Context: an optimization exercise on an open-source flow, tuned for small area, a short achievable clock period and few clock cycles. The choices shown serve that exercise and are no tape-out recipe.
Where RTL was checked, it was by simulation tests only, not by an equivalence proof against the original.
The series may have gaps, and a smaller design here may also do less where the tests do not look.
Function not checked in runs 2, 3, 6, 20 to 22 and 28: the RTL went through the layout flow alone.
Treat power and IR drop as tool artefacts here; the default activity estimate runs too high for this design.

**flow/design.v**
```verilog
module dff (q, d, clk, rst);
    output         q;
    input          d;
    input          clk;
    input          rst;
    reg            state;
    assign q = state;
    always @(posedge clk) begin
      state <= rst? 0 : d;
    end
endmodule
module dffen(q, d, en, clk, rst);
  output q;
  input d;
  input en;
  input clk;
  input rst;
  dff dff(.q (q), .d (en ? d : q), .clk (clk), .rst (rst));
endmodule
module dffen3(
	input [2:0] d,
	output [2:0] q,
	input en, clk, rst);
	dffen d0(.d (d[0]), .q (q[0]), .en (en), .rst (rst), .clk (clk));
	dffen d1(.d (d[1]), .q (q[1]), .en (en), .rst (rst), .clk (clk));
	dffen d2(.d (d[2]), .q (q[2]), .en (en), .rst (rst), .clk (clk));
endmodule 
module dffen5(q, d, en, clk, rst);
  output [4:0] q;
  input [4:0] d;
  input en;
  input clk;
  input rst;
  dffen dff0(.q (q[0]), .d (d[0]), .clk (clk), .rst (rst), .en (en));
  dffen dff1(.q (q[1]), .d (d[1]), .clk (clk), .rst (rst), .en (en));
  dffen dff2(.q (q[2]), .d (d[2]), .clk (clk), .rst (rst), .en (en));
  dffen dff3(.q (q[3]), .d (d[3]), .clk (clk), .rst (rst), .en (en));
  dffen dff4(.q (q[4]), .d (d[4]), .clk (clk), .rst (rst), .en (en));
endmodule
module dffen16(q, d, clk, rst, en);
  output [15:0] q;
  input [15:0] d;
  input clk;
  input rst;
  input en;
  dffen dff0(.q (q[0]),  .d (d[0]),  .clk (clk), .rst (rst), .en (en));
  dffen dff1(.q (q[1]),  .d (d[1]),  .clk (clk), .rst (rst), .en (en));
  dffen dff2(.q (q[2]),  .d (d[2]),  .clk (clk), .rst (rst), .en (en));
  dffen dff3(.q (q[3]),  .d (d[3]),  .clk (clk), .rst (rst), .en (en));
  dffen dff4(.q (q[4]),  .d (d[4]),  .clk (clk), .rst (rst), .en (en));
  dffen dff5(.q (q[5]),  .d (d[5]),  .clk (clk), .rst (rst), .en (en));
  dffen dff6(.q (q[6]),  .d (d[6]),  .clk (clk), .rst (rst), .en (en));
  dffen dff7(.q (q[7]),  .d (d[7]),  .clk (clk), .rst (rst), .en (en));
  dffen dff8(.q (q[8]),  .d (d[8]),  .clk (clk), .rst (rst), .en (en));
  dffen dff9(.q (q[9]),  .d (d[9]),  .clk (clk), .rst (rst), .en (en));
  dffen dffA(.q (q[10]), .d (d[10]), .clk (clk), .rst (rst), .en (en));
  dffen dffB(.q (q[11]), .d (d[11]), .clk (clk), .rst (rst), .en (en));
  dffen dffC(.q (q[12]), .d (d[12]), .clk (clk), .rst (rst), .en (en));
  dffen dffD(.q (q[13]), .d (d[13]), .clk (clk), .rst (rst), .en (en));
  dffen dffE(.q (q[14]), .d (d[14]), .clk (clk), .rst (rst), .en (en));
  dffen dffF(.q (q[15]), .d (d[15]), .clk (clk), .rst (rst), .en (en));
endmodule
module cla_4 (
	input [3:0] InA,
	input [3:0] InB,
	input CIn,
	output [3:0] Out,
	output Gen, 
	output Prop,
	output COut);
	wire [3:0] p;
	wire [3:0] g;
	wire [4:0] c;
	assign c[0] = CIn;
	assign COut = c[4];
	assign p[0] = InA[0] | InB[0];
	assign p[1] = InA[1] | InB[1];
	assign p[2] = InA[2] | InB[2];
	assign p[3] = InA[3] | InB[3];
	assign g[0] = InA[0] & InB[0];
	assign g[1] = InA[1] & InB[1];
	assign g[2] = InA[2] & InB[2];
	assign g[3] = InA[3] & InB[3];
	assign c[1] = g[0] | p[0] & c[0];
	assign c[2] = g[1] | (g[0] & p[1]) | (c[0] & p[0] & p[1]);
	assign c[3] = g[2] | (g[1] & p[2]) | (g[0] & p[1] & p[2]) | (c[0] & p[0] & p[1] & p[2]);
	assign c[4] = g[3] | (g[2] & p[3]) | (g[1] & p[2] & p[3]) | (g[0] & p[1] & p[2] & p[3]) | (c[0] & p[0] & p[1] & p[2] & p[3]);
	assign Prop = p[0] & p[1] & p[2] & p[3];
	assign Gen = g[3] | (g[2] & p[3]) | (g[1] & p[2] & p[3]) | (g[0] & p[1] & p[2] & p[3]);
	assign Out[0] = InA[0] ^ InB[0] ^ c[0];
	assign Out[1] = InA[1] ^ InB[1] ^ c[1];
	assign Out[2] = InA[2] ^ InB[2] ^ c[2];
	assign Out[3] = InA[3] ^ InB[3] ^ c[3];
endmodule 
module cla16(
  input [15:0] A,
  input [15:0] B,
  input C,
  output [15:0] Out,
  output OFu,
  output OFs);
  wire CIn1, CIn2, CIn3;
  wire g0, g1, g2, g3, p0, p1, p2, p3;
  assign OFs = (Out[15] != A[15]) & (Out[15] != B[15]);
  wire nc1, nc2, nc3;
  assign CIn1 = g0 | (p0 & C);
  assign CIn2 = g1 | (p1 & CIn1);
  assign CIn3 = g2 | (p2 & CIn2);
  cla_4 submod0(.InA (A[3:0]),   .InB (B[3:0]),   .CIn (C),    .Out (Out[3:0]),   .Gen (g0), .Prop (p0), .COut (nc1));
  cla_4 submod1(.InA (A[7:4]),   .InB (B[7:4]),   .CIn (CIn1), .Out (Out[7:4]),   .Gen (g1), .Prop (p1), .COut (nc2));
  cla_4 submod2(.InA (A[11:8]),  .InB (B[11:8]),  .CIn (CIn2), .Out (Out[11:8]),  .Gen (g2), .Prop (p2), .COut (nc3));
  cla_4 submod3(.InA (A[15:12]), .InB (B[15:12]), .CIn (CIn3), .Out (Out[15:12]), .Gen (g3), .Prop (p3), .COut (OFu)); 
endmodule
module compare(A, B, LT, GT);
  input [15:0] A, B;
  output LT, GT;
  wire [15:0] diff;
  wire posA, posB, posDiff;
  wire negA, negB, negDiff;
  wire nc1, nc2;
  assign negA = A[15];
  assign negB = B[15];
  assign negDiff = diff[15];
  assign posA = (! negA); 
  assign posB = (! negB); 
  assign posDiff = (! negDiff) && (diff != 0);
  assign LT = (negA && posB) || (negDiff && !(posA && negB));
  assign GT = (posA && negB) || (posDiff && !(negA && posB));
  cla16 adder(.A (A), .B (~B), .C (1'b1), .Out (diff), .OFu (nc1), .OFs (nc2));
endmodule
module btr (In, Out);
  input [15:0] In;
  output [15:0] Out;
  assign Out[15] = In[0];
  assign Out[14] = In[1];
  assign Out[13] = In[2];
  assign Out[12] = In[3];
  assign Out[11] = In[4];
  assign Out[10] = In[5];
  assign Out[9] = In[6];
  assign Out[8] = In[7];
  assign Out[7] = In[8];
  assign Out[6] = In[9];
  assign Out[5] = In[10];
  assign Out[4] = In[11];
  assign Out[3] = In[12];
  assign Out[2] = In[13];
  assign Out[1] = In[14];
  assign Out[0] = In[15];
endmodule
module shifter (In, Cnt, Op, Out);
  input [15:0] In;
  input [3:0] Cnt;
  input [1:0] Op;
  output [15:0] Out;
  assign Out =
    Op == 0 ? (
      Cnt == 0 ? In :
      Cnt == 1 ? {In[14:0], In[15]} :
      Cnt == 2 ? {In[13:0], In[15:14]} :
      Cnt == 3 ? {In[12:0], In[15:13]} :
      Cnt == 4 ? {In[11:0], In[15:12]} :
      Cnt == 5 ? {In[10:0], In[15:11]} :
      Cnt == 6 ? {In[9:0], In[15:10]} :
      Cnt == 7 ? {In[8:0], In[15:9]} :
      Cnt == 8 ? {In[7:0], In[15:8]} :
      Cnt == 9 ? {In[6:0], In[15:7]} :
      Cnt == 10 ? {In[5:0], In[15:6]} :
      Cnt == 11 ? {In[4:0], In[15:5]} :
      Cnt == 12 ? {In[3:0], In[15:4]} :
      Cnt == 13 ? {In[2:0], In[15:3]} :
      Cnt == 14 ? {In[1:0], In[15:2]} :
      {In[0], In[15:1]}
    ) : Op == 1 ? (
      Cnt == 0 ? In :
      Cnt == 1 ? In << 1 :
      Cnt == 2 ? In << 2 :
      Cnt == 3 ? In << 3 :
      Cnt == 4 ? In << 4 :
      Cnt == 5 ? In << 5 :
      Cnt == 6 ? In << 6 :
      Cnt == 7 ? In << 7 :
      Cnt == 8 ? In << 8 :
      Cnt == 9 ? In << 9 :
      Cnt == 10 ? In << 10 :
      Cnt == 11 ? In << 11 :
      Cnt == 12 ? In << 12 :
      Cnt == 13 ? In << 13 :
      Cnt == 14 ? In << 14 :
      In << 15
    ) : Op == 2 ? (
      Cnt == 0 ? In :
      Cnt == 1 ? {In[0], In[15:1]} :
      Cnt == 2 ? {In[1:0], In[15:2]} :
      Cnt == 3 ? {In[2:0], In[15:3]} :
      Cnt == 4 ? {In[3:0], In[15:4]} :
      Cnt == 5 ? {In[4:0], In[15:5]} :
      Cnt == 6 ? {In[5:0], In[15:6]} :
      Cnt == 7 ? {In[6:0], In[15:7]} :
      Cnt == 8 ? {In[7:0], In[15:8]} :
      Cnt == 9 ? {In[8:0], In[15:9]} :
      Cnt == 10 ? {In[9:0], In[15:10]} :
      Cnt == 11 ? {In[10:0], In[15:11]} :
      Cnt == 12 ? {In[11:0], In[15:12]} :
      Cnt == 13 ? {In[12:0], In[15:13]} :
      Cnt == 14 ? {In[13:0], In[15:14]} :
      {In[14:0], In[15]}
    ) : (
      Cnt == 0 ? In :
      Cnt == 1 ? In >> 1 :
      Cnt == 2 ? In >> 2 :
      Cnt == 3 ? In >> 3 :
      Cnt == 4 ? In >> 4 :
      Cnt == 5 ? In >> 5 :
      Cnt == 6 ? In >> 6 :
      Cnt == 7 ? In >> 7 :
      Cnt == 8 ? In >> 8 :
      Cnt == 9 ? In >> 9 :
      Cnt == 10 ? In >> 10 :
      Cnt == 11 ? In >> 11 :
      Cnt == 12 ? In >> 12 :
      Cnt == 13 ? In >> 13 :
      Cnt == 14 ? In >> 14 :
      In >> 15
    );
endmodule
module mux8_1x16(A, B, C, D, E, F, G, H, S, Out);
  input [15:0] A, B, C, D, E, F, G, H;
  input [2:0] S;
  output [15:0] Out;
  assign Out =
    S[2]
      ? (S[1]
        ? (S[0] ? H : G)
        : (S[0] ? F : E))
      : (S[1]
        ? (S[0] ? D : C)
        : (S[0] ? B : A));
endmodule
module alu (
  input [15:0] A,
  input [15:0] B,
  input [4:0] Op,
  output err,
  output [15:0] Out);
  wire [15:0] OShift, OAdd, OBtr;
  wire aLTb, aGTb, aNeg, aPos;
  reg [15:0] OutReg;
  wire OFs, OFu; 
  assign Out = OutReg;
  assign err = 0;
  always @* begin
  casex(Op)
   5'b0000x : OutReg = OAdd;  
   5'b00010 : OutReg = A ^ B;  
   5'b00011 : OutReg = A & ~B;  
   5'b001xx : OutReg = OShift;  
   5'b01000 : begin OutReg[15:1] = 15'b0; OutReg[0] = ~(aLTb | aGTb); end  
   5'b01001 : begin OutReg[15:1] = 15'b0; OutReg[0] = aLTb; end  
   5'b01010 : begin OutReg[15:1] = 15'b0; OutReg[0] = ~aGTb; end  
   5'b01011 : begin OutReg[15:1] = 15'b0; OutReg[0] = OFu; end  
   5'b01100 : begin OutReg[15:1] = 15'b0; OutReg[0] = ~(aNeg | aPos); end  
   5'b01101 : begin OutReg[15:1] = 15'b0; OutReg[0] = aNeg | aPos;  end  
   5'b01110 : begin OutReg[15:1] = 15'b0; OutReg[0] = aNeg; end  
   5'b01111 : begin OutReg[15:1] = 15'b0; OutReg[0] = ~aNeg; end  
   5'b10000 : OutReg = B;  
   5'b10001 : begin OutReg[15:8] = A[7:0]; OutReg[7:0] = B[7:0]; end  
   5'b10010 : OutReg = OBtr;  
   default  : OutReg = 16'b0;
  endcase
  end
  shifter shift(.In (A), .Cnt (B[3:0]), .Op (Op[1:0]), .Out (OShift));
  cla16 adder(.A ((Op == 5'b00001) ? ~A : A), .B (B), .C (Op == 5'b00001),
              .Out (OAdd), .OFu (OFu), .OFs (OFs));
  btr btr0(.In (A), .Out (OBtr));
  compare compR(.A (A), .B (B), .LT (aLTb), .GT(aGTb));
  compare compZ(.A (A), .B (16'b0), .LT (aNeg), .GT(aPos));
endmodule
module rf ( read1data, read2data, err,  
            clk, rst, read1regsel, read2regsel, writeregsel, writedata, write  
          );
   input clk, rst;
   input [2:0]  read1regsel;
   input [2:0]  read2regsel;
   input [2:0]  writeregsel;
   input [15:0] writedata;
   input        write;
   output [15:0] read1data;
   output [15:0] read2data;
   output        err;
   wire [15:0] q0, q1, q2, q3, q4, q5, q6, q7;
   wire [15:0] d0, d1, d2, d3, d4, d5, d6, d7;
   assign err = 0;
   assign d0 = (writeregsel == 0) && write ? writedata : q0;
   assign d1 = (writeregsel == 1) && write ? writedata : q1;
   assign d2 = (writeregsel == 2) && write ? writedata : q2;
   assign d3 = (writeregsel == 3) && write ? writedata : q3;
   assign d4 = (writeregsel == 4) && write ? writedata : q4;
   assign d5 = (writeregsel == 5) && write ? writedata : q5;
   assign d6 = (writeregsel == 6) && write ? writedata : q6;
   assign d7 = (writeregsel == 7) && write ? writedata : q7;
   mux8_1x16 r1mux(.A (q0), .B (q1), .C (q2), .D (q3), .E (q4), .F (q5),
      .G (q6), .H (q7), .S (read1regsel), .Out (read1data));
   mux8_1x16 r2mux(.A (q0), .B (q1), .C (q2), .D (q3), .E (q4), .F (q5),
      .G (q6), .H (q7), .S (read2regsel), .Out (read2data));
   dffen16 reg0(.q (q0), .d (d0), .clk (clk), .rst (rst), .en (1'b1));
   dffen16 reg1(.q (q1), .d (d1), .clk (clk), .rst (rst), .en (1'b1));
   dffen16 reg2(.q (q2), .d (d2), .clk (clk), .rst (rst), .en (1'b1));
   dffen16 reg3(.q (q3), .d (d3), .clk (clk), .rst (rst), .en (1'b1));
   dffen16 reg4(.q (q4), .d (d4), .clk (clk), .rst (rst), .en (1'b1));
   dffen16 reg5(.q (q5), .d (d5), .clk (clk), .rst (rst), .en (1'b1));
   dffen16 reg6(.q (q6), .d (d6), .clk (clk), .rst (rst), .en (1'b1));
   dffen16 reg7(.q (q7), .d (d7), .clk (clk), .rst (rst), .en (1'b1));
endmodule
module rf_bypass (read1data, read2data, err,
    clk, rst, read1regsel, read2regsel, writeregsel, writedata, write);
  input clk, rst;
  input [2:0] read1regsel;
  input [2:0] read2regsel;
  input [2:0] writeregsel;
  input [15:0] writedata;
  input        write;
  output [15:0] read1data;
  output [15:0] read2data;
  output        err;
  wire [15:0] r1d, r2d;
  assign read1data = (write && (read1regsel == writeregsel)) ? writedata : r1d;
  assign read2data = (write && (read2regsel == writeregsel)) ? writedata : r2d;
  rf rf0(.clk (clk), .rst (rst),
    .read1regsel (read1regsel),
    .read2regsel (read2regsel),
    .writeregsel (writeregsel),
    .writedata (writedata), .write (write), .err (err),
    .read1data (r1d), .read2data (r2d));
endmodule
module control(
	input [4:0] instr,
	input [1:0] op,
	output[1:0] regdest,
	output zext, imm8, jumpl, jumpr, jumpi, branch, m2r, memrd, memwr, ALU_src, regwrite, err, halt,
	output [4:0] ALU_op);
	reg [17:0] instr_demux;
	assign halt = instr_demux[17];
	assign regdest[1:0] = instr_demux[16:15];
	assign jumpl = instr_demux[14] & ~halt;
	assign jumpr = instr_demux[13] & ~halt;
	assign jumpi = instr_demux[12] & ~halt;
	assign branch = instr_demux[11] & ~halt;
	assign m2r = instr_demux[10];
	assign memrd = instr_demux[9];
	assign memwr = instr_demux[8] & ~halt;
	assign ALU_src = instr_demux[7];
	assign regwrite = instr_demux[6] & ~halt;
	assign err = instr_demux[5];
	assign ALU_op = instr_demux[4:0];
	assign imm8 = (instr[4:2] == 3'b011) || ({instr[4:2], instr[0]} == 4'b0011) || instr == 5'b11000 || instr == 5'b10010;
	assign zext = (instr==5'b01010) || (instr==5'b01011) || (instr==5'b10010);
	always @ (instr, op)
	 begin
	  casex (instr)				    
		5'b00000 : instr_demux = 18'b100000000000000000;  
		5'b00001 : instr_demux = 18'b000000000000000000;  
		5'b0001x : instr_demux = 18'b000000000000100000;  
		5'b00100 : instr_demux = 18'b000001000000000000;  
		5'b00110 : instr_demux = 18'b011101000001000000;  
		5'b00101 : instr_demux = 18'b000010000010000000;  
		5'b00111 : instr_demux = 18'b011110000011000000;  
		5'b010xx : begin instr_demux[17:2] = 16'b0010000000110000; instr_demux[1:0] = instr[1:0]; end  
		5'b011xx : begin instr_demux[17:2] = 16'b0000001000100011; instr_demux[1:0] = instr[1:0]; end  
		5'b10000 : instr_demux = 18'b000000000110000000;  
		5'b10001 : instr_demux = 18'b001000011011000000;  
		5'b10010 : instr_demux = 18'b010000000011010001;  
		5'b10011 : instr_demux = 18'b010000000111000000;  
		5'b101xx : begin instr_demux[17:2] = 16'b0010000000110001; instr_demux[1:0] = instr[1:0]; end  
		5'b11000 : instr_demux = 18'b010000000011010000;  
		5'b11001 : instr_demux = 18'b000000000001010010;  
		5'b1101x : instr_demux = {15'b000000000001000, ~instr[0], op};
		5'b111xx : begin instr_demux[17:2] = 16'b0000000000010010; instr_demux[1:0] = instr[1:0]; end  
		5'b????? : instr_demux = 18'b000000000000000000;  
	  endcase
	 end
endmodule 
module fetch(
	input [15:0] PC_new,
	input clk, rst, halt, stall,
	input brjmp,
	output [15:0] PC_incr,
	output [15:0] instr,
  output ready,
	output err,
	output valid,
	output [15:0] imem_addr,
	input  [15:0] imem_rdata,
	input         imem_ready);
	wire [15:0] pcCurrent;
	wire f_done;
	assign valid = f_done;
	dffen16 pc (.q (pcCurrent), .d (PC_new), .en (~stall || brjmp), .clk (clk), .rst (rst)); 
	cla16 incrPC (.A (pcCurrent), .B (halt ? 16'b0 : 16'h2), .C (1'b0), .Out (PC_incr));
	assign err = pcCurrent[0];
        assign ready = f_done; 
	assign imem_addr = {pcCurrent[15:1], 1'b0};
	assign instr = imem_rdata;
	assign f_done = imem_ready;
endmodule 
module decode(
	input [15:0] instr, write_data,
	input clk, rst, wb_regwrite,
	input [2:0] wb_writesel,
	input valid,
	output jumpr, jumpi, jumpl, branch, memtoreg, memread, memwrite, ALU_Source, halt, regwrite,
	output [15:0] read1data, read2data, imm,
	output [2:0] writesel,
	output [4:0] ALU_op,
	output err);
	wire [1:0] regdest;
	wire [1:0] err_internal;
	wire imm8, zext;
	assign err = |err_internal;
	assign imm[4:0] = instr[4:0];
	assign imm[15:5] = jumpi ? ({{5{zext ? 1'b0 : instr[10]}}, instr[10:5]}) : imm8 ? ({{8{zext ? 1'b0 : instr[7]}}, instr[7:5]}) : ({11{zext ? 1'b0 : instr[4]}});
	control control0 (.instr (valid ? instr[15:11] : 5'b00001), .op (instr[1:0]), .branch(branch), .halt (halt),
					  .m2r(memtoreg), .memrd(memread), .memwr(memwrite), .ALU_op(ALU_op),
					  .ALU_src (ALU_Source), .jumpi(jumpi), .jumpr(jumpr), .jumpl (jumpl),
					  .regwrite(regwrite), .regdest(regdest), .err(err_internal[1]), .imm8 (imm8), .zext (zext));
	assign writesel = regdest[1] ? (regdest[0] ? 3'b111 : instr[10:8]): regdest[0] ? instr[7:5] : instr[4:2];
	rf_bypass regFile0 (.read1data (read1data), .read2data (read2data), .err (err_internal[0]),
				 .clk (clk), .rst (rst), .read1regsel (instr[10:8]), .read2regsel (instr[7:5]),
				 .writeregsel (wb_writesel), .writedata (write_data), .write (wb_regwrite));
endmodule 
module execute(
	input [15:0] PC_incr, read1data, read2data, imm,
	input [4:0] ALU_op,
	input clk, rst,
	input ALU_source,
	input jumpr, jumpi, branch,
	output [15:0] ALU_out, PC_new,
	output err);
  wire [15:0] aluin2;
  wire nc1, nc2;
  cla16 jumpbr(.A (jumpr ? read1data : PC_incr),
               .B ((jumpr | jumpi | (branch & ALU_out[0])) ? imm : 16'b0),
               .C (1'b0), .Out (PC_new));
  assign aluin2 = ALU_source ? imm : read2data;
  alu alu0(.A (read1data), .B (aluin2), .Op (ALU_op), .err (err), .Out (ALU_out));
endmodule 
module memory(
	input [15:0] ALU_out, mem_write_data,
	input mem_read, mem_write,
	input clk, rst,
	output [15:0] mem_out,
  output ready,
	output err,
	output [15:0] dmem_addr,
	output [15:0] dmem_wdata,
	output        dmem_rd,
	output        dmem_wr,
	input  [15:0] dmem_rdata,
	input         dmem_ready);
    assign dmem_addr = {ALU_out[15:1], 1'b0};
    assign dmem_wdata = mem_write_data;
    assign dmem_rd = ~ALU_out[0] & mem_read;
    assign dmem_wr = ~ALU_out[0] & mem_write;
    assign mem_out = dmem_rdata;
    assign ready = dmem_ready | ~(dmem_rd | dmem_wr);
    assign err = 1'b0;
endmodule
module write(
	input [15:0] mem_out, ALU_out, PC_incr,
    input memtoreg,
	input clk, rst, jumpl,
	output [15:0] write_data,
	output err);
	assign write_data = jumpl ? PC_incr : (memtoreg ? mem_out : ALU_out);
  assign err = 0;
endmodule
module pipe_fetch(
	input [15:0] d_PC_incr,
  input [15:0] d_instr,
  input d_valid,
  input en,
  input clk,
  input rst,
  output q_valid,
  output [15:0] q_PC_incr,
  output [15:0] q_instr);
  dffen regvalid(.q (q_valid), .d (d_valid), .en (en), .clk (clk), .rst (rst));
  dffen16 regpci(.q (q_PC_incr), .d (d_PC_incr), .en (en), .clk (clk), .rst (rst));
  dffen16 reginst(.q (q_instr), .d (d_instr), .en (en), .clk (clk), .rst (rst));
endmodule 
module pipe_decode(
  input [15:0] d_PC_incr,
  input en,
  input d_jumpr, d_jumpi, d_jumpl, d_branch, d_memtoreg, d_memread, d_memwrite, d_ALU_Source, d_halt,
  input [15:0] d_read1data, d_read2data, d_imm,
  input [4:0] d_ALU_op,
  input clk,
  input rst,
  input d_regwrite,
  input [2:0] d_writereg,
  input [15:0] d_instr,
  input nopify,
  output [2:0] q_writereg,
  output q_regwrite,
  output q_jumpr, q_jumpi, q_jumpl, q_branch, q_memtoreg, q_memread, q_memwrite, q_ALU_Source, q_halt,
  output [15:0] q_read1data, q_read2data, q_imm,
  output [4:0] q_ALU_op,
  output [15:0] q_PC_incr,
  output [15:0] q_instr);
  dffen3 regwritereg(.q (q_writereg), .d (nopify ? 3'b000 : d_writereg), .en (en), .clk (clk), .rst (rst));
  dffen16 regpci(.q (q_PC_incr), .d (nopify ? 16'h0000 : d_PC_incr), .en (en), .clk (clk), .rst (rst));
  dffen regregwr(.q (q_regwrite), .d (nopify ? 1'b0 : d_regwrite), .en (en), .clk (clk), .rst (rst));
  dffen regji(.q (q_jumpi), .d (nopify ? 1'b0 : d_jumpi), .en (en), .clk (clk), .rst (rst));
  dffen regjr(.q (q_jumpr), .d (nopify ? 1'b0 : d_jumpr), .en (en), .clk (clk), .rst (rst));
  dffen regjl(.q (q_jumpl), .d (nopify ? 1'b0 : d_jumpl), .en (en), .clk (clk), .rst (rst));
  dffen regbr(.q (q_branch), .d (nopify ? 1'b0 : d_branch), .en (en), .clk (clk), .rst (rst));
  dffen regm2r(.q (q_memtoreg), .d (nopify ? 1'b0 : d_memtoreg), .en (en), .clk (clk), .rst (rst));
  dffen regmemrd(.q (q_memread), .d (nopify ? 1'b0 : d_memread), .en (en), .clk (clk), .rst (rst));
  dffen regmemwr(.q (q_memwrite), .d (nopify ? 1'b0 : d_memwrite), .en (en), .clk (clk), .rst (rst));
  dffen regalusrc(.q (q_ALU_Source), .d (nopify ? 1'b0 : d_ALU_Source), .en (en), .clk (clk), .rst (rst));
  dffen reghalt(.q (q_halt), .d (nopify ? 1'b0 : d_halt), .en (en), .clk (clk), .rst (rst));
  dffen16 regr1d(.q (q_read1data), .d (nopify ? 16'h0000 : d_read1data), .en (en), .clk (clk), .rst (rst));
  dffen16 regr2d(.q (q_read2data), .d (nopify ? 16'h0000 : d_read2data), .en (en), .clk (clk), .rst (rst));
  dffen16 regimm(.q (q_imm), .d (nopify ? 16'h0000 : d_imm), .en (en), .clk (clk), .rst (rst));
  dffen5 regaluop(.q (q_ALU_op), .d (nopify ? 5'b00000 : d_ALU_op), .en (en), .clk (clk), .rst (rst));
  dffen16 reginstr(.q (q_instr), .d (nopify ? 16'h0000 : d_instr), .en (en), .clk (clk), .rst (rst));
endmodule 
module pipe_execute(
  input [15:0] d_PC_incr,
  input [15:0] d_PC_new,
  input [15:0] d_ALU_out,
  input [15:0] d_mem_write_data,
  input d_mem_read, d_mem_write, d_memtoreg,
  input clk, rst,
  input d_regwrite,
  input [2:0] d_writereg,
  input d_jumpl,
  input en,
  input d_halt,
  output q_jumpl,
  output [2:0] q_writereg,
  output q_regwrite,
  output [15:0] q_PC_incr,
  output [15:0] q_PC_new,
  output [15:0] q_ALU_out,
  output [15:0] q_mem_write_data,
	output q_halt,
  output q_mem_read, q_mem_write, q_memtoreg);
	dffen reghalt(.q (q_halt), .d (d_halt), .en (en), .clk (clk), .rst (rst));
  dffen regjumpl (.q (q_jumpl), .d (d_jumpl), .en (en), .clk (clk), .rst (rst));
  dffen3 regwritereg(.q (q_writereg), .d (d_writereg), .en (en), .clk (clk), .rst (rst));
  dffen regregwr(.q (q_regwrite), .d (d_regwrite), .en (en), .clk (clk), .rst (rst));
  dffen16 regpcincr (.q (q_PC_incr), .d (d_PC_incr), .en (en), .clk (clk), .rst (rst));
  dffen16 regpcnew (.q (q_PC_new), .d (d_PC_new), .en (en), .clk (clk), .rst (rst));
  dffen16 regaluout (.q (q_ALU_out), .d (d_ALU_out), .en (en), .clk (clk), .rst (rst));
  dffen16 regmemwrdata (.q (q_mem_write_data), .d (d_mem_write_data), .en (en), .clk (clk), .rst (rst));
  dffen regmemrd (.q (q_mem_read), .d (d_mem_read), .en (en), .clk (clk), .rst (rst));
  dffen regmemwr (.q (q_mem_write), .d (d_mem_write), .en (en), .clk (clk), .rst (rst));
  dffen regm2r (.q (q_memtoreg), .d (d_memtoreg), .en (en), .clk (clk), .rst (rst));
endmodule 
module pipe_memory(
	input [15:0] d_mem_out,
	input [15:0] d_ALU_out,
	input [15:0] d_PC_incr,
	input [15:0] d_PC_new,
	input d_memtoreg,
  input d_regwrite,
  input [2:0] d_writereg,
  input d_jumpl,
  input en,
  input d_halt,
  output q_jumpl,
  output [2:0] q_writereg,
  output q_regwrite,
	output [15:0] q_mem_out,
	output [15:0] q_ALU_out,
	output [15:0] q_PC_incr,
	output [15:0] q_PC_new,
	output q_memtoreg,
	output q_halt,
	input clk, rst);
	dffen reghalt(.q (q_halt), .d (d_halt), .en (en), .clk (clk), .rst (rst));
	dffen regjumpl(.q (q_jumpl), .d (d_halt ? 1'b0 : d_jumpl), .en (en), .clk (clk), .rst (rst));
    dffen3 regwritereg(.q (q_writereg), .d (d_halt ? 3'b0 : d_writereg), .en (en), .clk (clk), .rst (rst));
	dffen regregwr(.q (q_regwrite), .d (d_halt ? 1'b0 : d_regwrite), .en (en), .clk (clk), .rst (rst));
	dffen16 regmemout (.q (q_mem_out), .d (d_halt ? 16'b0 : d_mem_out), .en (en), .clk (clk), .rst (rst));
	dffen16 regaluout (.q (q_ALU_out), .d (d_halt ? 16'b0 : d_ALU_out), .en (en), .clk (clk), .rst (rst));
	dffen16 regpcincr (.q (q_PC_incr), .d (d_halt ? 16'b0 : d_PC_incr), .en (en), .clk (clk), .rst (rst));
	dffen16 regpcnew (.q (q_PC_new), .d (d_halt ? 16'b0 : d_PC_new), .en (en), .clk (clk), .rst (rst));
	dffen regm2r (.q (q_memtoreg), .d (d_halt ? 1'b0 : d_memtoreg), .en (en), .clk (clk), .rst (rst));
endmodule 
module proc (
  input         clk,
  input         rst,
  output [15:0] imem_addr,
  input  [15:0] imem_rdata,
  input         imem_ready,
  output [15:0] dmem_addr,
  output [15:0] dmem_wdata,
  output        dmem_rd,
  output        dmem_wr,
  input  [15:0] dmem_rdata,
  input         dmem_ready,
  output        halt);
  wire err;
  wire [4:0] err_all;
  assign err = |err_all;
  wire [15:0] f_PC_new, f_PC_incr, f_instr;
  wire f_en, f_stall;
  wire [15:0] d_instr, d_read1data, d_read2data, d_imm, d_PC_incr;
  wire [4:0] d_ALU_op;
  wire [2:0] d_writereg;
  wire d_en, d_valid;
  wire d_jumpr, d_jumpi, d_jumpl, d_branch, d_m2r, d_memrd, d_memwr, d_ALU_src, d_halt, d_regwrite;
  wire [15:0] e_read1data, e_read2data, e_imm, e_PC_new, e_ALU_out, e_PC_incr;
  wire [15:0] e_read1data_bypass, e_read2data_bypass;
  wire [4:0] e_ALU_op;
  wire [2:0] e_writereg;
  wire e_en;
  wire e_jumpr, e_jumpi, e_jumpl, e_branch, e_m2r, e_memrd, e_memwr, e_ALU_src, e_halt, e_regwrite;
  wire [15:0] e_instr;  
  wire flush;
  wire [15:0] m_PC_new, m_ALU_out, m_PC_incr, m_memdata, m_mem_out;
  wire [2:0] m_writereg;
  wire m_ready;
  wire m_en;
  wire m_jumpl, m_m2r, m_memrd, m_memwr, m_halt, m_regwrite;
  wire [15:0] w_write_data, w_ALU_out, w_mem_out, w_PC_incr, w_PC_new;
  wire w_jumpl, w_m2r, w_regwrite, w_halt;
  wire [2:0] w_writereg;
  wire f_valid, f_ready, f_halt;
  wire mem_stall;
  assign f_PC_new = f_stall ? e_PC_new : f_PC_incr;
  fetch  fetch0 (.PC_new (f_PC_new), .PC_incr (f_PC_incr), .instr (f_instr),
    .halt (f_halt), .err (err_all[0]), .clk (clk), .rst (rst),
    .stall (f_stall | flush), .brjmp (e_branch | e_jumpi | e_jumpr),
    .ready (f_ready), .valid (f_valid),
    .imem_addr (imem_addr), .imem_rdata (imem_rdata), .imem_ready (imem_ready));
  pipe_fetch pfetch0 (.d_valid (f_valid), .q_valid (d_valid), .d_PC_incr (f_PC_incr),
    .d_instr (f_stall | flush ? 16'b0000100000000000 : f_instr), .en (f_en),
    .clk (clk), .rst (rst), .q_PC_incr (d_PC_incr), .q_instr (d_instr));
  decode  decode0 (.valid (d_valid), .instr (d_instr), .jumpi (d_jumpi),
    .jumpr (d_jumpr), .jumpl (d_jumpl), .branch (d_branch), .halt (d_halt),
    .memtoreg (d_m2r), .memread (d_memrd), .memwrite (d_memwr), .ALU_op (d_ALU_op),
		.ALU_Source (d_ALU_src), .read1data (d_read1data), .read2data (d_read2data),
    .imm (d_imm), .writesel (d_writereg), .write_data(w_write_data),
    .regwrite (d_regwrite), .wb_regwrite(w_regwrite & ~mem_stall),
		.wb_writesel (w_writereg), .err (err_all[1]), .clk (clk), .rst (rst));
  pipe_decode pdecode0 (.d_PC_incr (d_PC_incr), .en (d_en), .d_jumpr (d_jumpr),
    .d_jumpi (d_jumpi), .d_jumpl (d_jumpl), .d_branch (d_branch),
    .d_memtoreg (d_m2r), .d_memread (d_memrd), .d_memwrite (d_memwr),
    .d_ALU_Source (d_ALU_src),	.d_halt (d_halt), .d_read1data (d_read1data),
    .d_writereg (d_writereg), .d_read2data (d_read2data), .d_imm (d_imm),
		.d_ALU_op (d_ALU_op), .clk (clk), .rst (rst), .d_regwrite (d_regwrite),
    .q_regwrite (e_regwrite), .q_writereg (e_writereg), .q_jumpr (e_jumpr),
    .q_jumpi (e_jumpi), .q_jumpl (e_jumpl), .q_branch (e_branch),
		.q_memtoreg (e_m2r), .q_memread (e_memrd), .q_memwrite (e_memwr),
    .q_ALU_Source (e_ALU_src), .q_halt (e_halt), .q_read1data (e_read1data),
    .q_read2data (e_read2data), .q_imm (e_imm), .q_ALU_op (e_ALU_op),
    .q_PC_incr (e_PC_incr), .d_instr (d_instr), .q_instr (e_instr),
    .nopify(flush));
  execute execute0 (.PC_incr (e_PC_incr), .PC_new (e_PC_new), .read1data (e_read1data_bypass),
		.read2data (e_read2data_bypass), .imm (e_imm),	.jumpr (e_jumpr), .jumpi (e_jumpi),
		.branch (e_branch), .ALU_source (e_ALU_src), .ALU_op (e_ALU_op), .ALU_out (e_ALU_out),
		.err (err_all[2]), .clk (clk), .rst (rst));
  pipe_execute pexecute0 (.en (e_en), .d_PC_incr (e_PC_incr), .d_PC_new (e_PC_new), .d_ALU_out (e_ALU_out),
		.d_mem_write_data (e_read2data_bypass), .d_mem_read (e_memrd), .d_jumpl (e_jumpl), .d_mem_write (e_memwr),
		.d_memtoreg (e_m2r), .clk (clk), .rst (rst), .d_regwrite (e_regwrite), .q_regwrite (m_regwrite),
		.q_PC_incr (m_PC_incr), .d_writereg (e_writereg), .q_writereg (m_writereg), .q_PC_new (m_PC_new),
		.q_ALU_out (m_ALU_out), .q_mem_write_data (m_memdata), .q_mem_read (m_memrd), .q_mem_write (m_memwr),
		.q_memtoreg (m_m2r), .q_jumpl (m_jumpl), .d_halt (e_halt), .q_halt (m_halt));
  memory  memory0(.ALU_out (m_ALU_out), .mem_write_data (m_memdata), .mem_read (m_memrd), .mem_write (m_memwr),
		.mem_out (m_mem_out), .err (err_all[3]), .clk (clk), .rst (rst), .ready (m_ready),
		.dmem_addr (dmem_addr), .dmem_wdata (dmem_wdata), .dmem_rd (dmem_rd), .dmem_wr (dmem_wr),
		.dmem_rdata (dmem_rdata), .dmem_ready (dmem_ready));
  pipe_memory pmemory0 (.en (m_en), .d_mem_out (m_mem_out), .d_ALU_out (m_ALU_out), .d_PC_incr (m_PC_incr), .d_PC_new (m_PC_new),
		.d_memtoreg (m_m2r), .d_jumpl (m_jumpl), .d_regwrite (m_regwrite), .d_writereg (m_writereg), .q_writereg (w_writereg),
		.q_regwrite (w_regwrite), .q_mem_out (w_mem_out), .q_ALU_out (w_ALU_out), .q_PC_incr (w_PC_incr),
		.q_PC_new (w_PC_new), .q_memtoreg (w_m2r), .q_jumpl (w_jumpl), .d_halt (m_halt | ((m_memwr | m_memrd) & m_ALU_out[0])), .q_halt (w_halt), .clk (clk), .rst (rst));
  write  write0 (.mem_out (w_mem_out), .ALU_out (w_ALU_out), .write_data (w_write_data), .jumpl (w_jumpl),
		.PC_incr (w_PC_incr), .err (err_all[4]), .memtoreg (w_m2r), .clk (clk), .rst (rst));
  assign flush = e_jumpi | e_jumpr | (e_branch & e_ALU_out[0]);
  assign halt = w_halt;
  assign f_halt = d_halt;
  assign mem_stall = (m_memrd | m_memwr) & ~m_ready;
  assign f_en = ~d_halt & ~mem_stall;
  assign d_en = ~mem_stall;
  assign e_en = ~mem_stall;
  assign m_en = ~mem_stall;
  wire d_jump, e_jump;
  assign d_jump = d_jumpi | d_jumpr;
  assign e_jump = e_jumpi | e_jumpr;
  wire dhazard, reads_regs, reads_regt;
  assign f_stall = dhazard | d_branch | e_branch | d_jump | e_jump | mem_stall | ~(f_ready);
  assign dhazard = d_m2r & (reads_regs & (f_instr[10:8] == d_writereg) | reads_regt & (f_instr[7:5] == d_writereg));
  assign reads_regs = ~( ~|f_instr[15:13]                               
                       | ~|f_instr[15:14] & f_instr[13] & ~f_instr[11]  
                       | (f_instr[15:11] == 5'b11000) );                
  assign reads_regt = (f_instr[15:11] == 5'b10000)        
                    | (f_instr[15:11] == 5'b10011)        
                    | &f_instr[15:14] & |f_instr[13:12];  
  assign e_read1data_bypass
    = (m_regwrite & (e_instr[10:8] == m_writereg))
    ? m_ALU_out
    : (w_regwrite & (e_instr[10:8] == w_writereg))
    ? w_write_data
    : e_read1data;
  assign e_read2data_bypass
    = (m_regwrite & (e_instr[7:5] == m_writereg))
    ? m_ALU_out
    : (w_regwrite & (e_instr[7:5] == w_writereg))
    ? w_write_data
    : e_read2data;
endmodule
```
**flow/run.sh**
```bash
#!/bin/bash
# synth_recipe.tcl (not shown) runs the flow's synth.tcl, then flattens the netlist and writes it again
# the make line also repeats each setting of config.mk as NAME=value (left out here)
make -C /OpenROAD-flow-scripts/flow DESIGN_CONFIG=/design/flow/config.mk WORK_HOME=/design/flow/orfs CLKGATE_MAP_FILE= SYNTH_SCRIPT=/design/flow/synth_recipe.tcl finish
```
**flow/config.mk**
```make
export PLATFORM = sky130hd
export DESIGN_NAME = proc
export DESIGN_NICKNAME = proc
export VERILOG_FILES = /design/flow/design.v
export SDC_FILE = /design/flow/constraint.sdc
export NUM_CORES = 4
export LEC_CHECK = 0
export CAP_MARGIN = 20
export CORE_MARGIN = 2
export CORE_UTILIZATION = 30
export SLEW_MARGIN = 20
```
**flow/constraint.sdc**
```tcl
create_clock -name core_clock -period 10.0 [get_ports {clk}]
set_input_delay 2.0000 -clock core_clock [delete_from_list [all_inputs] [get_ports {clk}]]
set_output_delay 2.0000 -clock core_clock [all_outputs]
set_load 0.01 [all_outputs]
```
Figure 1. Clock distribution (run 1).
The bar under the picture is 100 um long.
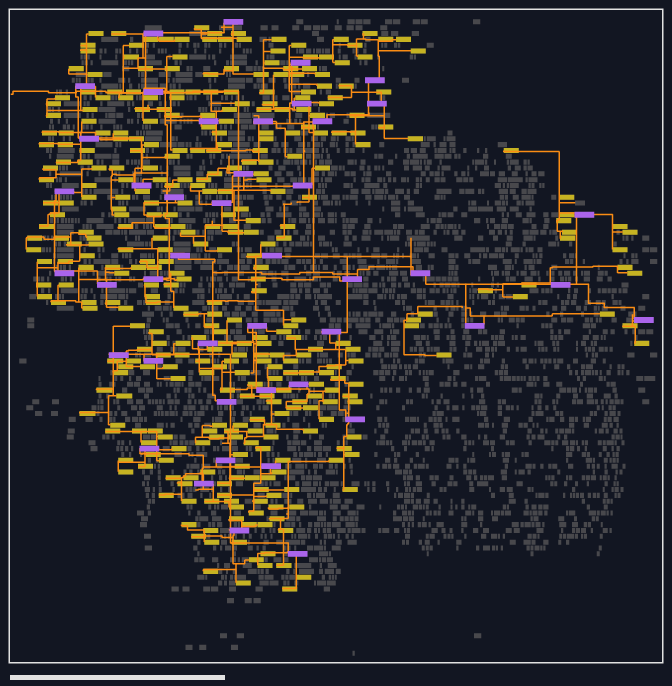
- flip-flops: yellow (count 371)
- clock wires: orange (length 5490 um)
- clock drivers: purple (count 44)
- routed clock nets: 45
Fin Clk Skew: 0.0460 ns
clk latency of the worst-skew pair: 0.61 ns

Figure 2. Local utilization (run 1).
30 x 30 tiles, from white (low) to dark blue (high), 0 to 100% covered.
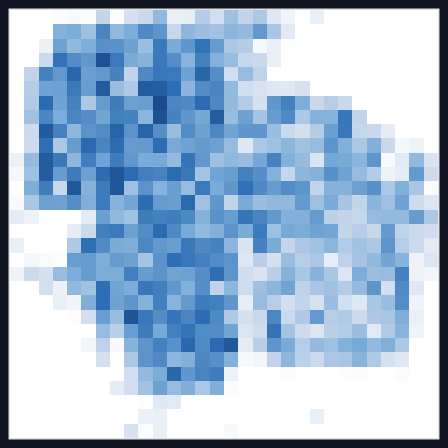
- densest ninth of the die: middle
- nearly empty tiles: 30%
- tiles over 75% full: 4.1%
- fullest tile: 89%
Core Box Area: 88600 um2
utilization after layout: 0.342
Initial Util: 0.303

Figure 3. Static IR drop (run 1).
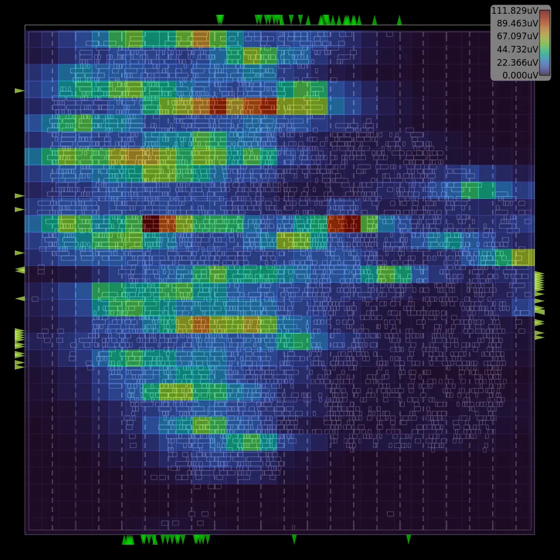

==> results.sh, run 1 <==
export IMPL_multi_input_area_share=0.580
export IMPL_seq_cells=371
export IMPL_multi_input_gates=2684
export IMPL_relSlewSlack=0.199
export IMPL_nNonClkBuffers=225
export IMPL_worstSetupPathType="reg -> reg"
export IMPL_reg2reg_depth=39
export IMPL_post_place_ws_ns=0.725
export IMPL_fin_crit_sh=0.935
export IMPL_clk_pin_slew_ns=0.06
export IMPL_hold_buffers=0
export IMPL_ant_nets=0
export IMPL_area_delta_synth_final_pct=12.7
export IMPL_num_fill_cells=9431
export IMPL_layout_nets=3571
export IMPL_synth_xor_area_frac=0.0251
export IMPL_cp_depth=39
export IMPL_final_nonclk_buf_share=0.0639
export IMPL_crit_top_cell="o21bai_1"
export IMPL_dr_wl_met3_mm=15.9
export IMPL_yosysMostFrequentCell="nand2_1"
export IMPL_vias=29000
export IMPL_cts_tree="done"
export IMPL_first_pass_iters=10
export IMPL_overflow=0
export IMPL_mostFrequentLayoutCell="nand2_1"
export IMPL_crit_buf_inv=3
export IMPL_grtUsageMet3=0.0765
export IMPL_top_layer="met5"
export IMPL_clkCellAreaFrac=0.0514
export IMPL_cts_resized=0
export IMPL_root_buffer="clkbuf_16"
export IMPL_top_usage_layer="met2"
export IMPL_htree_levels=2
export IMPL_max_freq_mhz=107
export IMPL_finalHoldViolations=0
export IMPL_tns_ns=0
export IMPL_rows=109
export IMPL_antenna_found_initial=4
export IMPL_nNonClkInverters=95
export IMPL_largest_cell_class="multi-input combinational cells"
export IMPL_globalRouteMet1Util=0.357
export IMPL_num_tap_cells=1165
export IMPL_synth_edf_count=0
export IMPL_track_usage=0.272
export IMPL_grt_max_degree=108
export IMPL_synth_top_area_frac=0.276
export IMPL_cts_buffers=44
export IMPL_placed_cell_area_um2=28700
export IMPL_yosys_mux_area_fraction=0.0969
export IMPL_period_minus_slack_ns=9.35
export IMPL_post_place_cells=4539
export IMPL_cp_end_kind="flip-flop"
export IMPL_grt_pass1_wl_mm=188
export IMPL_holdCritStartpoint="pexecute0.regpcincr.dffE.dff.state"
export IMPL_required_ns=10.48
export IMPL_synth_top_area_cell="dfxtp_1"
export IMPL_crit_path_start_kind="flip-flop"
export IMPL_synth_adder_area_share=0.0561
export IMPL_async_reset_ff_frac=0
export IMPL_place_hpwl_mm=87.1
export IMPL_grt_pass1_vias=27100
export IMPL_outcome="no timing/DRC/antenna violations"
export IMPL_dieArea_um2=92000
export IMPL_worst_pin_slew_ns=1.17
export IMPL_antenna_cells=0
export IMPL_wirelength_mm=130
export IMPL_synth_compound_area_frac=0.292
export IMPL_fp_dieH_um=303
export IMPL_wirelength_met1_mm=51.0
export IMPL_drt_drc_violations_left=0
export IMPL_drive_gt1_frac=0.107
export IMPL_port_buffers=84
export IMPL_regArea_um2=7430
export IMPL_seq_area_frac_synth=0.276
export IMPL_cap_violations=0
export IMPL_postCtsSetupRepairBufs=0
export IMPL_rsz0062_at_grt="false"
export IMPL_wl_met2_mm=54.6
export IMPL_drtIter0Drc=4459
export IMPL_multi_input_area_um2=17600
export IMPL_synth_area_leaders="dfxtp_1 28%, nand2_1 8.3%, a21oi_1 7.9%, mux4_2 5.4%, ha_1 4.8%"
Testbench counts for the RTL of run 1, summed over its fixed seeds: cycles 27,704.
--- run 2 (changed files replaced; the others as in run 1) ---
==> flow/design.v <==
module proc (
  input         clk,
  input         rst,
  output [15:0] imem_addr,
  input  [15:0] imem_rdata,
  input         imem_ready,
  output [15:0] dmem_addr,
  output [15:0] dmem_wdata,
  output        dmem_rd,
  output        dmem_wr,
  input  [15:0] dmem_rdata,
  input         dmem_ready,
  output        halt);
  localparam [15:0] NOP = 16'h0800;
  reg [15:0] ir;
  reg [15:0] pc2;
  reg [15:0] r0, r1, r2, r3, r4, r5, r6, r7;
  wire [4:0] op = ir[15:11];
  wire [1:0] fn = ir[1:0];
  wire op_halt  = (op == 5'b00000);
  wire op_j     = (op == 5'b00100);
  wire op_jr    = (op == 5'b00101);
  wire op_jal   = (op == 5'b00110);
  wire op_jalr  = (op == 5'b00111);
  wire op_addi  = (op == 5'b01000);
  wire op_subi  = (op == 5'b01001);
  wire op_xori  = (op == 5'b01010);
  wire op_andni = (op == 5'b01011);
  wire op_br    = (op[4:2] == 3'b011);
  wire op_st    = (op == 5'b10000);
  wire op_ld    = (op == 5'b10001);
  wire op_slbi  = (op == 5'b10010);
  wire op_stu   = (op == 5'b10011);
  wire op_shi   = (op[4:2] == 3'b101);
  wire op_lbi   = (op == 5'b11000);
  wire op_btr   = (op == 5'b11001);
  wire op_shr   = (op == 5'b11010);
  wire op_ar    = (op == 5'b11011);
  wire op_set   = (op[4:2] == 3'b111);
  wire op_mem   = op_st | op_ld | op_stu;
  wire rfmt     = op_ar | op_shr | op_set;         
  wire inv      = op_subi | (op_ar & fn == 2'b01) | (op == 5'b11101) | (op == 5'b11110);
  wire imm8f    = op_jr | op_jalr | op_lbi;        
  wire zx5      = op_xori | op_andni;
  wire [15:0] imm = imm8f ? {{8{ir[7]}}, ir[7:0]}
                          : {{11{ir[4] & ~zx5}}, ir[4:0]};
  function [15:0] rsel;
    input [2:0] s;
    input [15:0] a0, a1, a2, a3, a4, a5, a6, a7;
    case (s)
      3'd0: rsel = a0; 3'd1: rsel = a1; 3'd2: rsel = a2; 3'd3: rsel = a3;
      3'd4: rsel = a4; 3'd5: rsel = a5; 3'd6: rsel = a6; default: rsel = a7;
    endcase
  endfunction
  wire [15:0] rs = rsel(ir[10:8], r0, r1, r2, r3, r4, r5, r6, r7);
  wire [15:0] rt = rsel(ir[7:5],  r0, r1, r2, r3, r4, r5, r6, r7);
  wire pcrel = op_br | op_j | op_jal;
  wire [15:0] boff = (op_j | op_jal) ? {{5{ir[10]}}, ir[10:0]} : {{8{ir[7]}}, ir[7:0]};
  wire [15:0] y = rfmt ? rt : pcrel ? boff : imm;
  wire [15:0] x = pcrel ? pc2 : rs ^ {16{inv}};
  wire [16:0] sum = {1'b0, x} + {1'b0, y} + {16'b0, inv};
  wire [3:0] cnt  = op_shr ? rt[3:0] : ir[3:0];
  wire [1:0] sk   = op_shr ? fn : op[1:0];         
  wire [3:0] lamt = sk[1] ? (4'd0 - cnt) : cnt;
  wire [31:0] dbl = {rs, rs} << lamt;
  wire [15:0] rot = dbl[31:16];
  wire [15:0] mask_l = 16'hffff << cnt;
  wire [15:0] mask_r = 16'hffff >> cnt;
  wire [15:0] smask = ~sk[0] ? 16'hffff : sk[1] ? mask_r : mask_l;
  wire [15:0] shres = rot & smask;
  wire [15:0] xr = rs ^ y;
  wire eq  = ~|xr;
  wire ovf = (rt[15] ^ rs[15]) & (sum[15] ^ rt[15]);
  wire ge  = ~(sum[15] ^ ovf);                     
  reg setbit;
  always @* begin
    case (op[1:0])
      2'b00: setbit = eq;
      2'b01: setbit = ge & ~eq;                    
      2'b10: setbit = ge;                          
      default: setbit = sum[16];                   
    endcase
  end
  wire [15:0] btr;
  genvar g;
  generate for (g = 0; g < 16; g = g + 1) begin : rev
    assign btr[g] = rs[15 - g];
  end endgenerate
  wire arith = op_addi | op_subi | (op_ar & ~fn[1]) | op_stu;
  wire lxor  = op_xori | (op_ar & fn == 2'b10);
  wire landn = op_andni | (op_ar & fn == 2'b11);
  wire shf   = op_shi | op_shr;
  wire link  = op_jal | op_jalr;
  wire [15:0] res =
      ({16{arith}}  & sum[15:0])
    | ({16{lxor}}   & xr)
    | ({16{landn}}  & (rs & ~y))
    | ({16{shf}}    & shres)
    | ({16{op_set}} & {15'b0, setbit})
    | ({16{op_btr}} & btr)
    | ({16{op_lbi}} & imm)
    | ({16{op_slbi}} & {rs[7:0], ir[7:0]})
    | ({16{link}}   & pc2)
    | ({16{op_ld}}  & dmem_rdata);
  wire misal = op_mem & sum[0];
  assign dmem_addr  = {sum[15:1], 1'b0};
  assign dmem_wdata = rt;
  assign dmem_rd    = op_ld & ~sum[0];
  assign dmem_wr    = (op_st | op_stu) & ~sum[0];
  wire stop = op_halt | misal;
  wire hold = stop | ((dmem_rd | dmem_wr) & ~dmem_ready);
  assign halt = stop;
  wire wr = arith | lxor | landn | shf | op_set | op_btr | op_lbi | op_slbi | link | op_ld;
  wire [2:0] wsel = link ? 3'd7
                  : (op_lbi | op_slbi | op_stu) ? ir[10:8]
                  : (rfmt | op_btr) ? ir[4:2]
                  : ir[7:5];
  wire we = wr & ~hold;
  always @(posedge clk) begin
    if (we && wsel == 3'd0) r0 <= res;
    if (we && wsel == 3'd1) r1 <= res;
    if (we && wsel == 3'd2) r2 <= res;
    if (we && wsel == 3'd3) r3 <= res;
    if (we && wsel == 3'd4) r4 <= res;
    if (we && wsel == 3'd5) r5 <= res;
    if (we && wsel == 3'd6) r6 <= res;
    if (we && wsel == 3'd7) r7 <= res;
  end
  wire taken = op_br & (op[1] ? (rs[15] ^ op[0]) : ((rs == 16'b0) ^ op[0]));
  wire [15:0] nxt = (taken | op_j | op_jal | op_jr | op_jalr) ? sum[15:0] : pc2;
  assign imem_addr = {nxt[15:1], 1'b0};
  always @(posedge clk) begin
    if (rst) begin
      ir  <= NOP;
      pc2 <= 16'h0000;
    end else if (!hold) begin
      ir  <= imem_ready ? imem_rdata : NOP;
      pc2 <= imem_ready ? nxt + 16'd2 : nxt;
    end
  end
endmodule
==> flow/config.mk <==
export PLATFORM = sky130hd
export DESIGN_NAME = proc
export DESIGN_NICKNAME = proc
export VERILOG_FILES = /design/flow/design.v
export SDC_FILE = /design/flow/constraint.sdc
export NUM_CORES = 4
export LEC_CHECK = 0
export ABC_AREA = 1
export CAP_MARGIN = 20
export CORE_MARGIN = 2
export CORE_UTILIZATION = 60
export SLEW_MARGIN = 20
==> run 2 against run 1 <==
  * Still clean
  * Sequential share of layout area up 9.0 points
  * Synthesized area down 56%
  * Clock-buffer cell count down 40
  * Critical path depth down 13
  * Clock skew down 0.031 ns
  * Wire length down 66%
  * Non-clock buffer count down 117
  * Critical path type is now reg -> out
  * Critical endpoint is now imem_addr[12]
==> results.sh, run 2 <==
export IMPL_outcome="no timing/DRC/antenna violations"
export IMPL_crit_top_cell="inv_1"
export IMPL_tns_ns=0
export IMPL_antenna_cells=0
export IMPL_synth_top_area_frac=0.323
export IMPL_place_hpwl_mm=32.6
export IMPL_seq_area_frac_synth=0.377
export IMPL_wirelength_mm=44.2
export IMPL_track_usage=0.430
export IMPL_multi_input_area_um2=6030
export IMPL_multi_input_gates=1129
export IMPL_overflow=0
export IMPL_grtUsageMet3=0.127
export IMPL_nNonClkBuffers=108
export IMPL_fp_dieH_um=145
export IMPL_wl_met2_mm=18.1
export IMPL_post_place_cells=1909
export IMPL_wirelength_met1_mm=17.0
export IMPL_rsz0062_at_grt="false"
export IMPL_rows=51
export IMPL_synth_top_family_by_area="simple AND/OR/NAND/NOR gates"
export IMPL_vias=12500
export IMPL_required_ns=8.00
export IMPL_cap_violations=0
export IMPL_relSlewSlack=0.201
export IMPL_num_tap_cells=265
export IMPL_htree_levels=4
export IMPL_worstSetupPathType="reg -> out"
export IMPL_synth_compound_area_frac=0.196
export IMPL_yosys_mux_area_fraction=0.000842
export IMPL_synth_top_area_cell="edfxtp_1"
export IMPL_max_freq_mhz=123
export IMPL_globalRouteMet1Util=0.594
export IMPL_antenna_found_initial=0
export IMPL_area_delta_synth_final_pct=12.4
export IMPL_postCtsSetupRepairBufs=0
export IMPL_hold_buffers=0
export IMPL_fin_crit_sh=0.814
export IMPL_crit_buf_inv=8
export IMPL_finish_utilization=0.686
export IMPL_crit_path_start_kind="flip-flop"
export IMPL_layout_nets=1737
export IMPL_reg2reg_depth=23
export IMPL_instances_no_fill=1941
export IMPL_port_buffers=84
export IMPL_mostFrequentLayoutCell="nand2_1"
export IMPL_top_layer="met4"
export IMPL_yosysMostFrequentCell="nand2_1"
export IMPL_async_reset_ff_frac=0
export IMPL_grt_pass1_wl_mm=66.2
export IMPL_cts_resized=0
export IMPL_synth_adder_area_share=0.0412
export IMPL_cts_buffers=17
export IMPL_num_fill_cells=1640
export IMPL_root_buffer="clkbuf_16"
export IMPL_synth_edf_count=128
export IMPL_holdCritStartpoint="pc2[5]"
export IMPL_drive_gt1_frac=0.0626
export IMPL_synth_xor_area_frac=0.0139
export IMPL_coreArea_um2=19500
export IMPL_cp_depth=26
export IMPL_worst_pin_slew_ns=1.19
export IMPL_clk_pin_slew_ns=0.07
export IMPL_dr_wl_met3_mm=6.50
export IMPL_finalHoldViolations=0
export IMPL_placed_cell_area_um2=12800
export IMPL_ant_nets=0
export IMPL_cp_end_kind="output pin"
export IMPL_initial_core_util=0.611
export IMPL_drt_drc_violations_left=0
export IMPL_dieArea_um2=21000
export IMPL_final_nonclk_buf_share=0.0764
export IMPL_multi_input_area_share=0.451
export IMPL_top_usage_layer="met2"
export IMPL_cts_tree="done"
export IMPL_clkCellAreaFrac=0.0425
export IMPL_synth_area_leaders="edfxtp_1 32%, nand2_1 10%, inv_1 7.4%, o21ai_0 6.0%, dfxtp_1 5.4%"
export IMPL_largest_cell_class="multi-input combinational cells"
Figure 4. Clock distribution (run 2).
The bar under the picture is 50 um long.
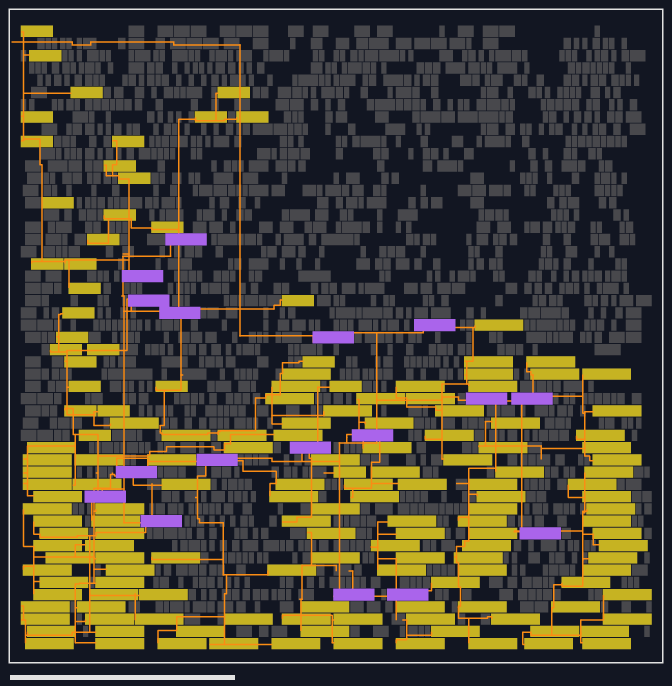
clk latency of the worst-skew pair: 0.44 ns
Fin Clk Skew: 0.0150 ns

Figure 5. Metal 2 (run 2).
Cells faint in the background.
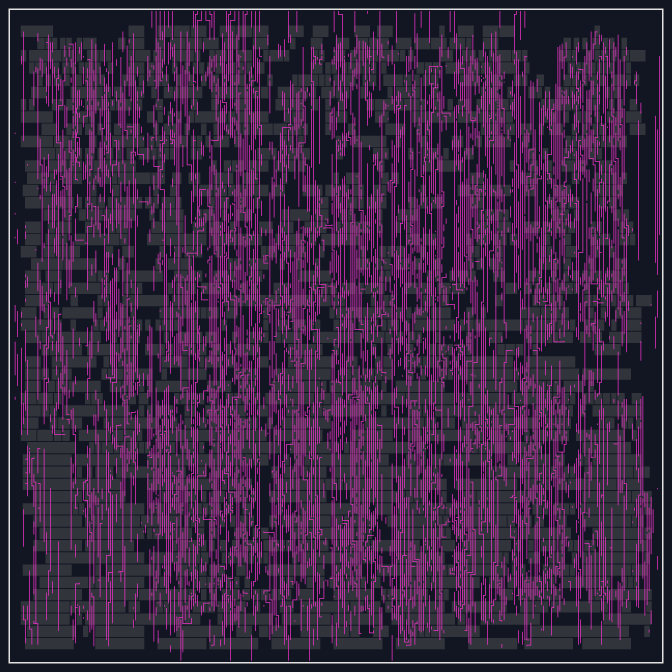
- wire length on this layer: 18100 um
- nets with wire on the layer: 1358
- main direction: vertical
- share of all routed wire: 41%
- longest straight run: 59.8 um

--- run 3 (diff from run 2) ---
--- a/flow/config.mk
+++ b/flow/config.mk
@@ -9,4 +9,5 @@
 export CAP_MARGIN = 20
 export CORE_MARGIN = 2
 export CORE_UTILIZATION = 60
+export SETUP_SLACK_MARGIN = 3
 export SLEW_MARGIN = 20
==> run 3 against run 2 <==
  * Critical path depth shrank 7
  * First-iteration DRC count up 6.0%
  * Clock-buffer cell count is the same
  * Wire length grew 7.0%
  * Register-to-register slack better by 0.88 ns
  * Non-clock buffer count grew 66
  * Core utilization increased by 4.8 points
==> results.sh, run 3 <==
export IMPL_rows=51
export IMPL_port_buffers=84
export IMPL_max_freq_mhz=144
export IMPL_period_minus_slack_ns=6.92
export IMPL_root_buffer="clkbuf_16"
export IMPL_post_place_cells=1909
export IMPL_drive_gt1_frac=0.137
export IMPL_seq_cells=160
export IMPL_largest_cell_class="multi-input combinational cells"
export IMPL_fin_crit_sh=0.692
export IMPL_top_usage_layer="met2"
export IMPL_antenna_found_initial=0
export IMPL_mostFrequentLayoutCell="nand2_1"
export IMPL_clkCellAreaFrac=0.0398
export IMPL_synth_top_family_by_area="simple AND/OR/NAND/NOR gates"
export IMPL_worst_pin_slew_ns=1.16
export IMPL_synth_avg_cell_area_um2=7.33
export IMPL_clkbuf_count=18
export IMPL_synth_simple_area_share=0.253
export IMPL_ys_top_cells_by_count="318 x nand2_1, 234 x inv_1, 142 x o21ai_0"
export IMPL_nNonClkBuffers=174
export IMPL_cts_tree="done"
export IMPL_crit_top_cell="nand2_1"
export IMPL_hold_depth=2
export IMPL_rsz0062_at_grt="true"
export IMPL_synth_top_area_cell="edfxtp_1"
export IMPL_finalHoldViolations=0
export IMPL_vias=13200
export IMPL_reg2reg_depth=17
export IMPL_hold_buffers=0
export IMPL_wl_met2_mm=19.3
export IMPL_synth_top_area_frac=0.323
export IMPL_post_place_ws_ns=2.41
export IMPL_synth_edf_count=128
export IMPL_outcome="no timing/DRC/antenna violations"
export IMPL_synth_area_um2=11900
export IMPL_yosysMostFrequentCell="nand2_1"
export IMPL_synth_compound_area_frac=0.196
export IMPL_r2r_end="r4[14]"
export IMPL_relSlewSlack=0.221
export IMPL_wirelength_met1_mm=17.2
export IMPL_layout_nets=1806
export IMPL_cts_resized=53
export IMPL_clk_latency_ns=0.45
export IMPL_worstSetupPathType="reg -> out"
export IMPL_fin_ws_ns=3.08
export IMPL_crit_buf_inv=6
export IMPL_drtIter0Drc=2266
export IMPL_ant_nets=0
export IMPL_final_nonclk_buf_share=0.110
export IMPL_cp_end_kind="output pin"
export IMPL_dieArea_um2=21000
export IMPL_clk_pin_slew_ns=0.07
export IMPL_crit_path_start_kind="flip-flop"
export IMPL_seq_area_frac_synth=0.377
export IMPL_nNonClkInverters=248
export IMPL_htree_levels=4
export IMPL_num_tap_cells=265
export IMPL_hold_path_class="reg -> reg"
export IMPL_synth_xor_area_frac=0.0139
export IMPL_multi_input_area_um2=6320
export IMPL_yosys_mux_area_fraction=0.000842
export IMPL_fp_dieH_um=145
export IMPL_first_pass_iters=10
export IMPL_finalClockSkew_ns=0.0184
export IMPL_drt_drc_violations_left=0
export IMPL_globalRouteMet1Util=0.605
export IMPL_overflow=0
export IMPL_cp_depth=19
export IMPL_placed_cell_area_um2=12800
export IMPL_tns_ns=0
export IMPL_track_usage=0.441
export IMPL_area_delta_synth_final_pct=20.1
export IMPL_holdCritStartpoint="pc2[5]"
export IMPL_grt_max_degree=43
export IMPL_required_ns=8.00
export IMPL_num_fill_cells=1529
export IMPL_antenna_cells=0
export IMPL_multi_input_area_share=0.442
export IMPL_synth_area_leaders="edfxtp_1 32%, nand2_1 10%, inv_1 7.4%, o21ai_0 6.0%, dfxtp_1 5.4%"
export IMPL_wirelength_mm=47.3
export IMPL_cap_violations=0
export IMPL_instances_no_fill=2010
export IMPL_cts_buffers=17
export IMPL_postCtsSetupRepairBufs=31
Figure 6. Static IR drop (run 3).
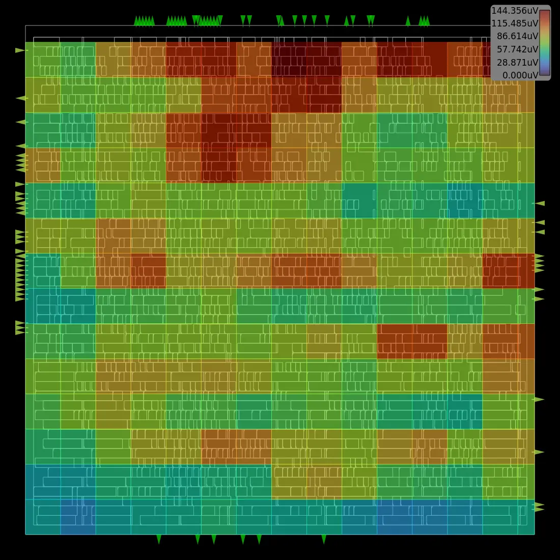

Figure 7. Local utilization (run 3).
14 x 14 tiles, from white (low) to dark blue (high), 0 to 100% covered.
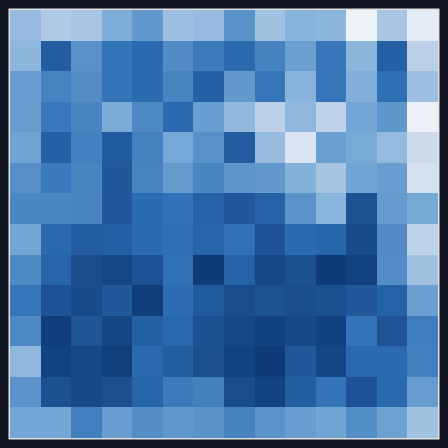
- fullest tile: 96%
- emptiest ninth of the die: top right
- mean over tiles: 67%
- tiles over 75% full: 41%
Initial Util: 0.611
Core Box Area: 19500 um2
utilization after layout: 0.734

--- run 4 (diff from run 3) ---
--- a/flow/design.v
+++ b/flow/design.v
@@ -54,22 +54,22 @@
   endfunction
   wire [15:0] rs = rsel(ir[10:8], r0, r1, r2, r3, r4, r5, r6, r7);
   wire [15:0] rt = rsel(ir[7:5],  r0, r1, r2, r3, r4, r5, r6, r7);
-  wire pcrel = op_br | op_j | op_jal;
-  wire [15:0] boff = (op_j | op_jal) ? {{5{ir[10]}}, ir[10:0]} : {{8{ir[7]}}, ir[7:0]};
-  wire [15:0] y = rfmt ? rt : pcrel ? boff : imm;
-  wire [15:0] x = pcrel ? pc2 : rs ^ {16{inv}};
+  wire [15:0] y = rfmt ? rt : imm;
+  wire [15:0] x = rs ^ {16{inv}};
   wire [16:0] sum = {1'b0, x} + {1'b0, y} + {16'b0, inv};
   wire [3:0] cnt  = op_shr ? rt[3:0] : ir[3:0];
   wire [1:0] sk   = op_shr ? fn : op[1:0];         
   wire [3:0] lamt = sk[1] ? (4'd0 - cnt) : cnt;
   wire [31:0] dbl = {rs, rs} << lamt;
   wire [15:0] rot = dbl[31:16];
-  wire [15:0] mask_l = 16'hffff << cnt;
-  wire [15:0] mask_r = 16'hffff >> cnt;
-  wire [15:0] smask = ~sk[0] ? 16'hffff : sk[1] ? mask_r : mask_l;
+  reg  [15:0] smask;
+  integer i;
+  always @* begin
+    for (i = 0; i < 16; i = i + 1)
+      smask[i] = ~sk[0] | (sk[1] ? (i + cnt <= 15) : (i >= cnt));
+  end
   wire [15:0] shres = rot & smask;
-  wire [15:0] xr = rs ^ y;
-  wire eq  = ~|xr;
+  wire eq  = (rs == rt);
   wire ovf = (rt[15] ^ rs[15]) & (sum[15] ^ rt[15]);
   wire ge  = ~(sum[15] ^ ovf);                     
   reg setbit;
@@ -93,7 +93,7 @@
   wire link  = op_jal | op_jalr;
   wire [15:0] res =
       ({16{arith}}  & sum[15:0])
-    | ({16{lxor}}   & xr)
+    | ({16{lxor}}   & (rs ^ y))
     | ({16{landn}}  & (rs & ~y))
     | ({16{shf}}    & shres)
     | ({16{op_set}} & {15'b0, setbit})
@@ -127,7 +127,11 @@
     if (we && wsel == 3'd7) r7 <= res;
   end
   wire taken = op_br & (op[1] ? (rs[15] ^ op[0]) : ((rs == 16'b0) ^ op[0]));
-  wire [15:0] nxt = (taken | op_j | op_jal | op_jr | op_jalr) ? sum[15:0] : pc2;
+  wire [15:0] boff = (op_j | op_jal) ? {{5{ir[10]}}, ir[10:0]} : {{8{ir[7]}}, ir[7:0]};
+  wire [15:0] btgt = pc2 + boff;
+  wire [15:0] nxt = (op_jr | op_jalr) ? sum[15:0]
+                  : (taken | op_j | op_jal) ? btgt
+                  : pc2;
   assign imem_addr = {nxt[15:1], 1'b0};
   always @(posedge clk) begin
     if (rst) begin
==> flow/config.mk (replaced) <==
export PLATFORM = sky130hd
export DESIGN_NAME = proc
export DESIGN_NICKNAME = proc
export VERILOG_FILES = /design/flow/design.v
export SDC_FILE = /design/flow/constraint.sdc
export NUM_CORES = 4
export LEC_CHECK = 0
export CAP_MARGIN = 20
export CORE_MARGIN = 2
export CORE_UTILIZATION = 30
export SLEW_MARGIN = 20
==> run 4 against run 3 <==
  * Fmax decreased by 16%
  * Non-clock buffer count decreased by 54
  * Core utilization decreased by 39 points
  * Clock-buffer cell count decreased by 1
  * Register-to-register slack got worse by 1.3 ns
  * Critical path depth decreased by 4
  * Cell count increased by 4.2%
  * Wire length increased by 4.3%
==> results.sh, run 4 <==
export IMPL_multi_input_area_um2=8210
export IMPL_synth_top_area_frac=0.287
export IMPL_required_ns=8.00
export IMPL_root_buffer="clkbuf_16"
export IMPL_holdCritStartpoint="pc2[4]"
export IMPL_wirelength_mm=49.3
export IMPL_hold_path_class="reg -> reg"
export IMPL_multi_input_gates=1135
export IMPL_globalRouteMet1Util=0.281
export IMPL_reg2reg_depth=13
export IMPL_htree_levels=4
export IMPL_layout_nets=1593
export IMPL_crit_buf_inv=2
export IMPL_cap_violations=0
export IMPL_clkCellAreaFrac=0.0390
export IMPL_cts_resized=0
export IMPL_drtIter0Drc=1504
export IMPL_hold_buffers=0
export IMPL_initial_core_util=0.303
export IMPL_wirelength_met1_mm=21.1
export IMPL_num_tap_cells=592
export IMPL_largest_cell_class="multi-input combinational cells"
export IMPL_finalClockSkew_ns=0.0183
export IMPL_outcome="no timing/DRC/antenna violations"
export IMPL_synth_simple_area_share=0.155
export IMPL_cts_tree="done"
export IMPL_r2r_end="r2[2]"
export IMPL_synth_compound_area_frac=0.230
export IMPL_async_reset_ff_frac=0
export IMPL_tns_ns=0
export IMPL_dr_wl_met3_mm=4.31
export IMPL_fp_dieH_um=215
export IMPL_synth_area_um2=13400
export IMPL_clk_latency_ns=0.46
export IMPL_place_hpwl_mm=36.6
export IMPL_overflow=0
export IMPL_synth_area_leaders="edfxtp_1 29%, mux2i_1 7.0%, ha_1 6.1%, dfxtp_1 4.8%, a21oi_1 4.1%"
export IMPL_cts_buffers=17
export IMPL_relSlewSlack=0.204
export IMPL_postCtsSetupRepairBufs=0
export IMPL_fin_crit_sh=0.827
export IMPL_vias=12300
Testbench counts for the RTL of run 4, summed over its fixed seeds: cycles 20,438.
Figure 8. Logic cells by family (run 4).
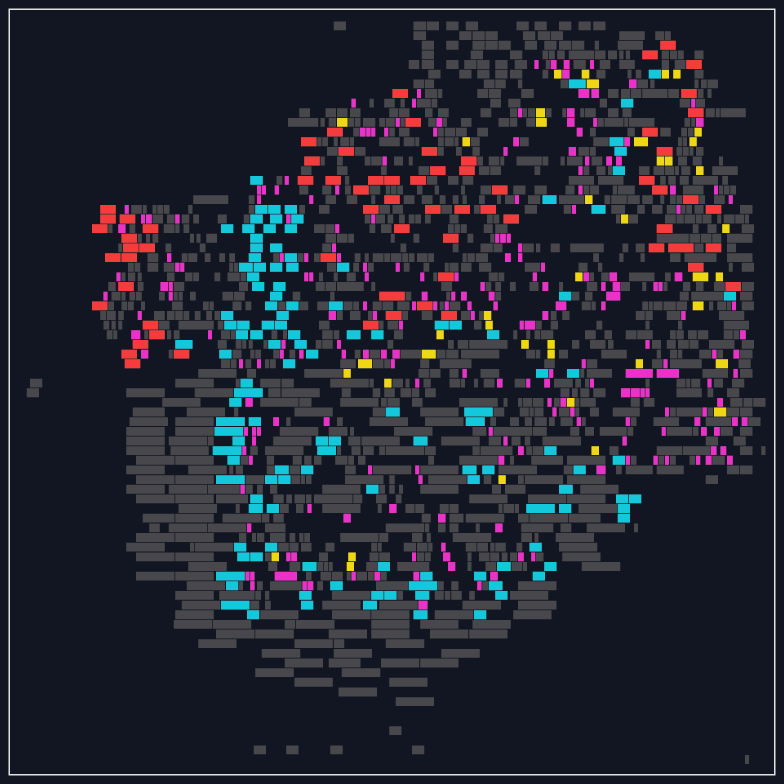
- AND and OR gates: yellow (cells 41)
- NAND gates: magenta (cells 218)
- multiplexers: cyan (cells 126)
- adder and majority cells: red (cells 67)

Figure 9. Static IR drop (run 4).
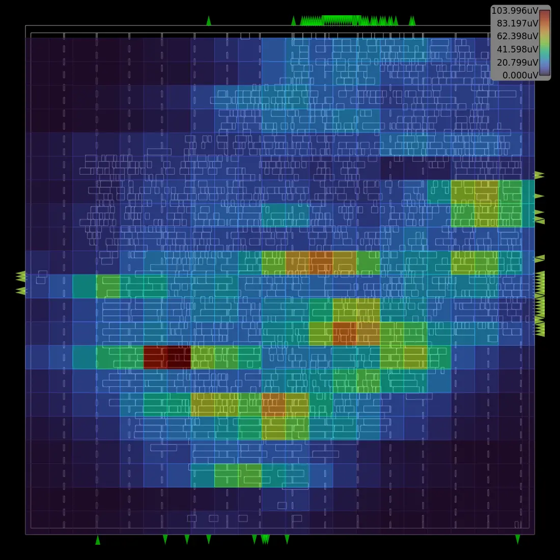

--- run 5 (changed files replaced; the others as in run 4) ---
==> flow/design.v <==
module cla16 (
  input  [15:0] a,
  input  [15:0] b,
  input         ci,
  output [15:0] s,
  output        co);
  wire [15:0] g0 = a & b;
  wire [15:0] p0 = a ^ b;
  wire [15:0] g1, p1, g2, p2, g3, p3, g4, p4;
  genvar i;
  generate for (i = 0; i < 16; i = i + 1) begin : pfx
    if (i % 2 == 1) begin : l1
      assign g1[i] = g0[i] | (p0[i] & g0[i - 1]);
      assign p1[i] = p0[i] & p0[i - 1];
    end else begin : l1n
      assign g1[i] = g0[i]; assign p1[i] = p0[i];
    end
    if (i % 4 >= 2) begin : l2
      assign g2[i] = g1[i] | (p1[i] & g1[(i / 4) * 4 + 1]);
      assign p2[i] = p1[i] & p1[(i / 4) * 4 + 1];
    end else begin : l2n
      assign g2[i] = g1[i]; assign p2[i] = p1[i];
    end
    if (i % 8 >= 4) begin : l3
      assign g3[i] = g2[i] | (p2[i] & g2[(i / 8) * 8 + 3]);
      assign p3[i] = p2[i] & p2[(i / 8) * 8 + 3];
    end else begin : l3n
      assign g3[i] = g2[i]; assign p3[i] = p2[i];
    end
    if (i >= 8) begin : l4
      assign g4[i] = g3[i] | (p3[i] & g3[7]);
      assign p4[i] = p3[i] & p3[7];
    end else begin : l4n
      assign g4[i] = g3[i]; assign p4[i] = p3[i];
    end
  end endgenerate
  wire [16:0] c = {g4 | (p4 & {16{ci}}), ci};
  assign s  = p0 ^ c[15:0];
  assign co = c[16];
endmodule
module proc (
  input         clk,
  input         rst,
  output [15:0] imem_addr,
  input  [15:0] imem_rdata,
  input         imem_ready,
  output [15:0] dmem_addr,
  output [15:0] dmem_wdata,
  output        dmem_rd,
  output        dmem_wr,
  input  [15:0] dmem_rdata,
  input         dmem_ready,
  output        halt);
  localparam [15:0] NOP = 16'h0800;
  reg [15:0] ir;
  reg [15:0] pc2;
  reg f_pcrel, f_rfmt, f_inv, f_jmp, f_br, f_ld, f_st;
  reg [15:0] r0, r1, r2, r3, r4, r5, r6, r7;
  wire [4:0] op = ir[15:11];
  wire [1:0] fn = ir[1:0];
  wire op_halt  = (op == 5'b00000);
  wire op_j     = (op == 5'b00100);
  wire op_jr    = (op == 5'b00101);
  wire op_jal   = (op == 5'b00110);
  wire op_jalr  = (op == 5'b00111);
  wire op_addi  = (op == 5'b01000);
  wire op_subi  = (op == 5'b01001);
  wire op_xori  = (op == 5'b01010);
  wire op_andni = (op == 5'b01011);
  wire op_br    = (op[4:2] == 3'b011);
  wire op_st    = (op == 5'b10000);
  wire op_ld    = (op == 5'b10001);
  wire op_slbi  = (op == 5'b10010);
  wire op_stu   = (op == 5'b10011);
  wire op_shi   = (op[4:2] == 3'b101);
  wire op_lbi   = (op == 5'b11000);
  wire op_btr   = (op == 5'b11001);
  wire op_shr   = (op == 5'b11010);
  wire op_ar    = (op == 5'b11011);
  wire op_set   = (op[4:2] == 3'b111);
  wire op_mem   = f_ld | f_st;
  wire rfmt     = f_rfmt;                          
  wire inv      = f_inv;                           
  wire imm8f    = op_jr | op_jalr | op_lbi;        
  wire zx5      = op_xori | op_andni;
  wire [15:0] imm = imm8f ? {{8{ir[7]}}, ir[7:0]}
                          : {{11{ir[4] & ~zx5}}, ir[4:0]};
  function [15:0] rsel;
    input [2:0] s;
    input [15:0] a0, a1, a2, a3, a4, a5, a6, a7;
    case (s)
      3'd0: rsel = a0; 3'd1: rsel = a1; 3'd2: rsel = a2; 3'd3: rsel = a3;
      3'd4: rsel = a4; 3'd5: rsel = a5; 3'd6: rsel = a6; default: rsel = a7;
    endcase
  endfunction
  reg  [15:0] rs, rt;
  wire [15:0] rfa = rsel(imem_rdata[10:8], r0, r1, r2, r3, r4, r5, r6, r7);
  wire [15:0] rfb = rsel(imem_rdata[7:5],  r0, r1, r2, r3, r4, r5, r6, r7);
  wire pcrel = f_pcrel;
  wire [15:0] boff = (op_j | op_jal) ? {{5{ir[10]}}, ir[10:0]} : {{8{ir[7]}}, ir[7:0]};
  wire [15:0] y = rfmt ? rt : pcrel ? boff : imm;
  wire [15:0] x = pcrel ? pc2 : rs ^ {16{inv}};
  wire [16:0] sum;
  cla16 add (.a(x), .b(y), .ci(inv), .s(sum[15:0]), .co(sum[16]));
  wire [3:0] cnt  = op_shr ? rt[3:0] : ir[3:0];
  wire [1:0] sk   = op_shr ? fn : op[1:0];         
  wire [3:0] lamt = sk[1] ? (4'd0 - cnt) : cnt;
  wire [31:0] dbl = {rs, rs} << lamt;
  wire [15:0] rot = dbl[31:16];
  wire [15:0] mask_l = 16'hffff << cnt;
  wire [15:0] mask_r = 16'hffff >> cnt;
  wire [15:0] smask = ~sk[0] ? 16'hffff : sk[1] ? mask_r : mask_l;
  wire [15:0] shres = rot & smask;
  wire [15:0] xr = rs ^ y;
  wire eq  = ~|xr;
  wire ovf = (rt[15] ^ rs[15]) & (sum[15] ^ rt[15]);
  wire ge  = ~(sum[15] ^ ovf);                     
  reg setbit;
  always @* begin
    case (op[1:0])
      2'b00: setbit = eq;
      2'b01: setbit = ge & ~eq;                    
      2'b10: setbit = ge;                          
      default: setbit = sum[16];                   
    endcase
  end
  wire [15:0] btr;
  genvar g;
  generate for (g = 0; g < 16; g = g + 1) begin : rev
    assign btr[g] = rs[15 - g];
  end endgenerate
  wire arith = op_addi | op_subi | (op_ar & ~fn[1]) | op_stu;
  wire lxor  = op_xori | (op_ar & fn == 2'b10);
  wire landn = op_andni | (op_ar & fn == 2'b11);
  wire shf   = op_shi | op_shr;
  wire link  = op_jal | op_jalr;
  wire [15:0] res =
      ({16{arith}}  & sum[15:0])
    | ({16{lxor}}   & xr)
    | ({16{landn}}  & (rs & ~y))
    | ({16{shf}}    & shres)
    | ({16{op_set}} & {15'b0, setbit})
    | ({16{op_btr}} & btr)
    | ({16{op_lbi}} & imm)
    | ({16{op_slbi}} & {rs[7:0], ir[7:0]})
    | ({16{link}}   & pc2)
    | ({16{op_ld}}  & dmem_rdata);
  wire misal = op_mem & sum[0];
  assign dmem_addr  = {sum[15:1], 1'b0};
  assign dmem_wdata = rt;
  assign dmem_rd    = f_ld & ~sum[0];
  assign dmem_wr    = f_st & ~sum[0];
  wire stop = op_halt | misal;
  wire hold = stop | ((dmem_rd | dmem_wr) & ~dmem_ready);
  assign halt = stop;
  wire wr = arith | lxor | landn | shf | op_set | op_btr | op_lbi | op_slbi | link | op_ld;
  wire [2:0] wsel = link ? 3'd7
                  : (op_lbi | op_slbi | op_stu) ? ir[10:8]
                  : (rfmt | op_btr) ? ir[4:2]
                  : ir[7:5];
  wire we = wr & ~hold;
  always @(posedge clk) begin
    if (we && wsel == 3'd0) r0 <= res;
    if (we && wsel == 3'd1) r1 <= res;
    if (we && wsel == 3'd2) r2 <= res;
    if (we && wsel == 3'd3) r3 <= res;
    if (we && wsel == 3'd4) r4 <= res;
    if (we && wsel == 3'd5) r5 <= res;
    if (we && wsel == 3'd6) r6 <= res;
    if (we && wsel == 3'd7) r7 <= res;
  end
  wire taken = f_br & (op[1] ? (rs[15] ^ op[0]) : ((rs == 16'b0) ^ op[0]));
  wire [15:0] nxt = (taken | f_jmp) ? sum[15:0] : pc2;
  assign imem_addr = {nxt[15:1], 1'b0};
  wire [15:0] fi = imem_ready ? imem_rdata : NOP;
  always @(posedge clk) begin
    if (!hold) begin
      rs <= (wr && wsel == imem_rdata[10:8]) ? res : rfa;
      rt <= (wr && wsel == imem_rdata[7:5])  ? res : rfb;
    end
  end
  wire [4:0] fo = fi[15:11];
  always @(posedge clk) begin
    if (rst) begin
      ir  <= NOP;
      pc2 <= 16'h0000;
      {f_pcrel, f_rfmt, f_inv, f_jmp, f_br, f_ld, f_st} <= 7'b0;
    end else if (!hold) begin
      ir  <= fi;
      pc2 <= imem_ready ? nxt + 16'd2 : nxt;
      f_pcrel <= (fo[4:2] == 3'b011) | (fo == 5'b00100) | (fo == 5'b00110);
      f_rfmt  <= (fo == 5'b11011) | (fo == 5'b11010) | (fo[4:2] == 3'b111);
      f_inv   <= (fo == 5'b01001) | (fo == 5'b11011 && fi[1:0] == 2'b01)
               | (fo == 5'b11101) | (fo == 5'b11110);
      f_jmp   <= (fo[4:2] == 3'b001);
      f_br    <= (fo[4:2] == 3'b011);
      f_ld    <= (fo == 5'b10001);
      f_st    <= (fo == 5'b10000) | (fo == 5'b10011);
    end
  end
endmodule
==> flow/config.mk <==
export PLATFORM = sky130hd
export DESIGN_NAME = proc
export DESIGN_NICKNAME = proc
export VERILOG_FILES = /design/flow/design.v
export SDC_FILE = /design/flow/constraint.sdc
export NUM_CORES = 4
export LEC_CHECK = 0
export ABC_AREA = 1
export CAP_MARGIN = 20
export CORE_MARGIN = 2
export CORE_UTILIZATION = 60
export SETUP_SLACK_MARGIN = 3
export SLEW_MARGIN = 20
==> run 5 against run 4 <==
  * Cell area decreased by 3.7%
  * Via count grew 5.1%
  * Hold slack worse by 0.072 ns
  * Synthesized cell count rose by 15%
  * Flip-flop and latch count is 39 higher
  * Cell count decreased by 3.9%
  * Highest routed layer unchanged
  * Non-clock buffer count fell by 20
  * Core utilization rose by 33 points
  * Setup slack improved by 1.8 ns
  * Global-route usage increased by 18 points
==> results.sh, run 5 <==
export IMPL_nNonClkBuffers=100
export IMPL_cp_end_kind="output pin"
export IMPL_hold_depth=2
export IMPL_htree_levels=4
export IMPL_cts_buffers=17
export IMPL_finish_utilization=0.678
export IMPL_fin_ws_ns=3.50
export IMPL_place_hpwl_mm=33.8
export IMPL_yosys_mux_area_fraction=0.00160
export IMPL_tns_ns=0
export IMPL_wirelength_mm=46.1
export IMPL_port_buffers=84
export IMPL_hold_path_class="reg -> reg"
export IMPL_max_freq_mhz=154
export IMPL_required_ns=8.00
export IMPL_wl_met2_mm=21.4
export IMPL_synth_top_area_frac=0.360
export IMPL_clkbuf_count=17
export IMPL_rows=54
export IMPL_clk_pin_slew_ns=0.08
export IMPL_instances_no_fill=2013
export IMPL_cts_resized=0
export IMPL_finalClockSkew_ns=0.0218
export IMPL_clkCellAreaFrac=0.0417
export IMPL_outcome="no timing/DRC/antenna violations"
export IMPL_dieArea_um2=23400
export IMPL_vias=12900
export IMPL_num_fill_cells=1849
export IMPL_synth_area_leaders="edfxtp_1 36%, nand2_1 9.9%, inv_1 6.6%, dfxtp_1 5.9%, a21oi_1 4.0%"
export IMPL_ant_nets=0
export IMPL_postCtsSetupRepairBufs=0
export IMPL_num_tap_cells=280
export IMPL_synth_avg_cell_area_um2=7.91
export IMPL_regArea_um2=5590
export IMPL_worst_pin_slew_ns=1.18
export IMPL_worstSetupPathType="reg -> out"
export IMPL_crit_buf_inv=4
export IMPL_overflow=0
export IMPL_synth_xor_area_frac=0.0231
Testbench counts for the RTL of run 5, summed over its fixed seeds: cycles 20,438.
Figure 10. Local utilization (run 5).
15 x 15 tiles, from white (low) to dark blue (high), 0 to 100% covered.
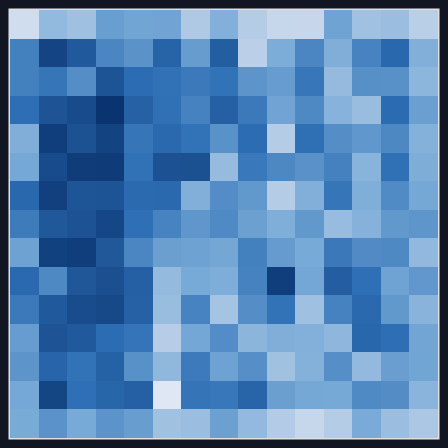
- mean over tiles: 62%
- fullest tile: 99%
- tiles over 75% full: 25%
- densest ninth of the die: left middle

Figure 11. Metal 2 (run 5).
Cells faint in the background.
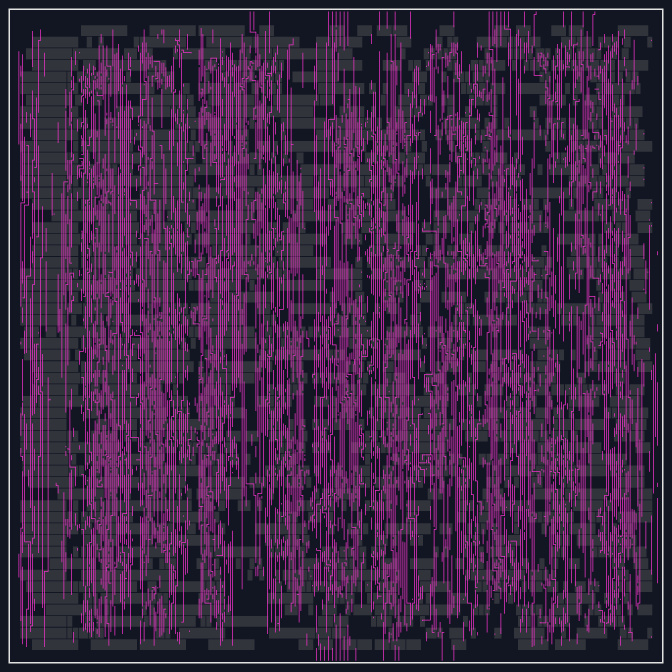
- share of all routed wire: 46%
- main direction: vertical
- longest straight run: 83.6 um
- wire length on this layer: 21.4 mm
- nets with wire on the layer: 1455

--- run 6 (diff from run 5) ---
--- a/flow/design.v
+++ b/flow/design.v
@@ -93,9 +93,8 @@
       3'd4: rsel = a4; 3'd5: rsel = a5; 3'd6: rsel = a6; default: rsel = a7;
     endcase
   endfunction
-  reg  [15:0] rs, rt;
-  wire [15:0] rfa = rsel(imem_rdata[10:8], r0, r1, r2, r3, r4, r5, r6, r7);
-  wire [15:0] rfb = rsel(imem_rdata[7:5],  r0, r1, r2, r3, r4, r5, r6, r7);
+  wire [15:0] rs = rsel(ir[10:8], r0, r1, r2, r3, r4, r5, r6, r7);
+  wire [15:0] rt = rsel(ir[7:5],  r0, r1, r2, r3, r4, r5, r6, r7);
   wire pcrel = f_pcrel;
   wire [15:0] boff = (op_j | op_jal) ? {{5{ir[10]}}, ir[10:0]} : {{8{ir[7]}}, ir[7:0]};
   wire [15:0] y = rfmt ? rt : pcrel ? boff : imm;
@@ -173,12 +172,6 @@
   wire [15:0] nxt = (taken | f_jmp) ? sum[15:0] : pc2;
   assign imem_addr = {nxt[15:1], 1'b0};
   wire [15:0] fi = imem_ready ? imem_rdata : NOP;
-  always @(posedge clk) begin
-    if (!hold) begin
-      rs <= (wr && wsel == imem_rdata[10:8]) ? res : rfa;
-      rt <= (wr && wsel == imem_rdata[7:5])  ? res : rfb;
-    end
-  end
   wire [4:0] fo = fi[15:11];
   always @(posedge clk) begin
     if (rst) begin
==> run 6 against run 5 <==
  * Clock skew down 0.0044 ns
  * Via count up 3.6%
  * Cell area down 2.4%
  * Synthesized cell count down 1.7%
  * Critical path type unchanged
  * Critical endpoint is now imem_addr[15]
  * Largest cell class unchanged
  * Highest routed layer unchanged
==> results.sh, run 6 <==
export IMPL_grt_pass1_vias=11900
export IMPL_root_buffer="clkbuf_16"
export IMPL_track_usage=0.420
export IMPL_area_delta_synth_final_pct=18.4
export IMPL_layout_nets=1815
export IMPL_top_usage_layer="met2"
export IMPL_largest_cell_class="multi-input combinational cells"
export IMPL_required_ns=8.00
export IMPL_outcome="no timing/DRC/antenna violations"
export IMPL_finalHoldViolations=0
export IMPL_hold_buffers=0
export IMPL_post_place_cells=1947
export IMPL_r2r_end="r7[1]"
export IMPL_hold_path_class="reg -> reg"
export IMPL_nNonClkInverters=213
export IMPL_holdCritStartpoint="f_jmp"
export IMPL_port_buffers=84
export IMPL_drtIter0Drc=2081
export IMPL_placed_cell_area_um2=13100
export IMPL_rows=52
export IMPL_htree_levels=4
export IMPL_synth_top_family_by_area="simple AND/OR/NAND/NOR gates"
export IMPL_postCtsSetupRepairBufs=20
export IMPL_reg2reg_depth=17
export IMPL_cap_violations=0
export IMPL_top_layer="met4"
export IMPL_cts_tree="done"
export IMPL_multi_input_area_share=0.453
export IMPL_regArea_um2=4640
export IMPL_nNonClkBuffers=147
export IMPL_dieArea_um2=21500
export IMPL_drive_gt1_frac=0.115
export IMPL_tns_ns=0
export IMPL_synth_edf_count=128
export IMPL_clkCellAreaFrac=0.0407
export IMPL_fin_ws_ns=3.10
export IMPL_post_place_ws_ns=2.84
export IMPL_grt_pass1_wl_mm=68.5
export IMPL_max_freq_mhz=145
export IMPL_wirelength_mm=47.5
export IMPL_rsz0062_at_grt="true"
export IMPL_place_hpwl_mm=32.5
export IMPL_instances_no_fill=2024
export IMPL_cp_end_kind="output pin"
export IMPL_globalRouteMet1Util=0.580
export IMPL_first_pass_iters=14
export IMPL_ys_top_cells_by_count="411 x nand2_1, 199 x inv_1, 135 x o21ai_0"
export IMPL_cts_buffers=17
export IMPL_clk_latency_ns=0.44
export IMPL_num_tap_cells=270
export IMPL_period_minus_slack_ns=6.90
export IMPL_crit_buf_inv=5
export IMPL_worstSetupPathType="reg -> out"
export IMPL_cp_depth=19
export IMPL_cts_resized=41
export IMPL_synth_xor_area_frac=0.0164
export IMPL_vias=13400
export IMPL_fp_dieH_um=147
export IMPL_dr_wl_met3_mm=7.32
export IMPL_wirelength_met1_mm=17.4
export IMPL_ant_nets=0
export IMPL_async_reset_ff_frac=0
export IMPL_antenna_cells=0
Figure 12. Clock distribution (run 6).
The bar under the picture is 50 um long.
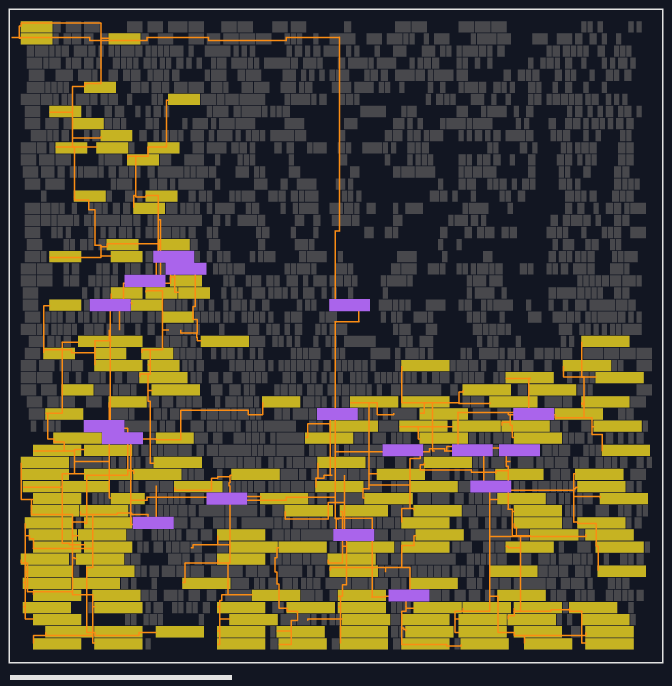
Fin Clk Skew: 0.0174 ns

Figure 13. Local utilization (run 6).
15 x 15 tiles, from white (low) to dark blue (high), 0 to 100% covered.
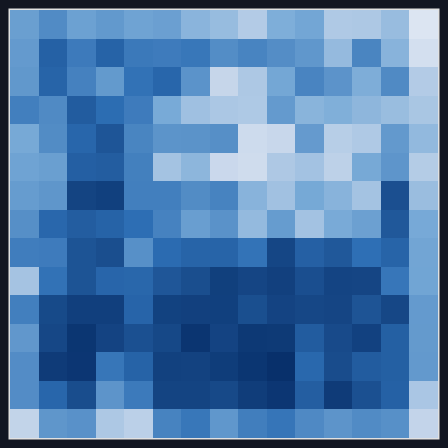
Core Box Area: 20100 um2
Initial Util: 0.607
utilization after layout: 0.719

--- run 7 (diff from run 6) ---
--- a/flow/design.v
+++ b/flow/design.v
@@ -93,8 +93,9 @@
       3'd4: rsel = a4; 3'd5: rsel = a5; 3'd6: rsel = a6; default: rsel = a7;
     endcase
   endfunction
-  wire [15:0] rs = rsel(ir[10:8], r0, r1, r2, r3, r4, r5, r6, r7);
-  wire [15:0] rt = rsel(ir[7:5],  r0, r1, r2, r3, r4, r5, r6, r7);
+  reg  [15:0] rs, rt;
+  wire [15:0] rfa = rsel(imem_rdata[10:8], r0, r1, r2, r3, r4, r5, r6, r7);
+  wire [15:0] rfb = rsel(imem_rdata[7:5],  r0, r1, r2, r3, r4, r5, r6, r7);
   wire pcrel = f_pcrel;
   wire [15:0] boff = (op_j | op_jal) ? {{5{ir[10]}}, ir[10:0]} : {{8{ir[7]}}, ir[7:0]};
   wire [15:0] y = rfmt ? rt : pcrel ? boff : imm;
@@ -172,6 +173,12 @@
   wire [15:0] nxt = (taken | f_jmp) ? sum[15:0] : pc2;
   assign imem_addr = {nxt[15:1], 1'b0};
   wire [15:0] fi = imem_ready ? imem_rdata : NOP;
+  always @(posedge clk) begin
+    if (!hold) begin
+      rs <= (wr && wsel == imem_rdata[10:8]) ? res : rfa;
+      rt <= (wr && wsel == imem_rdata[7:5])  ? res : rfb;
+    end
+  end
   wire [4:0] fo = fi[15:11];
   always @(posedge clk) begin
     if (rst) begin
==> flow/flow/run.sh (new file) <==
#!/bin/bash
# The standard layout, with two changes: ports are buffered with buf_1 cells
# (instead of the clkdlybuf4s50_1 that buffer_ports picks by default), and
# the resizer may change a cell's footprint when it sizes cells up or down.
set -euo pipefail
bash standard.sh MATCH_CELL_FOOTPRINT=0 "BUFFER_PORTS_ARGS=-buffer_cell sky130_fd_sc_hd__buf_1" finish > flow_make.log 2>&1
==> flow/standard.sh (new file) <==
#!/bin/bash
# synth_recipe.tcl (not shown) runs the flow's synth.tcl, then flattens the netlist and writes it again
# the make line also repeats each setting of config.mk as NAME=value (left out here)
make -C /OpenROAD-flow-scripts/flow DESIGN_CONFIG=/design/flow/config.mk WORK_HOME=/design/flow/orfs CLKGATE_MAP_FILE= SYNTH_SCRIPT=/design/flow/synth_recipe.tcl "${@:-finish}"
removed: flow/run.sh
==> run 7 against run 6 <==
  * Still clean
  * Wire length fell by 2.7%
  * Flip-flop and latch count rose by 32
  * Non-clock buffer count fell by 46
  * Global-route usage fell by 2.8 points
  * Clock skew rose by 0.0034 ns
  * Critical path type unchanged
  * Highest routed layer unchanged
==> results.sh, run 7 <==
export IMPL_cts_buffers=17
export IMPL_port_buffers=84
export IMPL_fin_crit_sh=0.646
export IMPL_antenna_cells=0
export IMPL_wirelength_met1_mm=16.8
export IMPL_required_ns=8.00
export IMPL_synth_avg_cell_area_um2=7.91
export IMPL_post_place_ws_ns=4.14
export IMPL_finalHoldViolations=0
export IMPL_synth_xor_area_frac=0.0231
export IMPL_hold_path_class="reg -> reg"
export IMPL_largest_cell_class="multi-input combinational cells"
export IMPL_multi_input_area_share=0.441
export IMPL_r2r_end="rs[0]"
export IMPL_outcome="no timing/DRC/antenna violations"
export IMPL_vias=12800
export IMPL_wirelength_mm=46.2
export IMPL_multi_input_gates=1142
export IMPL_final_nonclk_buf_share=0.0309
export IMPL_multi_input_area_um2=6320
export IMPL_root_buffer="clkbuf_16"
export IMPL_placed_cell_area_um2=13700
export IMPL_reg2reg_depth=21
export IMPL_layout_nets=1795
export IMPL_first_pass_iters=7
export IMPL_track_usage=0.392
export IMPL_drt_drc_violations_left=0
export IMPL_yosys_mux_area_fraction=0.00160
export IMPL_initial_core_util=0.611
export IMPL_worst_pin_slew_ns=1.13
export IMPL_cp_end_kind="output pin"
export IMPL_worstSetupPathType="reg -> out"
export IMPL_nNonClkBuffers=101
export IMPL_crit_buf_inv=4
export IMPL_postCtsSetupRepairBufs=0
export IMPL_synth_top_area_cell="edfxtp_1"
export IMPL_instances_no_fill=2014
export IMPL_dieArea_um2=23400
export IMPL_wl_met2_mm=21.5
export IMPL_coreArea_um2=21800
export IMPL_htree_levels=4
export IMPL_synth_top_family_by_area="compound AO/OA/AOI/OAI gates"
export IMPL_place_hpwl_mm=33.6
export IMPL_drive_gt1_frac=0.0686
export IMPL_crit_path_start_kind="flip-flop"
export IMPL_cap_violations=0
export IMPL_yosysMostFrequentCell="nand2_1"
export IMPL_grt_max_degree=61
export IMPL_grt_pass1_vias=12100
export IMPL_crit_top_cell="nand2_1"
export IMPL_synth_adder_area_share=0.0362
export IMPL_fin_ws_ns=3.54
export IMPL_ant_nets=0
export IMPL_area_delta_synth_final_pct=7.47
export IMPL_synth_edf_count=160
export IMPL_rsz0062_at_grt="false"
export IMPL_dr_wl_met3_mm=4.75
export IMPL_grt_pass1_wl_mm=70.1
export IMPL_mostFrequentLayoutCell="nand2_1"
export IMPL_synth_area_um2=13300
export IMPL_hold_buffers=0
export IMPL_drtIter0Drc=1614
export IMPL_regArea_um2=5590
export IMPL_clk_pin_slew_ns=0.09
export IMPL_holdCritStartpoint="f_jmp"
export IMPL_antenna_found_initial=0
export IMPL_max_freq_mhz=155
export IMPL_seq_area_frac_synth=0.419
export IMPL_num_fill_cells=1906
export IMPL_period_minus_slack_ns=6.46
export IMPL_relSlewSlack=0.248
export IMPL_clkCellAreaFrac=0.0458
export IMPL_cts_resized=0
Testbench counts for the RTL of run 7, summed over its fixed seeds: cycles 20,438.
Figure 14. Clock distribution (run 7).
The bar under the picture is 50 um long.
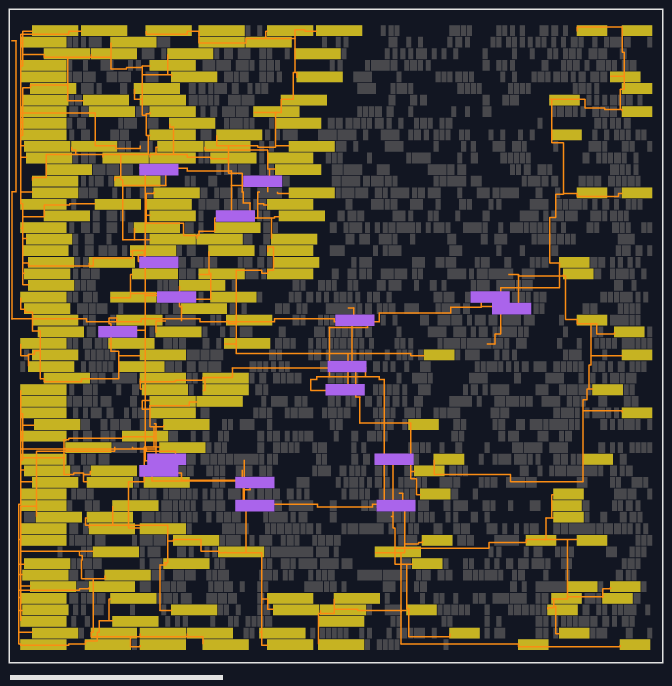
clk latency of the worst-skew pair: 0.46 ns
Fin Clk Skew: 0.0209 ns

Figure 15. Logic cells by family (run 7).
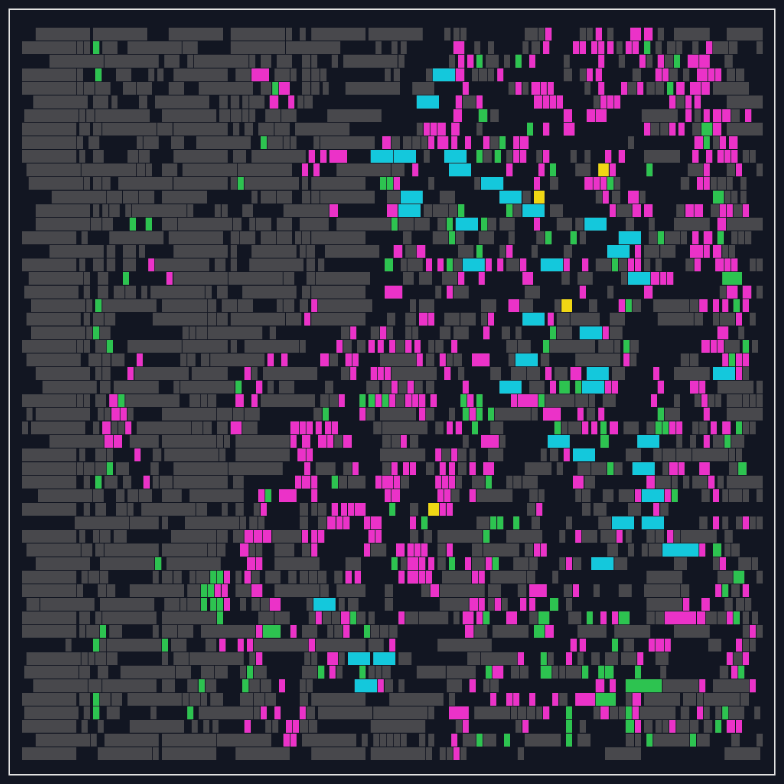
- AND and OR gates: yellow (cells 4)
- adder and majority cells: cyan (cells 38)
- NAND gates: magenta (cells 470)
- NOR gates: green (cells 146; where spread over the die)

--- run 8 (diff from run 7) ---
--- a/flow/config.mk
+++ b/flow/config.mk
@@ -9,5 +9,5 @@
 export CAP_MARGIN = 20
 export CORE_MARGIN = 2
 export CORE_UTILIZATION = 60
-export SETUP_SLACK_MARGIN = 3
+export SETUP_SLACK_MARGIN = 5
 export SLEW_MARGIN = 20
==> run 8 against run 7 <==
  * Clock-buffer cell count is the same
  * Register-to-register slack worse by 0.25 ns
  * First-iteration DRC count grew 24%
  * Cell area is 16% higher
  * Clock skew down 0.0017 ns
  * Largest cell class unchanged
==> results.sh, run 8 <==
export IMPL_rows=54
export IMPL_cts_tree="done"
export IMPL_async_reset_ff_frac=0
export IMPL_seq_cells=199
export IMPL_yosysMostFrequentCell="nand2_1"
export IMPL_fin_crit_sh=0.556
export IMPL_rsz0062_at_grt="true"
export IMPL_root_buffer="clkbuf_16"
export IMPL_finish_utilization=0.760
export IMPL_worstSetupPathType="reg -> out"
export IMPL_ant_nets=0
export IMPL_relSlewSlack=0.214
export IMPL_drtIter0Drc=1996
export IMPL_crit_path_start_kind="flip-flop"
export IMPL_cap_violations=0
export IMPL_grt_max_degree=61
export IMPL_holdCritStartpoint="f_jmp"
export IMPL_required_ns=8.00
export IMPL_multi_input_gates=1145
export IMPL_seq_area_frac_synth=0.419
export IMPL_wl_met2_mm=24.0
export IMPL_clkbuf_count=17
export IMPL_crit_family="compound AO/OA/AOI/OAI gates"
export IMPL_reg2reg_depth=38
export IMPL_area_delta_synth_final_pct=24.4
export IMPL_clk_latency_ns=0.46
export IMPL_hold_buffers=0
export IMPL_dieArea_um2=23400
export IMPL_synth_edf_count=160
export IMPL_min_to="f_jmp"
export IMPL_post_place_ws_ns=4.14
export IMPL_wirelength_mm=52.3
export IMPL_place_hpwl_mm=33.6
export IMPL_first_pass_iters=9
export IMPL_top_usage_layer="met2"
export IMPL_synth_adder_area_share=0.0362
export IMPL_hold_depth=2
export IMPL_cp_depth=22
export IMPL_max_freq_mhz=180
export IMPL_fp_dieH_um=153
export IMPL_tns_ns=0
export IMPL_fin_area_um2=16600
export IMPL_synth_xor_area_frac=0.0231
export IMPL_synth_area_um2=13300
export IMPL_synth_compound_area_frac=0.212
export IMPL_grtUsageMet3=0.0672
export IMPL_regArea_um2=5610
export IMPL_num_fill_cells=1591
export IMPL_track_usage=0.407
export IMPL_multi_input_area_um2=7240
export IMPL_postCtsSetupRepairBufs=69
export IMPL_nNonClkBuffers=230
export IMPL_synth_simple_area_share=0.199
export IMPL_drive_gt1_frac=0.231
export IMPL_netlist_instances=1686
export IMPL_synth_distinct_cells=62
export IMPL_synth_top_area_frac=0.360
export IMPL_hold_path_class="reg -> reg"
export IMPL_htree_levels=4
export IMPL_drt_drc_violations_left=0
export IMPL_initial_core_util=0.611
export IMPL_worst_pin_slew_ns=1.18
export IMPL_cts_resized=169
export IMPL_synth_top_family_by_area="compound AO/OA/AOI/OAI gates"
export IMPL_yosys_mux_area_fraction=0.00160
export IMPL_period_minus_slack_ns=5.56
export IMPL_antenna_found_initial=0
export IMPL_ys_top_cells_by_count="350 x nand2_1, 234 x inv_1, 160 x edfxtp_1"
export IMPL_dr_wl_met3_mm=6.16
export IMPL_synth_area_leaders="edfxtp_1 36%, nand2_1 9.9%, inv_1 6.6%, dfxtp_1 5.9%, a21oi_1 4.0%"
export IMPL_post_place_cells=1982
export IMPL_grt_pass1_wl_mm=73.2
export IMPL_num_tap_cells=280
export IMPL_wirelength_met1_mm=17.6
export IMPL_fin_ws_ns=4.44
export IMPL_synth_avg_cell_area_um2=7.91
export IMPL_clkCellAreaFrac=0.0395
export IMPL_placed_cell_area_um2=13700
export IMPL_die_w_um=153
export IMPL_crit_top_cell="nand2_2"
export IMPL_overflow=0
export IMPL_cp_end_kind="output pin"
export IMPL_grt_pass1_vias=12800
export IMPL_largest_cell_class="multi-input combinational cells"
export IMPL_outcome="no timing/DRC/antenna violations"
export IMPL_globalRouteMet1Util=0.500
export IMPL_antenna_cells=0
export IMPL_vias=14000
export IMPL_clk_pin_slew_ns=0.09
export IMPL_crit_buf_inv=4
export IMPL_port_buffers=84
export IMPL_finalHoldViolations=0
export IMPL_synth_top_area_cell="edfxtp_1"
export IMPL_nNonClkInverters=261
Figure 16. Logic cells by family (run 8).
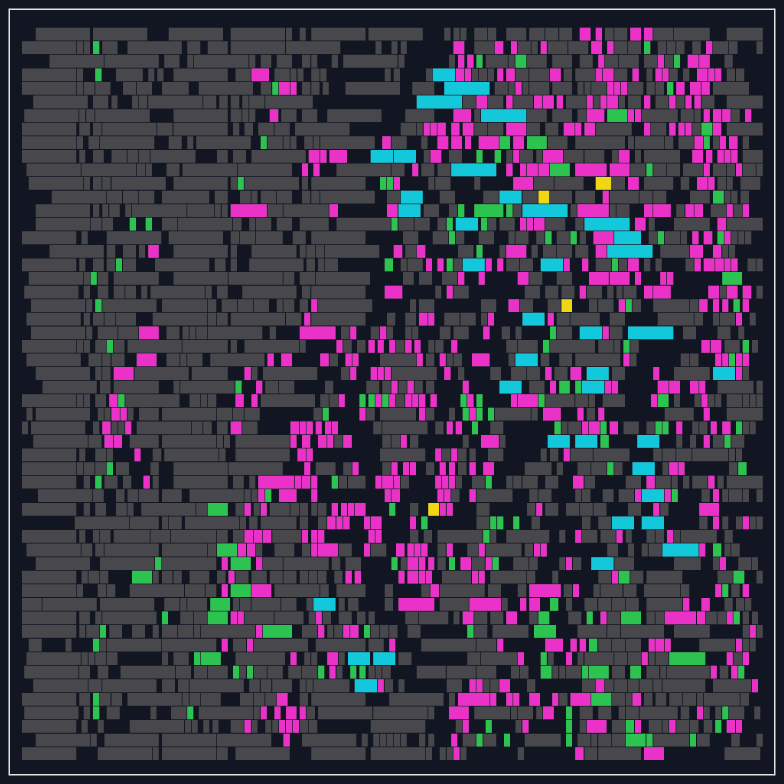
commonest non-fill, non-tap cell in the layout: nand2_1
Final Non-Filler Cells: 2147
fraction of area in multi-input gates: 0.436

Figure 17. Clock distribution (run 8).
The bar under the picture is 50 um long.
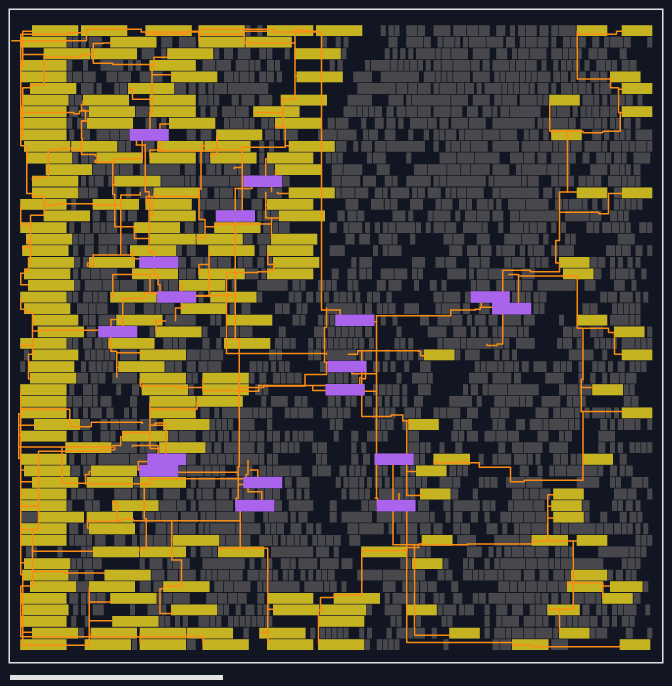
Fin Clk Skew: 0.0192 ns

--- run 9 (diff from run 8) ---
--- a/flow/config.mk
+++ b/flow/config.mk
@@ -11,3 +11,4 @@
 export CORE_UTILIZATION = 60
 export SETUP_SLACK_MARGIN = 5
 export SLEW_MARGIN = 20
+export TNS_END_PERCENT = 0
==> run 9 against run 8 <==
  * Synthesized cell count unchanged
  * Cell count decreased by 3.5%
  * Flip-flop and latch count unchanged
  * Synthesized area unchanged
  * First-iteration DRC count decreased by 23%
  * Register-to-register slack got worse by 0.28 ns
  * Cell area decreased by 8.5%
  * Setup slack improved by 0.0023 ns
==> results.sh, run 9 <==
export IMPL_outcome="no timing/DRC/antenna violations"
export IMPL_post_place_cells=1982
export IMPL_track_usage=0.404
export IMPL_final_nonclk_buf_share=0.0599
export IMPL_clkbuf_count=17
export IMPL_nNonClkBuffers=158
export IMPL_top_layer="met4"
export IMPL_cts_tree="done"
export IMPL_ant_nets=0
export IMPL_clk_latency_ns=0.46
export IMPL_seq_cells=199
export IMPL_worstSetupPathType="reg -> out"
export IMPL_grt_pass1_vias=12600
export IMPL_cp_depth=22
export IMPL_crit_top_cell="nand2_2"
export IMPL_clock_sinks=199
export IMPL_post_place_ws_ns=4.14
export IMPL_overflow=0
export IMPL_synth_area_leaders="edfxtp_1 36%, nand2_1 9.9%, inv_1 6.6%, dfxtp_1 5.9%, a21oi_1 4.0%"
export IMPL_crit_family="compound AO/OA/AOI/OAI gates"
export IMPL_root_buffer="clkbuf_16"
export IMPL_clock_tree_buffer_depth=2
export IMPL_port_buffers=84
export IMPL_drt_drc_violations_left=0
export IMPL_period_minus_slack_ns=5.56
export IMPL_place_hpwl_mm=33.6
export IMPL_fin_area_um2=15200
export IMPL_yosys_mux_area_fraction=0.00160
export IMPL_hold_buffers=0
export IMPL_wirelength_met1_mm=17.2
export IMPL_rsz0062_at_grt="true"
export IMPL_drtIter0Drc=1529
export IMPL_num_fill_cells=1798
export IMPL_hold_depth=2
export IMPL_dieArea_um2=23400
export IMPL_htree_levels=4
export IMPL_worst_pin_slew_ns=1.18
export IMPL_num_tap_cells=280
export IMPL_wl_met2_mm=22.3
export IMPL_cp_end_kind="output pin"
export IMPL_crit_path_start_kind="flip-flop"
export IMPL_synth_top_family_by_area="compound AO/OA/AOI/OAI gates"
export IMPL_grtUsageMet3=0.0700
export IMPL_synth_adder_area_share=0.0362
export IMPL_r2r_end="r3[4]"
export IMPL_synth_avg_cell_area_um2=7.91
export IMPL_synth_simple_area_share=0.199
export IMPL_clkCellAreaFrac=0.0432
export IMPL_fp_dieH_um=153
export IMPL_tns_ns=0
export IMPL_yosysMostFrequentCell="nand2_1"
export IMPL_hold_path_class="reg -> reg"
export IMPL_fin_ws_ns=4.44
export IMPL_nNonClkInverters=261
export IMPL_multi_input_gates=1142
export IMPL_drive_gt1_frac=0.141
export IMPL_regArea_um2=5600
export IMPL_netlist_instances=1686
export IMPL_grt_max_degree=61
export IMPL_finalClockSkew_ns=0.0207
export IMPL_first_pass_iters=9
export IMPL_async_reset_ff_frac=0
export IMPL_antenna_cells=0
export IMPL_min_to="f_jmp"
export IMPL_rows=54
export IMPL_cts_buffers=17
export IMPL_top_usage_layer="met2"
export IMPL_instances_no_fill=2072
export IMPL_layout_nets=1853
export IMPL_synth_distinct_cells=62
export IMPL_mostFrequentLayoutCell="nand2_1"
export IMPL_relSlewSlack=0.208
export IMPL_area_delta_synth_final_pct=13.9
export IMPL_globalRouteMet1Util=0.495
export IMPL_cp_startpoint="ir[13]"
export IMPL_seq_area_frac_synth=0.419
export IMPL_fin_crit_sh=0.556
export IMPL_postCtsSetupRepairBufs=52
export IMPL_antenna_found_initial=0
export IMPL_synth_top_area_frac=0.360
export IMPL_crit_buf_inv=4
export IMPL_synth_top_area_cell="edfxtp_1"
export IMPL_ys_top_cells_by_count="350 x nand2_1, 234 x inv_1, 160 x edfxtp_1"
export IMPL_required_ns=8.00
export IMPL_holdCritStartpoint="f_jmp"
export IMPL_finalHoldViolations=0
export IMPL_grt_pass1_wl_mm=72.4
export IMPL_synth_xor_area_frac=0.0231
Figure 18. Metal 2 (run 9).
Cells faint in the background.
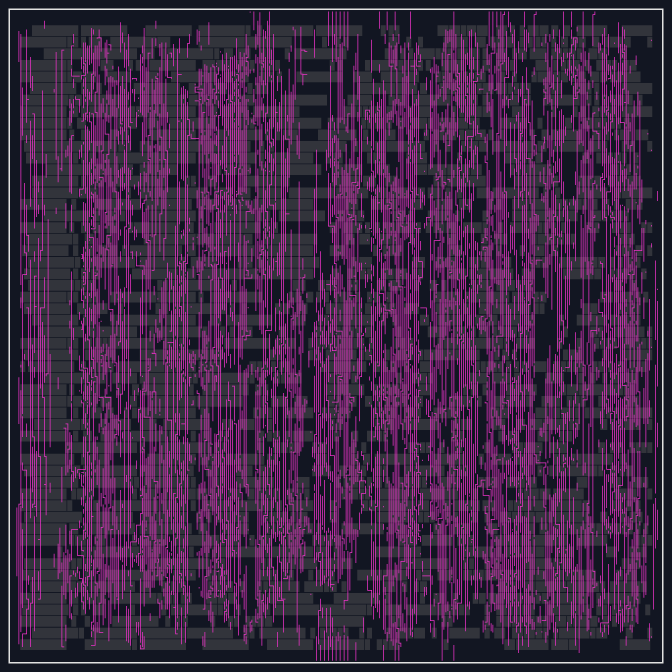
GR Util met2: 0.660
final wirelength: 47.9 mm
total number of vias: 13200

Figure 19. Local utilization (run 9).
15 x 15 tiles, from white (low) to dark blue (high), 0 to 100% covered.
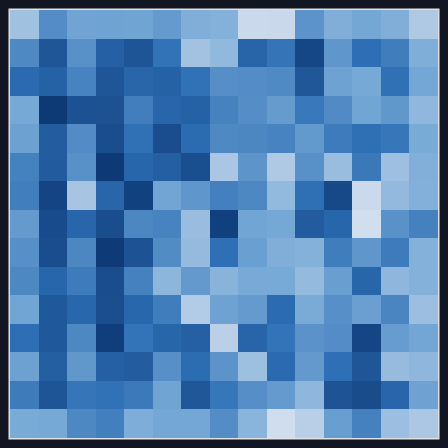
utilization after layout: 0.696
Initial Util: 0.611
Core Box Area: 21800 um2

--- run 10 (diff from run 9) ---
--- a/flow/config.mk
+++ b/flow/config.mk
@@ -9,6 +9,6 @@
 export CAP_MARGIN = 20
 export CORE_MARGIN = 2
 export CORE_UTILIZATION = 60
-export SETUP_SLACK_MARGIN = 5
+export SETUP_SLACK_MARGIN = 4
 export SLEW_MARGIN = 20
 export TNS_END_PERCENT = 0
==> run 10 against run 9 <==
  * Wire length decreased by 3.1%
  * Global-route usage decreased by 1.1 points
  * Critical endpoint unchanged
  * Die area unchanged
  * Critical path depth decreased by 5
==> results.sh, run 10 <==
export IMPL_ys_top_cells_by_count="350 x nand2_1, 234 x inv_1, 160 x edfxtp_1"
export IMPL_hold_path_class="reg -> reg"
export IMPL_dr_wl_met3_mm=4.78
export IMPL_async_reset_ff_frac=0
export IMPL_regArea_um2=5590
export IMPL_top_layer="met4"
export IMPL_fin_area_um2=14500
export IMPL_synth_area_leaders="edfxtp_1 36%, nand2_1 9.9%, inv_1 6.6%, dfxtp_1 5.9%, a21oi_1 4.0%"
export IMPL_synth_top_area_frac=0.360
export IMPL_fp_dieH_um=153
export IMPL_place_hpwl_mm=33.6
export IMPL_synth_xor_area_frac=0.0231
export IMPL_seq_area_frac_synth=0.419
export IMPL_final_nonclk_buf_share=0.0323
export IMPL_drtIter0Drc=1844
export IMPL_synth_top_family_by_area="compound AO/OA/AOI/OAI gates"
export IMPL_min_to="f_jmp"
export IMPL_seq_cells=199
export IMPL_mostFrequentLayoutCell="nand2_1"
export IMPL_clk_pin_slew_ns=0.09
export IMPL_coreArea_um2=21800
export IMPL_hold_depth=2
export IMPL_synth_compound_area_frac=0.212
export IMPL_cap_violations=0
export IMPL_num_tap_cells=280
export IMPL_reg2reg_depth=17
export IMPL_crit_path_start_kind="flip-flop"
export IMPL_synth_adder_area_share=0.0362
export IMPL_nNonClkBuffers=104
export IMPL_cp_end_kind="output pin"
export IMPL_top_usage_layer="met2"
export IMPL_wl_met2_mm=21.6
export IMPL_globalRouteMet1Util=0.490
export IMPL_ant_nets=0
export IMPL_synth_top_area_cell="edfxtp_1"
export IMPL_track_usage=0.393
export IMPL_drt_drc_violations_left=0
export IMPL_dieArea_um2=23400
export IMPL_rsz0062_at_grt="false"
export IMPL_clock_tree_buffer_depth=2
export IMPL_synth_area_um2=13300
export IMPL_grt_max_degree=61
export IMPL_fin_crit_sh=0.579
export IMPL_cts_tree="done"
export IMPL_wirelength_mm=46.4
export IMPL_tns_ns=0
export IMPL_layout_nets=1799
export IMPL_cp_startpoint="f_pcrel"
export IMPL_vias=12900
export IMPL_antenna_found_initial=0
export IMPL_r2r_end="rs[3]"
export IMPL_outcome="no timing/DRC/antenna violations"
export IMPL_clkCellAreaFrac=0.0453
Figure 20. Logic cells by family (run 10).
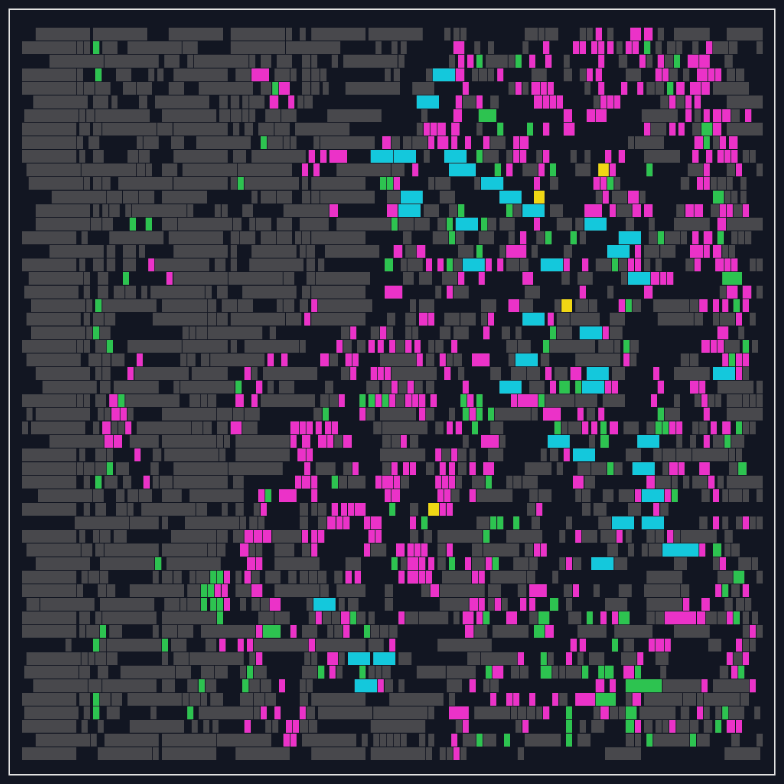
- AND and OR gates: yellow (cells 4)
- NAND gates: magenta (cells 470)
- adder and majority cells: cyan (cells 38)
- NOR gates: green (cells 146; where spread over the die)

Figure 21. Clock distribution (run 10).
The bar under the picture is 50 um long.
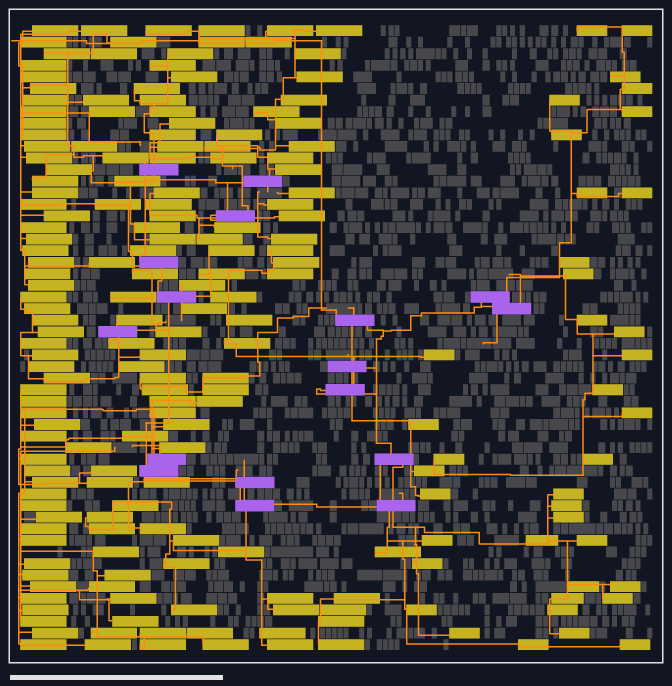
- flip-flops: yellow (count 199)
- clock wires: orange (length 2730 um)
- clock drivers: purple (count 17)
- flops lie: spread over the die
- routed clock nets: 18
Fin Clk Skew: 0.0246 ns

--- run 11 (diff from run 10) ---
--- a/flow/config.mk
+++ b/flow/config.mk
@@ -11,4 +11,3 @@
 export CORE_UTILIZATION = 60
 export SETUP_SLACK_MARGIN = 4
 export SLEW_MARGIN = 20
-export TNS_END_PERCENT = 0
==> run 11 against run 10 <==
  * Sequential share of layout area stayed put
  * Fmax unchanged
  * Largest cell class unchanged
  * Cell count stayed put
  * Flip-flop and latch count unchanged
==> results.sh, run 11 <==
export IMPL_regArea_um2=5590
export IMPL_synth_simple_area_share=0.199
export IMPL_largest_cell_class="multi-input combinational cells"
export IMPL_drt_drc_violations_left=0
export IMPL_antenna_cells=0
export IMPL_ant_nets=0
export IMPL_grt_max_degree=61
export IMPL_cts_buffers=17
export IMPL_fp_dieH_um=153
export IMPL_drtIter0Drc=1844
export IMPL_clkCellAreaFrac=0.0453
export IMPL_synth_distinct_cells=62
export IMPL_clkbuf_count=17
export IMPL_crit_top_cell="nand2_1"
export IMPL_cp_depth=17
export IMPL_clock_tree_buffer_depth=2
export IMPL_synth_top_area_frac=0.360
export IMPL_synth_avg_cell_area_um2=7.91
export IMPL_clk_pin_slew_ns=0.09
export IMPL_final_nonclk_buf_share=0.0323
export IMPL_top_usage_layer="met2"
export IMPL_nNonClkInverters=261
export IMPL_crit_buf_inv=4
export IMPL_fin_crit_sh=0.579
export IMPL_tns_ns=0
export IMPL_fin_area_um2=14500
export IMPL_synth_adder_area_share=0.0362
export IMPL_fin_ws_ns=4.21
export IMPL_cap_violations=0
export IMPL_crit_family="compound AO/OA/AOI/OAI gates"
export IMPL_multi_input_area_share=0.443
export IMPL_seq_area_frac_synth=0.419
export IMPL_die_w_um=153
export IMPL_synth_area_um2=13300
export IMPL_seq_cells=199
export IMPL_cts_resized=5
export IMPL_overflow=0
export IMPL_globalRouteMet1Util=0.490
export IMPL_wirelength_met1_mm=16.8
export IMPL_instances_no_fill=2018
export IMPL_synth_xor_area_frac=0.0231
export IMPL_initial_core_util=0.611
export IMPL_ys_top_cells_by_count="350 x nand2_1, 234 x inv_1, 160 x edfxtp_1"
export IMPL_max_freq_mhz=173
export IMPL_clk_latency_ns=0.46
export IMPL_antenna_found_initial=0
export IMPL_post_place_cells=1982
export IMPL_htree_levels=4
export IMPL_area_delta_synth_final_pct=8.45
export IMPL_yosys_mux_area_fraction=0.00160
export IMPL_post_place_ws_ns=4.14
export IMPL_hold_buffers=0
export IMPL_rows=54
export IMPL_finish_utilization=0.663
export IMPL_finalClockSkew_ns=0.0246
export IMPL_dieArea_um2=23400
export IMPL_relSlewSlack=0.230
export IMPL_netlist_instances=1686
export IMPL_r2r_end="rs[3]"
export IMPL_nNonClkBuffers=104
export IMPL_synth_edf_count=160
export IMPL_worst_pin_slew_ns=1.15
export IMPL_cp_end_kind="output pin"
export IMPL_dr_wl_met3_mm=4.78
export IMPL_cts_tree="done"
export IMPL_synth_top_area_cell="edfxtp_1"
export IMPL_period_minus_slack_ns=5.79
export IMPL_cp_startpoint="f_pcrel"
export IMPL_async_reset_ff_frac=0
export IMPL_outcome="no timing/DRC/antenna violations"
export IMPL_synth_area_leaders="edfxtp_1 36%, nand2_1 9.9%, inv_1 6.6%, dfxtp_1 5.9%, a21oi_1 4.0%"
export IMPL_track_usage=0.393
export IMPL_finalHoldViolations=0
export IMPL_crit_path_start_kind="flip-flop"
export IMPL_num_tap_cells=280
export IMPL_multi_input_area_um2=6410
export IMPL_synth_compound_area_frac=0.212
export IMPL_required_ns=8.00
Figure 22. Static IR drop (run 11).
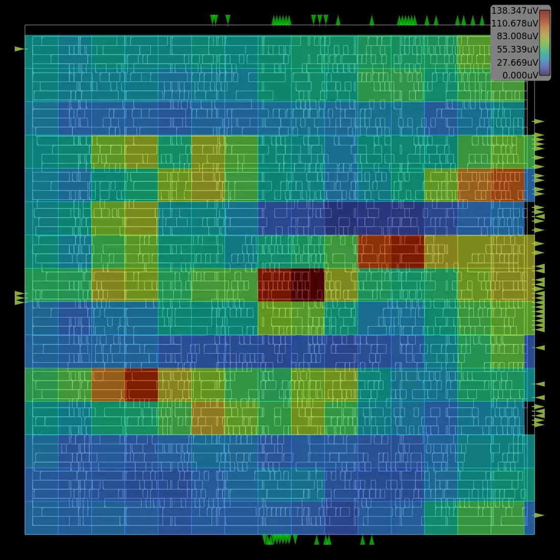

Figure 23. Metal 2 (run 11).
Cells faint in the background.
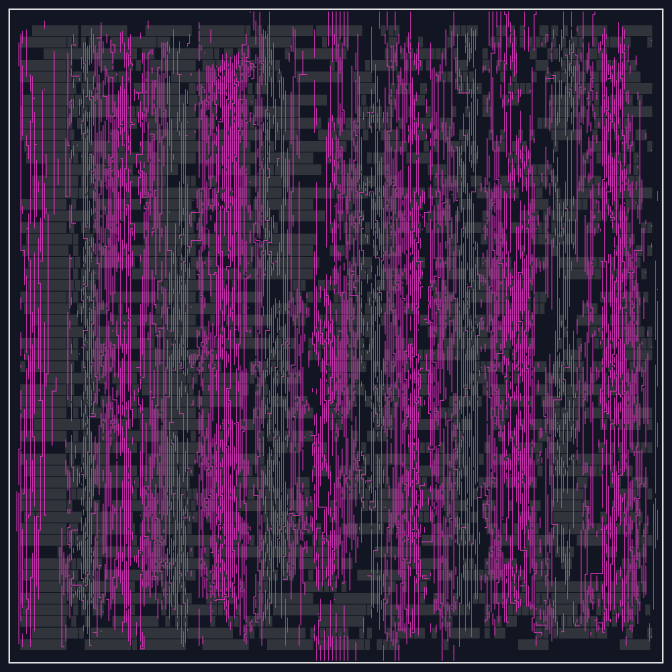
- main direction: vertical
- nets with wire on the layer: 1435
- longest straight run: 65.6 um
total number of vias: 12900
GR Util met2: 0.640
final wirelength: 46.4 mm

--- run 12 (diff from run 11) ---
==> flow/flow/run.sh (replaced) <==
#!/bin/bash
# The standard layout, with two changes: ports are buffered with buf_1 cells
# (instead of the clkdlybuf4s50_1 that buffer_ports picks by default), and
# the resizer may change a cell's footprint when it sizes cells up or down.
set -euo pipefail
bash standard.sh MATCH_CELL_FOOTPRINT=0 SETUP_SLACK_MARGIN=6 "BUFFER_PORTS_ARGS=-buffer_cell sky130_fd_sc_hd__buf_1" finish > flow_make.log 2>&1
==> run 12 against run 11 <==
  * Still clean
  * Wire length increased by 9.0%
  * Clock-buffer cell count unchanged
  * Critical endpoint is now imem_addr[10]
==> results.sh, run 12 <==
export IMPL_outcome="no timing/DRC/antenna violations"
export IMPL_max_freq_mhz=185
export IMPL_tns_ns=0
export IMPL_drive_gt1_frac=0.231
export IMPL_crit_buf_inv=4
export IMPL_clk_pin_slew_ns=0.09
export IMPL_cts_tree="done"
export IMPL_yosys_mux_area_fraction=0.00160
export IMPL_area_delta_synth_final_pct=22.2
export IMPL_hold_depth=2
export IMPL_rows=54
export IMPL_slew_viol_final=0
export IMPL_num_fill_cells=1598
export IMPL_regArea_um2=5620
export IMPL_cp_depth=22
export IMPL_synth_area_um2=13300
export IMPL_nNonClkInverters=260
export IMPL_multi_input_area_um2=7240
export IMPL_top_usage_layer="met2"
export IMPL_use_met2=0.669
export IMPL_netlist_instances=1686
export IMPL_crit_path_start_kind="flip-flop"
export IMPL_synth_edf_count=160
export IMPL_track_usage=0.415
export IMPL_synth_avg_cell_area_um2=7.91
export IMPL_top_layer="met4"
export IMPL_cp_startpoint="ir[13]"
export IMPL_grt_pass1_vias=12900
export IMPL_num_tap_cells=280
export IMPL_wirelength_mm=50.6
export IMPL_clkbuf_count=17
export IMPL_clock_tree_buffer_depth=2
export IMPL_crit_family="simple AND/OR/NAND/NOR gates"
export IMPL_holdCritStartpoint="f_st"
export IMPL_fin_crit_sh=0.542
export IMPL_largest_cell_class="multi-input combinational cells"
export IMPL_hold_buffers=0
export IMPL_antenna_cells=0
export IMPL_worstSetupPathType="reg -> out"
export IMPL_cap_violations=0
export IMPL_layout_nets=1898
export IMPL_finalHoldViolations=0
export IMPL_wl_met2_mm=23.1
export IMPL_post_place_ws_ns=4.74
export IMPL_wirelength_met1_mm=18.1
export IMPL_worst_pin_slew_ns=1.20
export IMPL_final_nonclk_buf_share=0.0877
export IMPL_cts_resized=182
export IMPL_instances_no_fill=2117
export IMPL_relSlewSlack=0.195
export IMPL_mostFrequentLayoutCell="nand2_1"
export IMPL_synth_area_leaders="edfxtp_1 36%, nand2_1 9.9%, inv_1 6.6%, dfxtp_1 5.9%, a21oi_1 4.0%"
export IMPL_overflow=0
export IMPL_place_hpwl_mm=33.7
export IMPL_postCtsSetupRepairBufs=71
export IMPL_synth_top_area_frac=0.360
export IMPL_seq_area_frac_synth=0.419
export IMPL_cts_buffers=17
export IMPL_r2r_end="rs[0]"
export IMPL_finalClockSkew_ns=0.0199
export IMPL_synth_distinct_cells=62
export IMPL_seq_cells=199
export IMPL_htree_levels=4
export IMPL_port_buffers=84
export IMPL_placed_cell_area_um2=13900
export IMPL_period_minus_slack_ns=5.42
export IMPL_multi_input_gates=1147
export IMPL_globalRouteMet1Util=0.523
export IMPL_yosysMostFrequentCell="nand2_1"
export IMPL_grt_max_degree=61
export IMPL_min_to="f_st"
export IMPL_ys_top_cells_by_count="350 x nand2_1, 234 x inv_1, 160 x edfxtp_1"
export IMPL_drt_drc_violations_left=0
export IMPL_clk_latency_ns=0.47
export IMPL_ant_nets=0
export IMPL_synth_xor_area_frac=0.0231
export IMPL_rsz0062_at_grt="true"
export IMPL_dieArea_um2=23400
export IMPL_fin_area_um2=16300
export IMPL_required_ns=8.00
export IMPL_dr_wl_met3_mm=5.54
export IMPL_synth_compound_area_frac=0.212
export IMPL_multi_input_area_share=0.445
export IMPL_nNonClkBuffers=199
export IMPL_synth_adder_area_share=0.0362
export IMPL_cp_end_kind="output pin"
export IMPL_initial_core_util=0.611
export IMPL_clkCellAreaFrac=0.0403
export IMPL_clock_sinks=199
export IMPL_fp_dieH_um=153
export IMPL_drtIter0Drc=1894
export IMPL_fin_ws_ns=4.58
export IMPL_reg2reg_depth=27
export IMPL_synth_top_family_by_area="compound AO/OA/AOI/OAI gates"
Figure 24. Static IR drop (run 12).
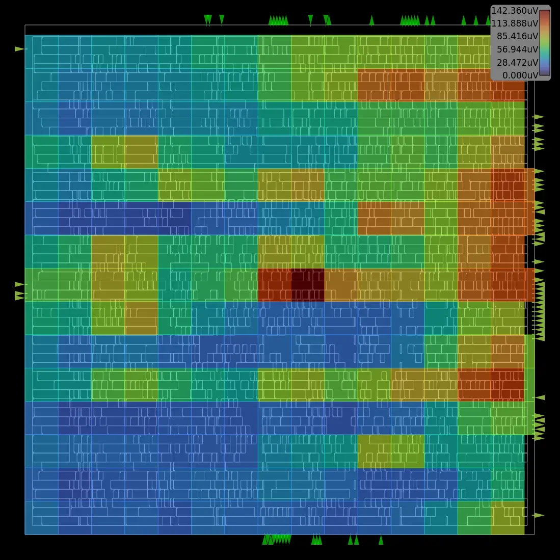

Figure 25. Local utilization (run 12).
15 x 15 tiles, from white (low) to dark blue (high), 0 to 100% covered.
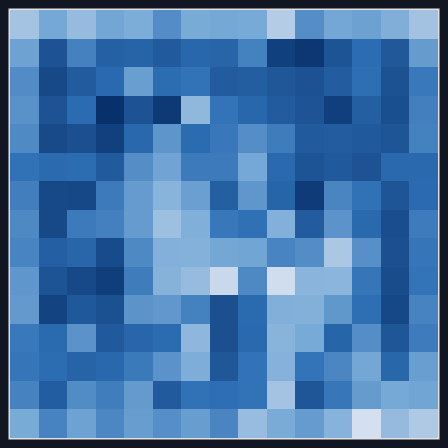
- fullest tile: 100%
- tiles over 75% full: 41%
- mean over tiles: 68%
utilization after layout: 0.747

--- run 13 (diff from run 12) ---
--- a/flow/design.v
+++ b/flow/design.v
@@ -172,30 +172,30 @@
   wire taken = f_br & (op[1] ? (rs[15] ^ op[0]) : ((rs == 16'b0) ^ op[0]));
   wire [15:0] nxt = (taken | f_jmp) ? sum[15:0] : pc2;
   assign imem_addr = {nxt[15:1], 1'b0};
-  wire [15:0] fi = imem_ready ? imem_rdata : NOP;
+  wire [15:0] fi = imem_rdata;
+  wire [4:0] fo = fi[15:11];
+  wire [4:0] fop = imem_ready ? fo : NOP[15:11];
   always @(posedge clk) begin
     if (!hold) begin
       rs <= (wr && wsel == imem_rdata[10:8]) ? res : rfa;
       rt <= (wr && wsel == imem_rdata[7:5])  ? res : rfb;
-    end
-  end
-  wire [4:0] fo = fi[15:11];
-  always @(posedge clk) begin
-    if (rst) begin
-      ir  <= NOP;
-      pc2 <= 16'h0000;
-      {f_pcrel, f_rfmt, f_inv, f_jmp, f_br, f_ld, f_st} <= 7'b0;
-    end else if (!hold) begin
-      ir  <= fi;
-      pc2 <= imem_ready ? nxt + 16'd2 : nxt;
+      ir[10:0] <= fi[10:0];
       f_pcrel <= (fo[4:2] == 3'b011) | (fo == 5'b00100) | (fo == 5'b00110);
       f_rfmt  <= (fo == 5'b11011) | (fo == 5'b11010) | (fo[4:2] == 3'b111);
       f_inv   <= (fo == 5'b01001) | (fo == 5'b11011 && fi[1:0] == 2'b01)
                | (fo == 5'b11101) | (fo == 5'b11110);
-      f_jmp   <= (fo[4:2] == 3'b001);
-      f_br    <= (fo[4:2] == 3'b011);
-      f_ld    <= (fo == 5'b10001);
-      f_st    <= (fo == 5'b10000) | (fo == 5'b10011);
+    end
+    if (rst) begin
+      ir[15:11] <= NOP[15:11];
+      pc2 <= 16'h0000;
+      {f_jmp, f_br, f_ld, f_st} <= 4'b0;
+    end else if (!hold) begin
+      ir[15:11] <= fop;
+      pc2 <= imem_ready ? nxt + 16'd2 : nxt;
+      f_jmp   <= (fop[4:2] == 3'b001);
+      f_br    <= (fop[4:2] == 3'b011);
+      f_ld    <= (fop == 5'b10001);
+      f_st    <= (fop == 5'b10000) | (fop == 5'b10011);
     end
   end
 endmodule
==> flow/flow/run.sh (replaced) <==
#!/bin/bash
# The standard layout, with two changes: ports are buffered with buf_1 cells
# (instead of the clkdlybuf4s50_1 that buffer_ports picks by default), and
# the resizer may change a cell's footprint when it sizes cells up or down.
set -euo pipefail
bash standard.sh MATCH_CELL_FOOTPRINT=0 "BUFFER_PORTS_ARGS=-buffer_cell sky130_fd_sc_hd__buf_1" finish > flow_make.log 2>&1
==> run 13 against run 12 <==
  * Still clean on timing, DRC and antenna
  * Fmax down 6.7%
  * Die area down 0.61%
  * Setup slack worse by 0.39 ns
  * Clock-buffer cell count unchanged
  * Clock skew up 0.0098 ns
  * Core utilization down 8.6 points
  * First-iteration DRC count down 17%
  * Non-clock buffer count down 93
  * Synthesized area down 0.63%
  * Critical endpoint is now dmem_addr[15]
  * Largest cell class unchanged
==> results.sh, run 13 <==
export IMPL_port_buffers=84
export IMPL_holdCritStartpoint="f_st"
export IMPL_top_layer="met4"
export IMPL_root_buffer="clkbuf_16"
export IMPL_antenna_cells=0
export IMPL_hold_path_class="reg -> reg"
export IMPL_track_usage=0.383
export IMPL_grt_pass1_wl_mm=68.0
export IMPL_multi_input_gates=1106
export IMPL_synth_top_area_cell="edfxtp_1"
export IMPL_regArea_um2=5730
export IMPL_clkbuf_count=17
export IMPL_clk_pin_slew_ns=0.10
export IMPL_drt_drc_violations_left=0
export IMPL_clock_sinks=199
export IMPL_tns_ns=0
export IMPL_outcome="no timing/DRC/antenna violations"
export IMPL_grtUsageMet3=0.0794
export IMPL_cts_buffers=17
export IMPL_synth_adder_area_share=0.0365
export IMPL_hold_depth=2
export IMPL_max_freq_mhz=172
export IMPL_worstSetupPathType="reg -> out"
export IMPL_crit_buf_inv=5
export IMPL_cap_violations=0
export IMPL_worst_pin_slew_ns=1.20
export IMPL_wirelength_met1_mm=17.0
export IMPL_synth_edf_count=174
export IMPL_synth_top_family_by_area="compound AO/OA/AOI/OAI gates"
export IMPL_instances_no_fill=1991
export IMPL_async_reset_ff_frac=0
export IMPL_postCtsSetupRepairBufs=1
export IMPL_rsz0062_at_grt="false"
export IMPL_clk_latency_ns=0.46
export IMPL_min_to="f_st"
export IMPL_cp_end_kind="output pin"
export IMPL_fin_area_um2=14400
export IMPL_yosysMostFrequentCell="nand2_1"
export IMPL_dieArea_um2=23300
export IMPL_final_nonclk_buf_share=0.0335
export IMPL_overflow=0
export IMPL_synth_area_um2=13200
export IMPL_num_fill_cells=1909
export IMPL_grt_max_degree=71
export IMPL_synth_xor_area_frac=0.0239
export IMPL_multi_input_area_share=0.430
export IMPL_ys_top_cells_by_count="331 x nand2_1, 241 x inv_1, 174 x edfxtp_1"
export IMPL_cp_startpoint="ir[13]"
export IMPL_synth_compound_area_frac=0.199
export IMPL_finalHoldViolations=0
export IMPL_die_w_um=153
export IMPL_slew_viol_final=0
export IMPL_finalClockSkew_ns=0.0297
export IMPL_fp_dieH_um=153
export IMPL_fin_ws_ns=4.19
export IMPL_crit_family="simple AND/OR/NAND/NOR gates"
export IMPL_grt_pass1_vias=11600
export IMPL_synth_avg_cell_area_um2=8.03
export IMPL_synth_simple_area_share=0.196
export IMPL_synth_area_leaders="edfxtp_1 39%, nand2_1 9.4%, inv_1 6.8%, a21oi_1 4.0%, dfxtp_1 3.8%"
export IMPL_area_delta_synth_final_pct=8.46
export IMPL_initial_core_util=0.609
export IMPL_cts_tree="done"
export IMPL_place_hpwl_mm=33.4
export IMPL_synth_distinct_cells=57
export IMPL_synth_top_area_frac=0.394
Testbench counts for the RTL of run 13, summed over its fixed seeds: cycles 20,438.
Figure 26. Metal 2 (run 13).
Cells faint in the background.
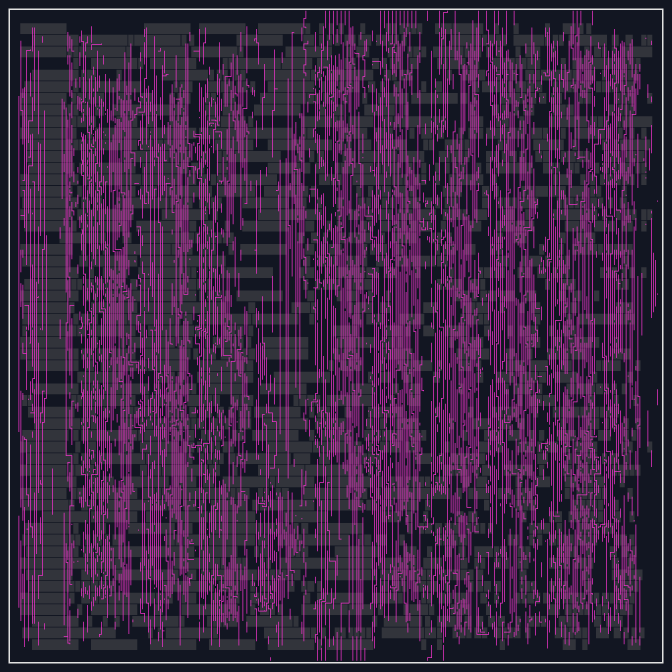
- longest straight run: 78.5 um
- main direction: vertical
- wire length on this layer: 20.8 mm
GR Util met2: 0.608
total number of vias: 12600
final wirelength: 45.5 mm

Figure 27. Static IR drop (run 13).
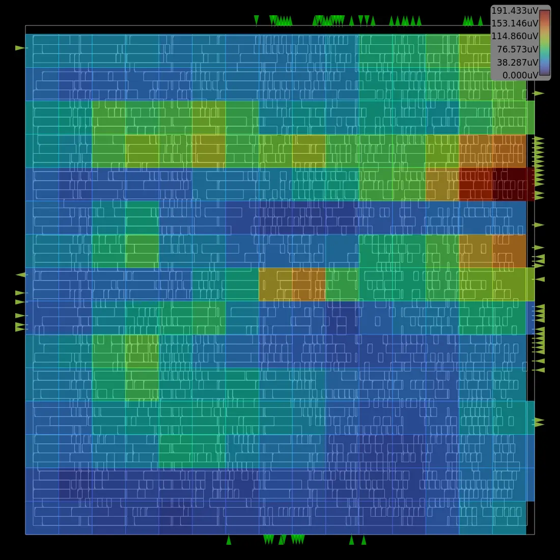

--- run 14 (diff from run 13) ---
--- a/flow/config.mk
+++ b/flow/config.mk
@@ -9,5 +9,6 @@
 export CAP_MARGIN = 20
 export CORE_MARGIN = 2
 export CORE_UTILIZATION = 60
-export SETUP_SLACK_MARGIN = 4
+export SETUP_SLACK_MARGIN = 4.5
 export SLEW_MARGIN = 20
+export TNS_END_PERCENT = 0
==> run 14 against run 13 <==
  * Register-to-register slack about the same
  * Global-route usage increased by 0.62 points
  * Cell count increased by 0.70%
  * Synthesized area unchanged
  * Non-clock buffer count increased by 14
  * Core utilization increased by 1.7 points
  * Clock-buffer cell count unchanged
  * Wire length increased by 0.93%
  * Hold slack improved by 0.0038 ns
  * Highest routed layer unchanged
==> results.sh, run 14 <==
export IMPL_grtUsageMet3=0.0816
export IMPL_synth_area_leaders="edfxtp_1 39%, nand2_1 9.4%, inv_1 6.8%, a21oi_1 4.0%, dfxtp_1 3.8%"
export IMPL_crit_buf_inv=4
export IMPL_seq_area_frac_synth=0.432
export IMPL_antenna_cells=0
export IMPL_synth_area_um2=13200
export IMPL_multi_input_area_um2=6420
export IMPL_post_place_ws_ns=3.97
export IMPL_synth_xor_area_frac=0.0239
export IMPL_tns_ns=0
export IMPL_fin_area_um2=14700
export IMPL_num_fill_cells=1850
export IMPL_globalRouteMet1Util=0.504
export IMPL_top_usage_layer="met2"
export IMPL_worstSetupPathType="reg -> out"
export IMPL_port_buffers=84
export IMPL_seq_cells=199
export IMPL_htree_levels=4
export IMPL_antenna_found_initial=0
export IMPL_crit_family="simple AND/OR/NAND/NOR gates"
export IMPL_instances_no_fill=2005
export IMPL_die_w_um=153
export IMPL_multi_input_gates=1106
export IMPL_period_minus_slack_ns=5.51
export IMPL_synth_top_area_frac=0.394
export IMPL_root_buffer="clkbuf_16"
export IMPL_finish_utilization=0.678
export IMPL_clk_latency_ns=0.46
export IMPL_clkCellAreaFrac=0.0418
export IMPL_synth_compound_area_frac=0.199
export IMPL_r2r_end="r6[8]"
export IMPL_fin_ws_ns=4.49
export IMPL_holdCritStartpoint="f_st"
export IMPL_nNonClkBuffers=120
export IMPL_initial_core_util=0.609
export IMPL_cp_startpoint="ir[13]"
export IMPL_place_hpwl_mm=33.4
export IMPL_mostFrequentLayoutCell="nand2_1"
export IMPL_clock_sinks=199
export IMPL_crit_path_start_kind="flip-flop"
export IMPL_required_ns=8.00
export IMPL_reg2reg_depth=12
export IMPL_layout_nets=1786
export IMPL_ys_top_cells_by_count="331 x nand2_1, 241 x inv_1, 174 x edfxtp_1"
export IMPL_postCtsSetupRepairBufs=17
export IMPL_cts_buffers=17
export IMPL_hold_path_class="reg -> reg"
export IMPL_synth_top_area_cell="edfxtp_1"
export IMPL_drt_drc_violations_left=0
export IMPL_clock_tree_buffer_depth=2
export IMPL_nNonClkInverters=268
export IMPL_area_delta_synth_final_pct=11.3
export IMPL_synth_distinct_cells=57
export IMPL_largest_cell_class="multi-input combinational cells"
export IMPL_outcome="no timing/DRC/antenna violations"
export IMPL_worst_pin_slew_ns=1.20
export IMPL_placed_cell_area_um2=13600
export IMPL_cts_tree="done"
export IMPL_slew_viol_final=0
export IMPL_grt_pass1_vias=11800
export IMPL_synth_edf_count=174
export IMPL_min_to="f_st"
export IMPL_wl_met2_mm=20.6
export IMPL_hold_buffers=0
export IMPL_rows=54
export IMPL_crit_top_cell="nand2_1"
export IMPL_grt_max_degree=71
export IMPL_cp_depth=18
export IMPL_wirelength_mm=45.9
export IMPL_multi_input_area_share=0.436
export IMPL_grt_pass1_wl_mm=69.2
export IMPL_synth_top_family_by_area="compound AO/OA/AOI/OAI gates"
export IMPL_regArea_um2=5740
export IMPL_rsz0062_at_grt="true"
export IMPL_clk_pin_slew_ns=0.09
export IMPL_top_layer="met4"
export IMPL_use_met2=0.611
export IMPL_dr_wl_met3_mm=5.48
export IMPL_post_place_cells=1951
export IMPL_synth_simple_area_share=0.196
export IMPL_num_tap_cells=280
export IMPL_yosys_mux_area_fraction=0.00236
export IMPL_hold_depth=2
export IMPL_final_nonclk_buf_share=0.0400
export IMPL_cts_resized=78
export IMPL_relSlewSlack=0.201
export IMPL_cp_end_kind="output pin"
export IMPL_netlist_instances=1650
export IMPL_overflow=0
export IMPL_cap_violations=0
export IMPL_drtIter0Drc=1497
Figure 28. Clock distribution (run 14).
The bar under the picture is 50 um long.
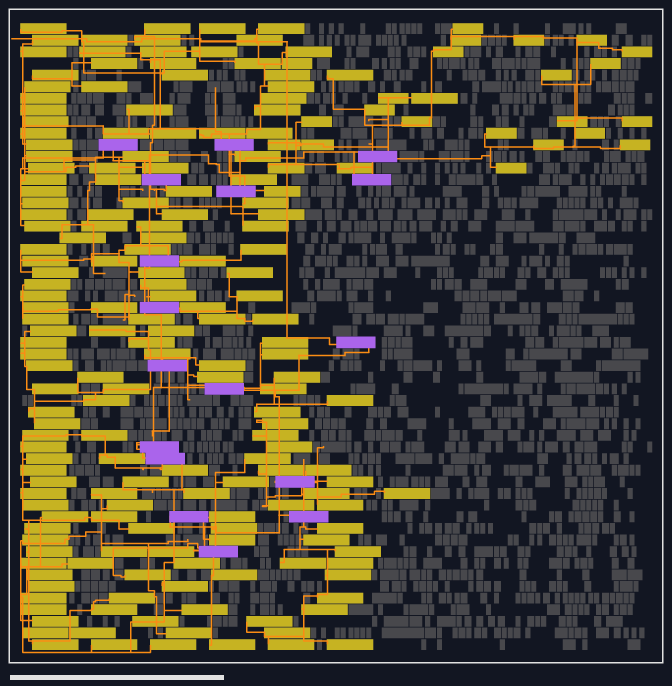
Fin Clk Skew: 0.0257 ns

Figure 29. Local utilization (run 14).
15 x 15 tiles, from white (low) to dark blue (high), 0 to 100% covered.
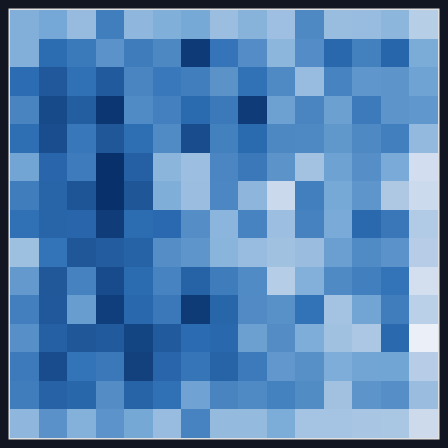
- fullest tile: 100%
- mean over tiles: 62%
- tiles over 75% full: 25%

--- run 15 (diff from run 14) ---
--- a/flow/design.v
+++ b/flow/design.v
@@ -52,12 +52,13 @@
   input         dmem_ready,
   output        halt);
   localparam [15:0] NOP = 16'h0800;
-  reg [15:0] ir;
+  reg [4:0] op;            
+  reg [1:0] fn;            
+  reg [2:0] wsel;          
+  reg [15:0] yi;           
   reg [15:0] pc2;
   reg f_pcrel, f_rfmt, f_inv, f_jmp, f_br, f_ld, f_st;
   reg [15:0] r0, r1, r2, r3, r4, r5, r6, r7;
-  wire [4:0] op = ir[15:11];
-  wire [1:0] fn = ir[1:0];
   wire op_halt  = (op == 5'b00000);
   wire op_j     = (op == 5'b00100);
   wire op_jr    = (op == 5'b00101);
@@ -81,10 +82,6 @@
   wire op_mem   = f_ld | f_st;
   wire rfmt     = f_rfmt;                          
   wire inv      = f_inv;                           
-  wire imm8f    = op_jr | op_jalr | op_lbi;        
-  wire zx5      = op_xori | op_andni;
-  wire [15:0] imm = imm8f ? {{8{ir[7]}}, ir[7:0]}
-                          : {{11{ir[4] & ~zx5}}, ir[4:0]};
   function [15:0] rsel;
     input [2:0] s;
     input [15:0] a0, a1, a2, a3, a4, a5, a6, a7;
@@ -97,12 +94,11 @@
   wire [15:0] rfa = rsel(imem_rdata[10:8], r0, r1, r2, r3, r4, r5, r6, r7);
   wire [15:0] rfb = rsel(imem_rdata[7:5],  r0, r1, r2, r3, r4, r5, r6, r7);
   wire pcrel = f_pcrel;
-  wire [15:0] boff = (op_j | op_jal) ? {{5{ir[10]}}, ir[10:0]} : {{8{ir[7]}}, ir[7:0]};
-  wire [15:0] y = rfmt ? rt : pcrel ? boff : imm;
+  wire [15:0] y = rfmt ? rt : yi;
   wire [15:0] x = pcrel ? pc2 : rs ^ {16{inv}};
   wire [16:0] sum;
   cla16 add (.a(x), .b(y), .ci(inv), .s(sum[15:0]), .co(sum[16]));
-  wire [3:0] cnt  = op_shr ? rt[3:0] : ir[3:0];
+  wire [3:0] cnt  = y[3:0];
   wire [1:0] sk   = op_shr ? fn : op[1:0];         
   wire [3:0] lamt = sk[1] ? (4'd0 - cnt) : cnt;
   wire [31:0] dbl = {rs, rs} << lamt;
@@ -141,8 +137,8 @@
     | ({16{shf}}    & shres)
     | ({16{op_set}} & {15'b0, setbit})
     | ({16{op_btr}} & btr)
-    | ({16{op_lbi}} & imm)
-    | ({16{op_slbi}} & {rs[7:0], ir[7:0]})
+    | ({16{op_lbi}} & yi)
+    | ({16{op_slbi}} & {rs[7:0], yi[7:0]})
     | ({16{link}}   & pc2)
     | ({16{op_ld}}  & dmem_rdata);
   wire misal = op_mem & sum[0];
@@ -154,10 +150,6 @@
   wire hold = stop | ((dmem_rd | dmem_wr) & ~dmem_ready);
   assign halt = stop;
   wire wr = arith | lxor | landn | shf | op_set | op_btr | op_lbi | op_slbi | link | op_ld;
-  wire [2:0] wsel = link ? 3'd7
-                  : (op_lbi | op_slbi | op_stu) ? ir[10:8]
-                  : (rfmt | op_btr) ? ir[4:2]
-                  : ir[7:5];
   wire we = wr & ~hold;
   always @(posedge clk) begin
     if (we && wsel == 3'd0) r0 <= res;
@@ -175,22 +167,35 @@
   wire [15:0] fi = imem_rdata;
   wire [4:0] fo = fi[15:11];
   wire [4:0] fop = imem_ready ? fo : NOP[15:11];
+  wire f_j    = (fo == 5'b00100) | (fo == 5'b00110);                          
+  wire f_imm8 = (fo[4:2] == 3'b011) | (fo == 5'b00101) | (fo == 5'b00111)     
+              | (fo == 5'b11000) | (fo == 5'b10010);                          
+  wire f_zx5  = (fo == 5'b01010) | (fo == 5'b01011);                          
+  wire [15:0] f_imm = f_j    ? {{5{fi[10]}}, fi[10:0]}
+                    : f_imm8 ? {{8{fi[7]}}, fi[7:0]}
+                    : {{11{fi[4] & ~f_zx5}}, fi[4:0]};
+  wire [2:0] f_wsel = (fo == 5'b00110 || fo == 5'b00111) ? 3'd7               
+                    : (fo == 5'b11000 || fo == 5'b10010 || fo == 5'b10011) ? fi[10:8]   
+                    : (fo[4:3] == 2'b11) ? fi[4:2]                              
+                    : fi[7:5];
   always @(posedge clk) begin
     if (!hold) begin
       rs <= (wr && wsel == imem_rdata[10:8]) ? res : rfa;
       rt <= (wr && wsel == imem_rdata[7:5])  ? res : rfb;
-      ir[10:0] <= fi[10:0];
+      fn   <= fi[1:0];
+      wsel <= f_wsel;
+      yi   <= f_imm;
       f_pcrel <= (fo[4:2] == 3'b011) | (fo == 5'b00100) | (fo == 5'b00110);
       f_rfmt  <= (fo == 5'b11011) | (fo == 5'b11010) | (fo[4:2] == 3'b111);
       f_inv   <= (fo == 5'b01001) | (fo == 5'b11011 && fi[1:0] == 2'b01)
                | (fo == 5'b11101) | (fo == 5'b11110);
     end
     if (rst) begin
-      ir[15:11] <= NOP[15:11];
+      op  <= NOP[15:11];
       pc2 <= 16'h0000;
       {f_jmp, f_br, f_ld, f_st} <= 4'b0;
     end else if (!hold) begin
-      ir[15:11] <= fop;
+      op  <= fop;
       pc2 <= imem_ready ? nxt + 16'd2 : nxt;
       f_jmp   <= (fop[4:2] == 3'b001);
       f_br    <= (fop[4:2] == 3'b011);
--- a/flow/config.mk
+++ b/flow/config.mk
@@ -9,6 +9,6 @@
 export CAP_MARGIN = 20
 export CORE_MARGIN = 2
 export CORE_UTILIZATION = 60
-export SETUP_SLACK_MARGIN = 4.5
+export SETUP_SLACK_MARGIN = 5
 export SLEW_MARGIN = 20
 export TNS_END_PERCENT = 0
==> run 15 against run 14 <==
  * Clock-buffer cell count grew 11
  * Highest routed layer unchanged
  * Hold slack lost 0.0068 ns
  * Still clean
  * Flip-flop and latch count grew 3
  * Die area grew 0.74%
==> results.sh, run 15 <==
export IMPL_largest_cell_class="multi-input combinational cells"
export IMPL_multi_input_area_share=0.431
export IMPL_place_hpwl_mm=33.0
export IMPL_synth_top_area_cell="edfxtp_1"
export IMPL_dr_wl_met3_mm=5.26
export IMPL_placed_cell_area_um2=13700
export IMPL_wl_met2_mm=21.9
export IMPL_drive_gt1_frac=0.149
export IMPL_grt_pass1_wl_mm=71.3
export IMPL_ant_nets=0
export IMPL_grt_max_degree=69
export IMPL_post_place_ws_ns=4.40
export IMPL_cts_resized=70
export IMPL_r2r_end="rt[1]"
export IMPL_initial_core_util=0.612
export IMPL_die_w_um=153
export IMPL_finalHoldViolations=0
export IMPL_seq_area_frac_synth=0.436
export IMPL_first_pass_iters=6
export IMPL_vias=13100
export IMPL_worstSetupPathType="reg -> out"
export IMPL_tns_ns=0
export IMPL_slew_viol_final=0
export IMPL_synth_area_um2=13400
export IMPL_drtIter0Drc=1857
export IMPL_nNonClkBuffers=152
export IMPL_cap_violations=0
export IMPL_drt_drc_violations_left=0
export IMPL_relSlewSlack=0.186
export IMPL_htree_levels=1
export IMPL_crit_top_cell="nand2_2"
export IMPL_finalClockSkew_ns=0.0237
export IMPL_synth_top_family_by_area="compound AO/OA/AOI/OAI gates"
export IMPL_rsz0062_at_grt="true"
export IMPL_period_minus_slack_ns=5.17
export IMPL_cts_buffers=22
export IMPL_multi_input_area_um2=6640
export IMPL_use_met2=0.647
export IMPL_num_tap_cells=280
export IMPL_grtUsageMet3=0.0522
export IMPL_layout_nets=1815
export IMPL_grt_pass1_vias=12200
export IMPL_synth_edf_count=177
export IMPL_synth_distinct_cells=60
export IMPL_outcome="no timing/DRC/antenna violations"
export IMPL_min_to="op[2]"
export IMPL_clk_latency_ns=0.51
export IMPL_synth_area_leaders="edfxtp_1 40%, nand2_1 9.4%, inv_1 7.1%, o22ai_1 3.9%, dfxtp_1 3.7%"
export IMPL_cp_end_kind="output pin"
export IMPL_netlist_instances=1644
export IMPL_async_reset_ff_frac=0
export IMPL_seq_cells=202
export IMPL_fin_ws_ns=4.83
export IMPL_clock_sinks=202
export IMPL_synth_simple_area_share=0.193
export IMPL_cp_startpoint="rs[6]"
export IMPL_clk_pin_slew_ns=0.06
export IMPL_regArea_um2=5820
export IMPL_dieArea_um2=23500
export IMPL_multi_input_gates=1085
export IMPL_postCtsSetupRepairBufs=35
export IMPL_antenna_cells=0
export IMPL_num_fill_cells=1701
export IMPL_port_buffers=84
export IMPL_clkCellAreaFrac=0.0438
export IMPL_nNonClkInverters=278
export IMPL_cp_depth=14
export IMPL_overflow=0
export IMPL_wirelength_mm=48.1
export IMPL_synth_xor_area_frac=0.0256
export IMPL_top_usage_layer="met2"
export IMPL_coreArea_um2=21800
export IMPL_synth_top_area_frac=0.398
export IMPL_root_buffer="clkbuf_16"
export IMPL_fin_crit_sh=0.517
export IMPL_globalRouteMet1Util=0.528
export IMPL_final_nonclk_buf_share=0.0571
export IMPL_reg2reg_depth=17
export IMPL_synth_avg_cell_area_um2=8.12
export IMPL_hold_buffers=0
export IMPL_crit_family="flip-flops"
export IMPL_hold_depth=2
export IMPL_mostFrequentLayoutCell="nand2_1"
export IMPL_post_place_cells=1939
export IMPL_yosysMostFrequentCell="nand2_1"
export IMPL_crit_path_start_kind="flip-flop"
export IMPL_ys_top_cells_by_count="334 x nand2_1, 254 x inv_1, 177 x edfxtp_1"
export IMPL_track_usage=0.395
Testbench counts for the RTL of run 15, summed over its fixed seeds: cycles 20,438.
Figure 30. Static IR drop (run 15).
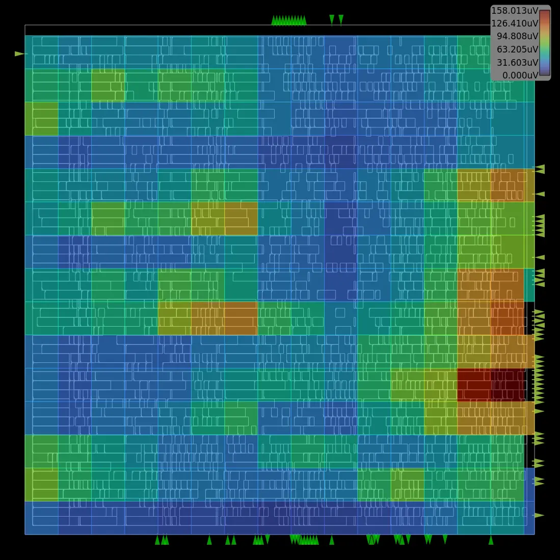

Figure 31. Clock distribution (run 15).
The bar under the picture is 50 um long.
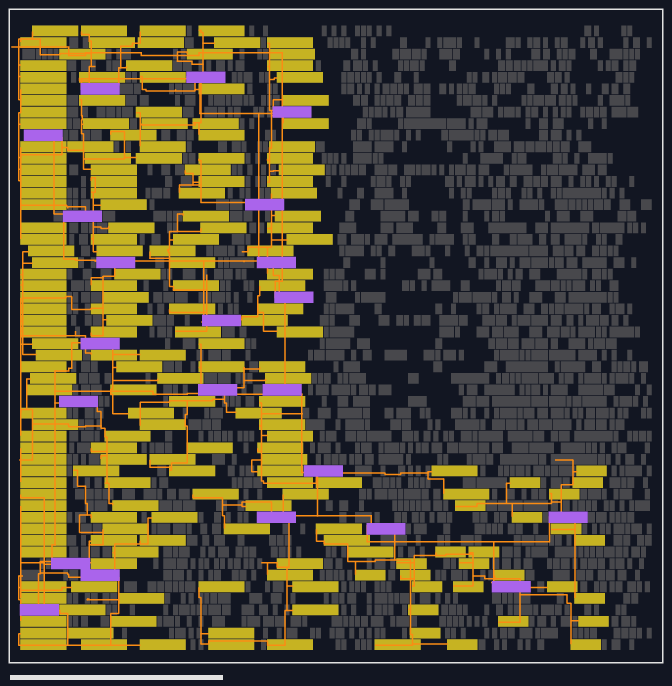
- clock drivers: purple (count 22)
- flip-flops: yellow (count 202)
- clock wires: orange (length 2290 um)
- routed clock nets: 23

--- run 16 (diff from run 15) ---
--- a/flow/config.mk
+++ b/flow/config.mk
@@ -9,6 +9,6 @@
 export CAP_MARGIN = 20
 export CORE_MARGIN = 2
 export CORE_UTILIZATION = 60
-export SETUP_SLACK_MARGIN = 5
+export SETUP_SLACK_MARGIN = 4.5
 export SLEW_MARGIN = 20
 export TNS_END_PERCENT = 0
==> run 16 against run 15 <==
  * Still clean
  * Fmax fell by 2.4%
  * Clock-buffer cell count fell by 4
  * Register-to-register slack improved by 0.23 ns
  * Synthesized cell count stayed put
  * Sequential share of layout area rose by 2.3 points
  * Cell area shrank 5.9%
  * Setup slack lost 0.13 ns
  * Cell count fell by 2.3%
  * First-iteration DRC count shrank 17%
  * Largest cell class unchanged
==> results.sh, run 16 <==
export IMPL_outcome="no timing/DRC/antenna violations"
export IMPL_seq_cells=202
export IMPL_grt_max_degree=60
export IMPL_initial_core_util=0.612
export IMPL_mostFrequentLayoutCell="nand2_1"
export IMPL_synth_edf_count=177
export IMPL_synth_area_um2=13400
export IMPL_largest_cell_class="multi-input combinational cells"
export IMPL_yosys_mux_area_fraction=0.00225
export IMPL_die_w_um=153
export IMPL_clock_sinks=202
export IMPL_placed_cell_area_um2=13700
export IMPL_synth_distinct_cells=60
export IMPL_holdCritStartpoint="f_ld"
export IMPL_async_reset_ff_frac=0
export IMPL_finalClockSkew_ns=0.0261
export IMPL_track_usage=0.380
export IMPL_required_ns=8.00
export IMPL_grt_pass1_wl_mm=68.4
export IMPL_grt_pass1_vias=11600
export IMPL_ant_nets=0
export IMPL_cts_buffers=21
export IMPL_cp_depth=15
export IMPL_final_nonclk_buf_share=0.0360
export IMPL_clk_pin_slew_ns=0.06
export IMPL_drt_drc_violations_left=0
export IMPL_fp_dieH_um=153
export IMPL_port_buffers=84
export IMPL_num_fill_cells=1825
export IMPL_antenna_cells=0
export IMPL_regArea_um2=5820
export IMPL_area_delta_synth_final_pct=8.76
export IMPL_finalHoldViolations=0
export IMPL_min_to="f_ld"
export IMPL_first_pass_iters=6
export IMPL_finish_utilization=0.665
export IMPL_top_layer="met4"
export IMPL_fin_ws_ns=4.71
export IMPL_wirelength_mm=45.2
export IMPL_synth_top_family_by_area="compound AO/OA/AOI/OAI gates"
export IMPL_wirelength_met1_mm=16.7
export IMPL_coreArea_um2=21800
export IMPL_seq_area_frac_synth=0.436
export IMPL_multi_input_gates=1084
export IMPL_relSlewSlack=0.303
export IMPL_overflow=0
export IMPL_rsz0062_at_grt="true"
export IMPL_globalRouteMet1Util=0.494
export IMPL_fin_crit_sh=0.529
export IMPL_drtIter0Drc=1539
export IMPL_drive_gt1_frac=0.0819
export IMPL_tns_ns=0
export IMPL_dieArea_um2=23500
export IMPL_root_buffer="clkbuf_16"
export IMPL_wl_met2_mm=21.4
export IMPL_netlist_instances=1644
export IMPL_max_freq_mhz=189
export IMPL_nNonClkBuffers=109
export IMPL_cap_violations=0
export IMPL_use_met2=0.633
export IMPL_synth_area_leaders="edfxtp_1 40%, nand2_1 9.4%, inv_1 7.1%, o22ai_1 3.9%, dfxtp_1 3.7%"
export IMPL_post_place_ws_ns=4.55
export IMPL_hold_path_class="reg -> reg"
export IMPL_clk_latency_ns=0.51
export IMPL_layout_nets=1769
export IMPL_synth_avg_cell_area_um2=8.12
export IMPL_cp_end_kind="output pin"
Figure 32. Static IR drop (run 16).
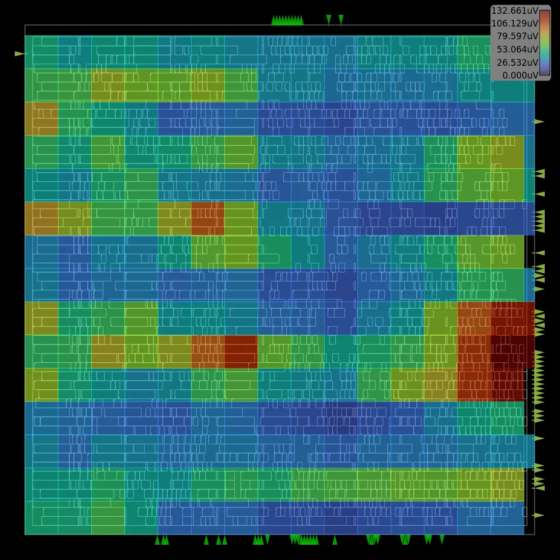

Figure 33. Logic cells by family (run 16).
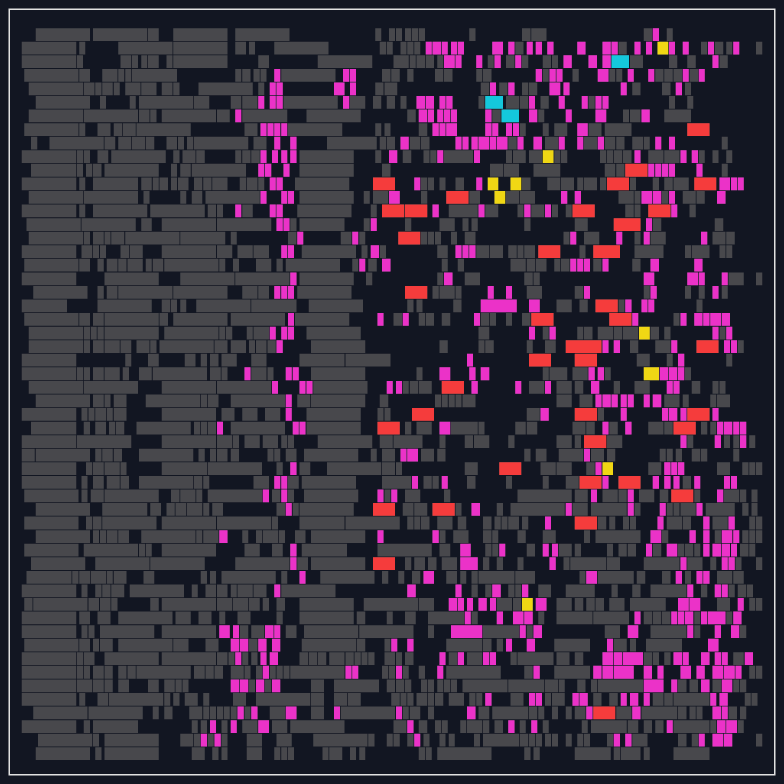
- adder and majority cells: red (cells 38)
- NAND gates: magenta (cells 456)
- multiplexers: cyan (cells 3)
- AND and OR gates: yellow (cells 9)
Final Non-Filler Cells: 1990
fraction of area in multi-input gates: 0.422

--- run 17 (diff from run 16) ---
--- a/flow/config.mk
+++ b/flow/config.mk
@@ -8,7 +8,7 @@
 export ABC_AREA = 1
 export CAP_MARGIN = 20
 export CORE_MARGIN = 2
-export CORE_UTILIZATION = 60
+export CORE_UTILIZATION = 50
 export SETUP_SLACK_MARGIN = 4.5
 export SLEW_MARGIN = 20
 export TNS_END_PERCENT = 0
==> run 17 against run 16 <==
  * Fmax is 0.76% lower
  * Synthesized cell count is the same
  * Via count decreased by 2.1%
  * Global-route usage decreased by 4.8 points
  * Flip-flop and latch count did not move
  * Core utilization down 9.9 points
  * Largest cell class unchanged
  * Critical path depth shrank 1
==> results.sh, run 17 <==
export IMPL_synth_adder_area_share=0.0362
export IMPL_clkCellAreaFrac=0.0510
export IMPL_multi_input_gates=1084
export IMPL_yosys_mux_area_fraction=0.00225
export IMPL_synth_area_leaders="edfxtp_1 40%, nand2_1 9.4%, inv_1 7.1%, o22ai_1 3.9%, dfxtp_1 3.7%"
export IMPL_place_hpwl_mm=34.5
export IMPL_nNonClkBuffers=117
export IMPL_clkbuf_count=28
export IMPL_reg2reg_depth=17
export IMPL_crit_path_start_kind="flip-flop"
export IMPL_cp_startpoint="f_rfmt"
export IMPL_vias=12200
export IMPL_synth_xor_area_frac=0.0256
export IMPL_period_minus_slack_ns=5.33
export IMPL_synth_edf_count=177
export IMPL_worstSetupPathType="reg -> out"
export IMPL_outcome="no timing/DRC/antenna violations"
export IMPL_cap_violations=0
export IMPL_cts_resized=9
export IMPL_die_w_um=167
export IMPL_tns_ns=0
export IMPL_placed_cell_area_um2=13700
export IMPL_antenna_found_initial=0
export IMPL_netlist_instances=1644
export IMPL_async_reset_ff_frac=0
export IMPL_coreArea_um2=26100
export IMPL_hold_buffers=0
export IMPL_num_fill_cells=2471
export IMPL_initial_core_util=0.511
export IMPL_largest_cell_class="multi-input combinational cells"
export IMPL_min_to="f_ld"
export IMPL_root_buffer="clkbuf_16"
export IMPL_clock_tree_buffer_depth=3
export IMPL_cts_buffers=24
export IMPL_finish_utilization=0.566
export IMPL_multi_input_area_um2=6170
export IMPL_synth_top_family_by_area="compound AO/OA/AOI/OAI gates"
export IMPL_wirelength_mm=47.4
export IMPL_crit_buf_inv=3
export IMPL_grt_pass1_wl_mm=70.0
export IMPL_max_freq_mhz=187
export IMPL_hold_depth=2
export IMPL_regArea_um2=5820
export IMPL_layout_nets=1780
export IMPL_clk_latency_ns=0.52
export IMPL_yosysMostFrequentCell="nand2_1"
export IMPL_clk_pin_slew_ns=0.06
export IMPL_area_delta_synth_final_pct=10.8
export IMPL_clock_sinks=202
export IMPL_grt_max_degree=50
export IMPL_mostFrequentLayoutCell="nand2_1"
export IMPL_required_ns=8.00
export IMPL_postCtsSetupRepairBufs=6
export IMPL_slew_viol_final=0
export IMPL_nNonClkInverters=277
export IMPL_fin_ws_ns=4.67
export IMPL_fin_crit_sh=0.533
export IMPL_synth_area_um2=13400
export IMPL_ys_top_cells_by_count="334 x nand2_1, 254 x inv_1, 177 x edfxtp_1"
export IMPL_relSlewSlack=0.228
export IMPL_synth_distinct_cells=60
export IMPL_dr_wl_met3_mm=4.28
export IMPL_crit_family="simple AND/OR/NAND/NOR gates"
export IMPL_grt_pass1_vias=11200
export IMPL_top_layer="met4"
export IMPL_synth_compound_area_frac=0.195
export IMPL_seq_cells=202
export IMPL_fp_dieH_um=167
export IMPL_rows=59
export IMPL_synth_top_area_frac=0.398
export IMPL_first_pass_iters=16
export IMPL_rsz0062_at_grt="false"
export IMPL_worst_pin_slew_ns=1.13
export IMPL_seq_area_frac_synth=0.436
export IMPL_cp_end_kind="output pin"
export IMPL_drt_drc_violations_left=0
export IMPL_post_place_cells=1994
export IMPL_overflow=0
export IMPL_r2r_end="rt[1]"
export IMPL_drtIter0Drc=1537
export IMPL_multi_input_area_share=0.417
export IMPL_path_cells="buf_4, buf_2, o21ai_4, ha_1, nand2_1, nand2_1, nand2_1, nand2_1, nand2_1, nand3_1, xor2_1, nand2_1, nand2_2, buf_1"
export IMPL_globalRouteMet1Util=0.442
export IMPL_synth_top_area_cell="edfxtp_1"
export IMPL_holdCritStartpoint="f_ld"
export IMPL_track_usage=0.332
export IMPL_crit_top_cell="nand2_1"
export IMPL_hold_path_class="reg -> reg"
export IMPL_cp_depth=14
export IMPL_post_place_ws_ns=4.56
export IMPL_wl_met2_mm=22.2
export IMPL_final_nonclk_buf_share=0.0398
export IMPL_synth_simple_area_share=0.193
export IMPL_instances_no_fill=2058
export IMPL_gp_congestion=1.05
export IMPL_finalHoldViolations=0
export IMPL_top_usage_layer="met2"
export IMPL_antenna_cells=0
export IMPL_synth_avg_cell_area_um2=8.12
export IMPL_grtUsageMet3=0.0435
Figure 34. Metal 2 (run 17).
Cells faint in the background.
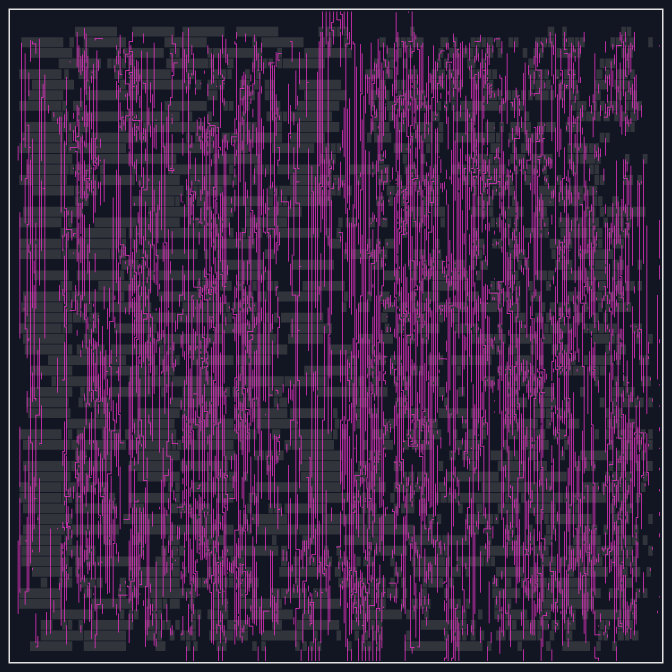
- longest straight run: 128 um
- nets with wire on the layer: 1388
- main direction: vertical
- share of all routed wire: 47%
- wire length on this layer: 22.2 mm

Figure 35. Static IR drop (run 17).
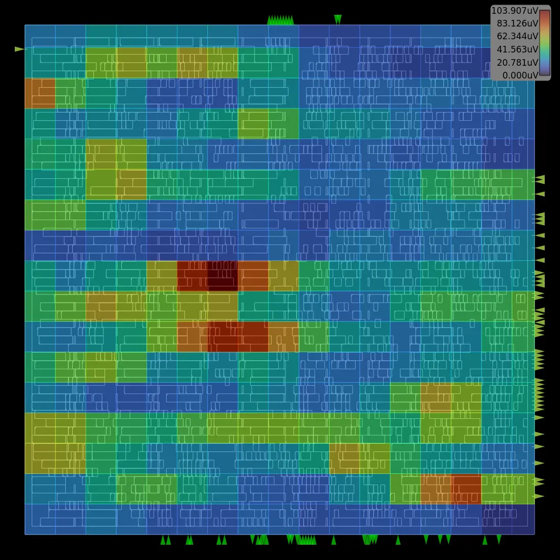

--- run 18 (diff from run 17) ---
--- a/flow/config.mk
+++ b/flow/config.mk
@@ -5,10 +5,10 @@
 export SDC_FILE = /design/flow/constraint.sdc
 export NUM_CORES = 4
 export LEC_CHECK = 0
-export ABC_AREA = 1
+export ABC_AREA = 0
 export CAP_MARGIN = 20
 export CORE_MARGIN = 2
-export CORE_UTILIZATION = 50
+export CORE_UTILIZATION = 60
 export SETUP_SLACK_MARGIN = 4.5
 export SLEW_MARGIN = 20
 export TNS_END_PERCENT = 0
==> run 18 against run 17 <==
  * Still clean on timing, DRC and antenna
  * Clock skew is 0.0097 ns higher
  * Setup slack worse by 0.26 ns
==> results.sh, run 18 <==
export IMPL_outcome="no timing/DRC/antenna violations"
export IMPL_num_fill_cells=1724
export IMPL_largest_cell_class="multi-input combinational cells"
export IMPL_nNonClkInverters=55
export IMPL_synth_simple_area_share=0.128
export IMPL_seq_cells=202
export IMPL_top_usage_layer="met2"
export IMPL_num_tap_cells=280
export IMPL_wirelength_met1_mm=17.1
export IMPL_synth_adder_area_share=0.0357
export IMPL_max_freq_mhz=179
export IMPL_regArea_um2=5820
export IMPL_tns_ns=0
export IMPL_cts_tree="done"
export IMPL_multi_input_area_um2=7320
export IMPL_port_buffers=84
export IMPL_coreArea_um2=22000
export IMPL_ant_nets=0
export IMPL_root_buffer="clkbuf_16"
export IMPL_ys_top_cells_by_count="177 x edfxtp_1, 150 x nand2_1, 117 x o21ai_0"
export IMPL_path_cells="buf_6, buf_4, mux2_2, ha_1, a221oi_2, o31a_1, o22ai_4, o2111a_1, a311oi_4, inv_1, buf_2"
export IMPL_grt_pass1_wl_mm=67.6
export IMPL_clkbuf_count=29
export IMPL_fin_crit_sh=0.559
export IMPL_cp_depth=11
export IMPL_top_layer="met5"
export IMPL_wl_met2_mm=20.9
export IMPL_worstSetupPathType="reg -> out"
export IMPL_first_pass_iters=6
export IMPL_netlist_instances=1377
export IMPL_overflow=0
export IMPL_clk_pin_slew_ns=0.06
export IMPL_final_nonclk_buf_share=0.0561
export IMPL_initial_core_util=0.616
export IMPL_multi_input_gates=1014
export IMPL_placed_cell_area_um2=14000
export IMPL_synth_top_area_cell="edfxtp_1"
export IMPL_crit_path_start_kind="flip-flop"
export IMPL_fp_dieH_um=154
export IMPL_gp_congestion=1.00
export IMPL_yosys_mux_area_fraction=0.116
export IMPL_cap_violations=0
export IMPL_drt_drc_violations_left=0
export IMPL_die_w_um=154
Figure 36. Metal 2 (run 18).
Cells faint in the background.
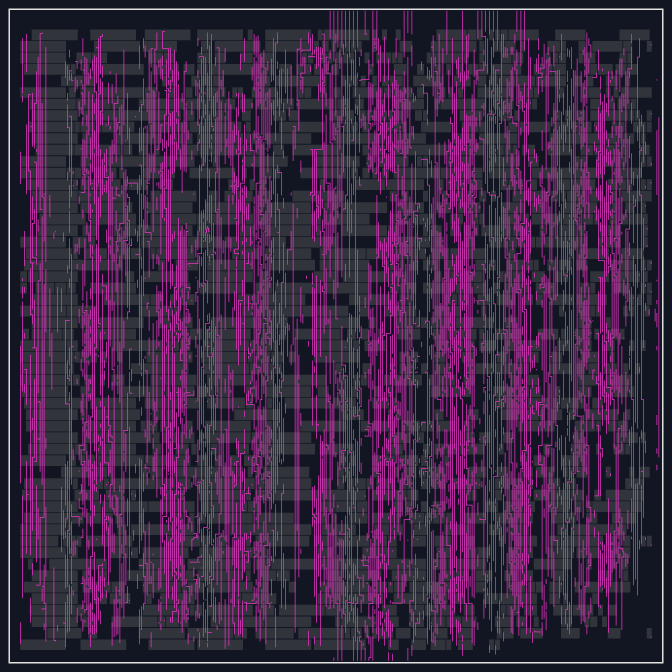
- wire length on this layer: 20.9 mm
- longest straight run: 80.2 um
- main direction: vertical
- nets with wire on the layer: 1256

Figure 37. Logic cells by family (run 18).
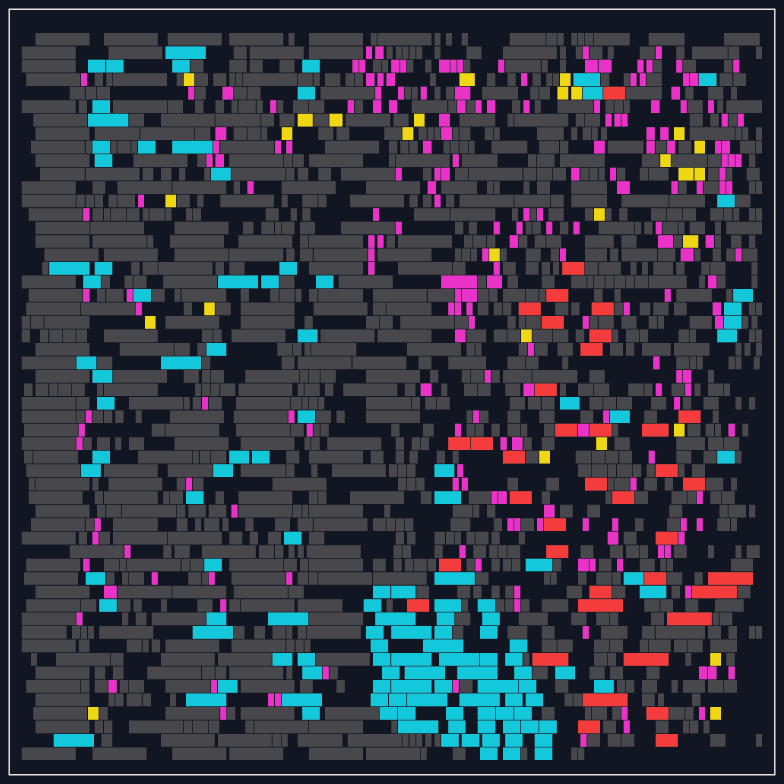
commonest non-fill, non-tap cell in the layout: edfxtp_1
fraction of area in multi-input gates: 0.480
Final Non-Filler Cells: 1742

--- run 19 (diff from run 18) ---
--- a/flow/config.mk
+++ b/flow/config.mk
@@ -5,10 +5,11 @@
 export SDC_FILE = /design/flow/constraint.sdc
 export NUM_CORES = 4
 export LEC_CHECK = 0
-export ABC_AREA = 0
+export ABC_AREA = 1
 export CAP_MARGIN = 20
 export CORE_MARGIN = 2
-export CORE_UTILIZATION = 60
+export CORE_UTILIZATION = 65
+export PLACE_DENSITY = 0.7
 export SETUP_SLACK_MARGIN = 4.5
 export SLEW_MARGIN = 20
 export TNS_END_PERCENT = 0
==> run 19 against run 18 <==
  * Still clean on timing, DRC and antenna
  * Cell area shrank 5.4%
  * Clock skew shrank 0.016 ns
  * Fmax increased by 6.0%
  * First-iteration DRC count up 6.1%
  * Hold slack gained 0.023 ns
  * Global-route usage increased by 2.0 points
  * Wire length fell by 4.9%
  * Die area decreased by 8.7%
  * Critical endpoint is now imem_addr[15]
==> results.sh, run 19 <==
export IMPL_place_hpwl_mm=30.8
export IMPL_root_buffer="clkbuf_16"
export IMPL_wirelength_mm=43.2
export IMPL_yosys_mux_area_fraction=0.00225
export IMPL_cp_depth=16
export IMPL_holdCritStartpoint="f_ld"
export IMPL_post_place_cells=1931
export IMPL_top_usage_layer="met2"
export IMPL_antenna_found_initial=0
export IMPL_clk_pin_slew_ns=0.06
export IMPL_multi_input_area_um2=6150
export IMPL_ant_nets=0
export IMPL_crit_buf_inv=4
export IMPL_async_reset_ff_frac=0
export IMPL_nNonClkInverters=277
export IMPL_initial_core_util=0.662
export IMPL_grtUsageMet3=0.0717
export IMPL_vias=12500
export IMPL_synth_edf_count=177
export IMPL_rsz0062_at_grt="true"
export IMPL_synth_area_um2=13400
export IMPL_yosysMostFrequentCell="nand2_1"
export IMPL_postCtsSetupRepairBufs=5
export IMPL_finalHoldViolations=0
export IMPL_cp_end_kind="output pin"
export IMPL_synth_area_leaders="edfxtp_1 40%, nand2_1 9.4%, inv_1 7.1%, o22ai_1 3.9%, dfxtp_1 3.7%"
export IMPL_synth_simple_area_share=0.193
export IMPL_dr_wl_met3_mm=4.82
export IMPL_nNonClkBuffers=105
export IMPL_fin_crit_sh=0.527
export IMPL_path_cells="buf_6, nor2_2, inv_1, o21ai_0, inv_1, ha_1, nand2_1, o21ai_2, a21boi_2, nand3_1, nand2_1, nand2_2, xor2_2, nand2_1, o21ai_2, buf_2"
export IMPL_drt_drc_violations_left=0
export IMPL_dieArea_um2=21700
export IMPL_ys_top_cells_by_count="334 x nand2_1, 254 x inv_1, 177 x edfxtp_1"
export IMPL_crit_path_start_kind="flip-flop"
export IMPL_die_w_um=147
export IMPL_r2r_end="rt[4]"
export IMPL_cp_startpoint="f_rfmt"
export IMPL_tns_ns=0
export IMPL_cts_buffers=21
export IMPL_synth_compound_area_frac=0.195
export IMPL_multi_input_area_share=0.426
export IMPL_synth_avg_cell_area_um2=8.12
export IMPL_worstSetupPathType="reg -> out"
export IMPL_seq_area_frac_synth=0.436
export IMPL_use_met2=0.650
export IMPL_relSlewSlack=0.260
export IMPL_layout_nets=1765
export IMPL_slew_viol_final=0
export IMPL_fin_ws_ns=4.73
export IMPL_drive_gt1_frac=0.0800
export IMPL_instances_no_fill=1971
export IMPL_post_place_ws_ns=4.57
export IMPL_crit_top_cell="nand2_1"
export IMPL_synth_top_family_by_area="compound AO/OA/AOI/OAI gates"
export IMPL_top_layer="met4"
export IMPL_cap_violations=0
export IMPL_synth_top_area_frac=0.398
export IMPL_hold_path_class="reg -> reg"
export IMPL_clock_sinks=202
export IMPL_clkCellAreaFrac=0.0404
export IMPL_globalRouteMet1Util=0.497
export IMPL_num_fill_cells=1643
export IMPL_crit_family="simple AND/OR/NAND/NOR gates"
export IMPL_htree_levels=1
export IMPL_track_usage=0.396
export IMPL_clock_tree_buffer_depth=3
export IMPL_final_nonclk_buf_share=0.0351
export IMPL_gp_congestion=1.00
export IMPL_grt_max_degree=39
export IMPL_mostFrequentLayoutCell="nand2_1"
export IMPL_grt_pass1_vias=11700
export IMPL_seq_cells=202
export IMPL_wire_per_inst_um=21.9
export IMPL_wl_met2_mm=19.8
export IMPL_synth_distinct_cells=60
export IMPL_grt_pass1_wl_mm=65.8
export IMPL_regArea_um2=5820
export IMPL_drtIter0Drc=1689
export IMPL_area_delta_synth_final_pct=8.14
export IMPL_reg2reg_depth=9
export IMPL_first_pass_iters=5
export IMPL_netlist_instances=1644
export IMPL_num_tap_cells=270
export IMPL_finalClockSkew_ns=0.0169
export IMPL_hold_buffers=0
export IMPL_largest_cell_class="multi-input combinational cells"
export IMPL_coreArea_um2=20200
export IMPL_overflow=0
export IMPL_hold_depth=2
export IMPL_antenna_cells=0
export IMPL_outcome="no timing/DRC/antenna violations"
Figure 38. Metal 2 (run 19).
Cells faint in the background.
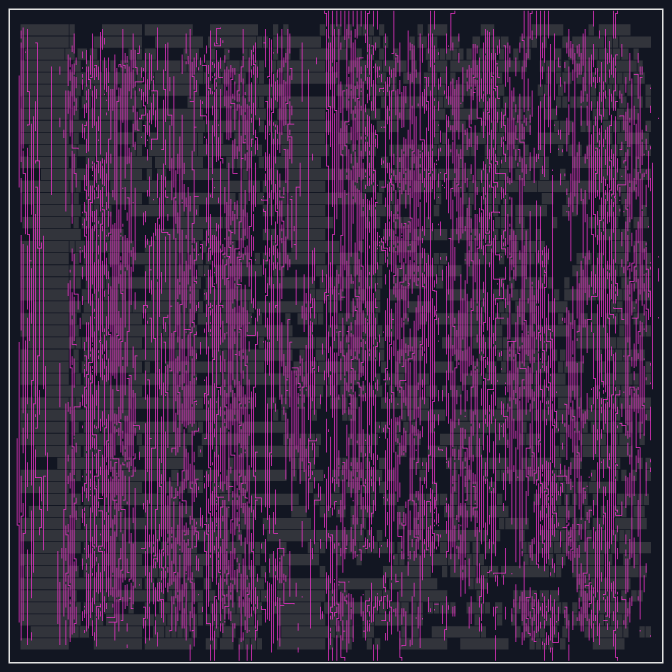
- longest straight run: 79.0 um
- nets with wire on the layer: 1405
- main direction: vertical
- wire length on this layer: 19800 um

Figure 39. Local utilization (run 19).
15 x 15 tiles, from white (low) to dark blue (high), 0 to 100% covered.
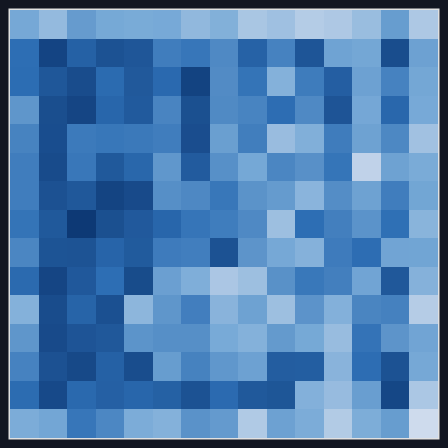
- tiles over 75% full: 34%
- mean over tiles: 65%
- densest ninth of the die: left middle
- fullest tile: 97%

--- run 20 (diff from run 19) ---
--- a/flow/design.v
+++ b/flow/design.v
@@ -57,7 +57,7 @@
   reg [2:0] wsel;          
   reg [15:0] yi;           
   reg [15:0] pc2;
-  reg f_pcrel, f_rfmt, f_inv, f_jmp, f_br, f_ld, f_st;
+  reg f_rfmt, f_inv, f_redir, f_ld, f_st;
   reg [15:0] r0, r1, r2, r3, r4, r5, r6, r7;
   wire op_halt  = (op == 5'b00000);
   wire op_j     = (op == 5'b00100);
@@ -93,9 +93,8 @@
   reg  [15:0] rs, rt;
   wire [15:0] rfa = rsel(imem_rdata[10:8], r0, r1, r2, r3, r4, r5, r6, r7);
   wire [15:0] rfb = rsel(imem_rdata[7:5],  r0, r1, r2, r3, r4, r5, r6, r7);
-  wire pcrel = f_pcrel;
   wire [15:0] y = rfmt ? rt : yi;
-  wire [15:0] x = pcrel ? pc2 : rs ^ {16{inv}};
+  wire [15:0] x = rs;
   wire [16:0] sum;
   cla16 add (.a(x), .b(y), .ci(inv), .s(sum[15:0]), .co(sum[16]));
   wire [3:0] cnt  = y[3:0];
@@ -108,14 +107,15 @@
   wire [15:0] smask = ~sk[0] ? 16'hffff : sk[1] ? mask_r : mask_l;
   wire [15:0] shres = rot & smask;
   wire [15:0] xr = rs ^ y;
-  wire eq  = ~|xr;
-  wire ovf = (rt[15] ^ rs[15]) & (sum[15] ^ rt[15]);
+  wire eq  = ~|xr;                                
+  wire ne  = ~&xr;                                 
+  wire ovf = ~(rt[15] ^ rs[15]) & (sum[15] ^ rt[15]);
   wire ge  = ~(sum[15] ^ ovf);                     
   reg setbit;
   always @* begin
     case (op[1:0])
       2'b00: setbit = eq;
-      2'b01: setbit = ge & ~eq;                    
+      2'b01: setbit = ge & ne;                     
       2'b10: setbit = ge;                          
       default: setbit = sum[16];                   
     endcase
@@ -161,12 +161,17 @@
     if (we && wsel == 3'd6) r6 <= res;
     if (we && wsel == 3'd7) r7 <= res;
   end
-  wire taken = f_br & (op[1] ? (rs[15] ^ op[0]) : ((rs == 16'b0) ^ op[0]));
-  wire [15:0] nxt = (taken | f_jmp) ? sum[15:0] : pc2;
+  wire [15:0] nxt = f_redir ? sum[15:0] : pc2;
+  wire [15:0] nxt2 = nxt + 16'd2;
   assign imem_addr = {nxt[15:1], 1'b0};
   wire [15:0] fi = imem_rdata;
   wire [4:0] fo = fi[15:11];
   wire [4:0] fop = imem_ready ? fo : NOP[15:11];
+  wire f_pc  = (fo[4:2] == 3'b011) | (fo == 5'b00100) | (fo == 5'b00110);    
+  wire f_sub = (fo == 5'b01001) | (fo == 5'b11011 && fi[1:0] == 2'b01)        
+             | (fo == 5'b11101) | (fo == 5'b11110);                          
+  wire [15:0] rsb = (wr && wsel == imem_rdata[10:8]) ? res : rfa;
+  wire f_cond = fo[1] ? (rsb[15] ^ fo[0]) : ((rsb == 16'b0) ^ fo[0]);
   wire f_j    = (fo == 5'b00100) | (fo == 5'b00110);                          
   wire f_imm8 = (fo[4:2] == 3'b011) | (fo == 5'b00101) | (fo == 5'b00111)     
               | (fo == 5'b11000) | (fo == 5'b10010);                          
@@ -180,25 +185,22 @@
                     : fi[7:5];
   always @(posedge clk) begin
     if (!hold) begin
-      rs <= (wr && wsel == imem_rdata[10:8]) ? res : rfa;
+      rs <= f_pc ? nxt2 : (rsb ^ {16{f_sub}});
       rt <= (wr && wsel == imem_rdata[7:5])  ? res : rfb;
       fn   <= fi[1:0];
       wsel <= f_wsel;
       yi   <= f_imm;
-      f_pcrel <= (fo[4:2] == 3'b011) | (fo == 5'b00100) | (fo == 5'b00110);
       f_rfmt  <= (fo == 5'b11011) | (fo == 5'b11010) | (fo[4:2] == 3'b111);
-      f_inv   <= (fo == 5'b01001) | (fo == 5'b11011 && fi[1:0] == 2'b01)
-               | (fo == 5'b11101) | (fo == 5'b11110);
+      f_inv   <= f_sub;
     end
     if (rst) begin
       op  <= NOP[15:11];
       pc2 <= 16'h0000;
-      {f_jmp, f_br, f_ld, f_st} <= 4'b0;
+      {f_redir, f_ld, f_st} <= 3'b0;
     end else if (!hold) begin
       op  <= fop;
-      pc2 <= imem_ready ? nxt + 16'd2 : nxt;
-      f_jmp   <= (fop[4:2] == 3'b001);
-      f_br    <= (fop[4:2] == 3'b011);
+      pc2 <= imem_ready ? nxt2 : nxt;
+      f_redir <= (fop[4:2] == 3'b001) | ((fop[4:2] == 3'b011) & f_cond);
       f_ld    <= (fop == 5'b10001);
       f_st    <= (fop == 5'b10000) | (fop == 5'b10011);
     end
--- a/flow/config.mk
+++ b/flow/config.mk
@@ -8,8 +8,7 @@
 export ABC_AREA = 1
 export CAP_MARGIN = 20
 export CORE_MARGIN = 2
-export CORE_UTILIZATION = 65
-export PLACE_DENSITY = 0.7
+export CORE_UTILIZATION = 60
 export SETUP_SLACK_MARGIN = 4.5
 export SLEW_MARGIN = 20
 export TNS_END_PERCENT = 0
==> run 20 against run 19 <==
  * Synthesized area increased by 2.0%
  * Global-route usage increased by 1.6 points
  * Hold slack got worse by 0.030 ns
  * Cell count increased by 8.0%
  * Still clean
  * Sequential share of layout area decreased by 1.1 points
  * Via count increased by 9.1%
  * First-iteration DRC count increased by 17%
==> results.sh, run 20 <==
export IMPL_outcome="no timing/DRC/antenna violations"
export IMPL_multi_input_area_um2=6450
export IMPL_clock_tree_buffer_depth=2
export IMPL_cp_depth=16
export IMPL_fin_ws_ns=4.56
export IMPL_top_layer="met5"
export IMPL_relSlewSlack=0.221
export IMPL_synth_top_area_cell="edfxtp_1"
export IMPL_crit_buf_inv=4
export IMPL_worstSetupPathType="reg -> out"
export IMPL_drtIter0Drc=1970
export IMPL_yosysMostFrequentCell="nand2_1"
export IMPL_hold_buffers=0
export IMPL_cap_violations=0
export IMPL_final_nonclk_buf_share=0.0336
export IMPL_grtUsageMet3=0.0745
export IMPL_placed_cell_area_um2=14000
export IMPL_path_cells="buf_4, nand2_1, o21ai_0, buf_4, ha_1, inv_1, a21oi_2, nand3_1, nand2_1, nand2_1, nand2_1, nand2_1, xor2_2, nand2_1, o21ai_2, buf_1"
export IMPL_yosys_mux_area_fraction=0
export IMPL_area_delta_synth_final_pct=8.15
export IMPL_synth_area_um2=13600
export IMPL_synth_distinct_cells=56
export IMPL_synth_simple_area_share=0.258
export IMPL_r2r_end="pc2[9]"
export IMPL_dr_wl_met3_mm=5.55
export IMPL_num_tap_cells=285
export IMPL_synth_top_area_frac=0.388
export IMPL_multi_input_area_share=0.438
export IMPL_clock_sinks=200
export IMPL_cts_tree="done"
export IMPL_synth_area_leaders="edfxtp_1 39%, nand2_1 11%, inv_1 7.3%, nand3_1 6.8%, o22ai_1 3.9%"
export IMPL_ys_top_cells_by_count="394 x nand2_1, 263 x inv_1, 184 x nand3_1"
export IMPL_overflow=0
export IMPL_worst_pin_slew_ns=1.16
export IMPL_finalClockSkew_ns=0.0245
export IMPL_async_reset_ff_frac=0
export IMPL_regArea_um2=5770
export IMPL_required_ns=8.00
export IMPL_post_place_cells=2086
export IMPL_crit_family="buffers and inverters"
export IMPL_wire_per_inst_um=23.2
export IMPL_antenna_found_initial=1
export IMPL_fp_dieH_um=155
export IMPL_reg2reg_depth=20
export IMPL_ant_nets=0
export IMPL_num_fill_cells=1972
export IMPL_hold_path_class="reg -> reg"
export IMPL_postCtsSetupRepairBufs=4
export IMPL_vias=13600
export IMPL_synth_avg_cell_area_um2=7.64
export IMPL_grt_pass1_wl_mm=73.7
export IMPL_slew_viol_final=0
export IMPL_drive_gt1_frac=0.0629
export IMPL_seq_cells=200
export IMPL_wirelength_mm=49.5
export IMPL_synth_xor_area_frac=0.0160
export IMPL_wirelength_met1_mm=18.6
export IMPL_post_place_ws_ns=4.51
export IMPL_port_buffers=84
export IMPL_layout_nets=1904
export IMPL_synth_compound_area_frac=0.161
export IMPL_period_minus_slack_ns=5.44
export IMPL_clk_pin_slew_ns=0.10
export IMPL_clkCellAreaFrac=0.0422
export IMPL_fin_crit_sh=0.544
export IMPL_drt_drc_violations_left=0
export IMPL_use_met2=0.645
export IMPL_crit_path_start_kind="flip-flop"
export IMPL_seq_area_frac_synth=0.423
export IMPL_first_pass_iters=7
export IMPL_top_usage_layer="met2"
export IMPL_place_hpwl_mm=36.9
export IMPL_wl_met2_mm=22.1
export IMPL_synth_top_family_by_area="simple AND/OR/NAND/NOR gates"
export IMPL_cts_resized=2
export IMPL_finalHoldViolations=0
export IMPL_die_w_um=155
export IMPL_track_usage=0.412
export IMPL_rows=55
export IMPL_htree_levels=4
export IMPL_cp_end_kind="output pin"
export IMPL_clkbuf_count=17
export IMPL_antenna_cells=0
export IMPL_instances_no_fill=2128
export IMPL_hold_depth=2
export IMPL_cts_buffers=17
export IMPL_holdCritStartpoint="pc2[9]"
export IMPL_synth_adder_area_share=0.0355
export IMPL_crit_top_cell="nand2_1"
Figure 40. Clock distribution (run 20).
The bar under the picture is 50 um long.
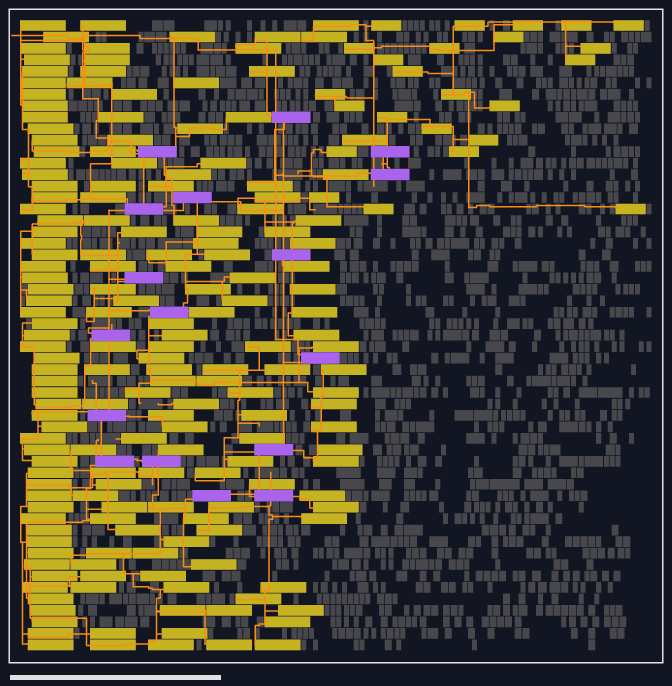
- flip-flops: yellow (count 200)
- clock drivers: purple (count 17)
- clock wires: orange (length 2420 um)
- routed clock nets: 18

Figure 41. Local utilization (run 20).
15 x 15 tiles, from white (low) to dark blue (high), 0 to 100% covered.
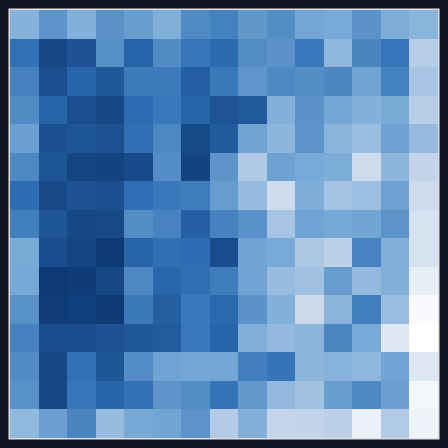
utilization after layout: 0.656
Initial Util: 0.607
Core Box Area: 22400 um2

--- run 21 (diff from run 20) ---
--- a/flow/config.mk
+++ b/flow/config.mk
@@ -9,6 +9,6 @@
 export CAP_MARGIN = 20
 export CORE_MARGIN = 2
 export CORE_UTILIZATION = 60
-export SETUP_SLACK_MARGIN = 4.5
+export SETUP_SLACK_MARGIN = 5
 export SLEW_MARGIN = 20
 export TNS_END_PERCENT = 0
==> run 21 against run 20 <==
  * Still clean
  * Non-clock buffer count is 22 higher
  * Critical path depth is 1 higher
  * Register-to-register slack better by 0.13 ns
  * Fmax is 8.4% higher
==> results.sh, run 21 <==
export IMPL_outcome="no timing/DRC/antenna violations"
export IMPL_async_reset_ff_frac=0
export IMPL_cp_startpoint="f_rfmt"
export IMPL_grt_max_degree=66
export IMPL_wl_met2_mm=22.3
export IMPL_gp_congestion=1.03
export IMPL_mostFrequentLayoutCell="nand2_1"
export IMPL_fp_dieH_um=155
export IMPL_synth_area_leaders="edfxtp_1 39%, nand2_1 11%, inv_1 7.3%, nand3_1 6.8%, o22ai_1 3.9%"
export IMPL_wirelength_met1_mm=18.6
export IMPL_crit_family="simple AND/OR/NAND/NOR gates"
export IMPL_cts_tree="done"
export IMPL_r2r_end="f_redir"
export IMPL_cap_violations=0
export IMPL_coreArea_um2=22400
export IMPL_grtUsageMet3=0.0751
export IMPL_top_usage_layer="met2"
export IMPL_clk_latency_ns=0.46
export IMPL_synth_distinct_cells=56
export IMPL_synth_xor_area_frac=0.0160
export IMPL_path_cells="buf_6, clkinvlp_4, or2_2, o21ai_4, ha_1, nor2_2, nand2_2, nor2_2, nor2_4, nand2_4, nand2_2, nand2_1, nand2_1, and2_4, nand2_1, o21ai_4, buf_2"
export IMPL_globalRouteMet1Util=0.539
export IMPL_relSlewSlack=0.181
export IMPL_drtIter0Drc=1997
export IMPL_nNonClkInverters=275
export IMPL_holdCritStartpoint="pc2[9]"
export IMPL_synth_adder_area_share=0.0355
export IMPL_antenna_cells=1
export IMPL_yosys_mux_area_fraction=0
export IMPL_num_fill_cells=1916
export IMPL_finish_utilization=0.683
export IMPL_clock_tree_buffer_depth=2
export IMPL_regArea_um2=5770
export IMPL_synth_avg_cell_area_um2=7.64
export IMPL_min_to="pc2[9]"
export IMPL_root_buffer="clkbuf_16"
export IMPL_synth_top_area_cell="edfxtp_1"
export IMPL_num_tap_cells=285
export IMPL_synth_simple_area_share=0.258
export IMPL_multi_input_area_um2=6840
export IMPL_postCtsSetupRepairBufs=25
export IMPL_period_minus_slack_ns=5.02
export IMPL_instances_no_fill=2152
export IMPL_max_freq_mhz=199
export IMPL_clock_sinks=200
export IMPL_overflow=0
export IMPL_synth_compound_area_frac=0.161
export IMPL_fin_area_um2=15300
export IMPL_yosysMostFrequentCell="nand2_1"
export IMPL_grt_pass1_wl_mm=74.7
export IMPL_layout_nets=1927
export IMPL_grt_pass1_vias=12600
export IMPL_ys_top_cells_by_count="394 x nand2_1, 263 x inv_1, 184 x nand3_1"
export IMPL_crit_buf_inv=3
export IMPL_largest_cell_class="multi-input combinational cells"
export IMPL_netlist_instances=1783
export IMPL_cp_end_kind="output pin"
export IMPL_dr_wl_met3_mm=5.63
export IMPL_hold_path_class="reg -> reg"
export IMPL_rows=55
export IMPL_drt_drc_violations_left=0
export IMPL_slew_viol_final=0
export IMPL_nNonClkBuffers=130
export IMPL_place_hpwl_mm=36.9
export IMPL_first_pass_iters=8
export IMPL_die_w_um=155
export IMPL_clkCellAreaFrac=0.0406
export IMPL_worst_pin_slew_ns=1.22
export IMPL_final_nonclk_buf_share=0.0450
export IMPL_synth_edf_count=176
export IMPL_htree_levels=4
Figure 42. Metal 2 (run 21).
Cells faint in the background.
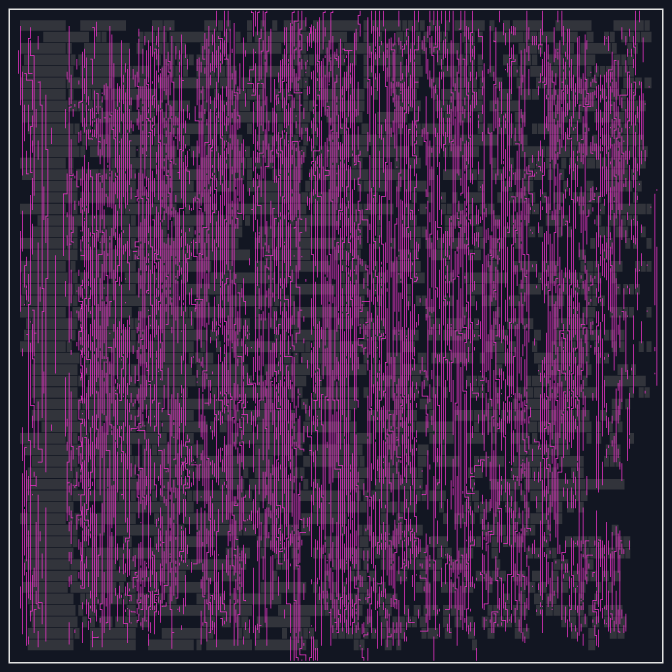
- longest straight run: 72.6 um
- wire length on this layer: 22.3 mm
total number of vias: 13800
GR Util met2: 0.657
final wirelength: 50.0 mm

Figure 43. Clock distribution (run 21).
The bar under the picture is 50 um long.
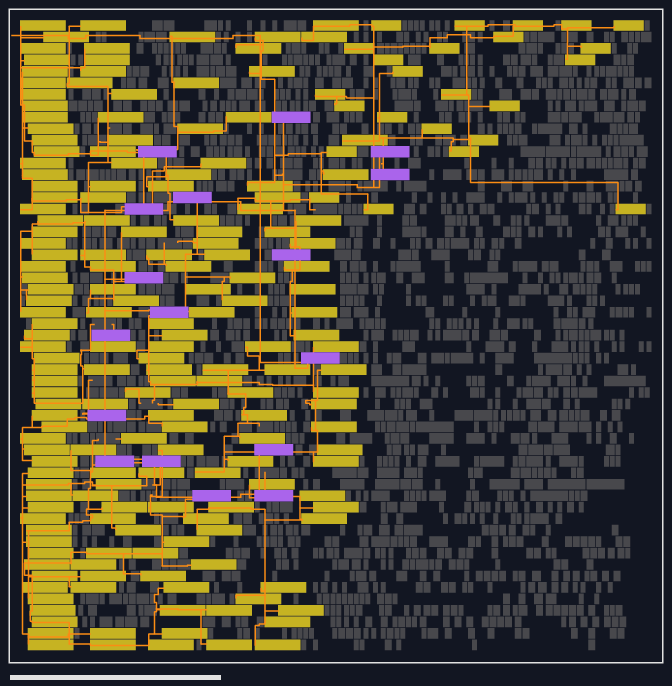
- clock drivers: purple (count 17)
- flip-flops: yellow (count 200)
- clock wires: orange (length 2420 um)
- routed clock nets: 18
Fin Clk Skew: 0.0227 ns

--- run 22 (diff from run 21) ---
==> flow/flow/run.sh (replaced) <==
#!/bin/bash
# The standard layout, with two changes: ports are buffered with buf_1 cells
# (instead of the clkdlybuf4s50_1 that buffer_ports picks by default), and
# the resizer may change a cell's footprint when it sizes cells up or down.
set -euo pipefail
bash standard.sh MATCH_CELL_FOOTPRINT=0 SETUP_SLACK_MARGIN=5.5 "BUFFER_PORTS_ARGS=-buffer_cell sky130_fd_sc_hd__buf_1" finish > flow_make.log 2>&1
==> run 22 against run 21 <==
  * Highest routed layer is now met4
  * Setup slack worse by 0.098 ns
  * Non-clock buffer count rose by 8
  * Synthesized area unchanged
  * Sequential share of layout area decreased by 0.59 points
  * Clock skew is 0.0022 ns lower
  * First-iteration DRC count is 0.95% higher
  * Global-route usage grew 0.35 points
  * Hold slack better by 0.0016 ns
  * Largest cell class unchanged
  * Critical path type unchanged
  * Synthesized cell count unchanged
==> results.sh, run 22 <==
export IMPL_seq_area_frac_synth=0.423
export IMPL_postCtsSetupRepairBufs=9
export IMPL_cts_resized=29
export IMPL_r2r_end="f_redir"
export IMPL_worst_pin_slew_ns=1.23
export IMPL_htree_levels=4
export IMPL_overflow=0
export IMPL_mostFrequentLayoutCell="nand2_1"
export IMPL_cp_startpoint="f_rfmt"
export IMPL_ant_nets=0
export IMPL_clock_tree_buffer_depth=2
export IMPL_fp_dieH_um=155
export IMPL_grtUsageMet3=0.103
export IMPL_instances_no_fill=2160
export IMPL_hold_buffers=0
export IMPL_netlist_instances=1783
export IMPL_vias=13900
export IMPL_coreArea_um2=22400
export IMPL_regArea_um2=5770
export IMPL_root_buffer="clkbuf_16"
export IMPL_layout_nets=1935
export IMPL_crit_family="simple AND/OR/NAND/NOR gates"
export IMPL_synth_edf_count=176
export IMPL_fin_ws_ns=4.88
export IMPL_drtIter0Drc=2016
export IMPL_drive_gt1_frac=0.135
export IMPL_synth_distinct_cells=56
export IMPL_period_minus_slack_ns=5.12
export IMPL_synth_top_area_cell="edfxtp_1"
export IMPL_synth_avg_cell_area_um2=7.64
export IMPL_outcome="no timing/DRC/antenna violations"
export IMPL_ys_top_cells_by_count="394 x nand2_1, 263 x inv_1, 184 x nand3_1"
export IMPL_synth_simple_area_share=0.258
export IMPL_max_freq_mhz=195
export IMPL_fin_crit_sh=0.512
export IMPL_track_usage=0.419
export IMPL_required_ns=8.00
export IMPL_path_cells="buf_6, buf_8, nand2_2, o21ai_4, ha_4, inv_2, a21oi_4, nand2_2, nand2_4, nand2_4, a21boi_2, and2_4, nand2_1, o21ai_4, buf_6"
export IMPL_first_pass_iters=9
export IMPL_clock_sinks=200
export IMPL_multi_input_gates=1229
export IMPL_post_place_cells=2085
export IMPL_num_fill_cells=1884
export IMPL_antenna_cells=1
export IMPL_cap_violations=0
export IMPL_crit_path_start_kind="flip-flop"
export IMPL_synth_top_family_by_area="simple AND/OR/NAND/NOR gates"
export IMPL_relSlewSlack=0.182
export IMPL_place_hpwl_mm=36.7
export IMPL_worstSetupPathType="reg -> out"
export IMPL_fin_area_um2=15600
export IMPL_gp_congestion=1.09
export IMPL_wl_met2_mm=22.8
export IMPL_drt_drc_violations_left=0
export IMPL_die_w_um=155
export IMPL_clkCellAreaFrac=0.0400
export IMPL_cts_tree="done"
export IMPL_crit_buf_inv=4
export IMPL_nNonClkInverters=275
export IMPL_finish_utilization=0.694
export IMPL_synth_xor_area_frac=0.0160
export IMPL_synth_top_area_frac=0.388
export IMPL_grt_max_degree=60
Figure 44. Logic cells by family (run 22).
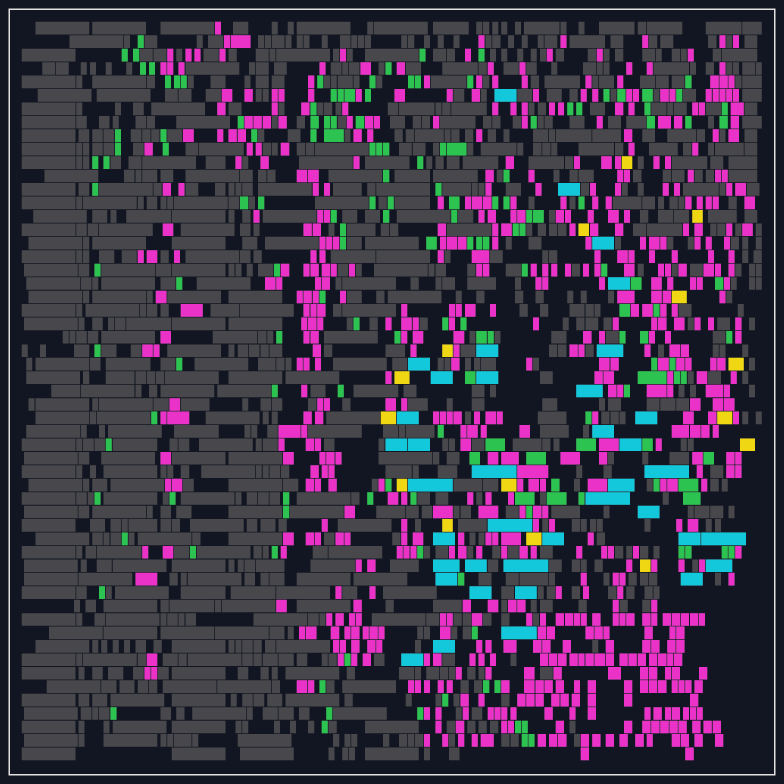
- AND and OR gates: yellow (cells 15)
- NOR gates: green (cells 159; where spread over the die)
- adder and majority cells: cyan (cells 38)
- NAND gates: magenta (cells 632)

Figure 45. Clock distribution (run 22).
The bar under the picture is 50 um long.
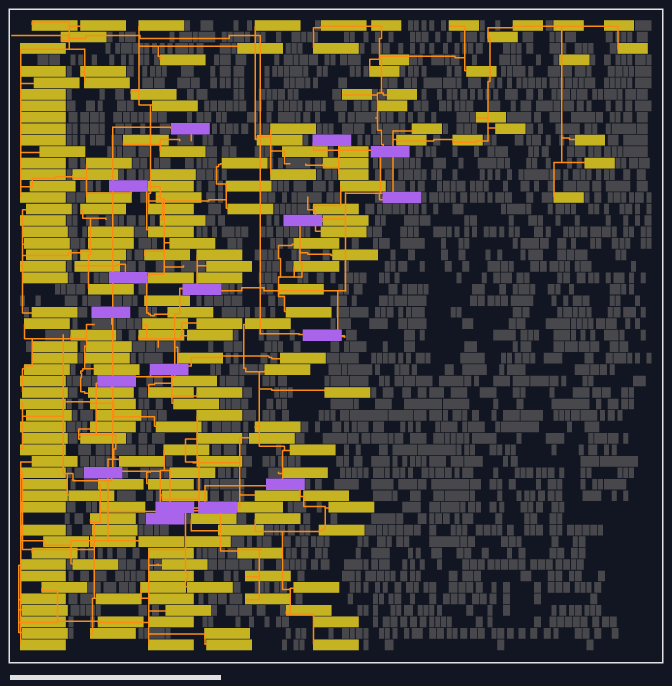
- clock drivers: purple (count 17)
- clock wires: orange (length 2290 um)
- flip-flops: yellow (count 200)
- routed clock nets: 18
clk latency of the worst-skew pair: 0.45 ns
Fin Clk Skew: 0.0205 ns

--- run 23 (diff from run 22) ---
--- a/flow/design.v
+++ b/flow/design.v
@@ -55,9 +55,9 @@
   reg [4:0] op;            
   reg [1:0] fn;            
   reg [2:0] wsel;          
-  reg [15:0] yi;           
+  reg [15:0] y;            
   reg [15:0] pc2;
-  reg f_rfmt, f_inv, f_redir, f_ld, f_st;
+  reg f_inv, f_redir, f_ld, f_st;
   reg [15:0] r0, r1, r2, r3, r4, r5, r6, r7;
   wire op_halt  = (op == 5'b00000);
   wire op_j     = (op == 5'b00100);
@@ -80,7 +80,6 @@
   wire op_ar    = (op == 5'b11011);
   wire op_set   = (op[4:2] == 3'b111);
   wire op_mem   = f_ld | f_st;
-  wire rfmt     = f_rfmt;                          
   wire inv      = f_inv;                           
   function [15:0] rsel;
     input [2:0] s;
@@ -93,7 +92,6 @@
   reg  [15:0] rs, rt;
   wire [15:0] rfa = rsel(imem_rdata[10:8], r0, r1, r2, r3, r4, r5, r6, r7);
   wire [15:0] rfb = rsel(imem_rdata[7:5],  r0, r1, r2, r3, r4, r5, r6, r7);
-  wire [15:0] y = rfmt ? rt : yi;
   wire [15:0] x = rs;
   wire [16:0] sum;
   cla16 add (.a(x), .b(y), .ci(inv), .s(sum[15:0]), .co(sum[16]));
@@ -109,7 +107,7 @@
   wire [15:0] xr = rs ^ y;
   wire eq  = ~|xr;                                
   wire ne  = ~&xr;                                 
-  wire ovf = ~(rt[15] ^ rs[15]) & (sum[15] ^ rt[15]);
+  wire ovf = ~(y[15] ^ rs[15]) & (sum[15] ^ y[15]);
   wire ge  = ~(sum[15] ^ ovf);                     
   reg setbit;
   always @* begin
@@ -137,8 +135,8 @@
     | ({16{shf}}    & shres)
     | ({16{op_set}} & {15'b0, setbit})
     | ({16{op_btr}} & btr)
-    | ({16{op_lbi}} & yi)
-    | ({16{op_slbi}} & {rs[7:0], yi[7:0]})
+    | ({16{op_lbi}} & y)
+    | ({16{op_slbi}} & {rs[7:0], y[7:0]})
     | ({16{link}}   & pc2)
     | ({16{op_ld}}  & dmem_rdata);
   wire misal = op_mem & sum[0];
@@ -171,6 +169,8 @@
   wire f_sub = (fo == 5'b01001) | (fo == 5'b11011 && fi[1:0] == 2'b01)        
              | (fo == 5'b11101) | (fo == 5'b11110);                          
   wire [15:0] rsb = (wr && wsel == imem_rdata[10:8]) ? res : rfa;
+  wire [15:0] rtb = (wr && wsel == imem_rdata[7:5])  ? res : rfb;
+  wire f_rfmt = (fo == 5'b11011) | (fo == 5'b11010) | (fo[4:2] == 3'b111);
   wire f_cond = fo[1] ? (rsb[15] ^ fo[0]) : ((rsb == 16'b0) ^ fo[0]);
   wire f_j    = (fo == 5'b00100) | (fo == 5'b00110);                          
   wire f_imm8 = (fo[4:2] == 3'b011) | (fo == 5'b00101) | (fo == 5'b00111)     
@@ -186,11 +186,10 @@
   always @(posedge clk) begin
     if (!hold) begin
       rs <= f_pc ? nxt2 : (rsb ^ {16{f_sub}});
-      rt <= (wr && wsel == imem_rdata[7:5])  ? res : rfb;
+      rt <= rtb;
+      y  <= f_rfmt ? rtb : f_imm;
       fn   <= fi[1:0];
       wsel <= f_wsel;
-      yi   <= f_imm;
-      f_rfmt  <= (fo == 5'b11011) | (fo == 5'b11010) | (fo[4:2] == 3'b111);
       f_inv   <= f_sub;
     end
     if (rst) begin
==> run 23 against run 22 <==
  * Die area up 4.2%
  * First-iteration DRC count down 9.9%
  * Fmax up 9.3%
  * Synthesized area up 4.3%
  * Flip-flop and latch count up 6
  * Core utilization down 0.50 points
  * Hold slack worse by 0.0035 ns
  * Cell count up 1.3%
  * Clock-buffer cell count up 6
  * Critical path depth down 3
  * Critical path type unchanged
  * Highest routed layer is now met5
==> results.sh, run 23 <==
export IMPL_synth_compound_area_frac=0.149
export IMPL_gp_congestion=1.02
export IMPL_first_pass_iters=7
export IMPL_nNonClkInverters=270
export IMPL_globalRouteMet1Util=0.513
export IMPL_layout_nets=1927
export IMPL_yosysMostFrequentCell="nand2_1"
export IMPL_drtIter0Drc=1817
export IMPL_drt_drc_violations_left=0
export IMPL_ant_nets=0
export IMPL_cp_end_kind="output pin"
export IMPL_post_place_ws_ns=4.87
export IMPL_final_nonclk_buf_share=0.0553
export IMPL_max_freq_mhz=214
export IMPL_synth_top_area_cell="edfxtp_1"
export IMPL_outcome="no timing/DRC/antenna violations"
export IMPL_synth_avg_cell_area_um2=8.09
export IMPL_grt_pass1_vias=12800
export IMPL_wirelength_mm=51.1
export IMPL_port_buffers=84
export IMPL_synth_area_um2=14200
export IMPL_crit_buf_inv=4
export IMPL_synth_xor_area_frac=0.0236
export IMPL_nNonClkBuffers=154
export IMPL_synth_area_leaders="edfxtp_1 38%, nand2_1 9.8%, inv_1 6.6%, nand3_1 6.1%, dfxtp_1 3.4%"
export IMPL_crit_path_start_kind="flip-flop"
export IMPL_antenna_found_initial=2
export IMPL_die_w_um=158
export IMPL_area_delta_synth_final_pct=13.1
export IMPL_cts_buffers=22
export IMPL_fin_area_um2=16100
export IMPL_finalHoldViolations=0
export IMPL_wirelength_met1_mm=18.9
export IMPL_num_fill_cells=1945
export IMPL_wire_per_inst_um=23.4
export IMPL_num_tap_cells=319
export IMPL_top_usage_layer="met2"
export IMPL_clkCellAreaFrac=0.0441
export IMPL_path_cells="inv_2, ha_4, inv_4, a21o_1, a21oi_2, buf_6, nand3_4, a21oi_2, and2_4, nand2_1, o21ai_4, buf_2"
export IMPL_place_hpwl_mm=36.7
export IMPL_synth_distinct_cells=67
export IMPL_overflow=0
export IMPL_slew_viol_final=0
export IMPL_fin_crit_sh=0.468
export IMPL_rsz0062_at_grt="true"
export IMPL_synth_simple_area_share=0.255
export IMPL_clkbuf_count=24
export IMPL_async_reset_ff_frac=0
export IMPL_hold_depth=2
export IMPL_dieArea_um2=24900
export IMPL_cap_violations=0
export IMPL_regArea_um2=5950
export IMPL_track_usage=0.407
export IMPL_drive_gt1_frac=0.152
export IMPL_cp_startpoint="y[7]"
export IMPL_mostFrequentLayoutCell="nand2_1"
export IMPL_min_to="pc2[6]"
export IMPL_grt_max_degree=64
export IMPL_synth_edf_count=182
export IMPL_seq_cells=206
export IMPL_crit_top_cell="a21oi_2"
export IMPL_post_place_cells=2099
export IMPL_use_met2=0.651
Testbench counts for the RTL of run 23, summed over its fixed seeds: cycles 20,438.
Figure 46. Local utilization (run 23).
16 x 16 tiles, from white (low) to dark blue (high), 0 to 100% covered.
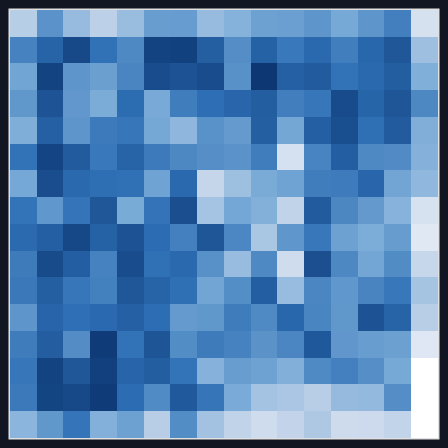
- emptiest ninth of the die: bottom right
- fullest tile: 97%
- tiles over 75% full: 31%
- nearly empty tiles: 1.2%
- mean over tiles: 63%
Initial Util: 0.609
utilization after layout: 0.689
Core Box Area: 23300 um2

Figure 47. Clock distribution (run 23).
The bar under the picture is 50 um long.
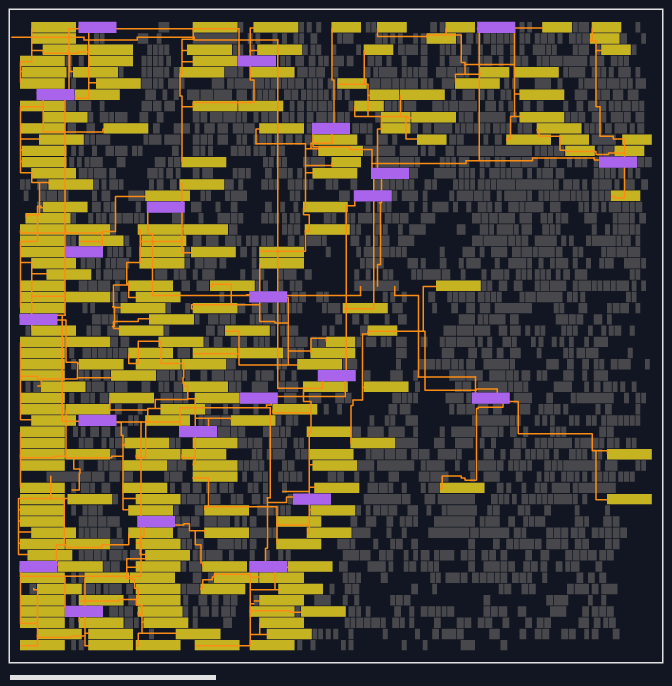
- flip-flops: yellow (count 206)
- clock drivers: purple (count 22)
- clock wires: orange (length 2690 um)
- flops lie: spread over the die
Fin Clk Skew: 0.0156 ns
clk latency of the worst-skew pair: 0.54 ns

--- run 24 (diff from run 23) ---
--- a/flow/config.mk
+++ b/flow/config.mk
@@ -8,7 +8,8 @@
 export ABC_AREA = 1
 export CAP_MARGIN = 20
 export CORE_MARGIN = 2
-export CORE_UTILIZATION = 60
+export CORE_UTILIZATION = 65
+export PLACE_DENSITY = 0.7
 export SETUP_SLACK_MARGIN = 5
 export SLEW_MARGIN = 20
 export TNS_END_PERCENT = 0
==> run 24 against run 23 <==
  * First-iteration DRC count up 21%
  * Core utilization up 4.4 points
==> results.sh, run 24 <==
export IMPL_outcome="no timing/DRC/antenna violations"
export IMPL_cp_depth=13
export IMPL_gp_congestion=1.03
export IMPL_r2r_end="r2[1]"
export IMPL_num_fill_cells=1668
export IMPL_required_ns=8.00
export IMPL_postCtsSetupRepairBufs=32
export IMPL_vias=13900
export IMPL_synth_top_family_by_area="simple AND/OR/NAND/NOR gates"
export IMPL_first_pass_iters=8
export IMPL_reg2reg_depth=11
export IMPL_hold_path_class="reg -> reg"
export IMPL_globalRouteMet1Util=0.529
export IMPL_worstSetupPathType="reg -> out"
export IMPL_clkCellAreaFrac=0.0435
export IMPL_synth_avg_cell_area_um2=8.09
export IMPL_drtIter0Drc=2205
export IMPL_crit_buf_inv=3
export IMPL_dr_wl_met3_mm=5.93
export IMPL_clk_pin_slew_ns=0.06
export IMPL_synth_compound_area_frac=0.149
export IMPL_fin_area_um2=15800
export IMPL_tns_ns=0
export IMPL_area_delta_synth_final_pct=11.6
export IMPL_rows=54
export IMPL_final_nonclk_buf_share=0.0509
export IMPL_synth_area_leaders="edfxtp_1 38%, nand2_1 9.8%, inv_1 6.6%, nand3_1 6.1%, dfxtp_1 3.4%"
export IMPL_instances_no_fill=2136
export IMPL_root_buffer="clkbuf_16"
export IMPL_grt_pass1_wl_mm=75.1
export IMPL_cts_buffers=22
export IMPL_antenna_cells=1
export IMPL_die_w_um=152
export IMPL_worst_pin_slew_ns=1.13
export IMPL_synth_area_um2=14200
export IMPL_synth_top_area_cell="edfxtp_1"
export IMPL_htree_levels=1
export IMPL_port_buffers=84
Figure 48. Clock distribution (run 24).
The bar under the picture is 50 um long.
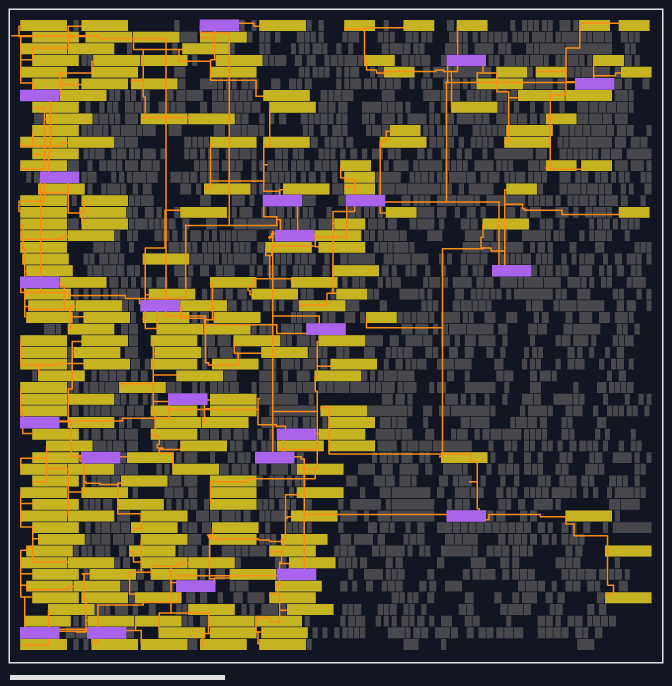
Fin Clk Skew: 0.0294 ns
clk latency of the worst-skew pair: 0.53 ns

Figure 49. Local utilization (run 24).
15 x 15 tiles, from white (low) to dark blue (high), 0 to 100% covered.
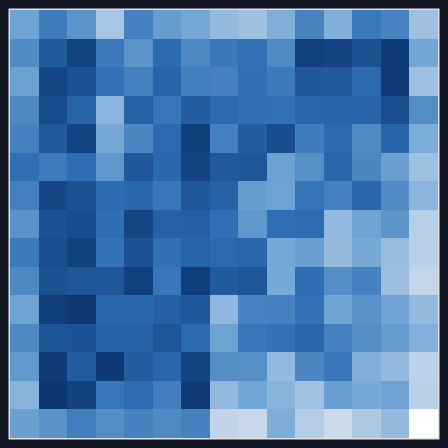
- tiles over 75% full: 39%
- nearly empty tiles: 0.40%
- emptiest ninth of the die: bottom right
- fullest tile: 97%
- mean over tiles: 67%
Core Box Area: 21600 um2
Initial Util: 0.657
utilization after layout: 0.733

--- run 25 (diff from run 24) ---
==> flow/flow/run.sh (replaced) <==
#!/bin/bash
# The standard layout, with two changes: ports are buffered with buf_1 cells
# (instead of the clkdlybuf4s50_1 that buffer_ports picks by default), and
# the resizer may change a cell's footprint when it sizes cells up or down.
set -euo pipefail
bash standard.sh MATCH_CELL_FOOTPRINT=0 "BUFFER_PORTS_ARGS=-buffer_cell sky130_fd_sc_hd__buf_1" finish > flow_make.log 2>&1
==> run 25 against run 24 <==
  * Still clean on timing, DRC and antenna
  * Critical path depth rose by 1
  * Die area is the same
  * Global-route usage down 0.70 points
  * Critical path type unchanged
==> results.sh, run 25 <==
export IMPL_outcome="no timing/DRC/antenna violations"
export IMPL_crit_buf_inv=5
export IMPL_drive_gt1_frac=0.112
export IMPL_worst_pin_slew_ns=1.13
export IMPL_ant_nets=0
export IMPL_worstSetupPathType="reg -> out"
export IMPL_overflow=0
export IMPL_synth_top_area_frac=0.385
export IMPL_finish_utilization=0.715
export IMPL_dieArea_um2=23100
export IMPL_period_minus_slack_ns=4.96
export IMPL_clock_tree_buffer_depth=3
export IMPL_reg2reg_depth=15
export IMPL_clk_pin_slew_ns=0.06
export IMPL_grtUsageMet3=0.0733
export IMPL_synth_top_family_by_area="simple AND/OR/NAND/NOR gates"
export IMPL_hold_path_class="reg -> reg"
export IMPL_multi_input_gates=1199
export IMPL_clkCellAreaFrac=0.0446
export IMPL_synth_top_area_cell="edfxtp_1"
export IMPL_wl_met2_mm=22.4
export IMPL_synth_compound_area_frac=0.149
export IMPL_crit_top_cell="nand2_1"
export IMPL_ys_top_cells_by_count="371 x nand2_1, 250 x inv_1, 182 x edfxtp_1"
export IMPL_cp_end_kind="output pin"
export IMPL_rows=54
export IMPL_cts_tree="done"
export IMPL_layout_nets=1899
export IMPL_fp_dieH_um=152
export IMPL_async_reset_ff_frac=0
export IMPL_num_fill_cells=1699
export IMPL_top_usage_layer="met2"
export IMPL_multi_input_area_um2=6820
export IMPL_clk_latency_ns=0.53
export IMPL_num_tap_cells=280
export IMPL_die_w_um=152
export IMPL_multi_input_area_share=0.441
export IMPL_seq_area_frac_synth=0.419
export IMPL_antenna_cells=0
export IMPL_final_nonclk_buf_share=0.0409
export IMPL_clkbuf_count=26
export IMPL_synth_adder_area_share=0.0340
export IMPL_grt_pass1_wl_mm=73.9
export IMPL_fin_crit_sh=0.496
export IMPL_cap_violations=0
export IMPL_nNonClkBuffers=126
export IMPL_synth_area_um2=14200
export IMPL_cp_depth=14
export IMPL_dr_wl_met3_mm=5.95
export IMPL_first_pass_iters=7
Figure 50. Metal 2 (run 25).
Cells faint in the background.
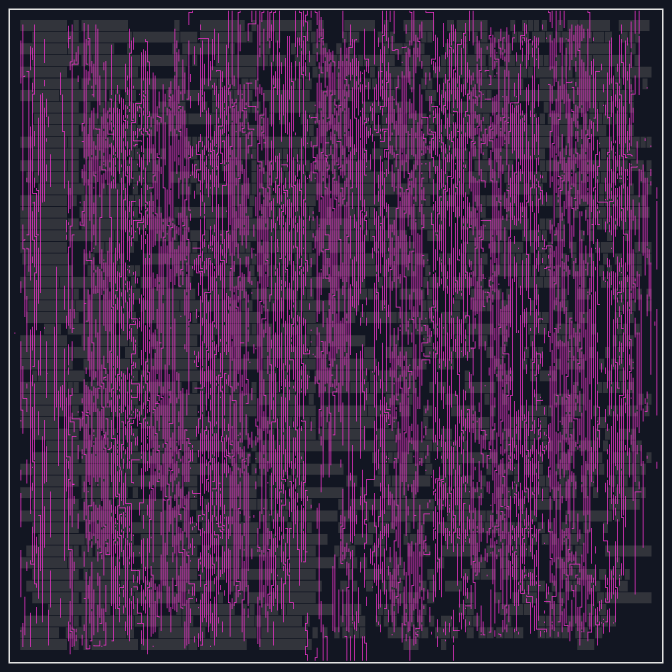
- wire length on this layer: 22.4 mm
- longest straight run: 63.9 um
- share of all routed wire: 45%
- main direction: vertical
- nets with wire on the layer: 1565
final wirelength: 49.5 mm
GR Util met2: 0.660
total number of vias: 13900

Figure 51. Clock distribution (run 25).
The bar under the picture is 50 um long.
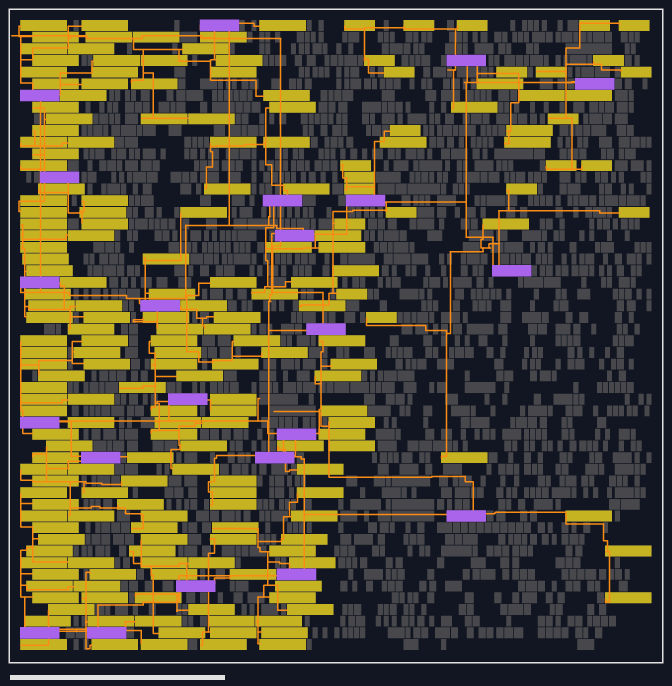
Fin Clk Skew: 0.0311 ns

--- run 26 (diff from run 25) ---
--- a/flow/config.mk
+++ b/flow/config.mk
@@ -8,8 +8,7 @@
 export ABC_AREA = 1
 export CAP_MARGIN = 20
 export CORE_MARGIN = 2
-export CORE_UTILIZATION = 65
-export PLACE_DENSITY = 0.7
+export CORE_UTILIZATION = 60
 export SETUP_SLACK_MARGIN = 5
 export SLEW_MARGIN = 20
 export TNS_END_PERCENT = 0
==> run 26 against run 25 <==
  * Still clean
  * Non-clock buffer count decreased by 3
  * Synthesized area did not move
  * Sequential share of layout area about the same
  * Via count is 2.8% lower
  * Register-to-register slack about the same
  * Clock-buffer cell count fell by 2
  * Cell area is 0.10% higher
  * Die area rose by 8.1%
  * Global-route usage shrank 1.4 points
==> results.sh, run 26 <==
export IMPL_gp_congestion=1.02
export IMPL_drt_drc_violations_left=0
export IMPL_cap_violations=0
export IMPL_crit_family="simple AND/OR/NAND/NOR gates"
export IMPL_finalClockSkew_ns=0.0193
export IMPL_ys_top_cells_by_count="371 x nand2_1, 250 x inv_1, 182 x edfxtp_1"
export IMPL_reg2reg_depth=16
export IMPL_coreArea_um2=23300
export IMPL_regArea_um2=5950
export IMPL_initial_core_util=0.609
export IMPL_fin_area_um2=15500
export IMPL_grtUsageMet3=0.0739
export IMPL_cp_depth=12
export IMPL_post_place_ws_ns=4.87
export IMPL_outcome="no timing/DRC/antenna violations"
export IMPL_clock_tree_buffer_depth=3
export IMPL_largest_cell_class="multi-input combinational cells"
export IMPL_postCtsSetupRepairBufs=12
export IMPL_fp_dieH_um=158
export IMPL_synth_avg_cell_area_um2=8.09
export IMPL_async_reset_ff_frac=0
export IMPL_rows=56
export IMPL_drtIter0Drc=1814
export IMPL_synth_top_area_frac=0.385
export IMPL_synth_top_family_by_area="simple AND/OR/NAND/NOR gates"
export IMPL_mostFrequentLayoutCell="nand2_1"
export IMPL_die_w_um=158
export IMPL_globalRouteMet1Util=0.506
export IMPL_crit_path_start_kind="flip-flop"
export IMPL_period_minus_slack_ns=4.92
export IMPL_synth_simple_area_share=0.255
export IMPL_root_buffer="clkbuf_16"
export IMPL_max_freq_mhz=203
export IMPL_fin_crit_sh=0.492
export IMPL_relSlewSlack=0.369
export IMPL_yosysMostFrequentCell="nand2_1"
export IMPL_track_usage=0.398
export IMPL_placed_cell_area_um2=14600
export IMPL_synth_area_leaders="edfxtp_1 38%, nand2_1 9.8%, inv_1 6.6%, nand3_1 6.1%, dfxtp_1 3.4%"
export IMPL_wirelength_met1_mm=18.7
export IMPL_drive_gt1_frac=0.111
export IMPL_num_tap_cells=319
export IMPL_required_ns=8.00
export IMPL_final_nonclk_buf_share=0.0395
Figure 52. Logic cells by family (run 26).
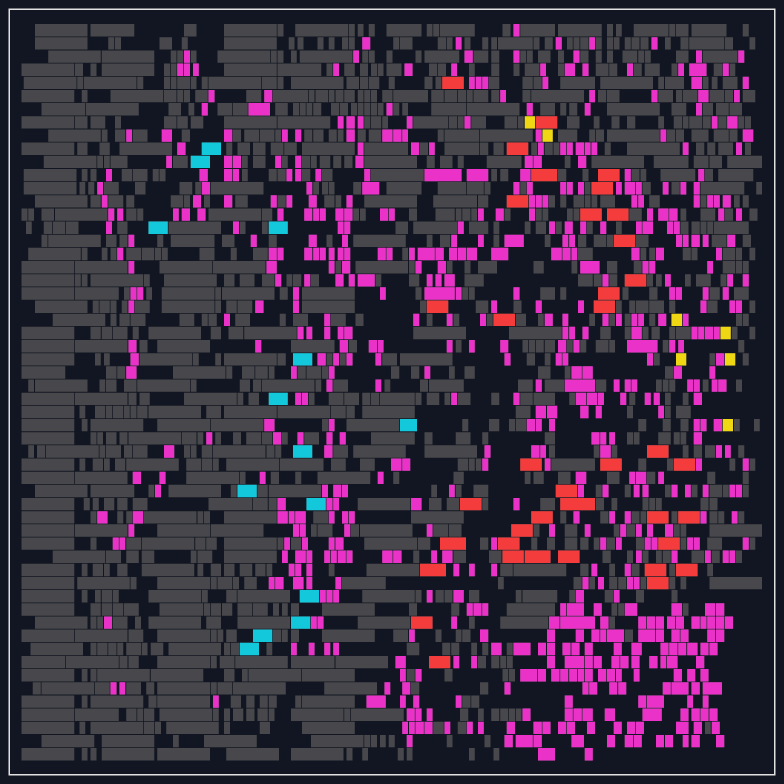
- AND and OR gates: yellow (cells 7)
- adder and majority cells: red (cells 38)
- NAND gates: magenta (cells 622)
- multiplexers: cyan (cells 14)

Figure 53. Metal 2 (run 26).
Cells faint in the background.
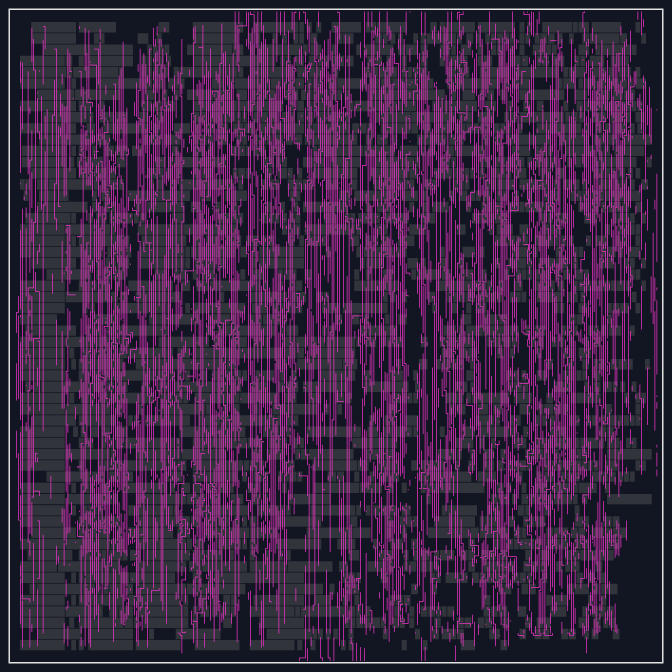
- wire length on this layer: 22.8 mm
- nets with wire on the layer: 1543
- longest straight run: 94.3 um

--- run 27 (diff from run 26) ---
==> flow/flow/run.sh (replaced) <==
#!/bin/bash
# The standard layout, with two changes: ports are buffered with buf_1 cells
# (instead of the clkdlybuf4s50_1 that buffer_ports picks by default), and
# the resizer may change a cell's footprint when it sizes cells up or down.
set -euo pipefail
bash standard.sh MATCH_CELL_FOOTPRINT=0 SETUP_SLACK_MARGIN=6 "BUFFER_PORTS_ARGS=-buffer_cell sky130_fd_sc_hd__buf_1" finish > flow_make.log 2>&1
==> run 27 against run 26 <==
  * Still clean on timing, DRC and antenna
  * Sequential share of layout area shrank 1.5 points
  * Critical path depth is the same
  * Cell count grew 1.3%
  * Synthesized cell count is the same
  * Via count grew 2.5%
==> results.sh, run 27 <==
export IMPL_drt_drc_violations_left=0
export IMPL_crit_top_cell="nand2_1"
export IMPL_finalHoldViolations=0
export IMPL_slew_viol_final=0
export IMPL_instances_no_fill=2186
export IMPL_synth_top_family_by_area="simple AND/OR/NAND/NOR gates"
export IMPL_fin_area_um2=16100
export IMPL_cp_depth=12
export IMPL_grt_pass1_vias=12500
export IMPL_clock_sinks=206
export IMPL_num_fill_cells=1967
export IMPL_multi_input_area_um2=7080
export IMPL_yosys_mux_area_fraction=0.0110
export IMPL_finalClockSkew_ns=0.0414
export IMPL_top_layer="met4"
export IMPL_path_cells="ha_4, inv_4, a21o_1, a21oi_4, buf_4, nand2_1, nand2_1, nand4_1, nand2_2, nand2_1, o21ai_2, clkbuf_2"
export IMPL_crit_path_start_kind="flip-flop"
export IMPL_drive_gt1_frac=0.152
export IMPL_clkbuf_count=26
export IMPL_outcome="no timing/DRC/antenna violations"
export IMPL_synth_compound_area_frac=0.149
export IMPL_top_usage_layer="met2"
export IMPL_htree_levels=1
export IMPL_reg2reg_depth=18
export IMPL_post_place_cells=2095
export IMPL_dieArea_um2=24900
export IMPL_synth_edf_count=182
export IMPL_synth_area_leaders="edfxtp_1 38%, nand2_1 9.8%, inv_1 6.6%, nand3_1 6.1%, dfxtp_1 3.4%"
export IMPL_globalRouteMet1Util=0.519
export IMPL_rsz0062_at_grt="true"
export IMPL_fin_crit_sh=0.471
export IMPL_seq_area_frac_synth=0.419
export IMPL_cts_buffers=22
export IMPL_cap_violations=0
export IMPL_clk_latency_ns=0.54
export IMPL_synth_adder_area_share=0.0340
Figure 54. Logic cells by family (run 27).
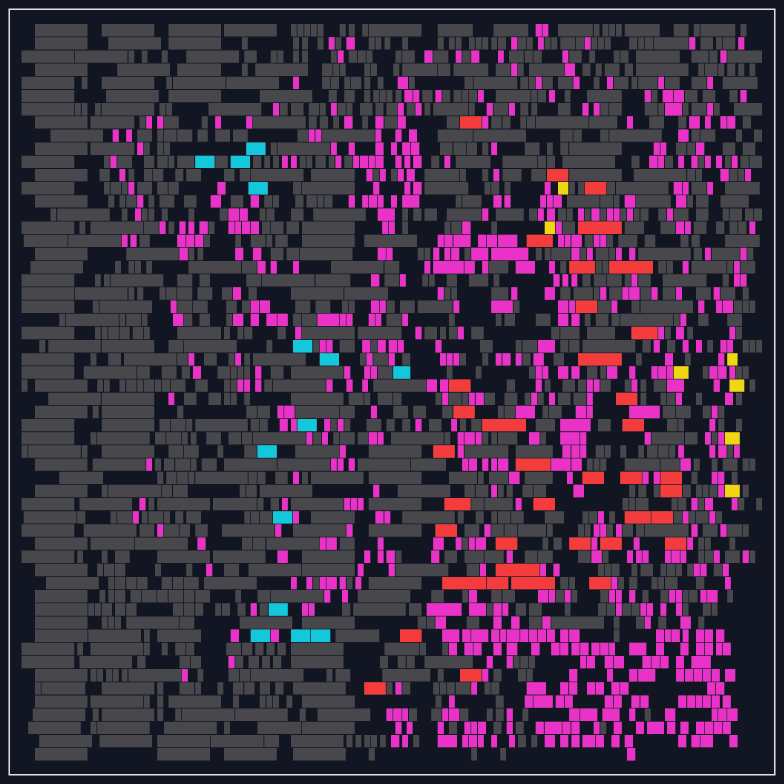
- multiplexers: cyan (cells 14)
- adder and majority cells: red (cells 38)
- NAND gates: magenta (cells 622)
- AND and OR gates: yellow (cells 7; where right middle)
fraction of area in multi-input gates: 0.439
commonest non-fill, non-tap cell in the layout: nand2_1

Figure 55. Local utilization (run 27).
16 x 16 tiles, from white (low) to dark blue (high), 0 to 100% covered.
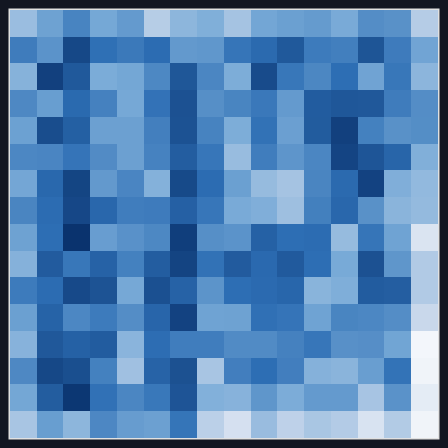
utilization after layout: 0.691
Core Box Area: 23300 um2
Initial Util: 0.609

## Run 28: large edit since run 27, in outline
flow/design.v: 207 -> 196 lines; modules unchanged: 1
  proc: edited, 167 -> 156 lines
==> flow/flow/run.sh (replaced) <==
#!/bin/bash
# The standard layout, with two changes: ports are buffered with buf_1 cells
# (instead of the clkdlybuf4s50_1 that buffer_ports picks by default), and
# the resizer may change a cell's footprint when it sizes cells up or down.
set -euo pipefail
bash standard.sh MATCH_CELL_FOOTPRINT=0 "BUFFER_PORTS_ARGS=-buffer_cell sky130_fd_sc_hd__buf_1" finish > flow_make.log 2>&1
--- a/flow/config.mk
+++ b/flow/config.mk
@@ -10,5 +10,4 @@
 export CORE_MARGIN = 2
 export CORE_UTILIZATION = 60
-export SETUP_SLACK_MARGIN = 5
+export SETUP_SLACK_MARGIN = 4
 export SLEW_MARGIN = 20
-export TNS_END_PERCENT = 0
==> run 28 against run 27 <==
  * Still clean
  * Global-route usage decreased by 1.3 points
  * Register-to-register slack worse by 1.3 ns
  * Via count shrank 0.72%
  * Clock skew decreased by 0.012 ns
  * Cell area fell by 4.2%
  * Cell count about the same
  * Core utilization is 3.1 points lower
  * Clock-buffer cell count up 7
  * Critical endpoint is now imem_addr[12]
==> results.sh, run 28 <==
export IMPL_synth_simple_area_share=0.244
export IMPL_grtUsageMet3=0.0657
export IMPL_dieArea_um2=25000
export IMPL_finalClockSkew_ns=0.0294
export IMPL_die_w_um=158
export IMPL_final_nonclk_buf_share=0.0287
export IMPL_area_delta_synth_final_pct=8.32
export IMPL_crit_buf_inv=2
export IMPL_num_tap_cells=319
export IMPL_cts_resized=0
export IMPL_globalRouteMet1Util=0.553
export IMPL_crit_path_start_kind="flip-flop"
export IMPL_async_reset_ff_frac=0
export IMPL_path_cells="inv_1, ha_1, nor2_1, nand2_1, nor2_2, nand2_1, nand3_1, nand3_1, nand3_1, and2_1, nand2_1, o21ai_1, buf_1"
export IMPL_synth_adder_area_share=0.0339
export IMPL_crit_family="simple AND/OR/NAND/NOR gates"
export IMPL_hold_path_class="reg -> reg"
export IMPL_synth_edf_count=176
export IMPL_nNonClkBuffers=101
export IMPL_post_place_ws_ns=4.67
export IMPL_synth_top_area_frac=0.371
export IMPL_synth_area_leaders="edfxtp_1 37%, nand2_1 10%, inv_1 6.8%, nand3_1 5.9%, dfxtp_1 5.2%"
export IMPL_cp_end_kind="output pin"
export IMPL_reg2reg_depth=11
export IMPL_fin_area_um2=15400
export IMPL_cts_buffers=24
export IMPL_rows=56
export IMPL_wirelength_mm=48.5
export IMPL_holdCritStartpoint="pc2[8]"
export IMPL_top_usage_layer="met2"
export IMPL_synth_top_family_by_area="simple AND/OR/NAND/NOR gates"
export IMPL_synth_top_area_cell="edfxtp_1"
export IMPL_drive_gt1_frac=0.0642
export IMPL_fin_crit_sh=0.572
export IMPL_port_buffers=84
export IMPL_tns_ns=0
export IMPL_hold_buffers=0
export IMPL_clk_pin_slew_ns=0.06
export IMPL_fin_ws_ns=4.28
export IMPL_track_usage=0.386
export IMPL_slew_viol_final=0
export IMPL_grt_pass1_wl_mm=72.0
export IMPL_overflow=0
export IMPL_worst_pin_slew_ns=1.19
export IMPL_rsz0062_at_grt="false"
export IMPL_yosys_mux_area_fraction=0.0103
export IMPL_post_place_cells=2141
export IMPL_drt_drc_violations_left=0
export IMPL_cap_violations=0
export IMPL_synth_xor_area_frac=0.0229
export IMPL_synth_compound_area_frac=0.163
export IMPL_synth_distinct_cells=60
export IMPL_placed_cell_area_um2=14600
export IMPL_cts_tree="done"
export IMPL_htree_levels=1
export IMPL_synth_avg_cell_area_um2=7.87
export IMPL_mostFrequentLayoutCell="nand2_1"
export IMPL_netlist_instances=1811
export IMPL_wirelength_met1_mm=19.8
export IMPL_antenna_found_initial=0
export IMPL_num_fill_cells=2056
export IMPL_grt_max_degree=88
export IMPL_cp_depth=13
export IMPL_ant_nets=0
export IMPL_root_buffer="clkbuf_16"
export IMPL_grt_pass1_vias=12500
export IMPL_yosysMostFrequentCell="nand2_1"
export IMPL_coreArea_um2=23400
export IMPL_clkbuf_count=33
export IMPL_antenna_cells=0
export IMPL_clock_tree_buffer_depth=3
export IMPL_outcome="no timing/DRC/antenna violations"
Figure 56. Logic cells by family (run 28).
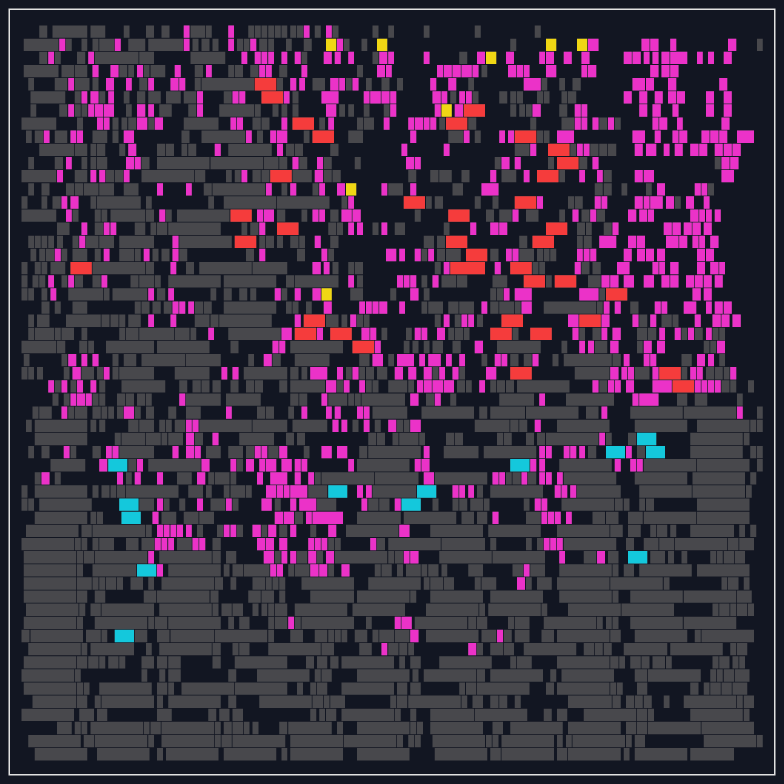
fraction of area in multi-input gates: 0.439
Final Non-Filler Cells: 2187

Figure 57. Clock distribution (run 28).
The bar under the picture is 50 um long.
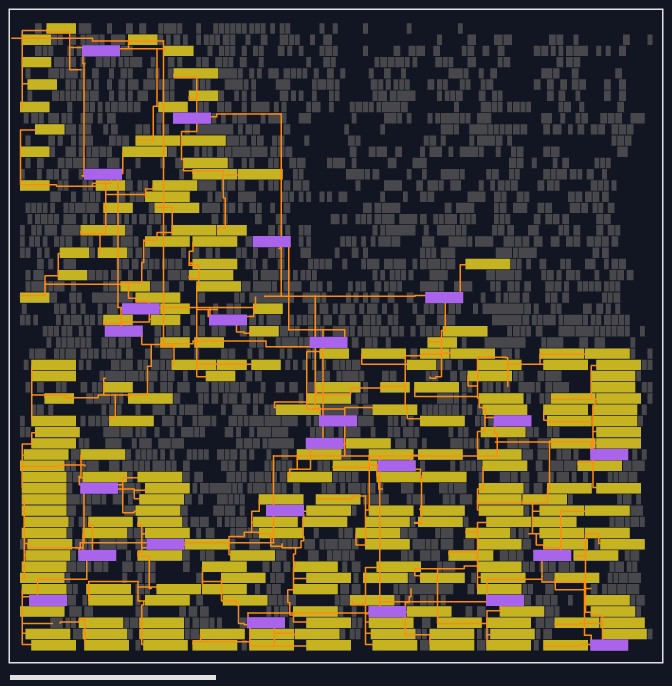
- flip-flops: yellow (count 213)
- clock drivers: purple (count 24)
- clock wires: orange (length 2540 um)
- routed clock nets: 25


==> gallery <==
Local utilization.
shot_01.png
15 x 15 tiles, from white (low) to dark blue (high), 0 to 100% covered.
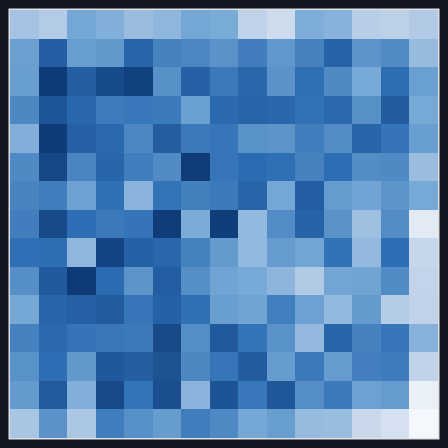
shot_02.png
17 x 17 tiles, from white (low) to dark blue (high), 0 to 100% covered.
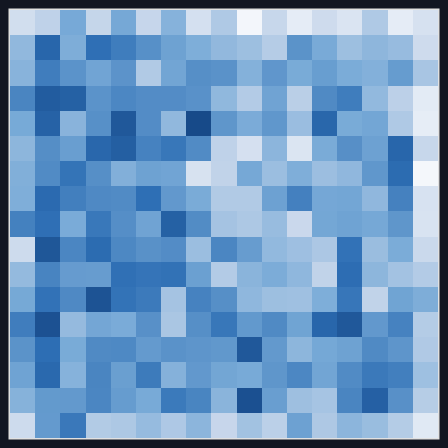
shot_03.png
15 x 15 tiles, from white (low) to dark blue (high), 0 to 100% covered.
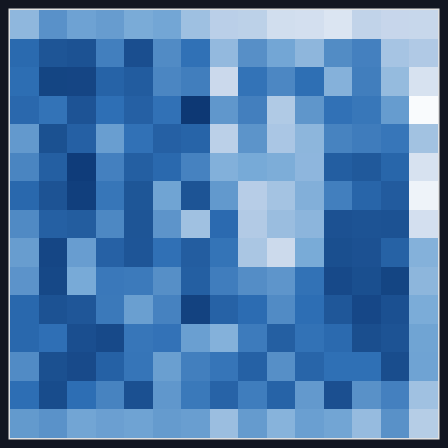
shot_04.png
16 x 16 tiles, from white (low) to dark blue (high), 0 to 100% covered.
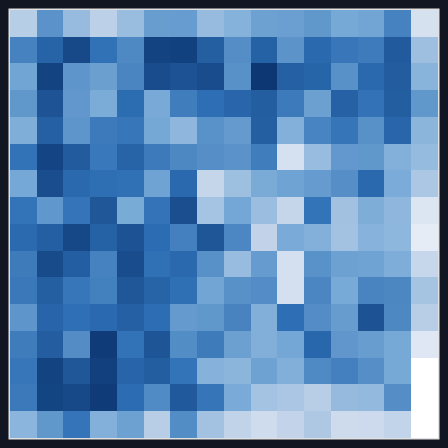
shot_05.png
16 x 16 tiles, from white (low) to dark blue (high), 0 to 100% covered.
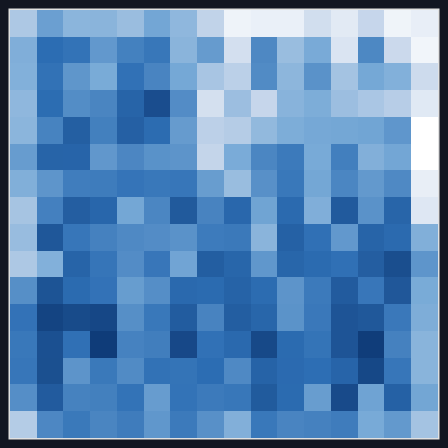
shot_06.png
15 x 15 tiles, from white (low) to dark blue (high), 0 to 100% covered.
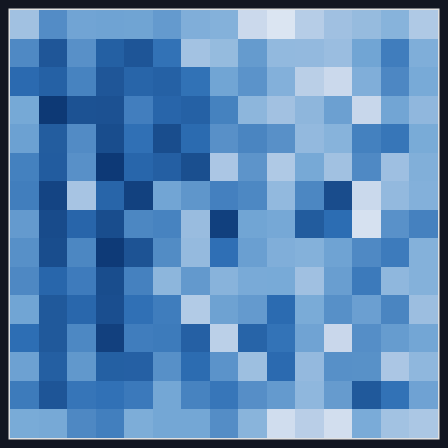
- run 26 = shot_04.png
- run 15 = shot_03.png
- run 7 = shot_06.png
- run 28 = shot_05.png
- run 18 = shot_01.png
- run 17 = shot_02.png
The one with the lowest utilization is shot_02.png.


==> notes/layouts.md <==
Pictures saved along the way, in no particular order.

Logic cells by family.
Plate I
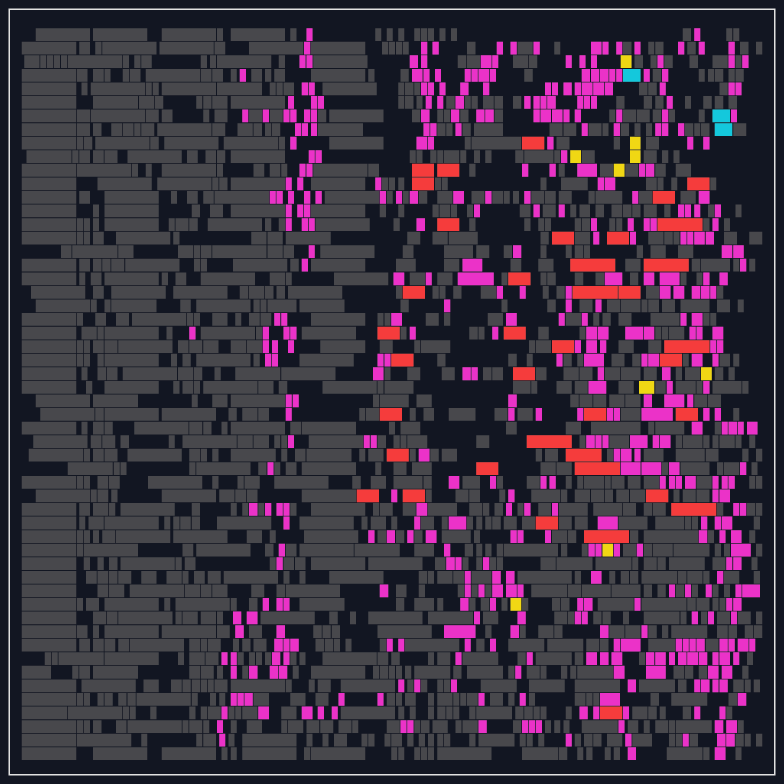
Plate II
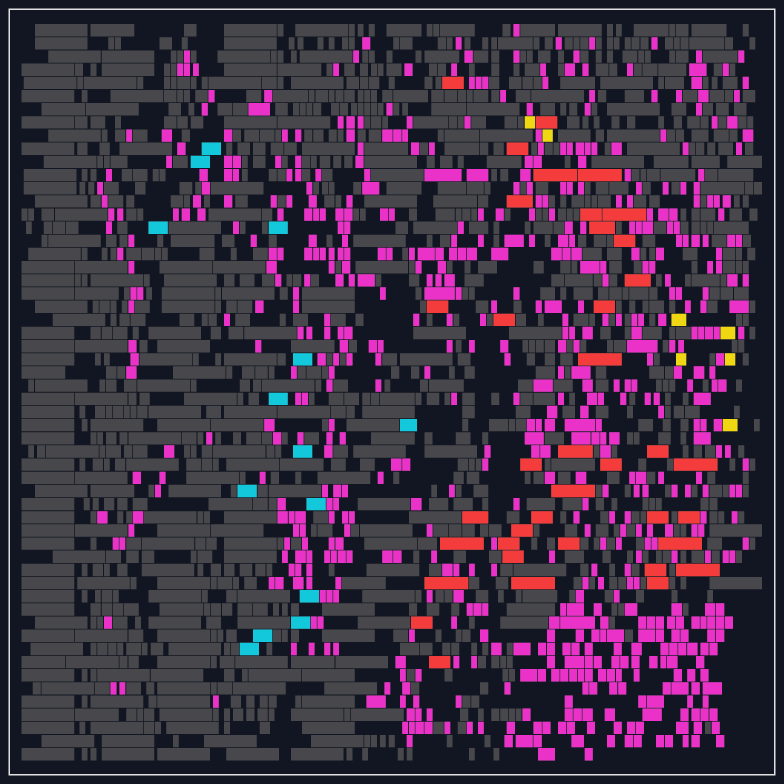
Plate III
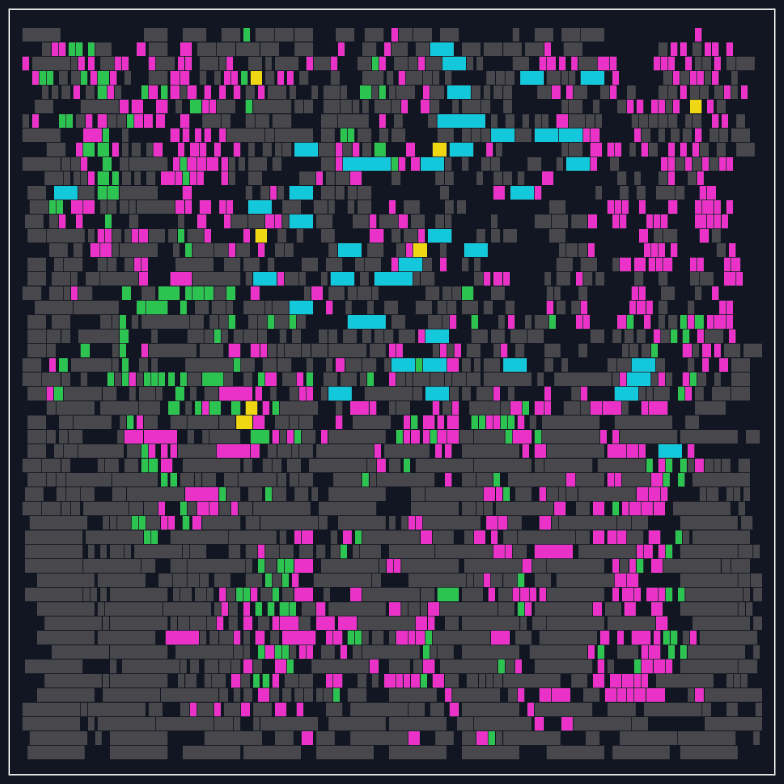
Plate IV
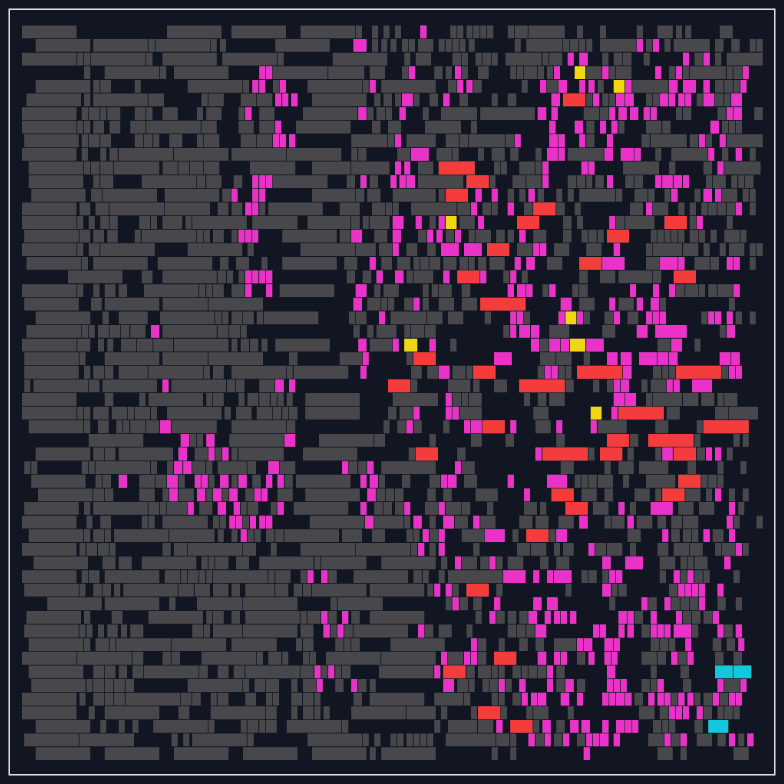
Plate V
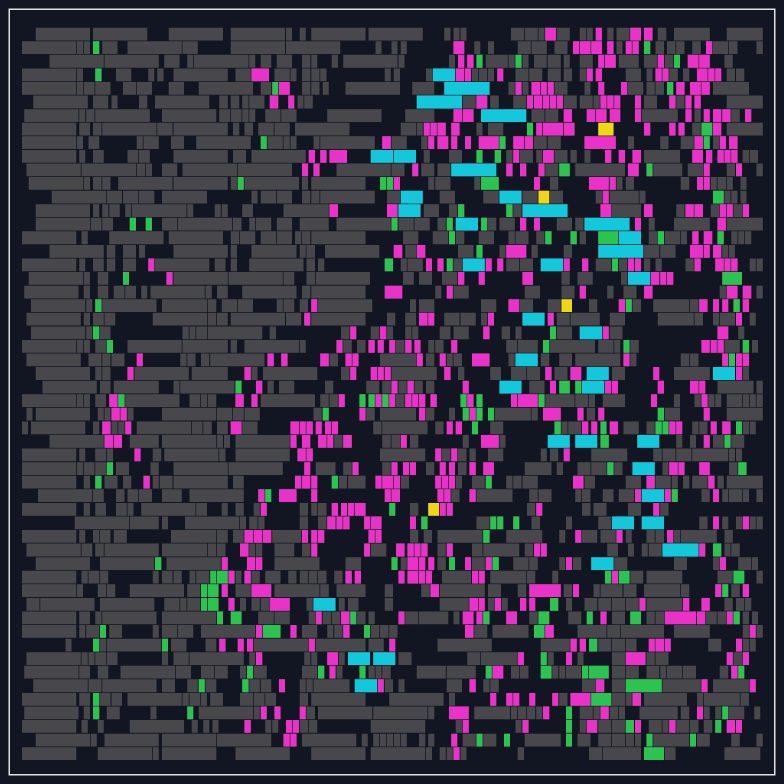
For run 14, see Plate IV.
For run 3, see Plate III.
For run 15, see Plate I.
For run 23, see Plate II.
For run 9, see Plate V.

==> afterwards: timing with drivers on the ports <==
No port has a modelled driver above. Below, the same layouts with a new extraction and two added sets of constraints.
Step 1 (the two cells are an assumption about what drives the block):
set clk [get_ports {clk}]
set_driving_cell -lib_cell sky130_fd_sc_hd__clkbuf_16 $clk
set_driving_cell -lib_cell sky130_fd_sc_hd__buf_2 [delete_from_list [all_inputs] $clk]
Step 2, shift: input delay + t, output delay - t, t = (earliest + latest rising clock arrival at the registers) / 2. This alone moves slack from input paths to output paths.
Slacks: ideal / step 1 / step 2; pairs: ideal / step 1.
run | t (ns) | setup WS [ns] | worst setup path after step 2 | cell pins on the clock port's net
run 1 | 0.652 | 0.653 / 0.653 / 0.653 | register to register | 1
run 2 | 0.482 | 1.864 / 1.814 / 2.297 | register to output | 1
run 3 | 0.484 | 3.077 / 3.029 / 3.513 | register to output | 1
run 4 | 0.505 | 1.734 / 1.676 / 2.181 | register to output | 1
run 5 | 0.493 | 3.504 / 3.453 / 3.946 | register to output | 1
run 6 | 0.478 | 3.099 / 3.049 / 3.527 | register to output | 1
run 7 | 0.500 | 3.535 / 3.488 / 3.988 | register to output | 1
run 8 | 0.500 | 4.436 / 4.387 / 4.732 | register to register | 1
run 9 | 0.500 | 4.438 / 4.388 / 4.447 | register to register | 1
run 10 | 0.500 | 4.208 / 4.161 / 4.661 | register to output | 1
run 11 | 0.500 | 4.208 / 4.161 / 4.661 | register to output | 1
run 12 | 0.513 | 4.584 / 4.530 / 5.043 | register to output | 1
run 13 | 0.495 | 4.192 / 4.141 / 4.636 | register to output | 1
run 14 | 0.493 | 4.491 / 4.444 / 4.937 | register to output | 1
run 15 | 0.542 | 4.834 / 4.789 / 5.330 | register to output | 1
run 16 | 0.542 | 4.706 / 4.661 / 5.203 | register to output | 1
run 17 | 0.559 | 4.665 / 4.615 / 5.174 | register to output | 1
run 18 | 0.566 | 4.410 / 4.364 / 4.818 | register to register | 1
run 19 | 0.564 | 4.728 / 4.678 / 5.241 | register to output | 1
run 20 | 0.495 | 4.561 / 4.510 / 4.919 | input to register | 1
run 21 | 0.497 | 4.982 / 4.930 / 4.825 | input to register | 1
run 22 | 0.491 | 4.884 / 4.835 / 4.975 | input to register | 1
run 23 | 0.582 | 5.319 / 5.267 / 4.857 | input to register | 1
run 24 | 0.565 | 5.303 / 5.253 / 4.817 | input to register | 1
run 25 | 0.561 | 5.038 / 4.989 / 4.752 | input to register | 1
run 26 | 0.580 | 5.080 / 5.030 / 4.901 | input to register | 1
run 27 | 0.564 | 5.293 / 5.246 / 4.856 | input to register | 1
run 28 | 0.587 | 4.277 / 4.225 / 4.579 | input to register | 1
After both steps setup and hold are still met in every run listed. The setup slack of run 24, which loses most, moves by -0.050 ns with the drivers and by -0.486 ns with both steps.
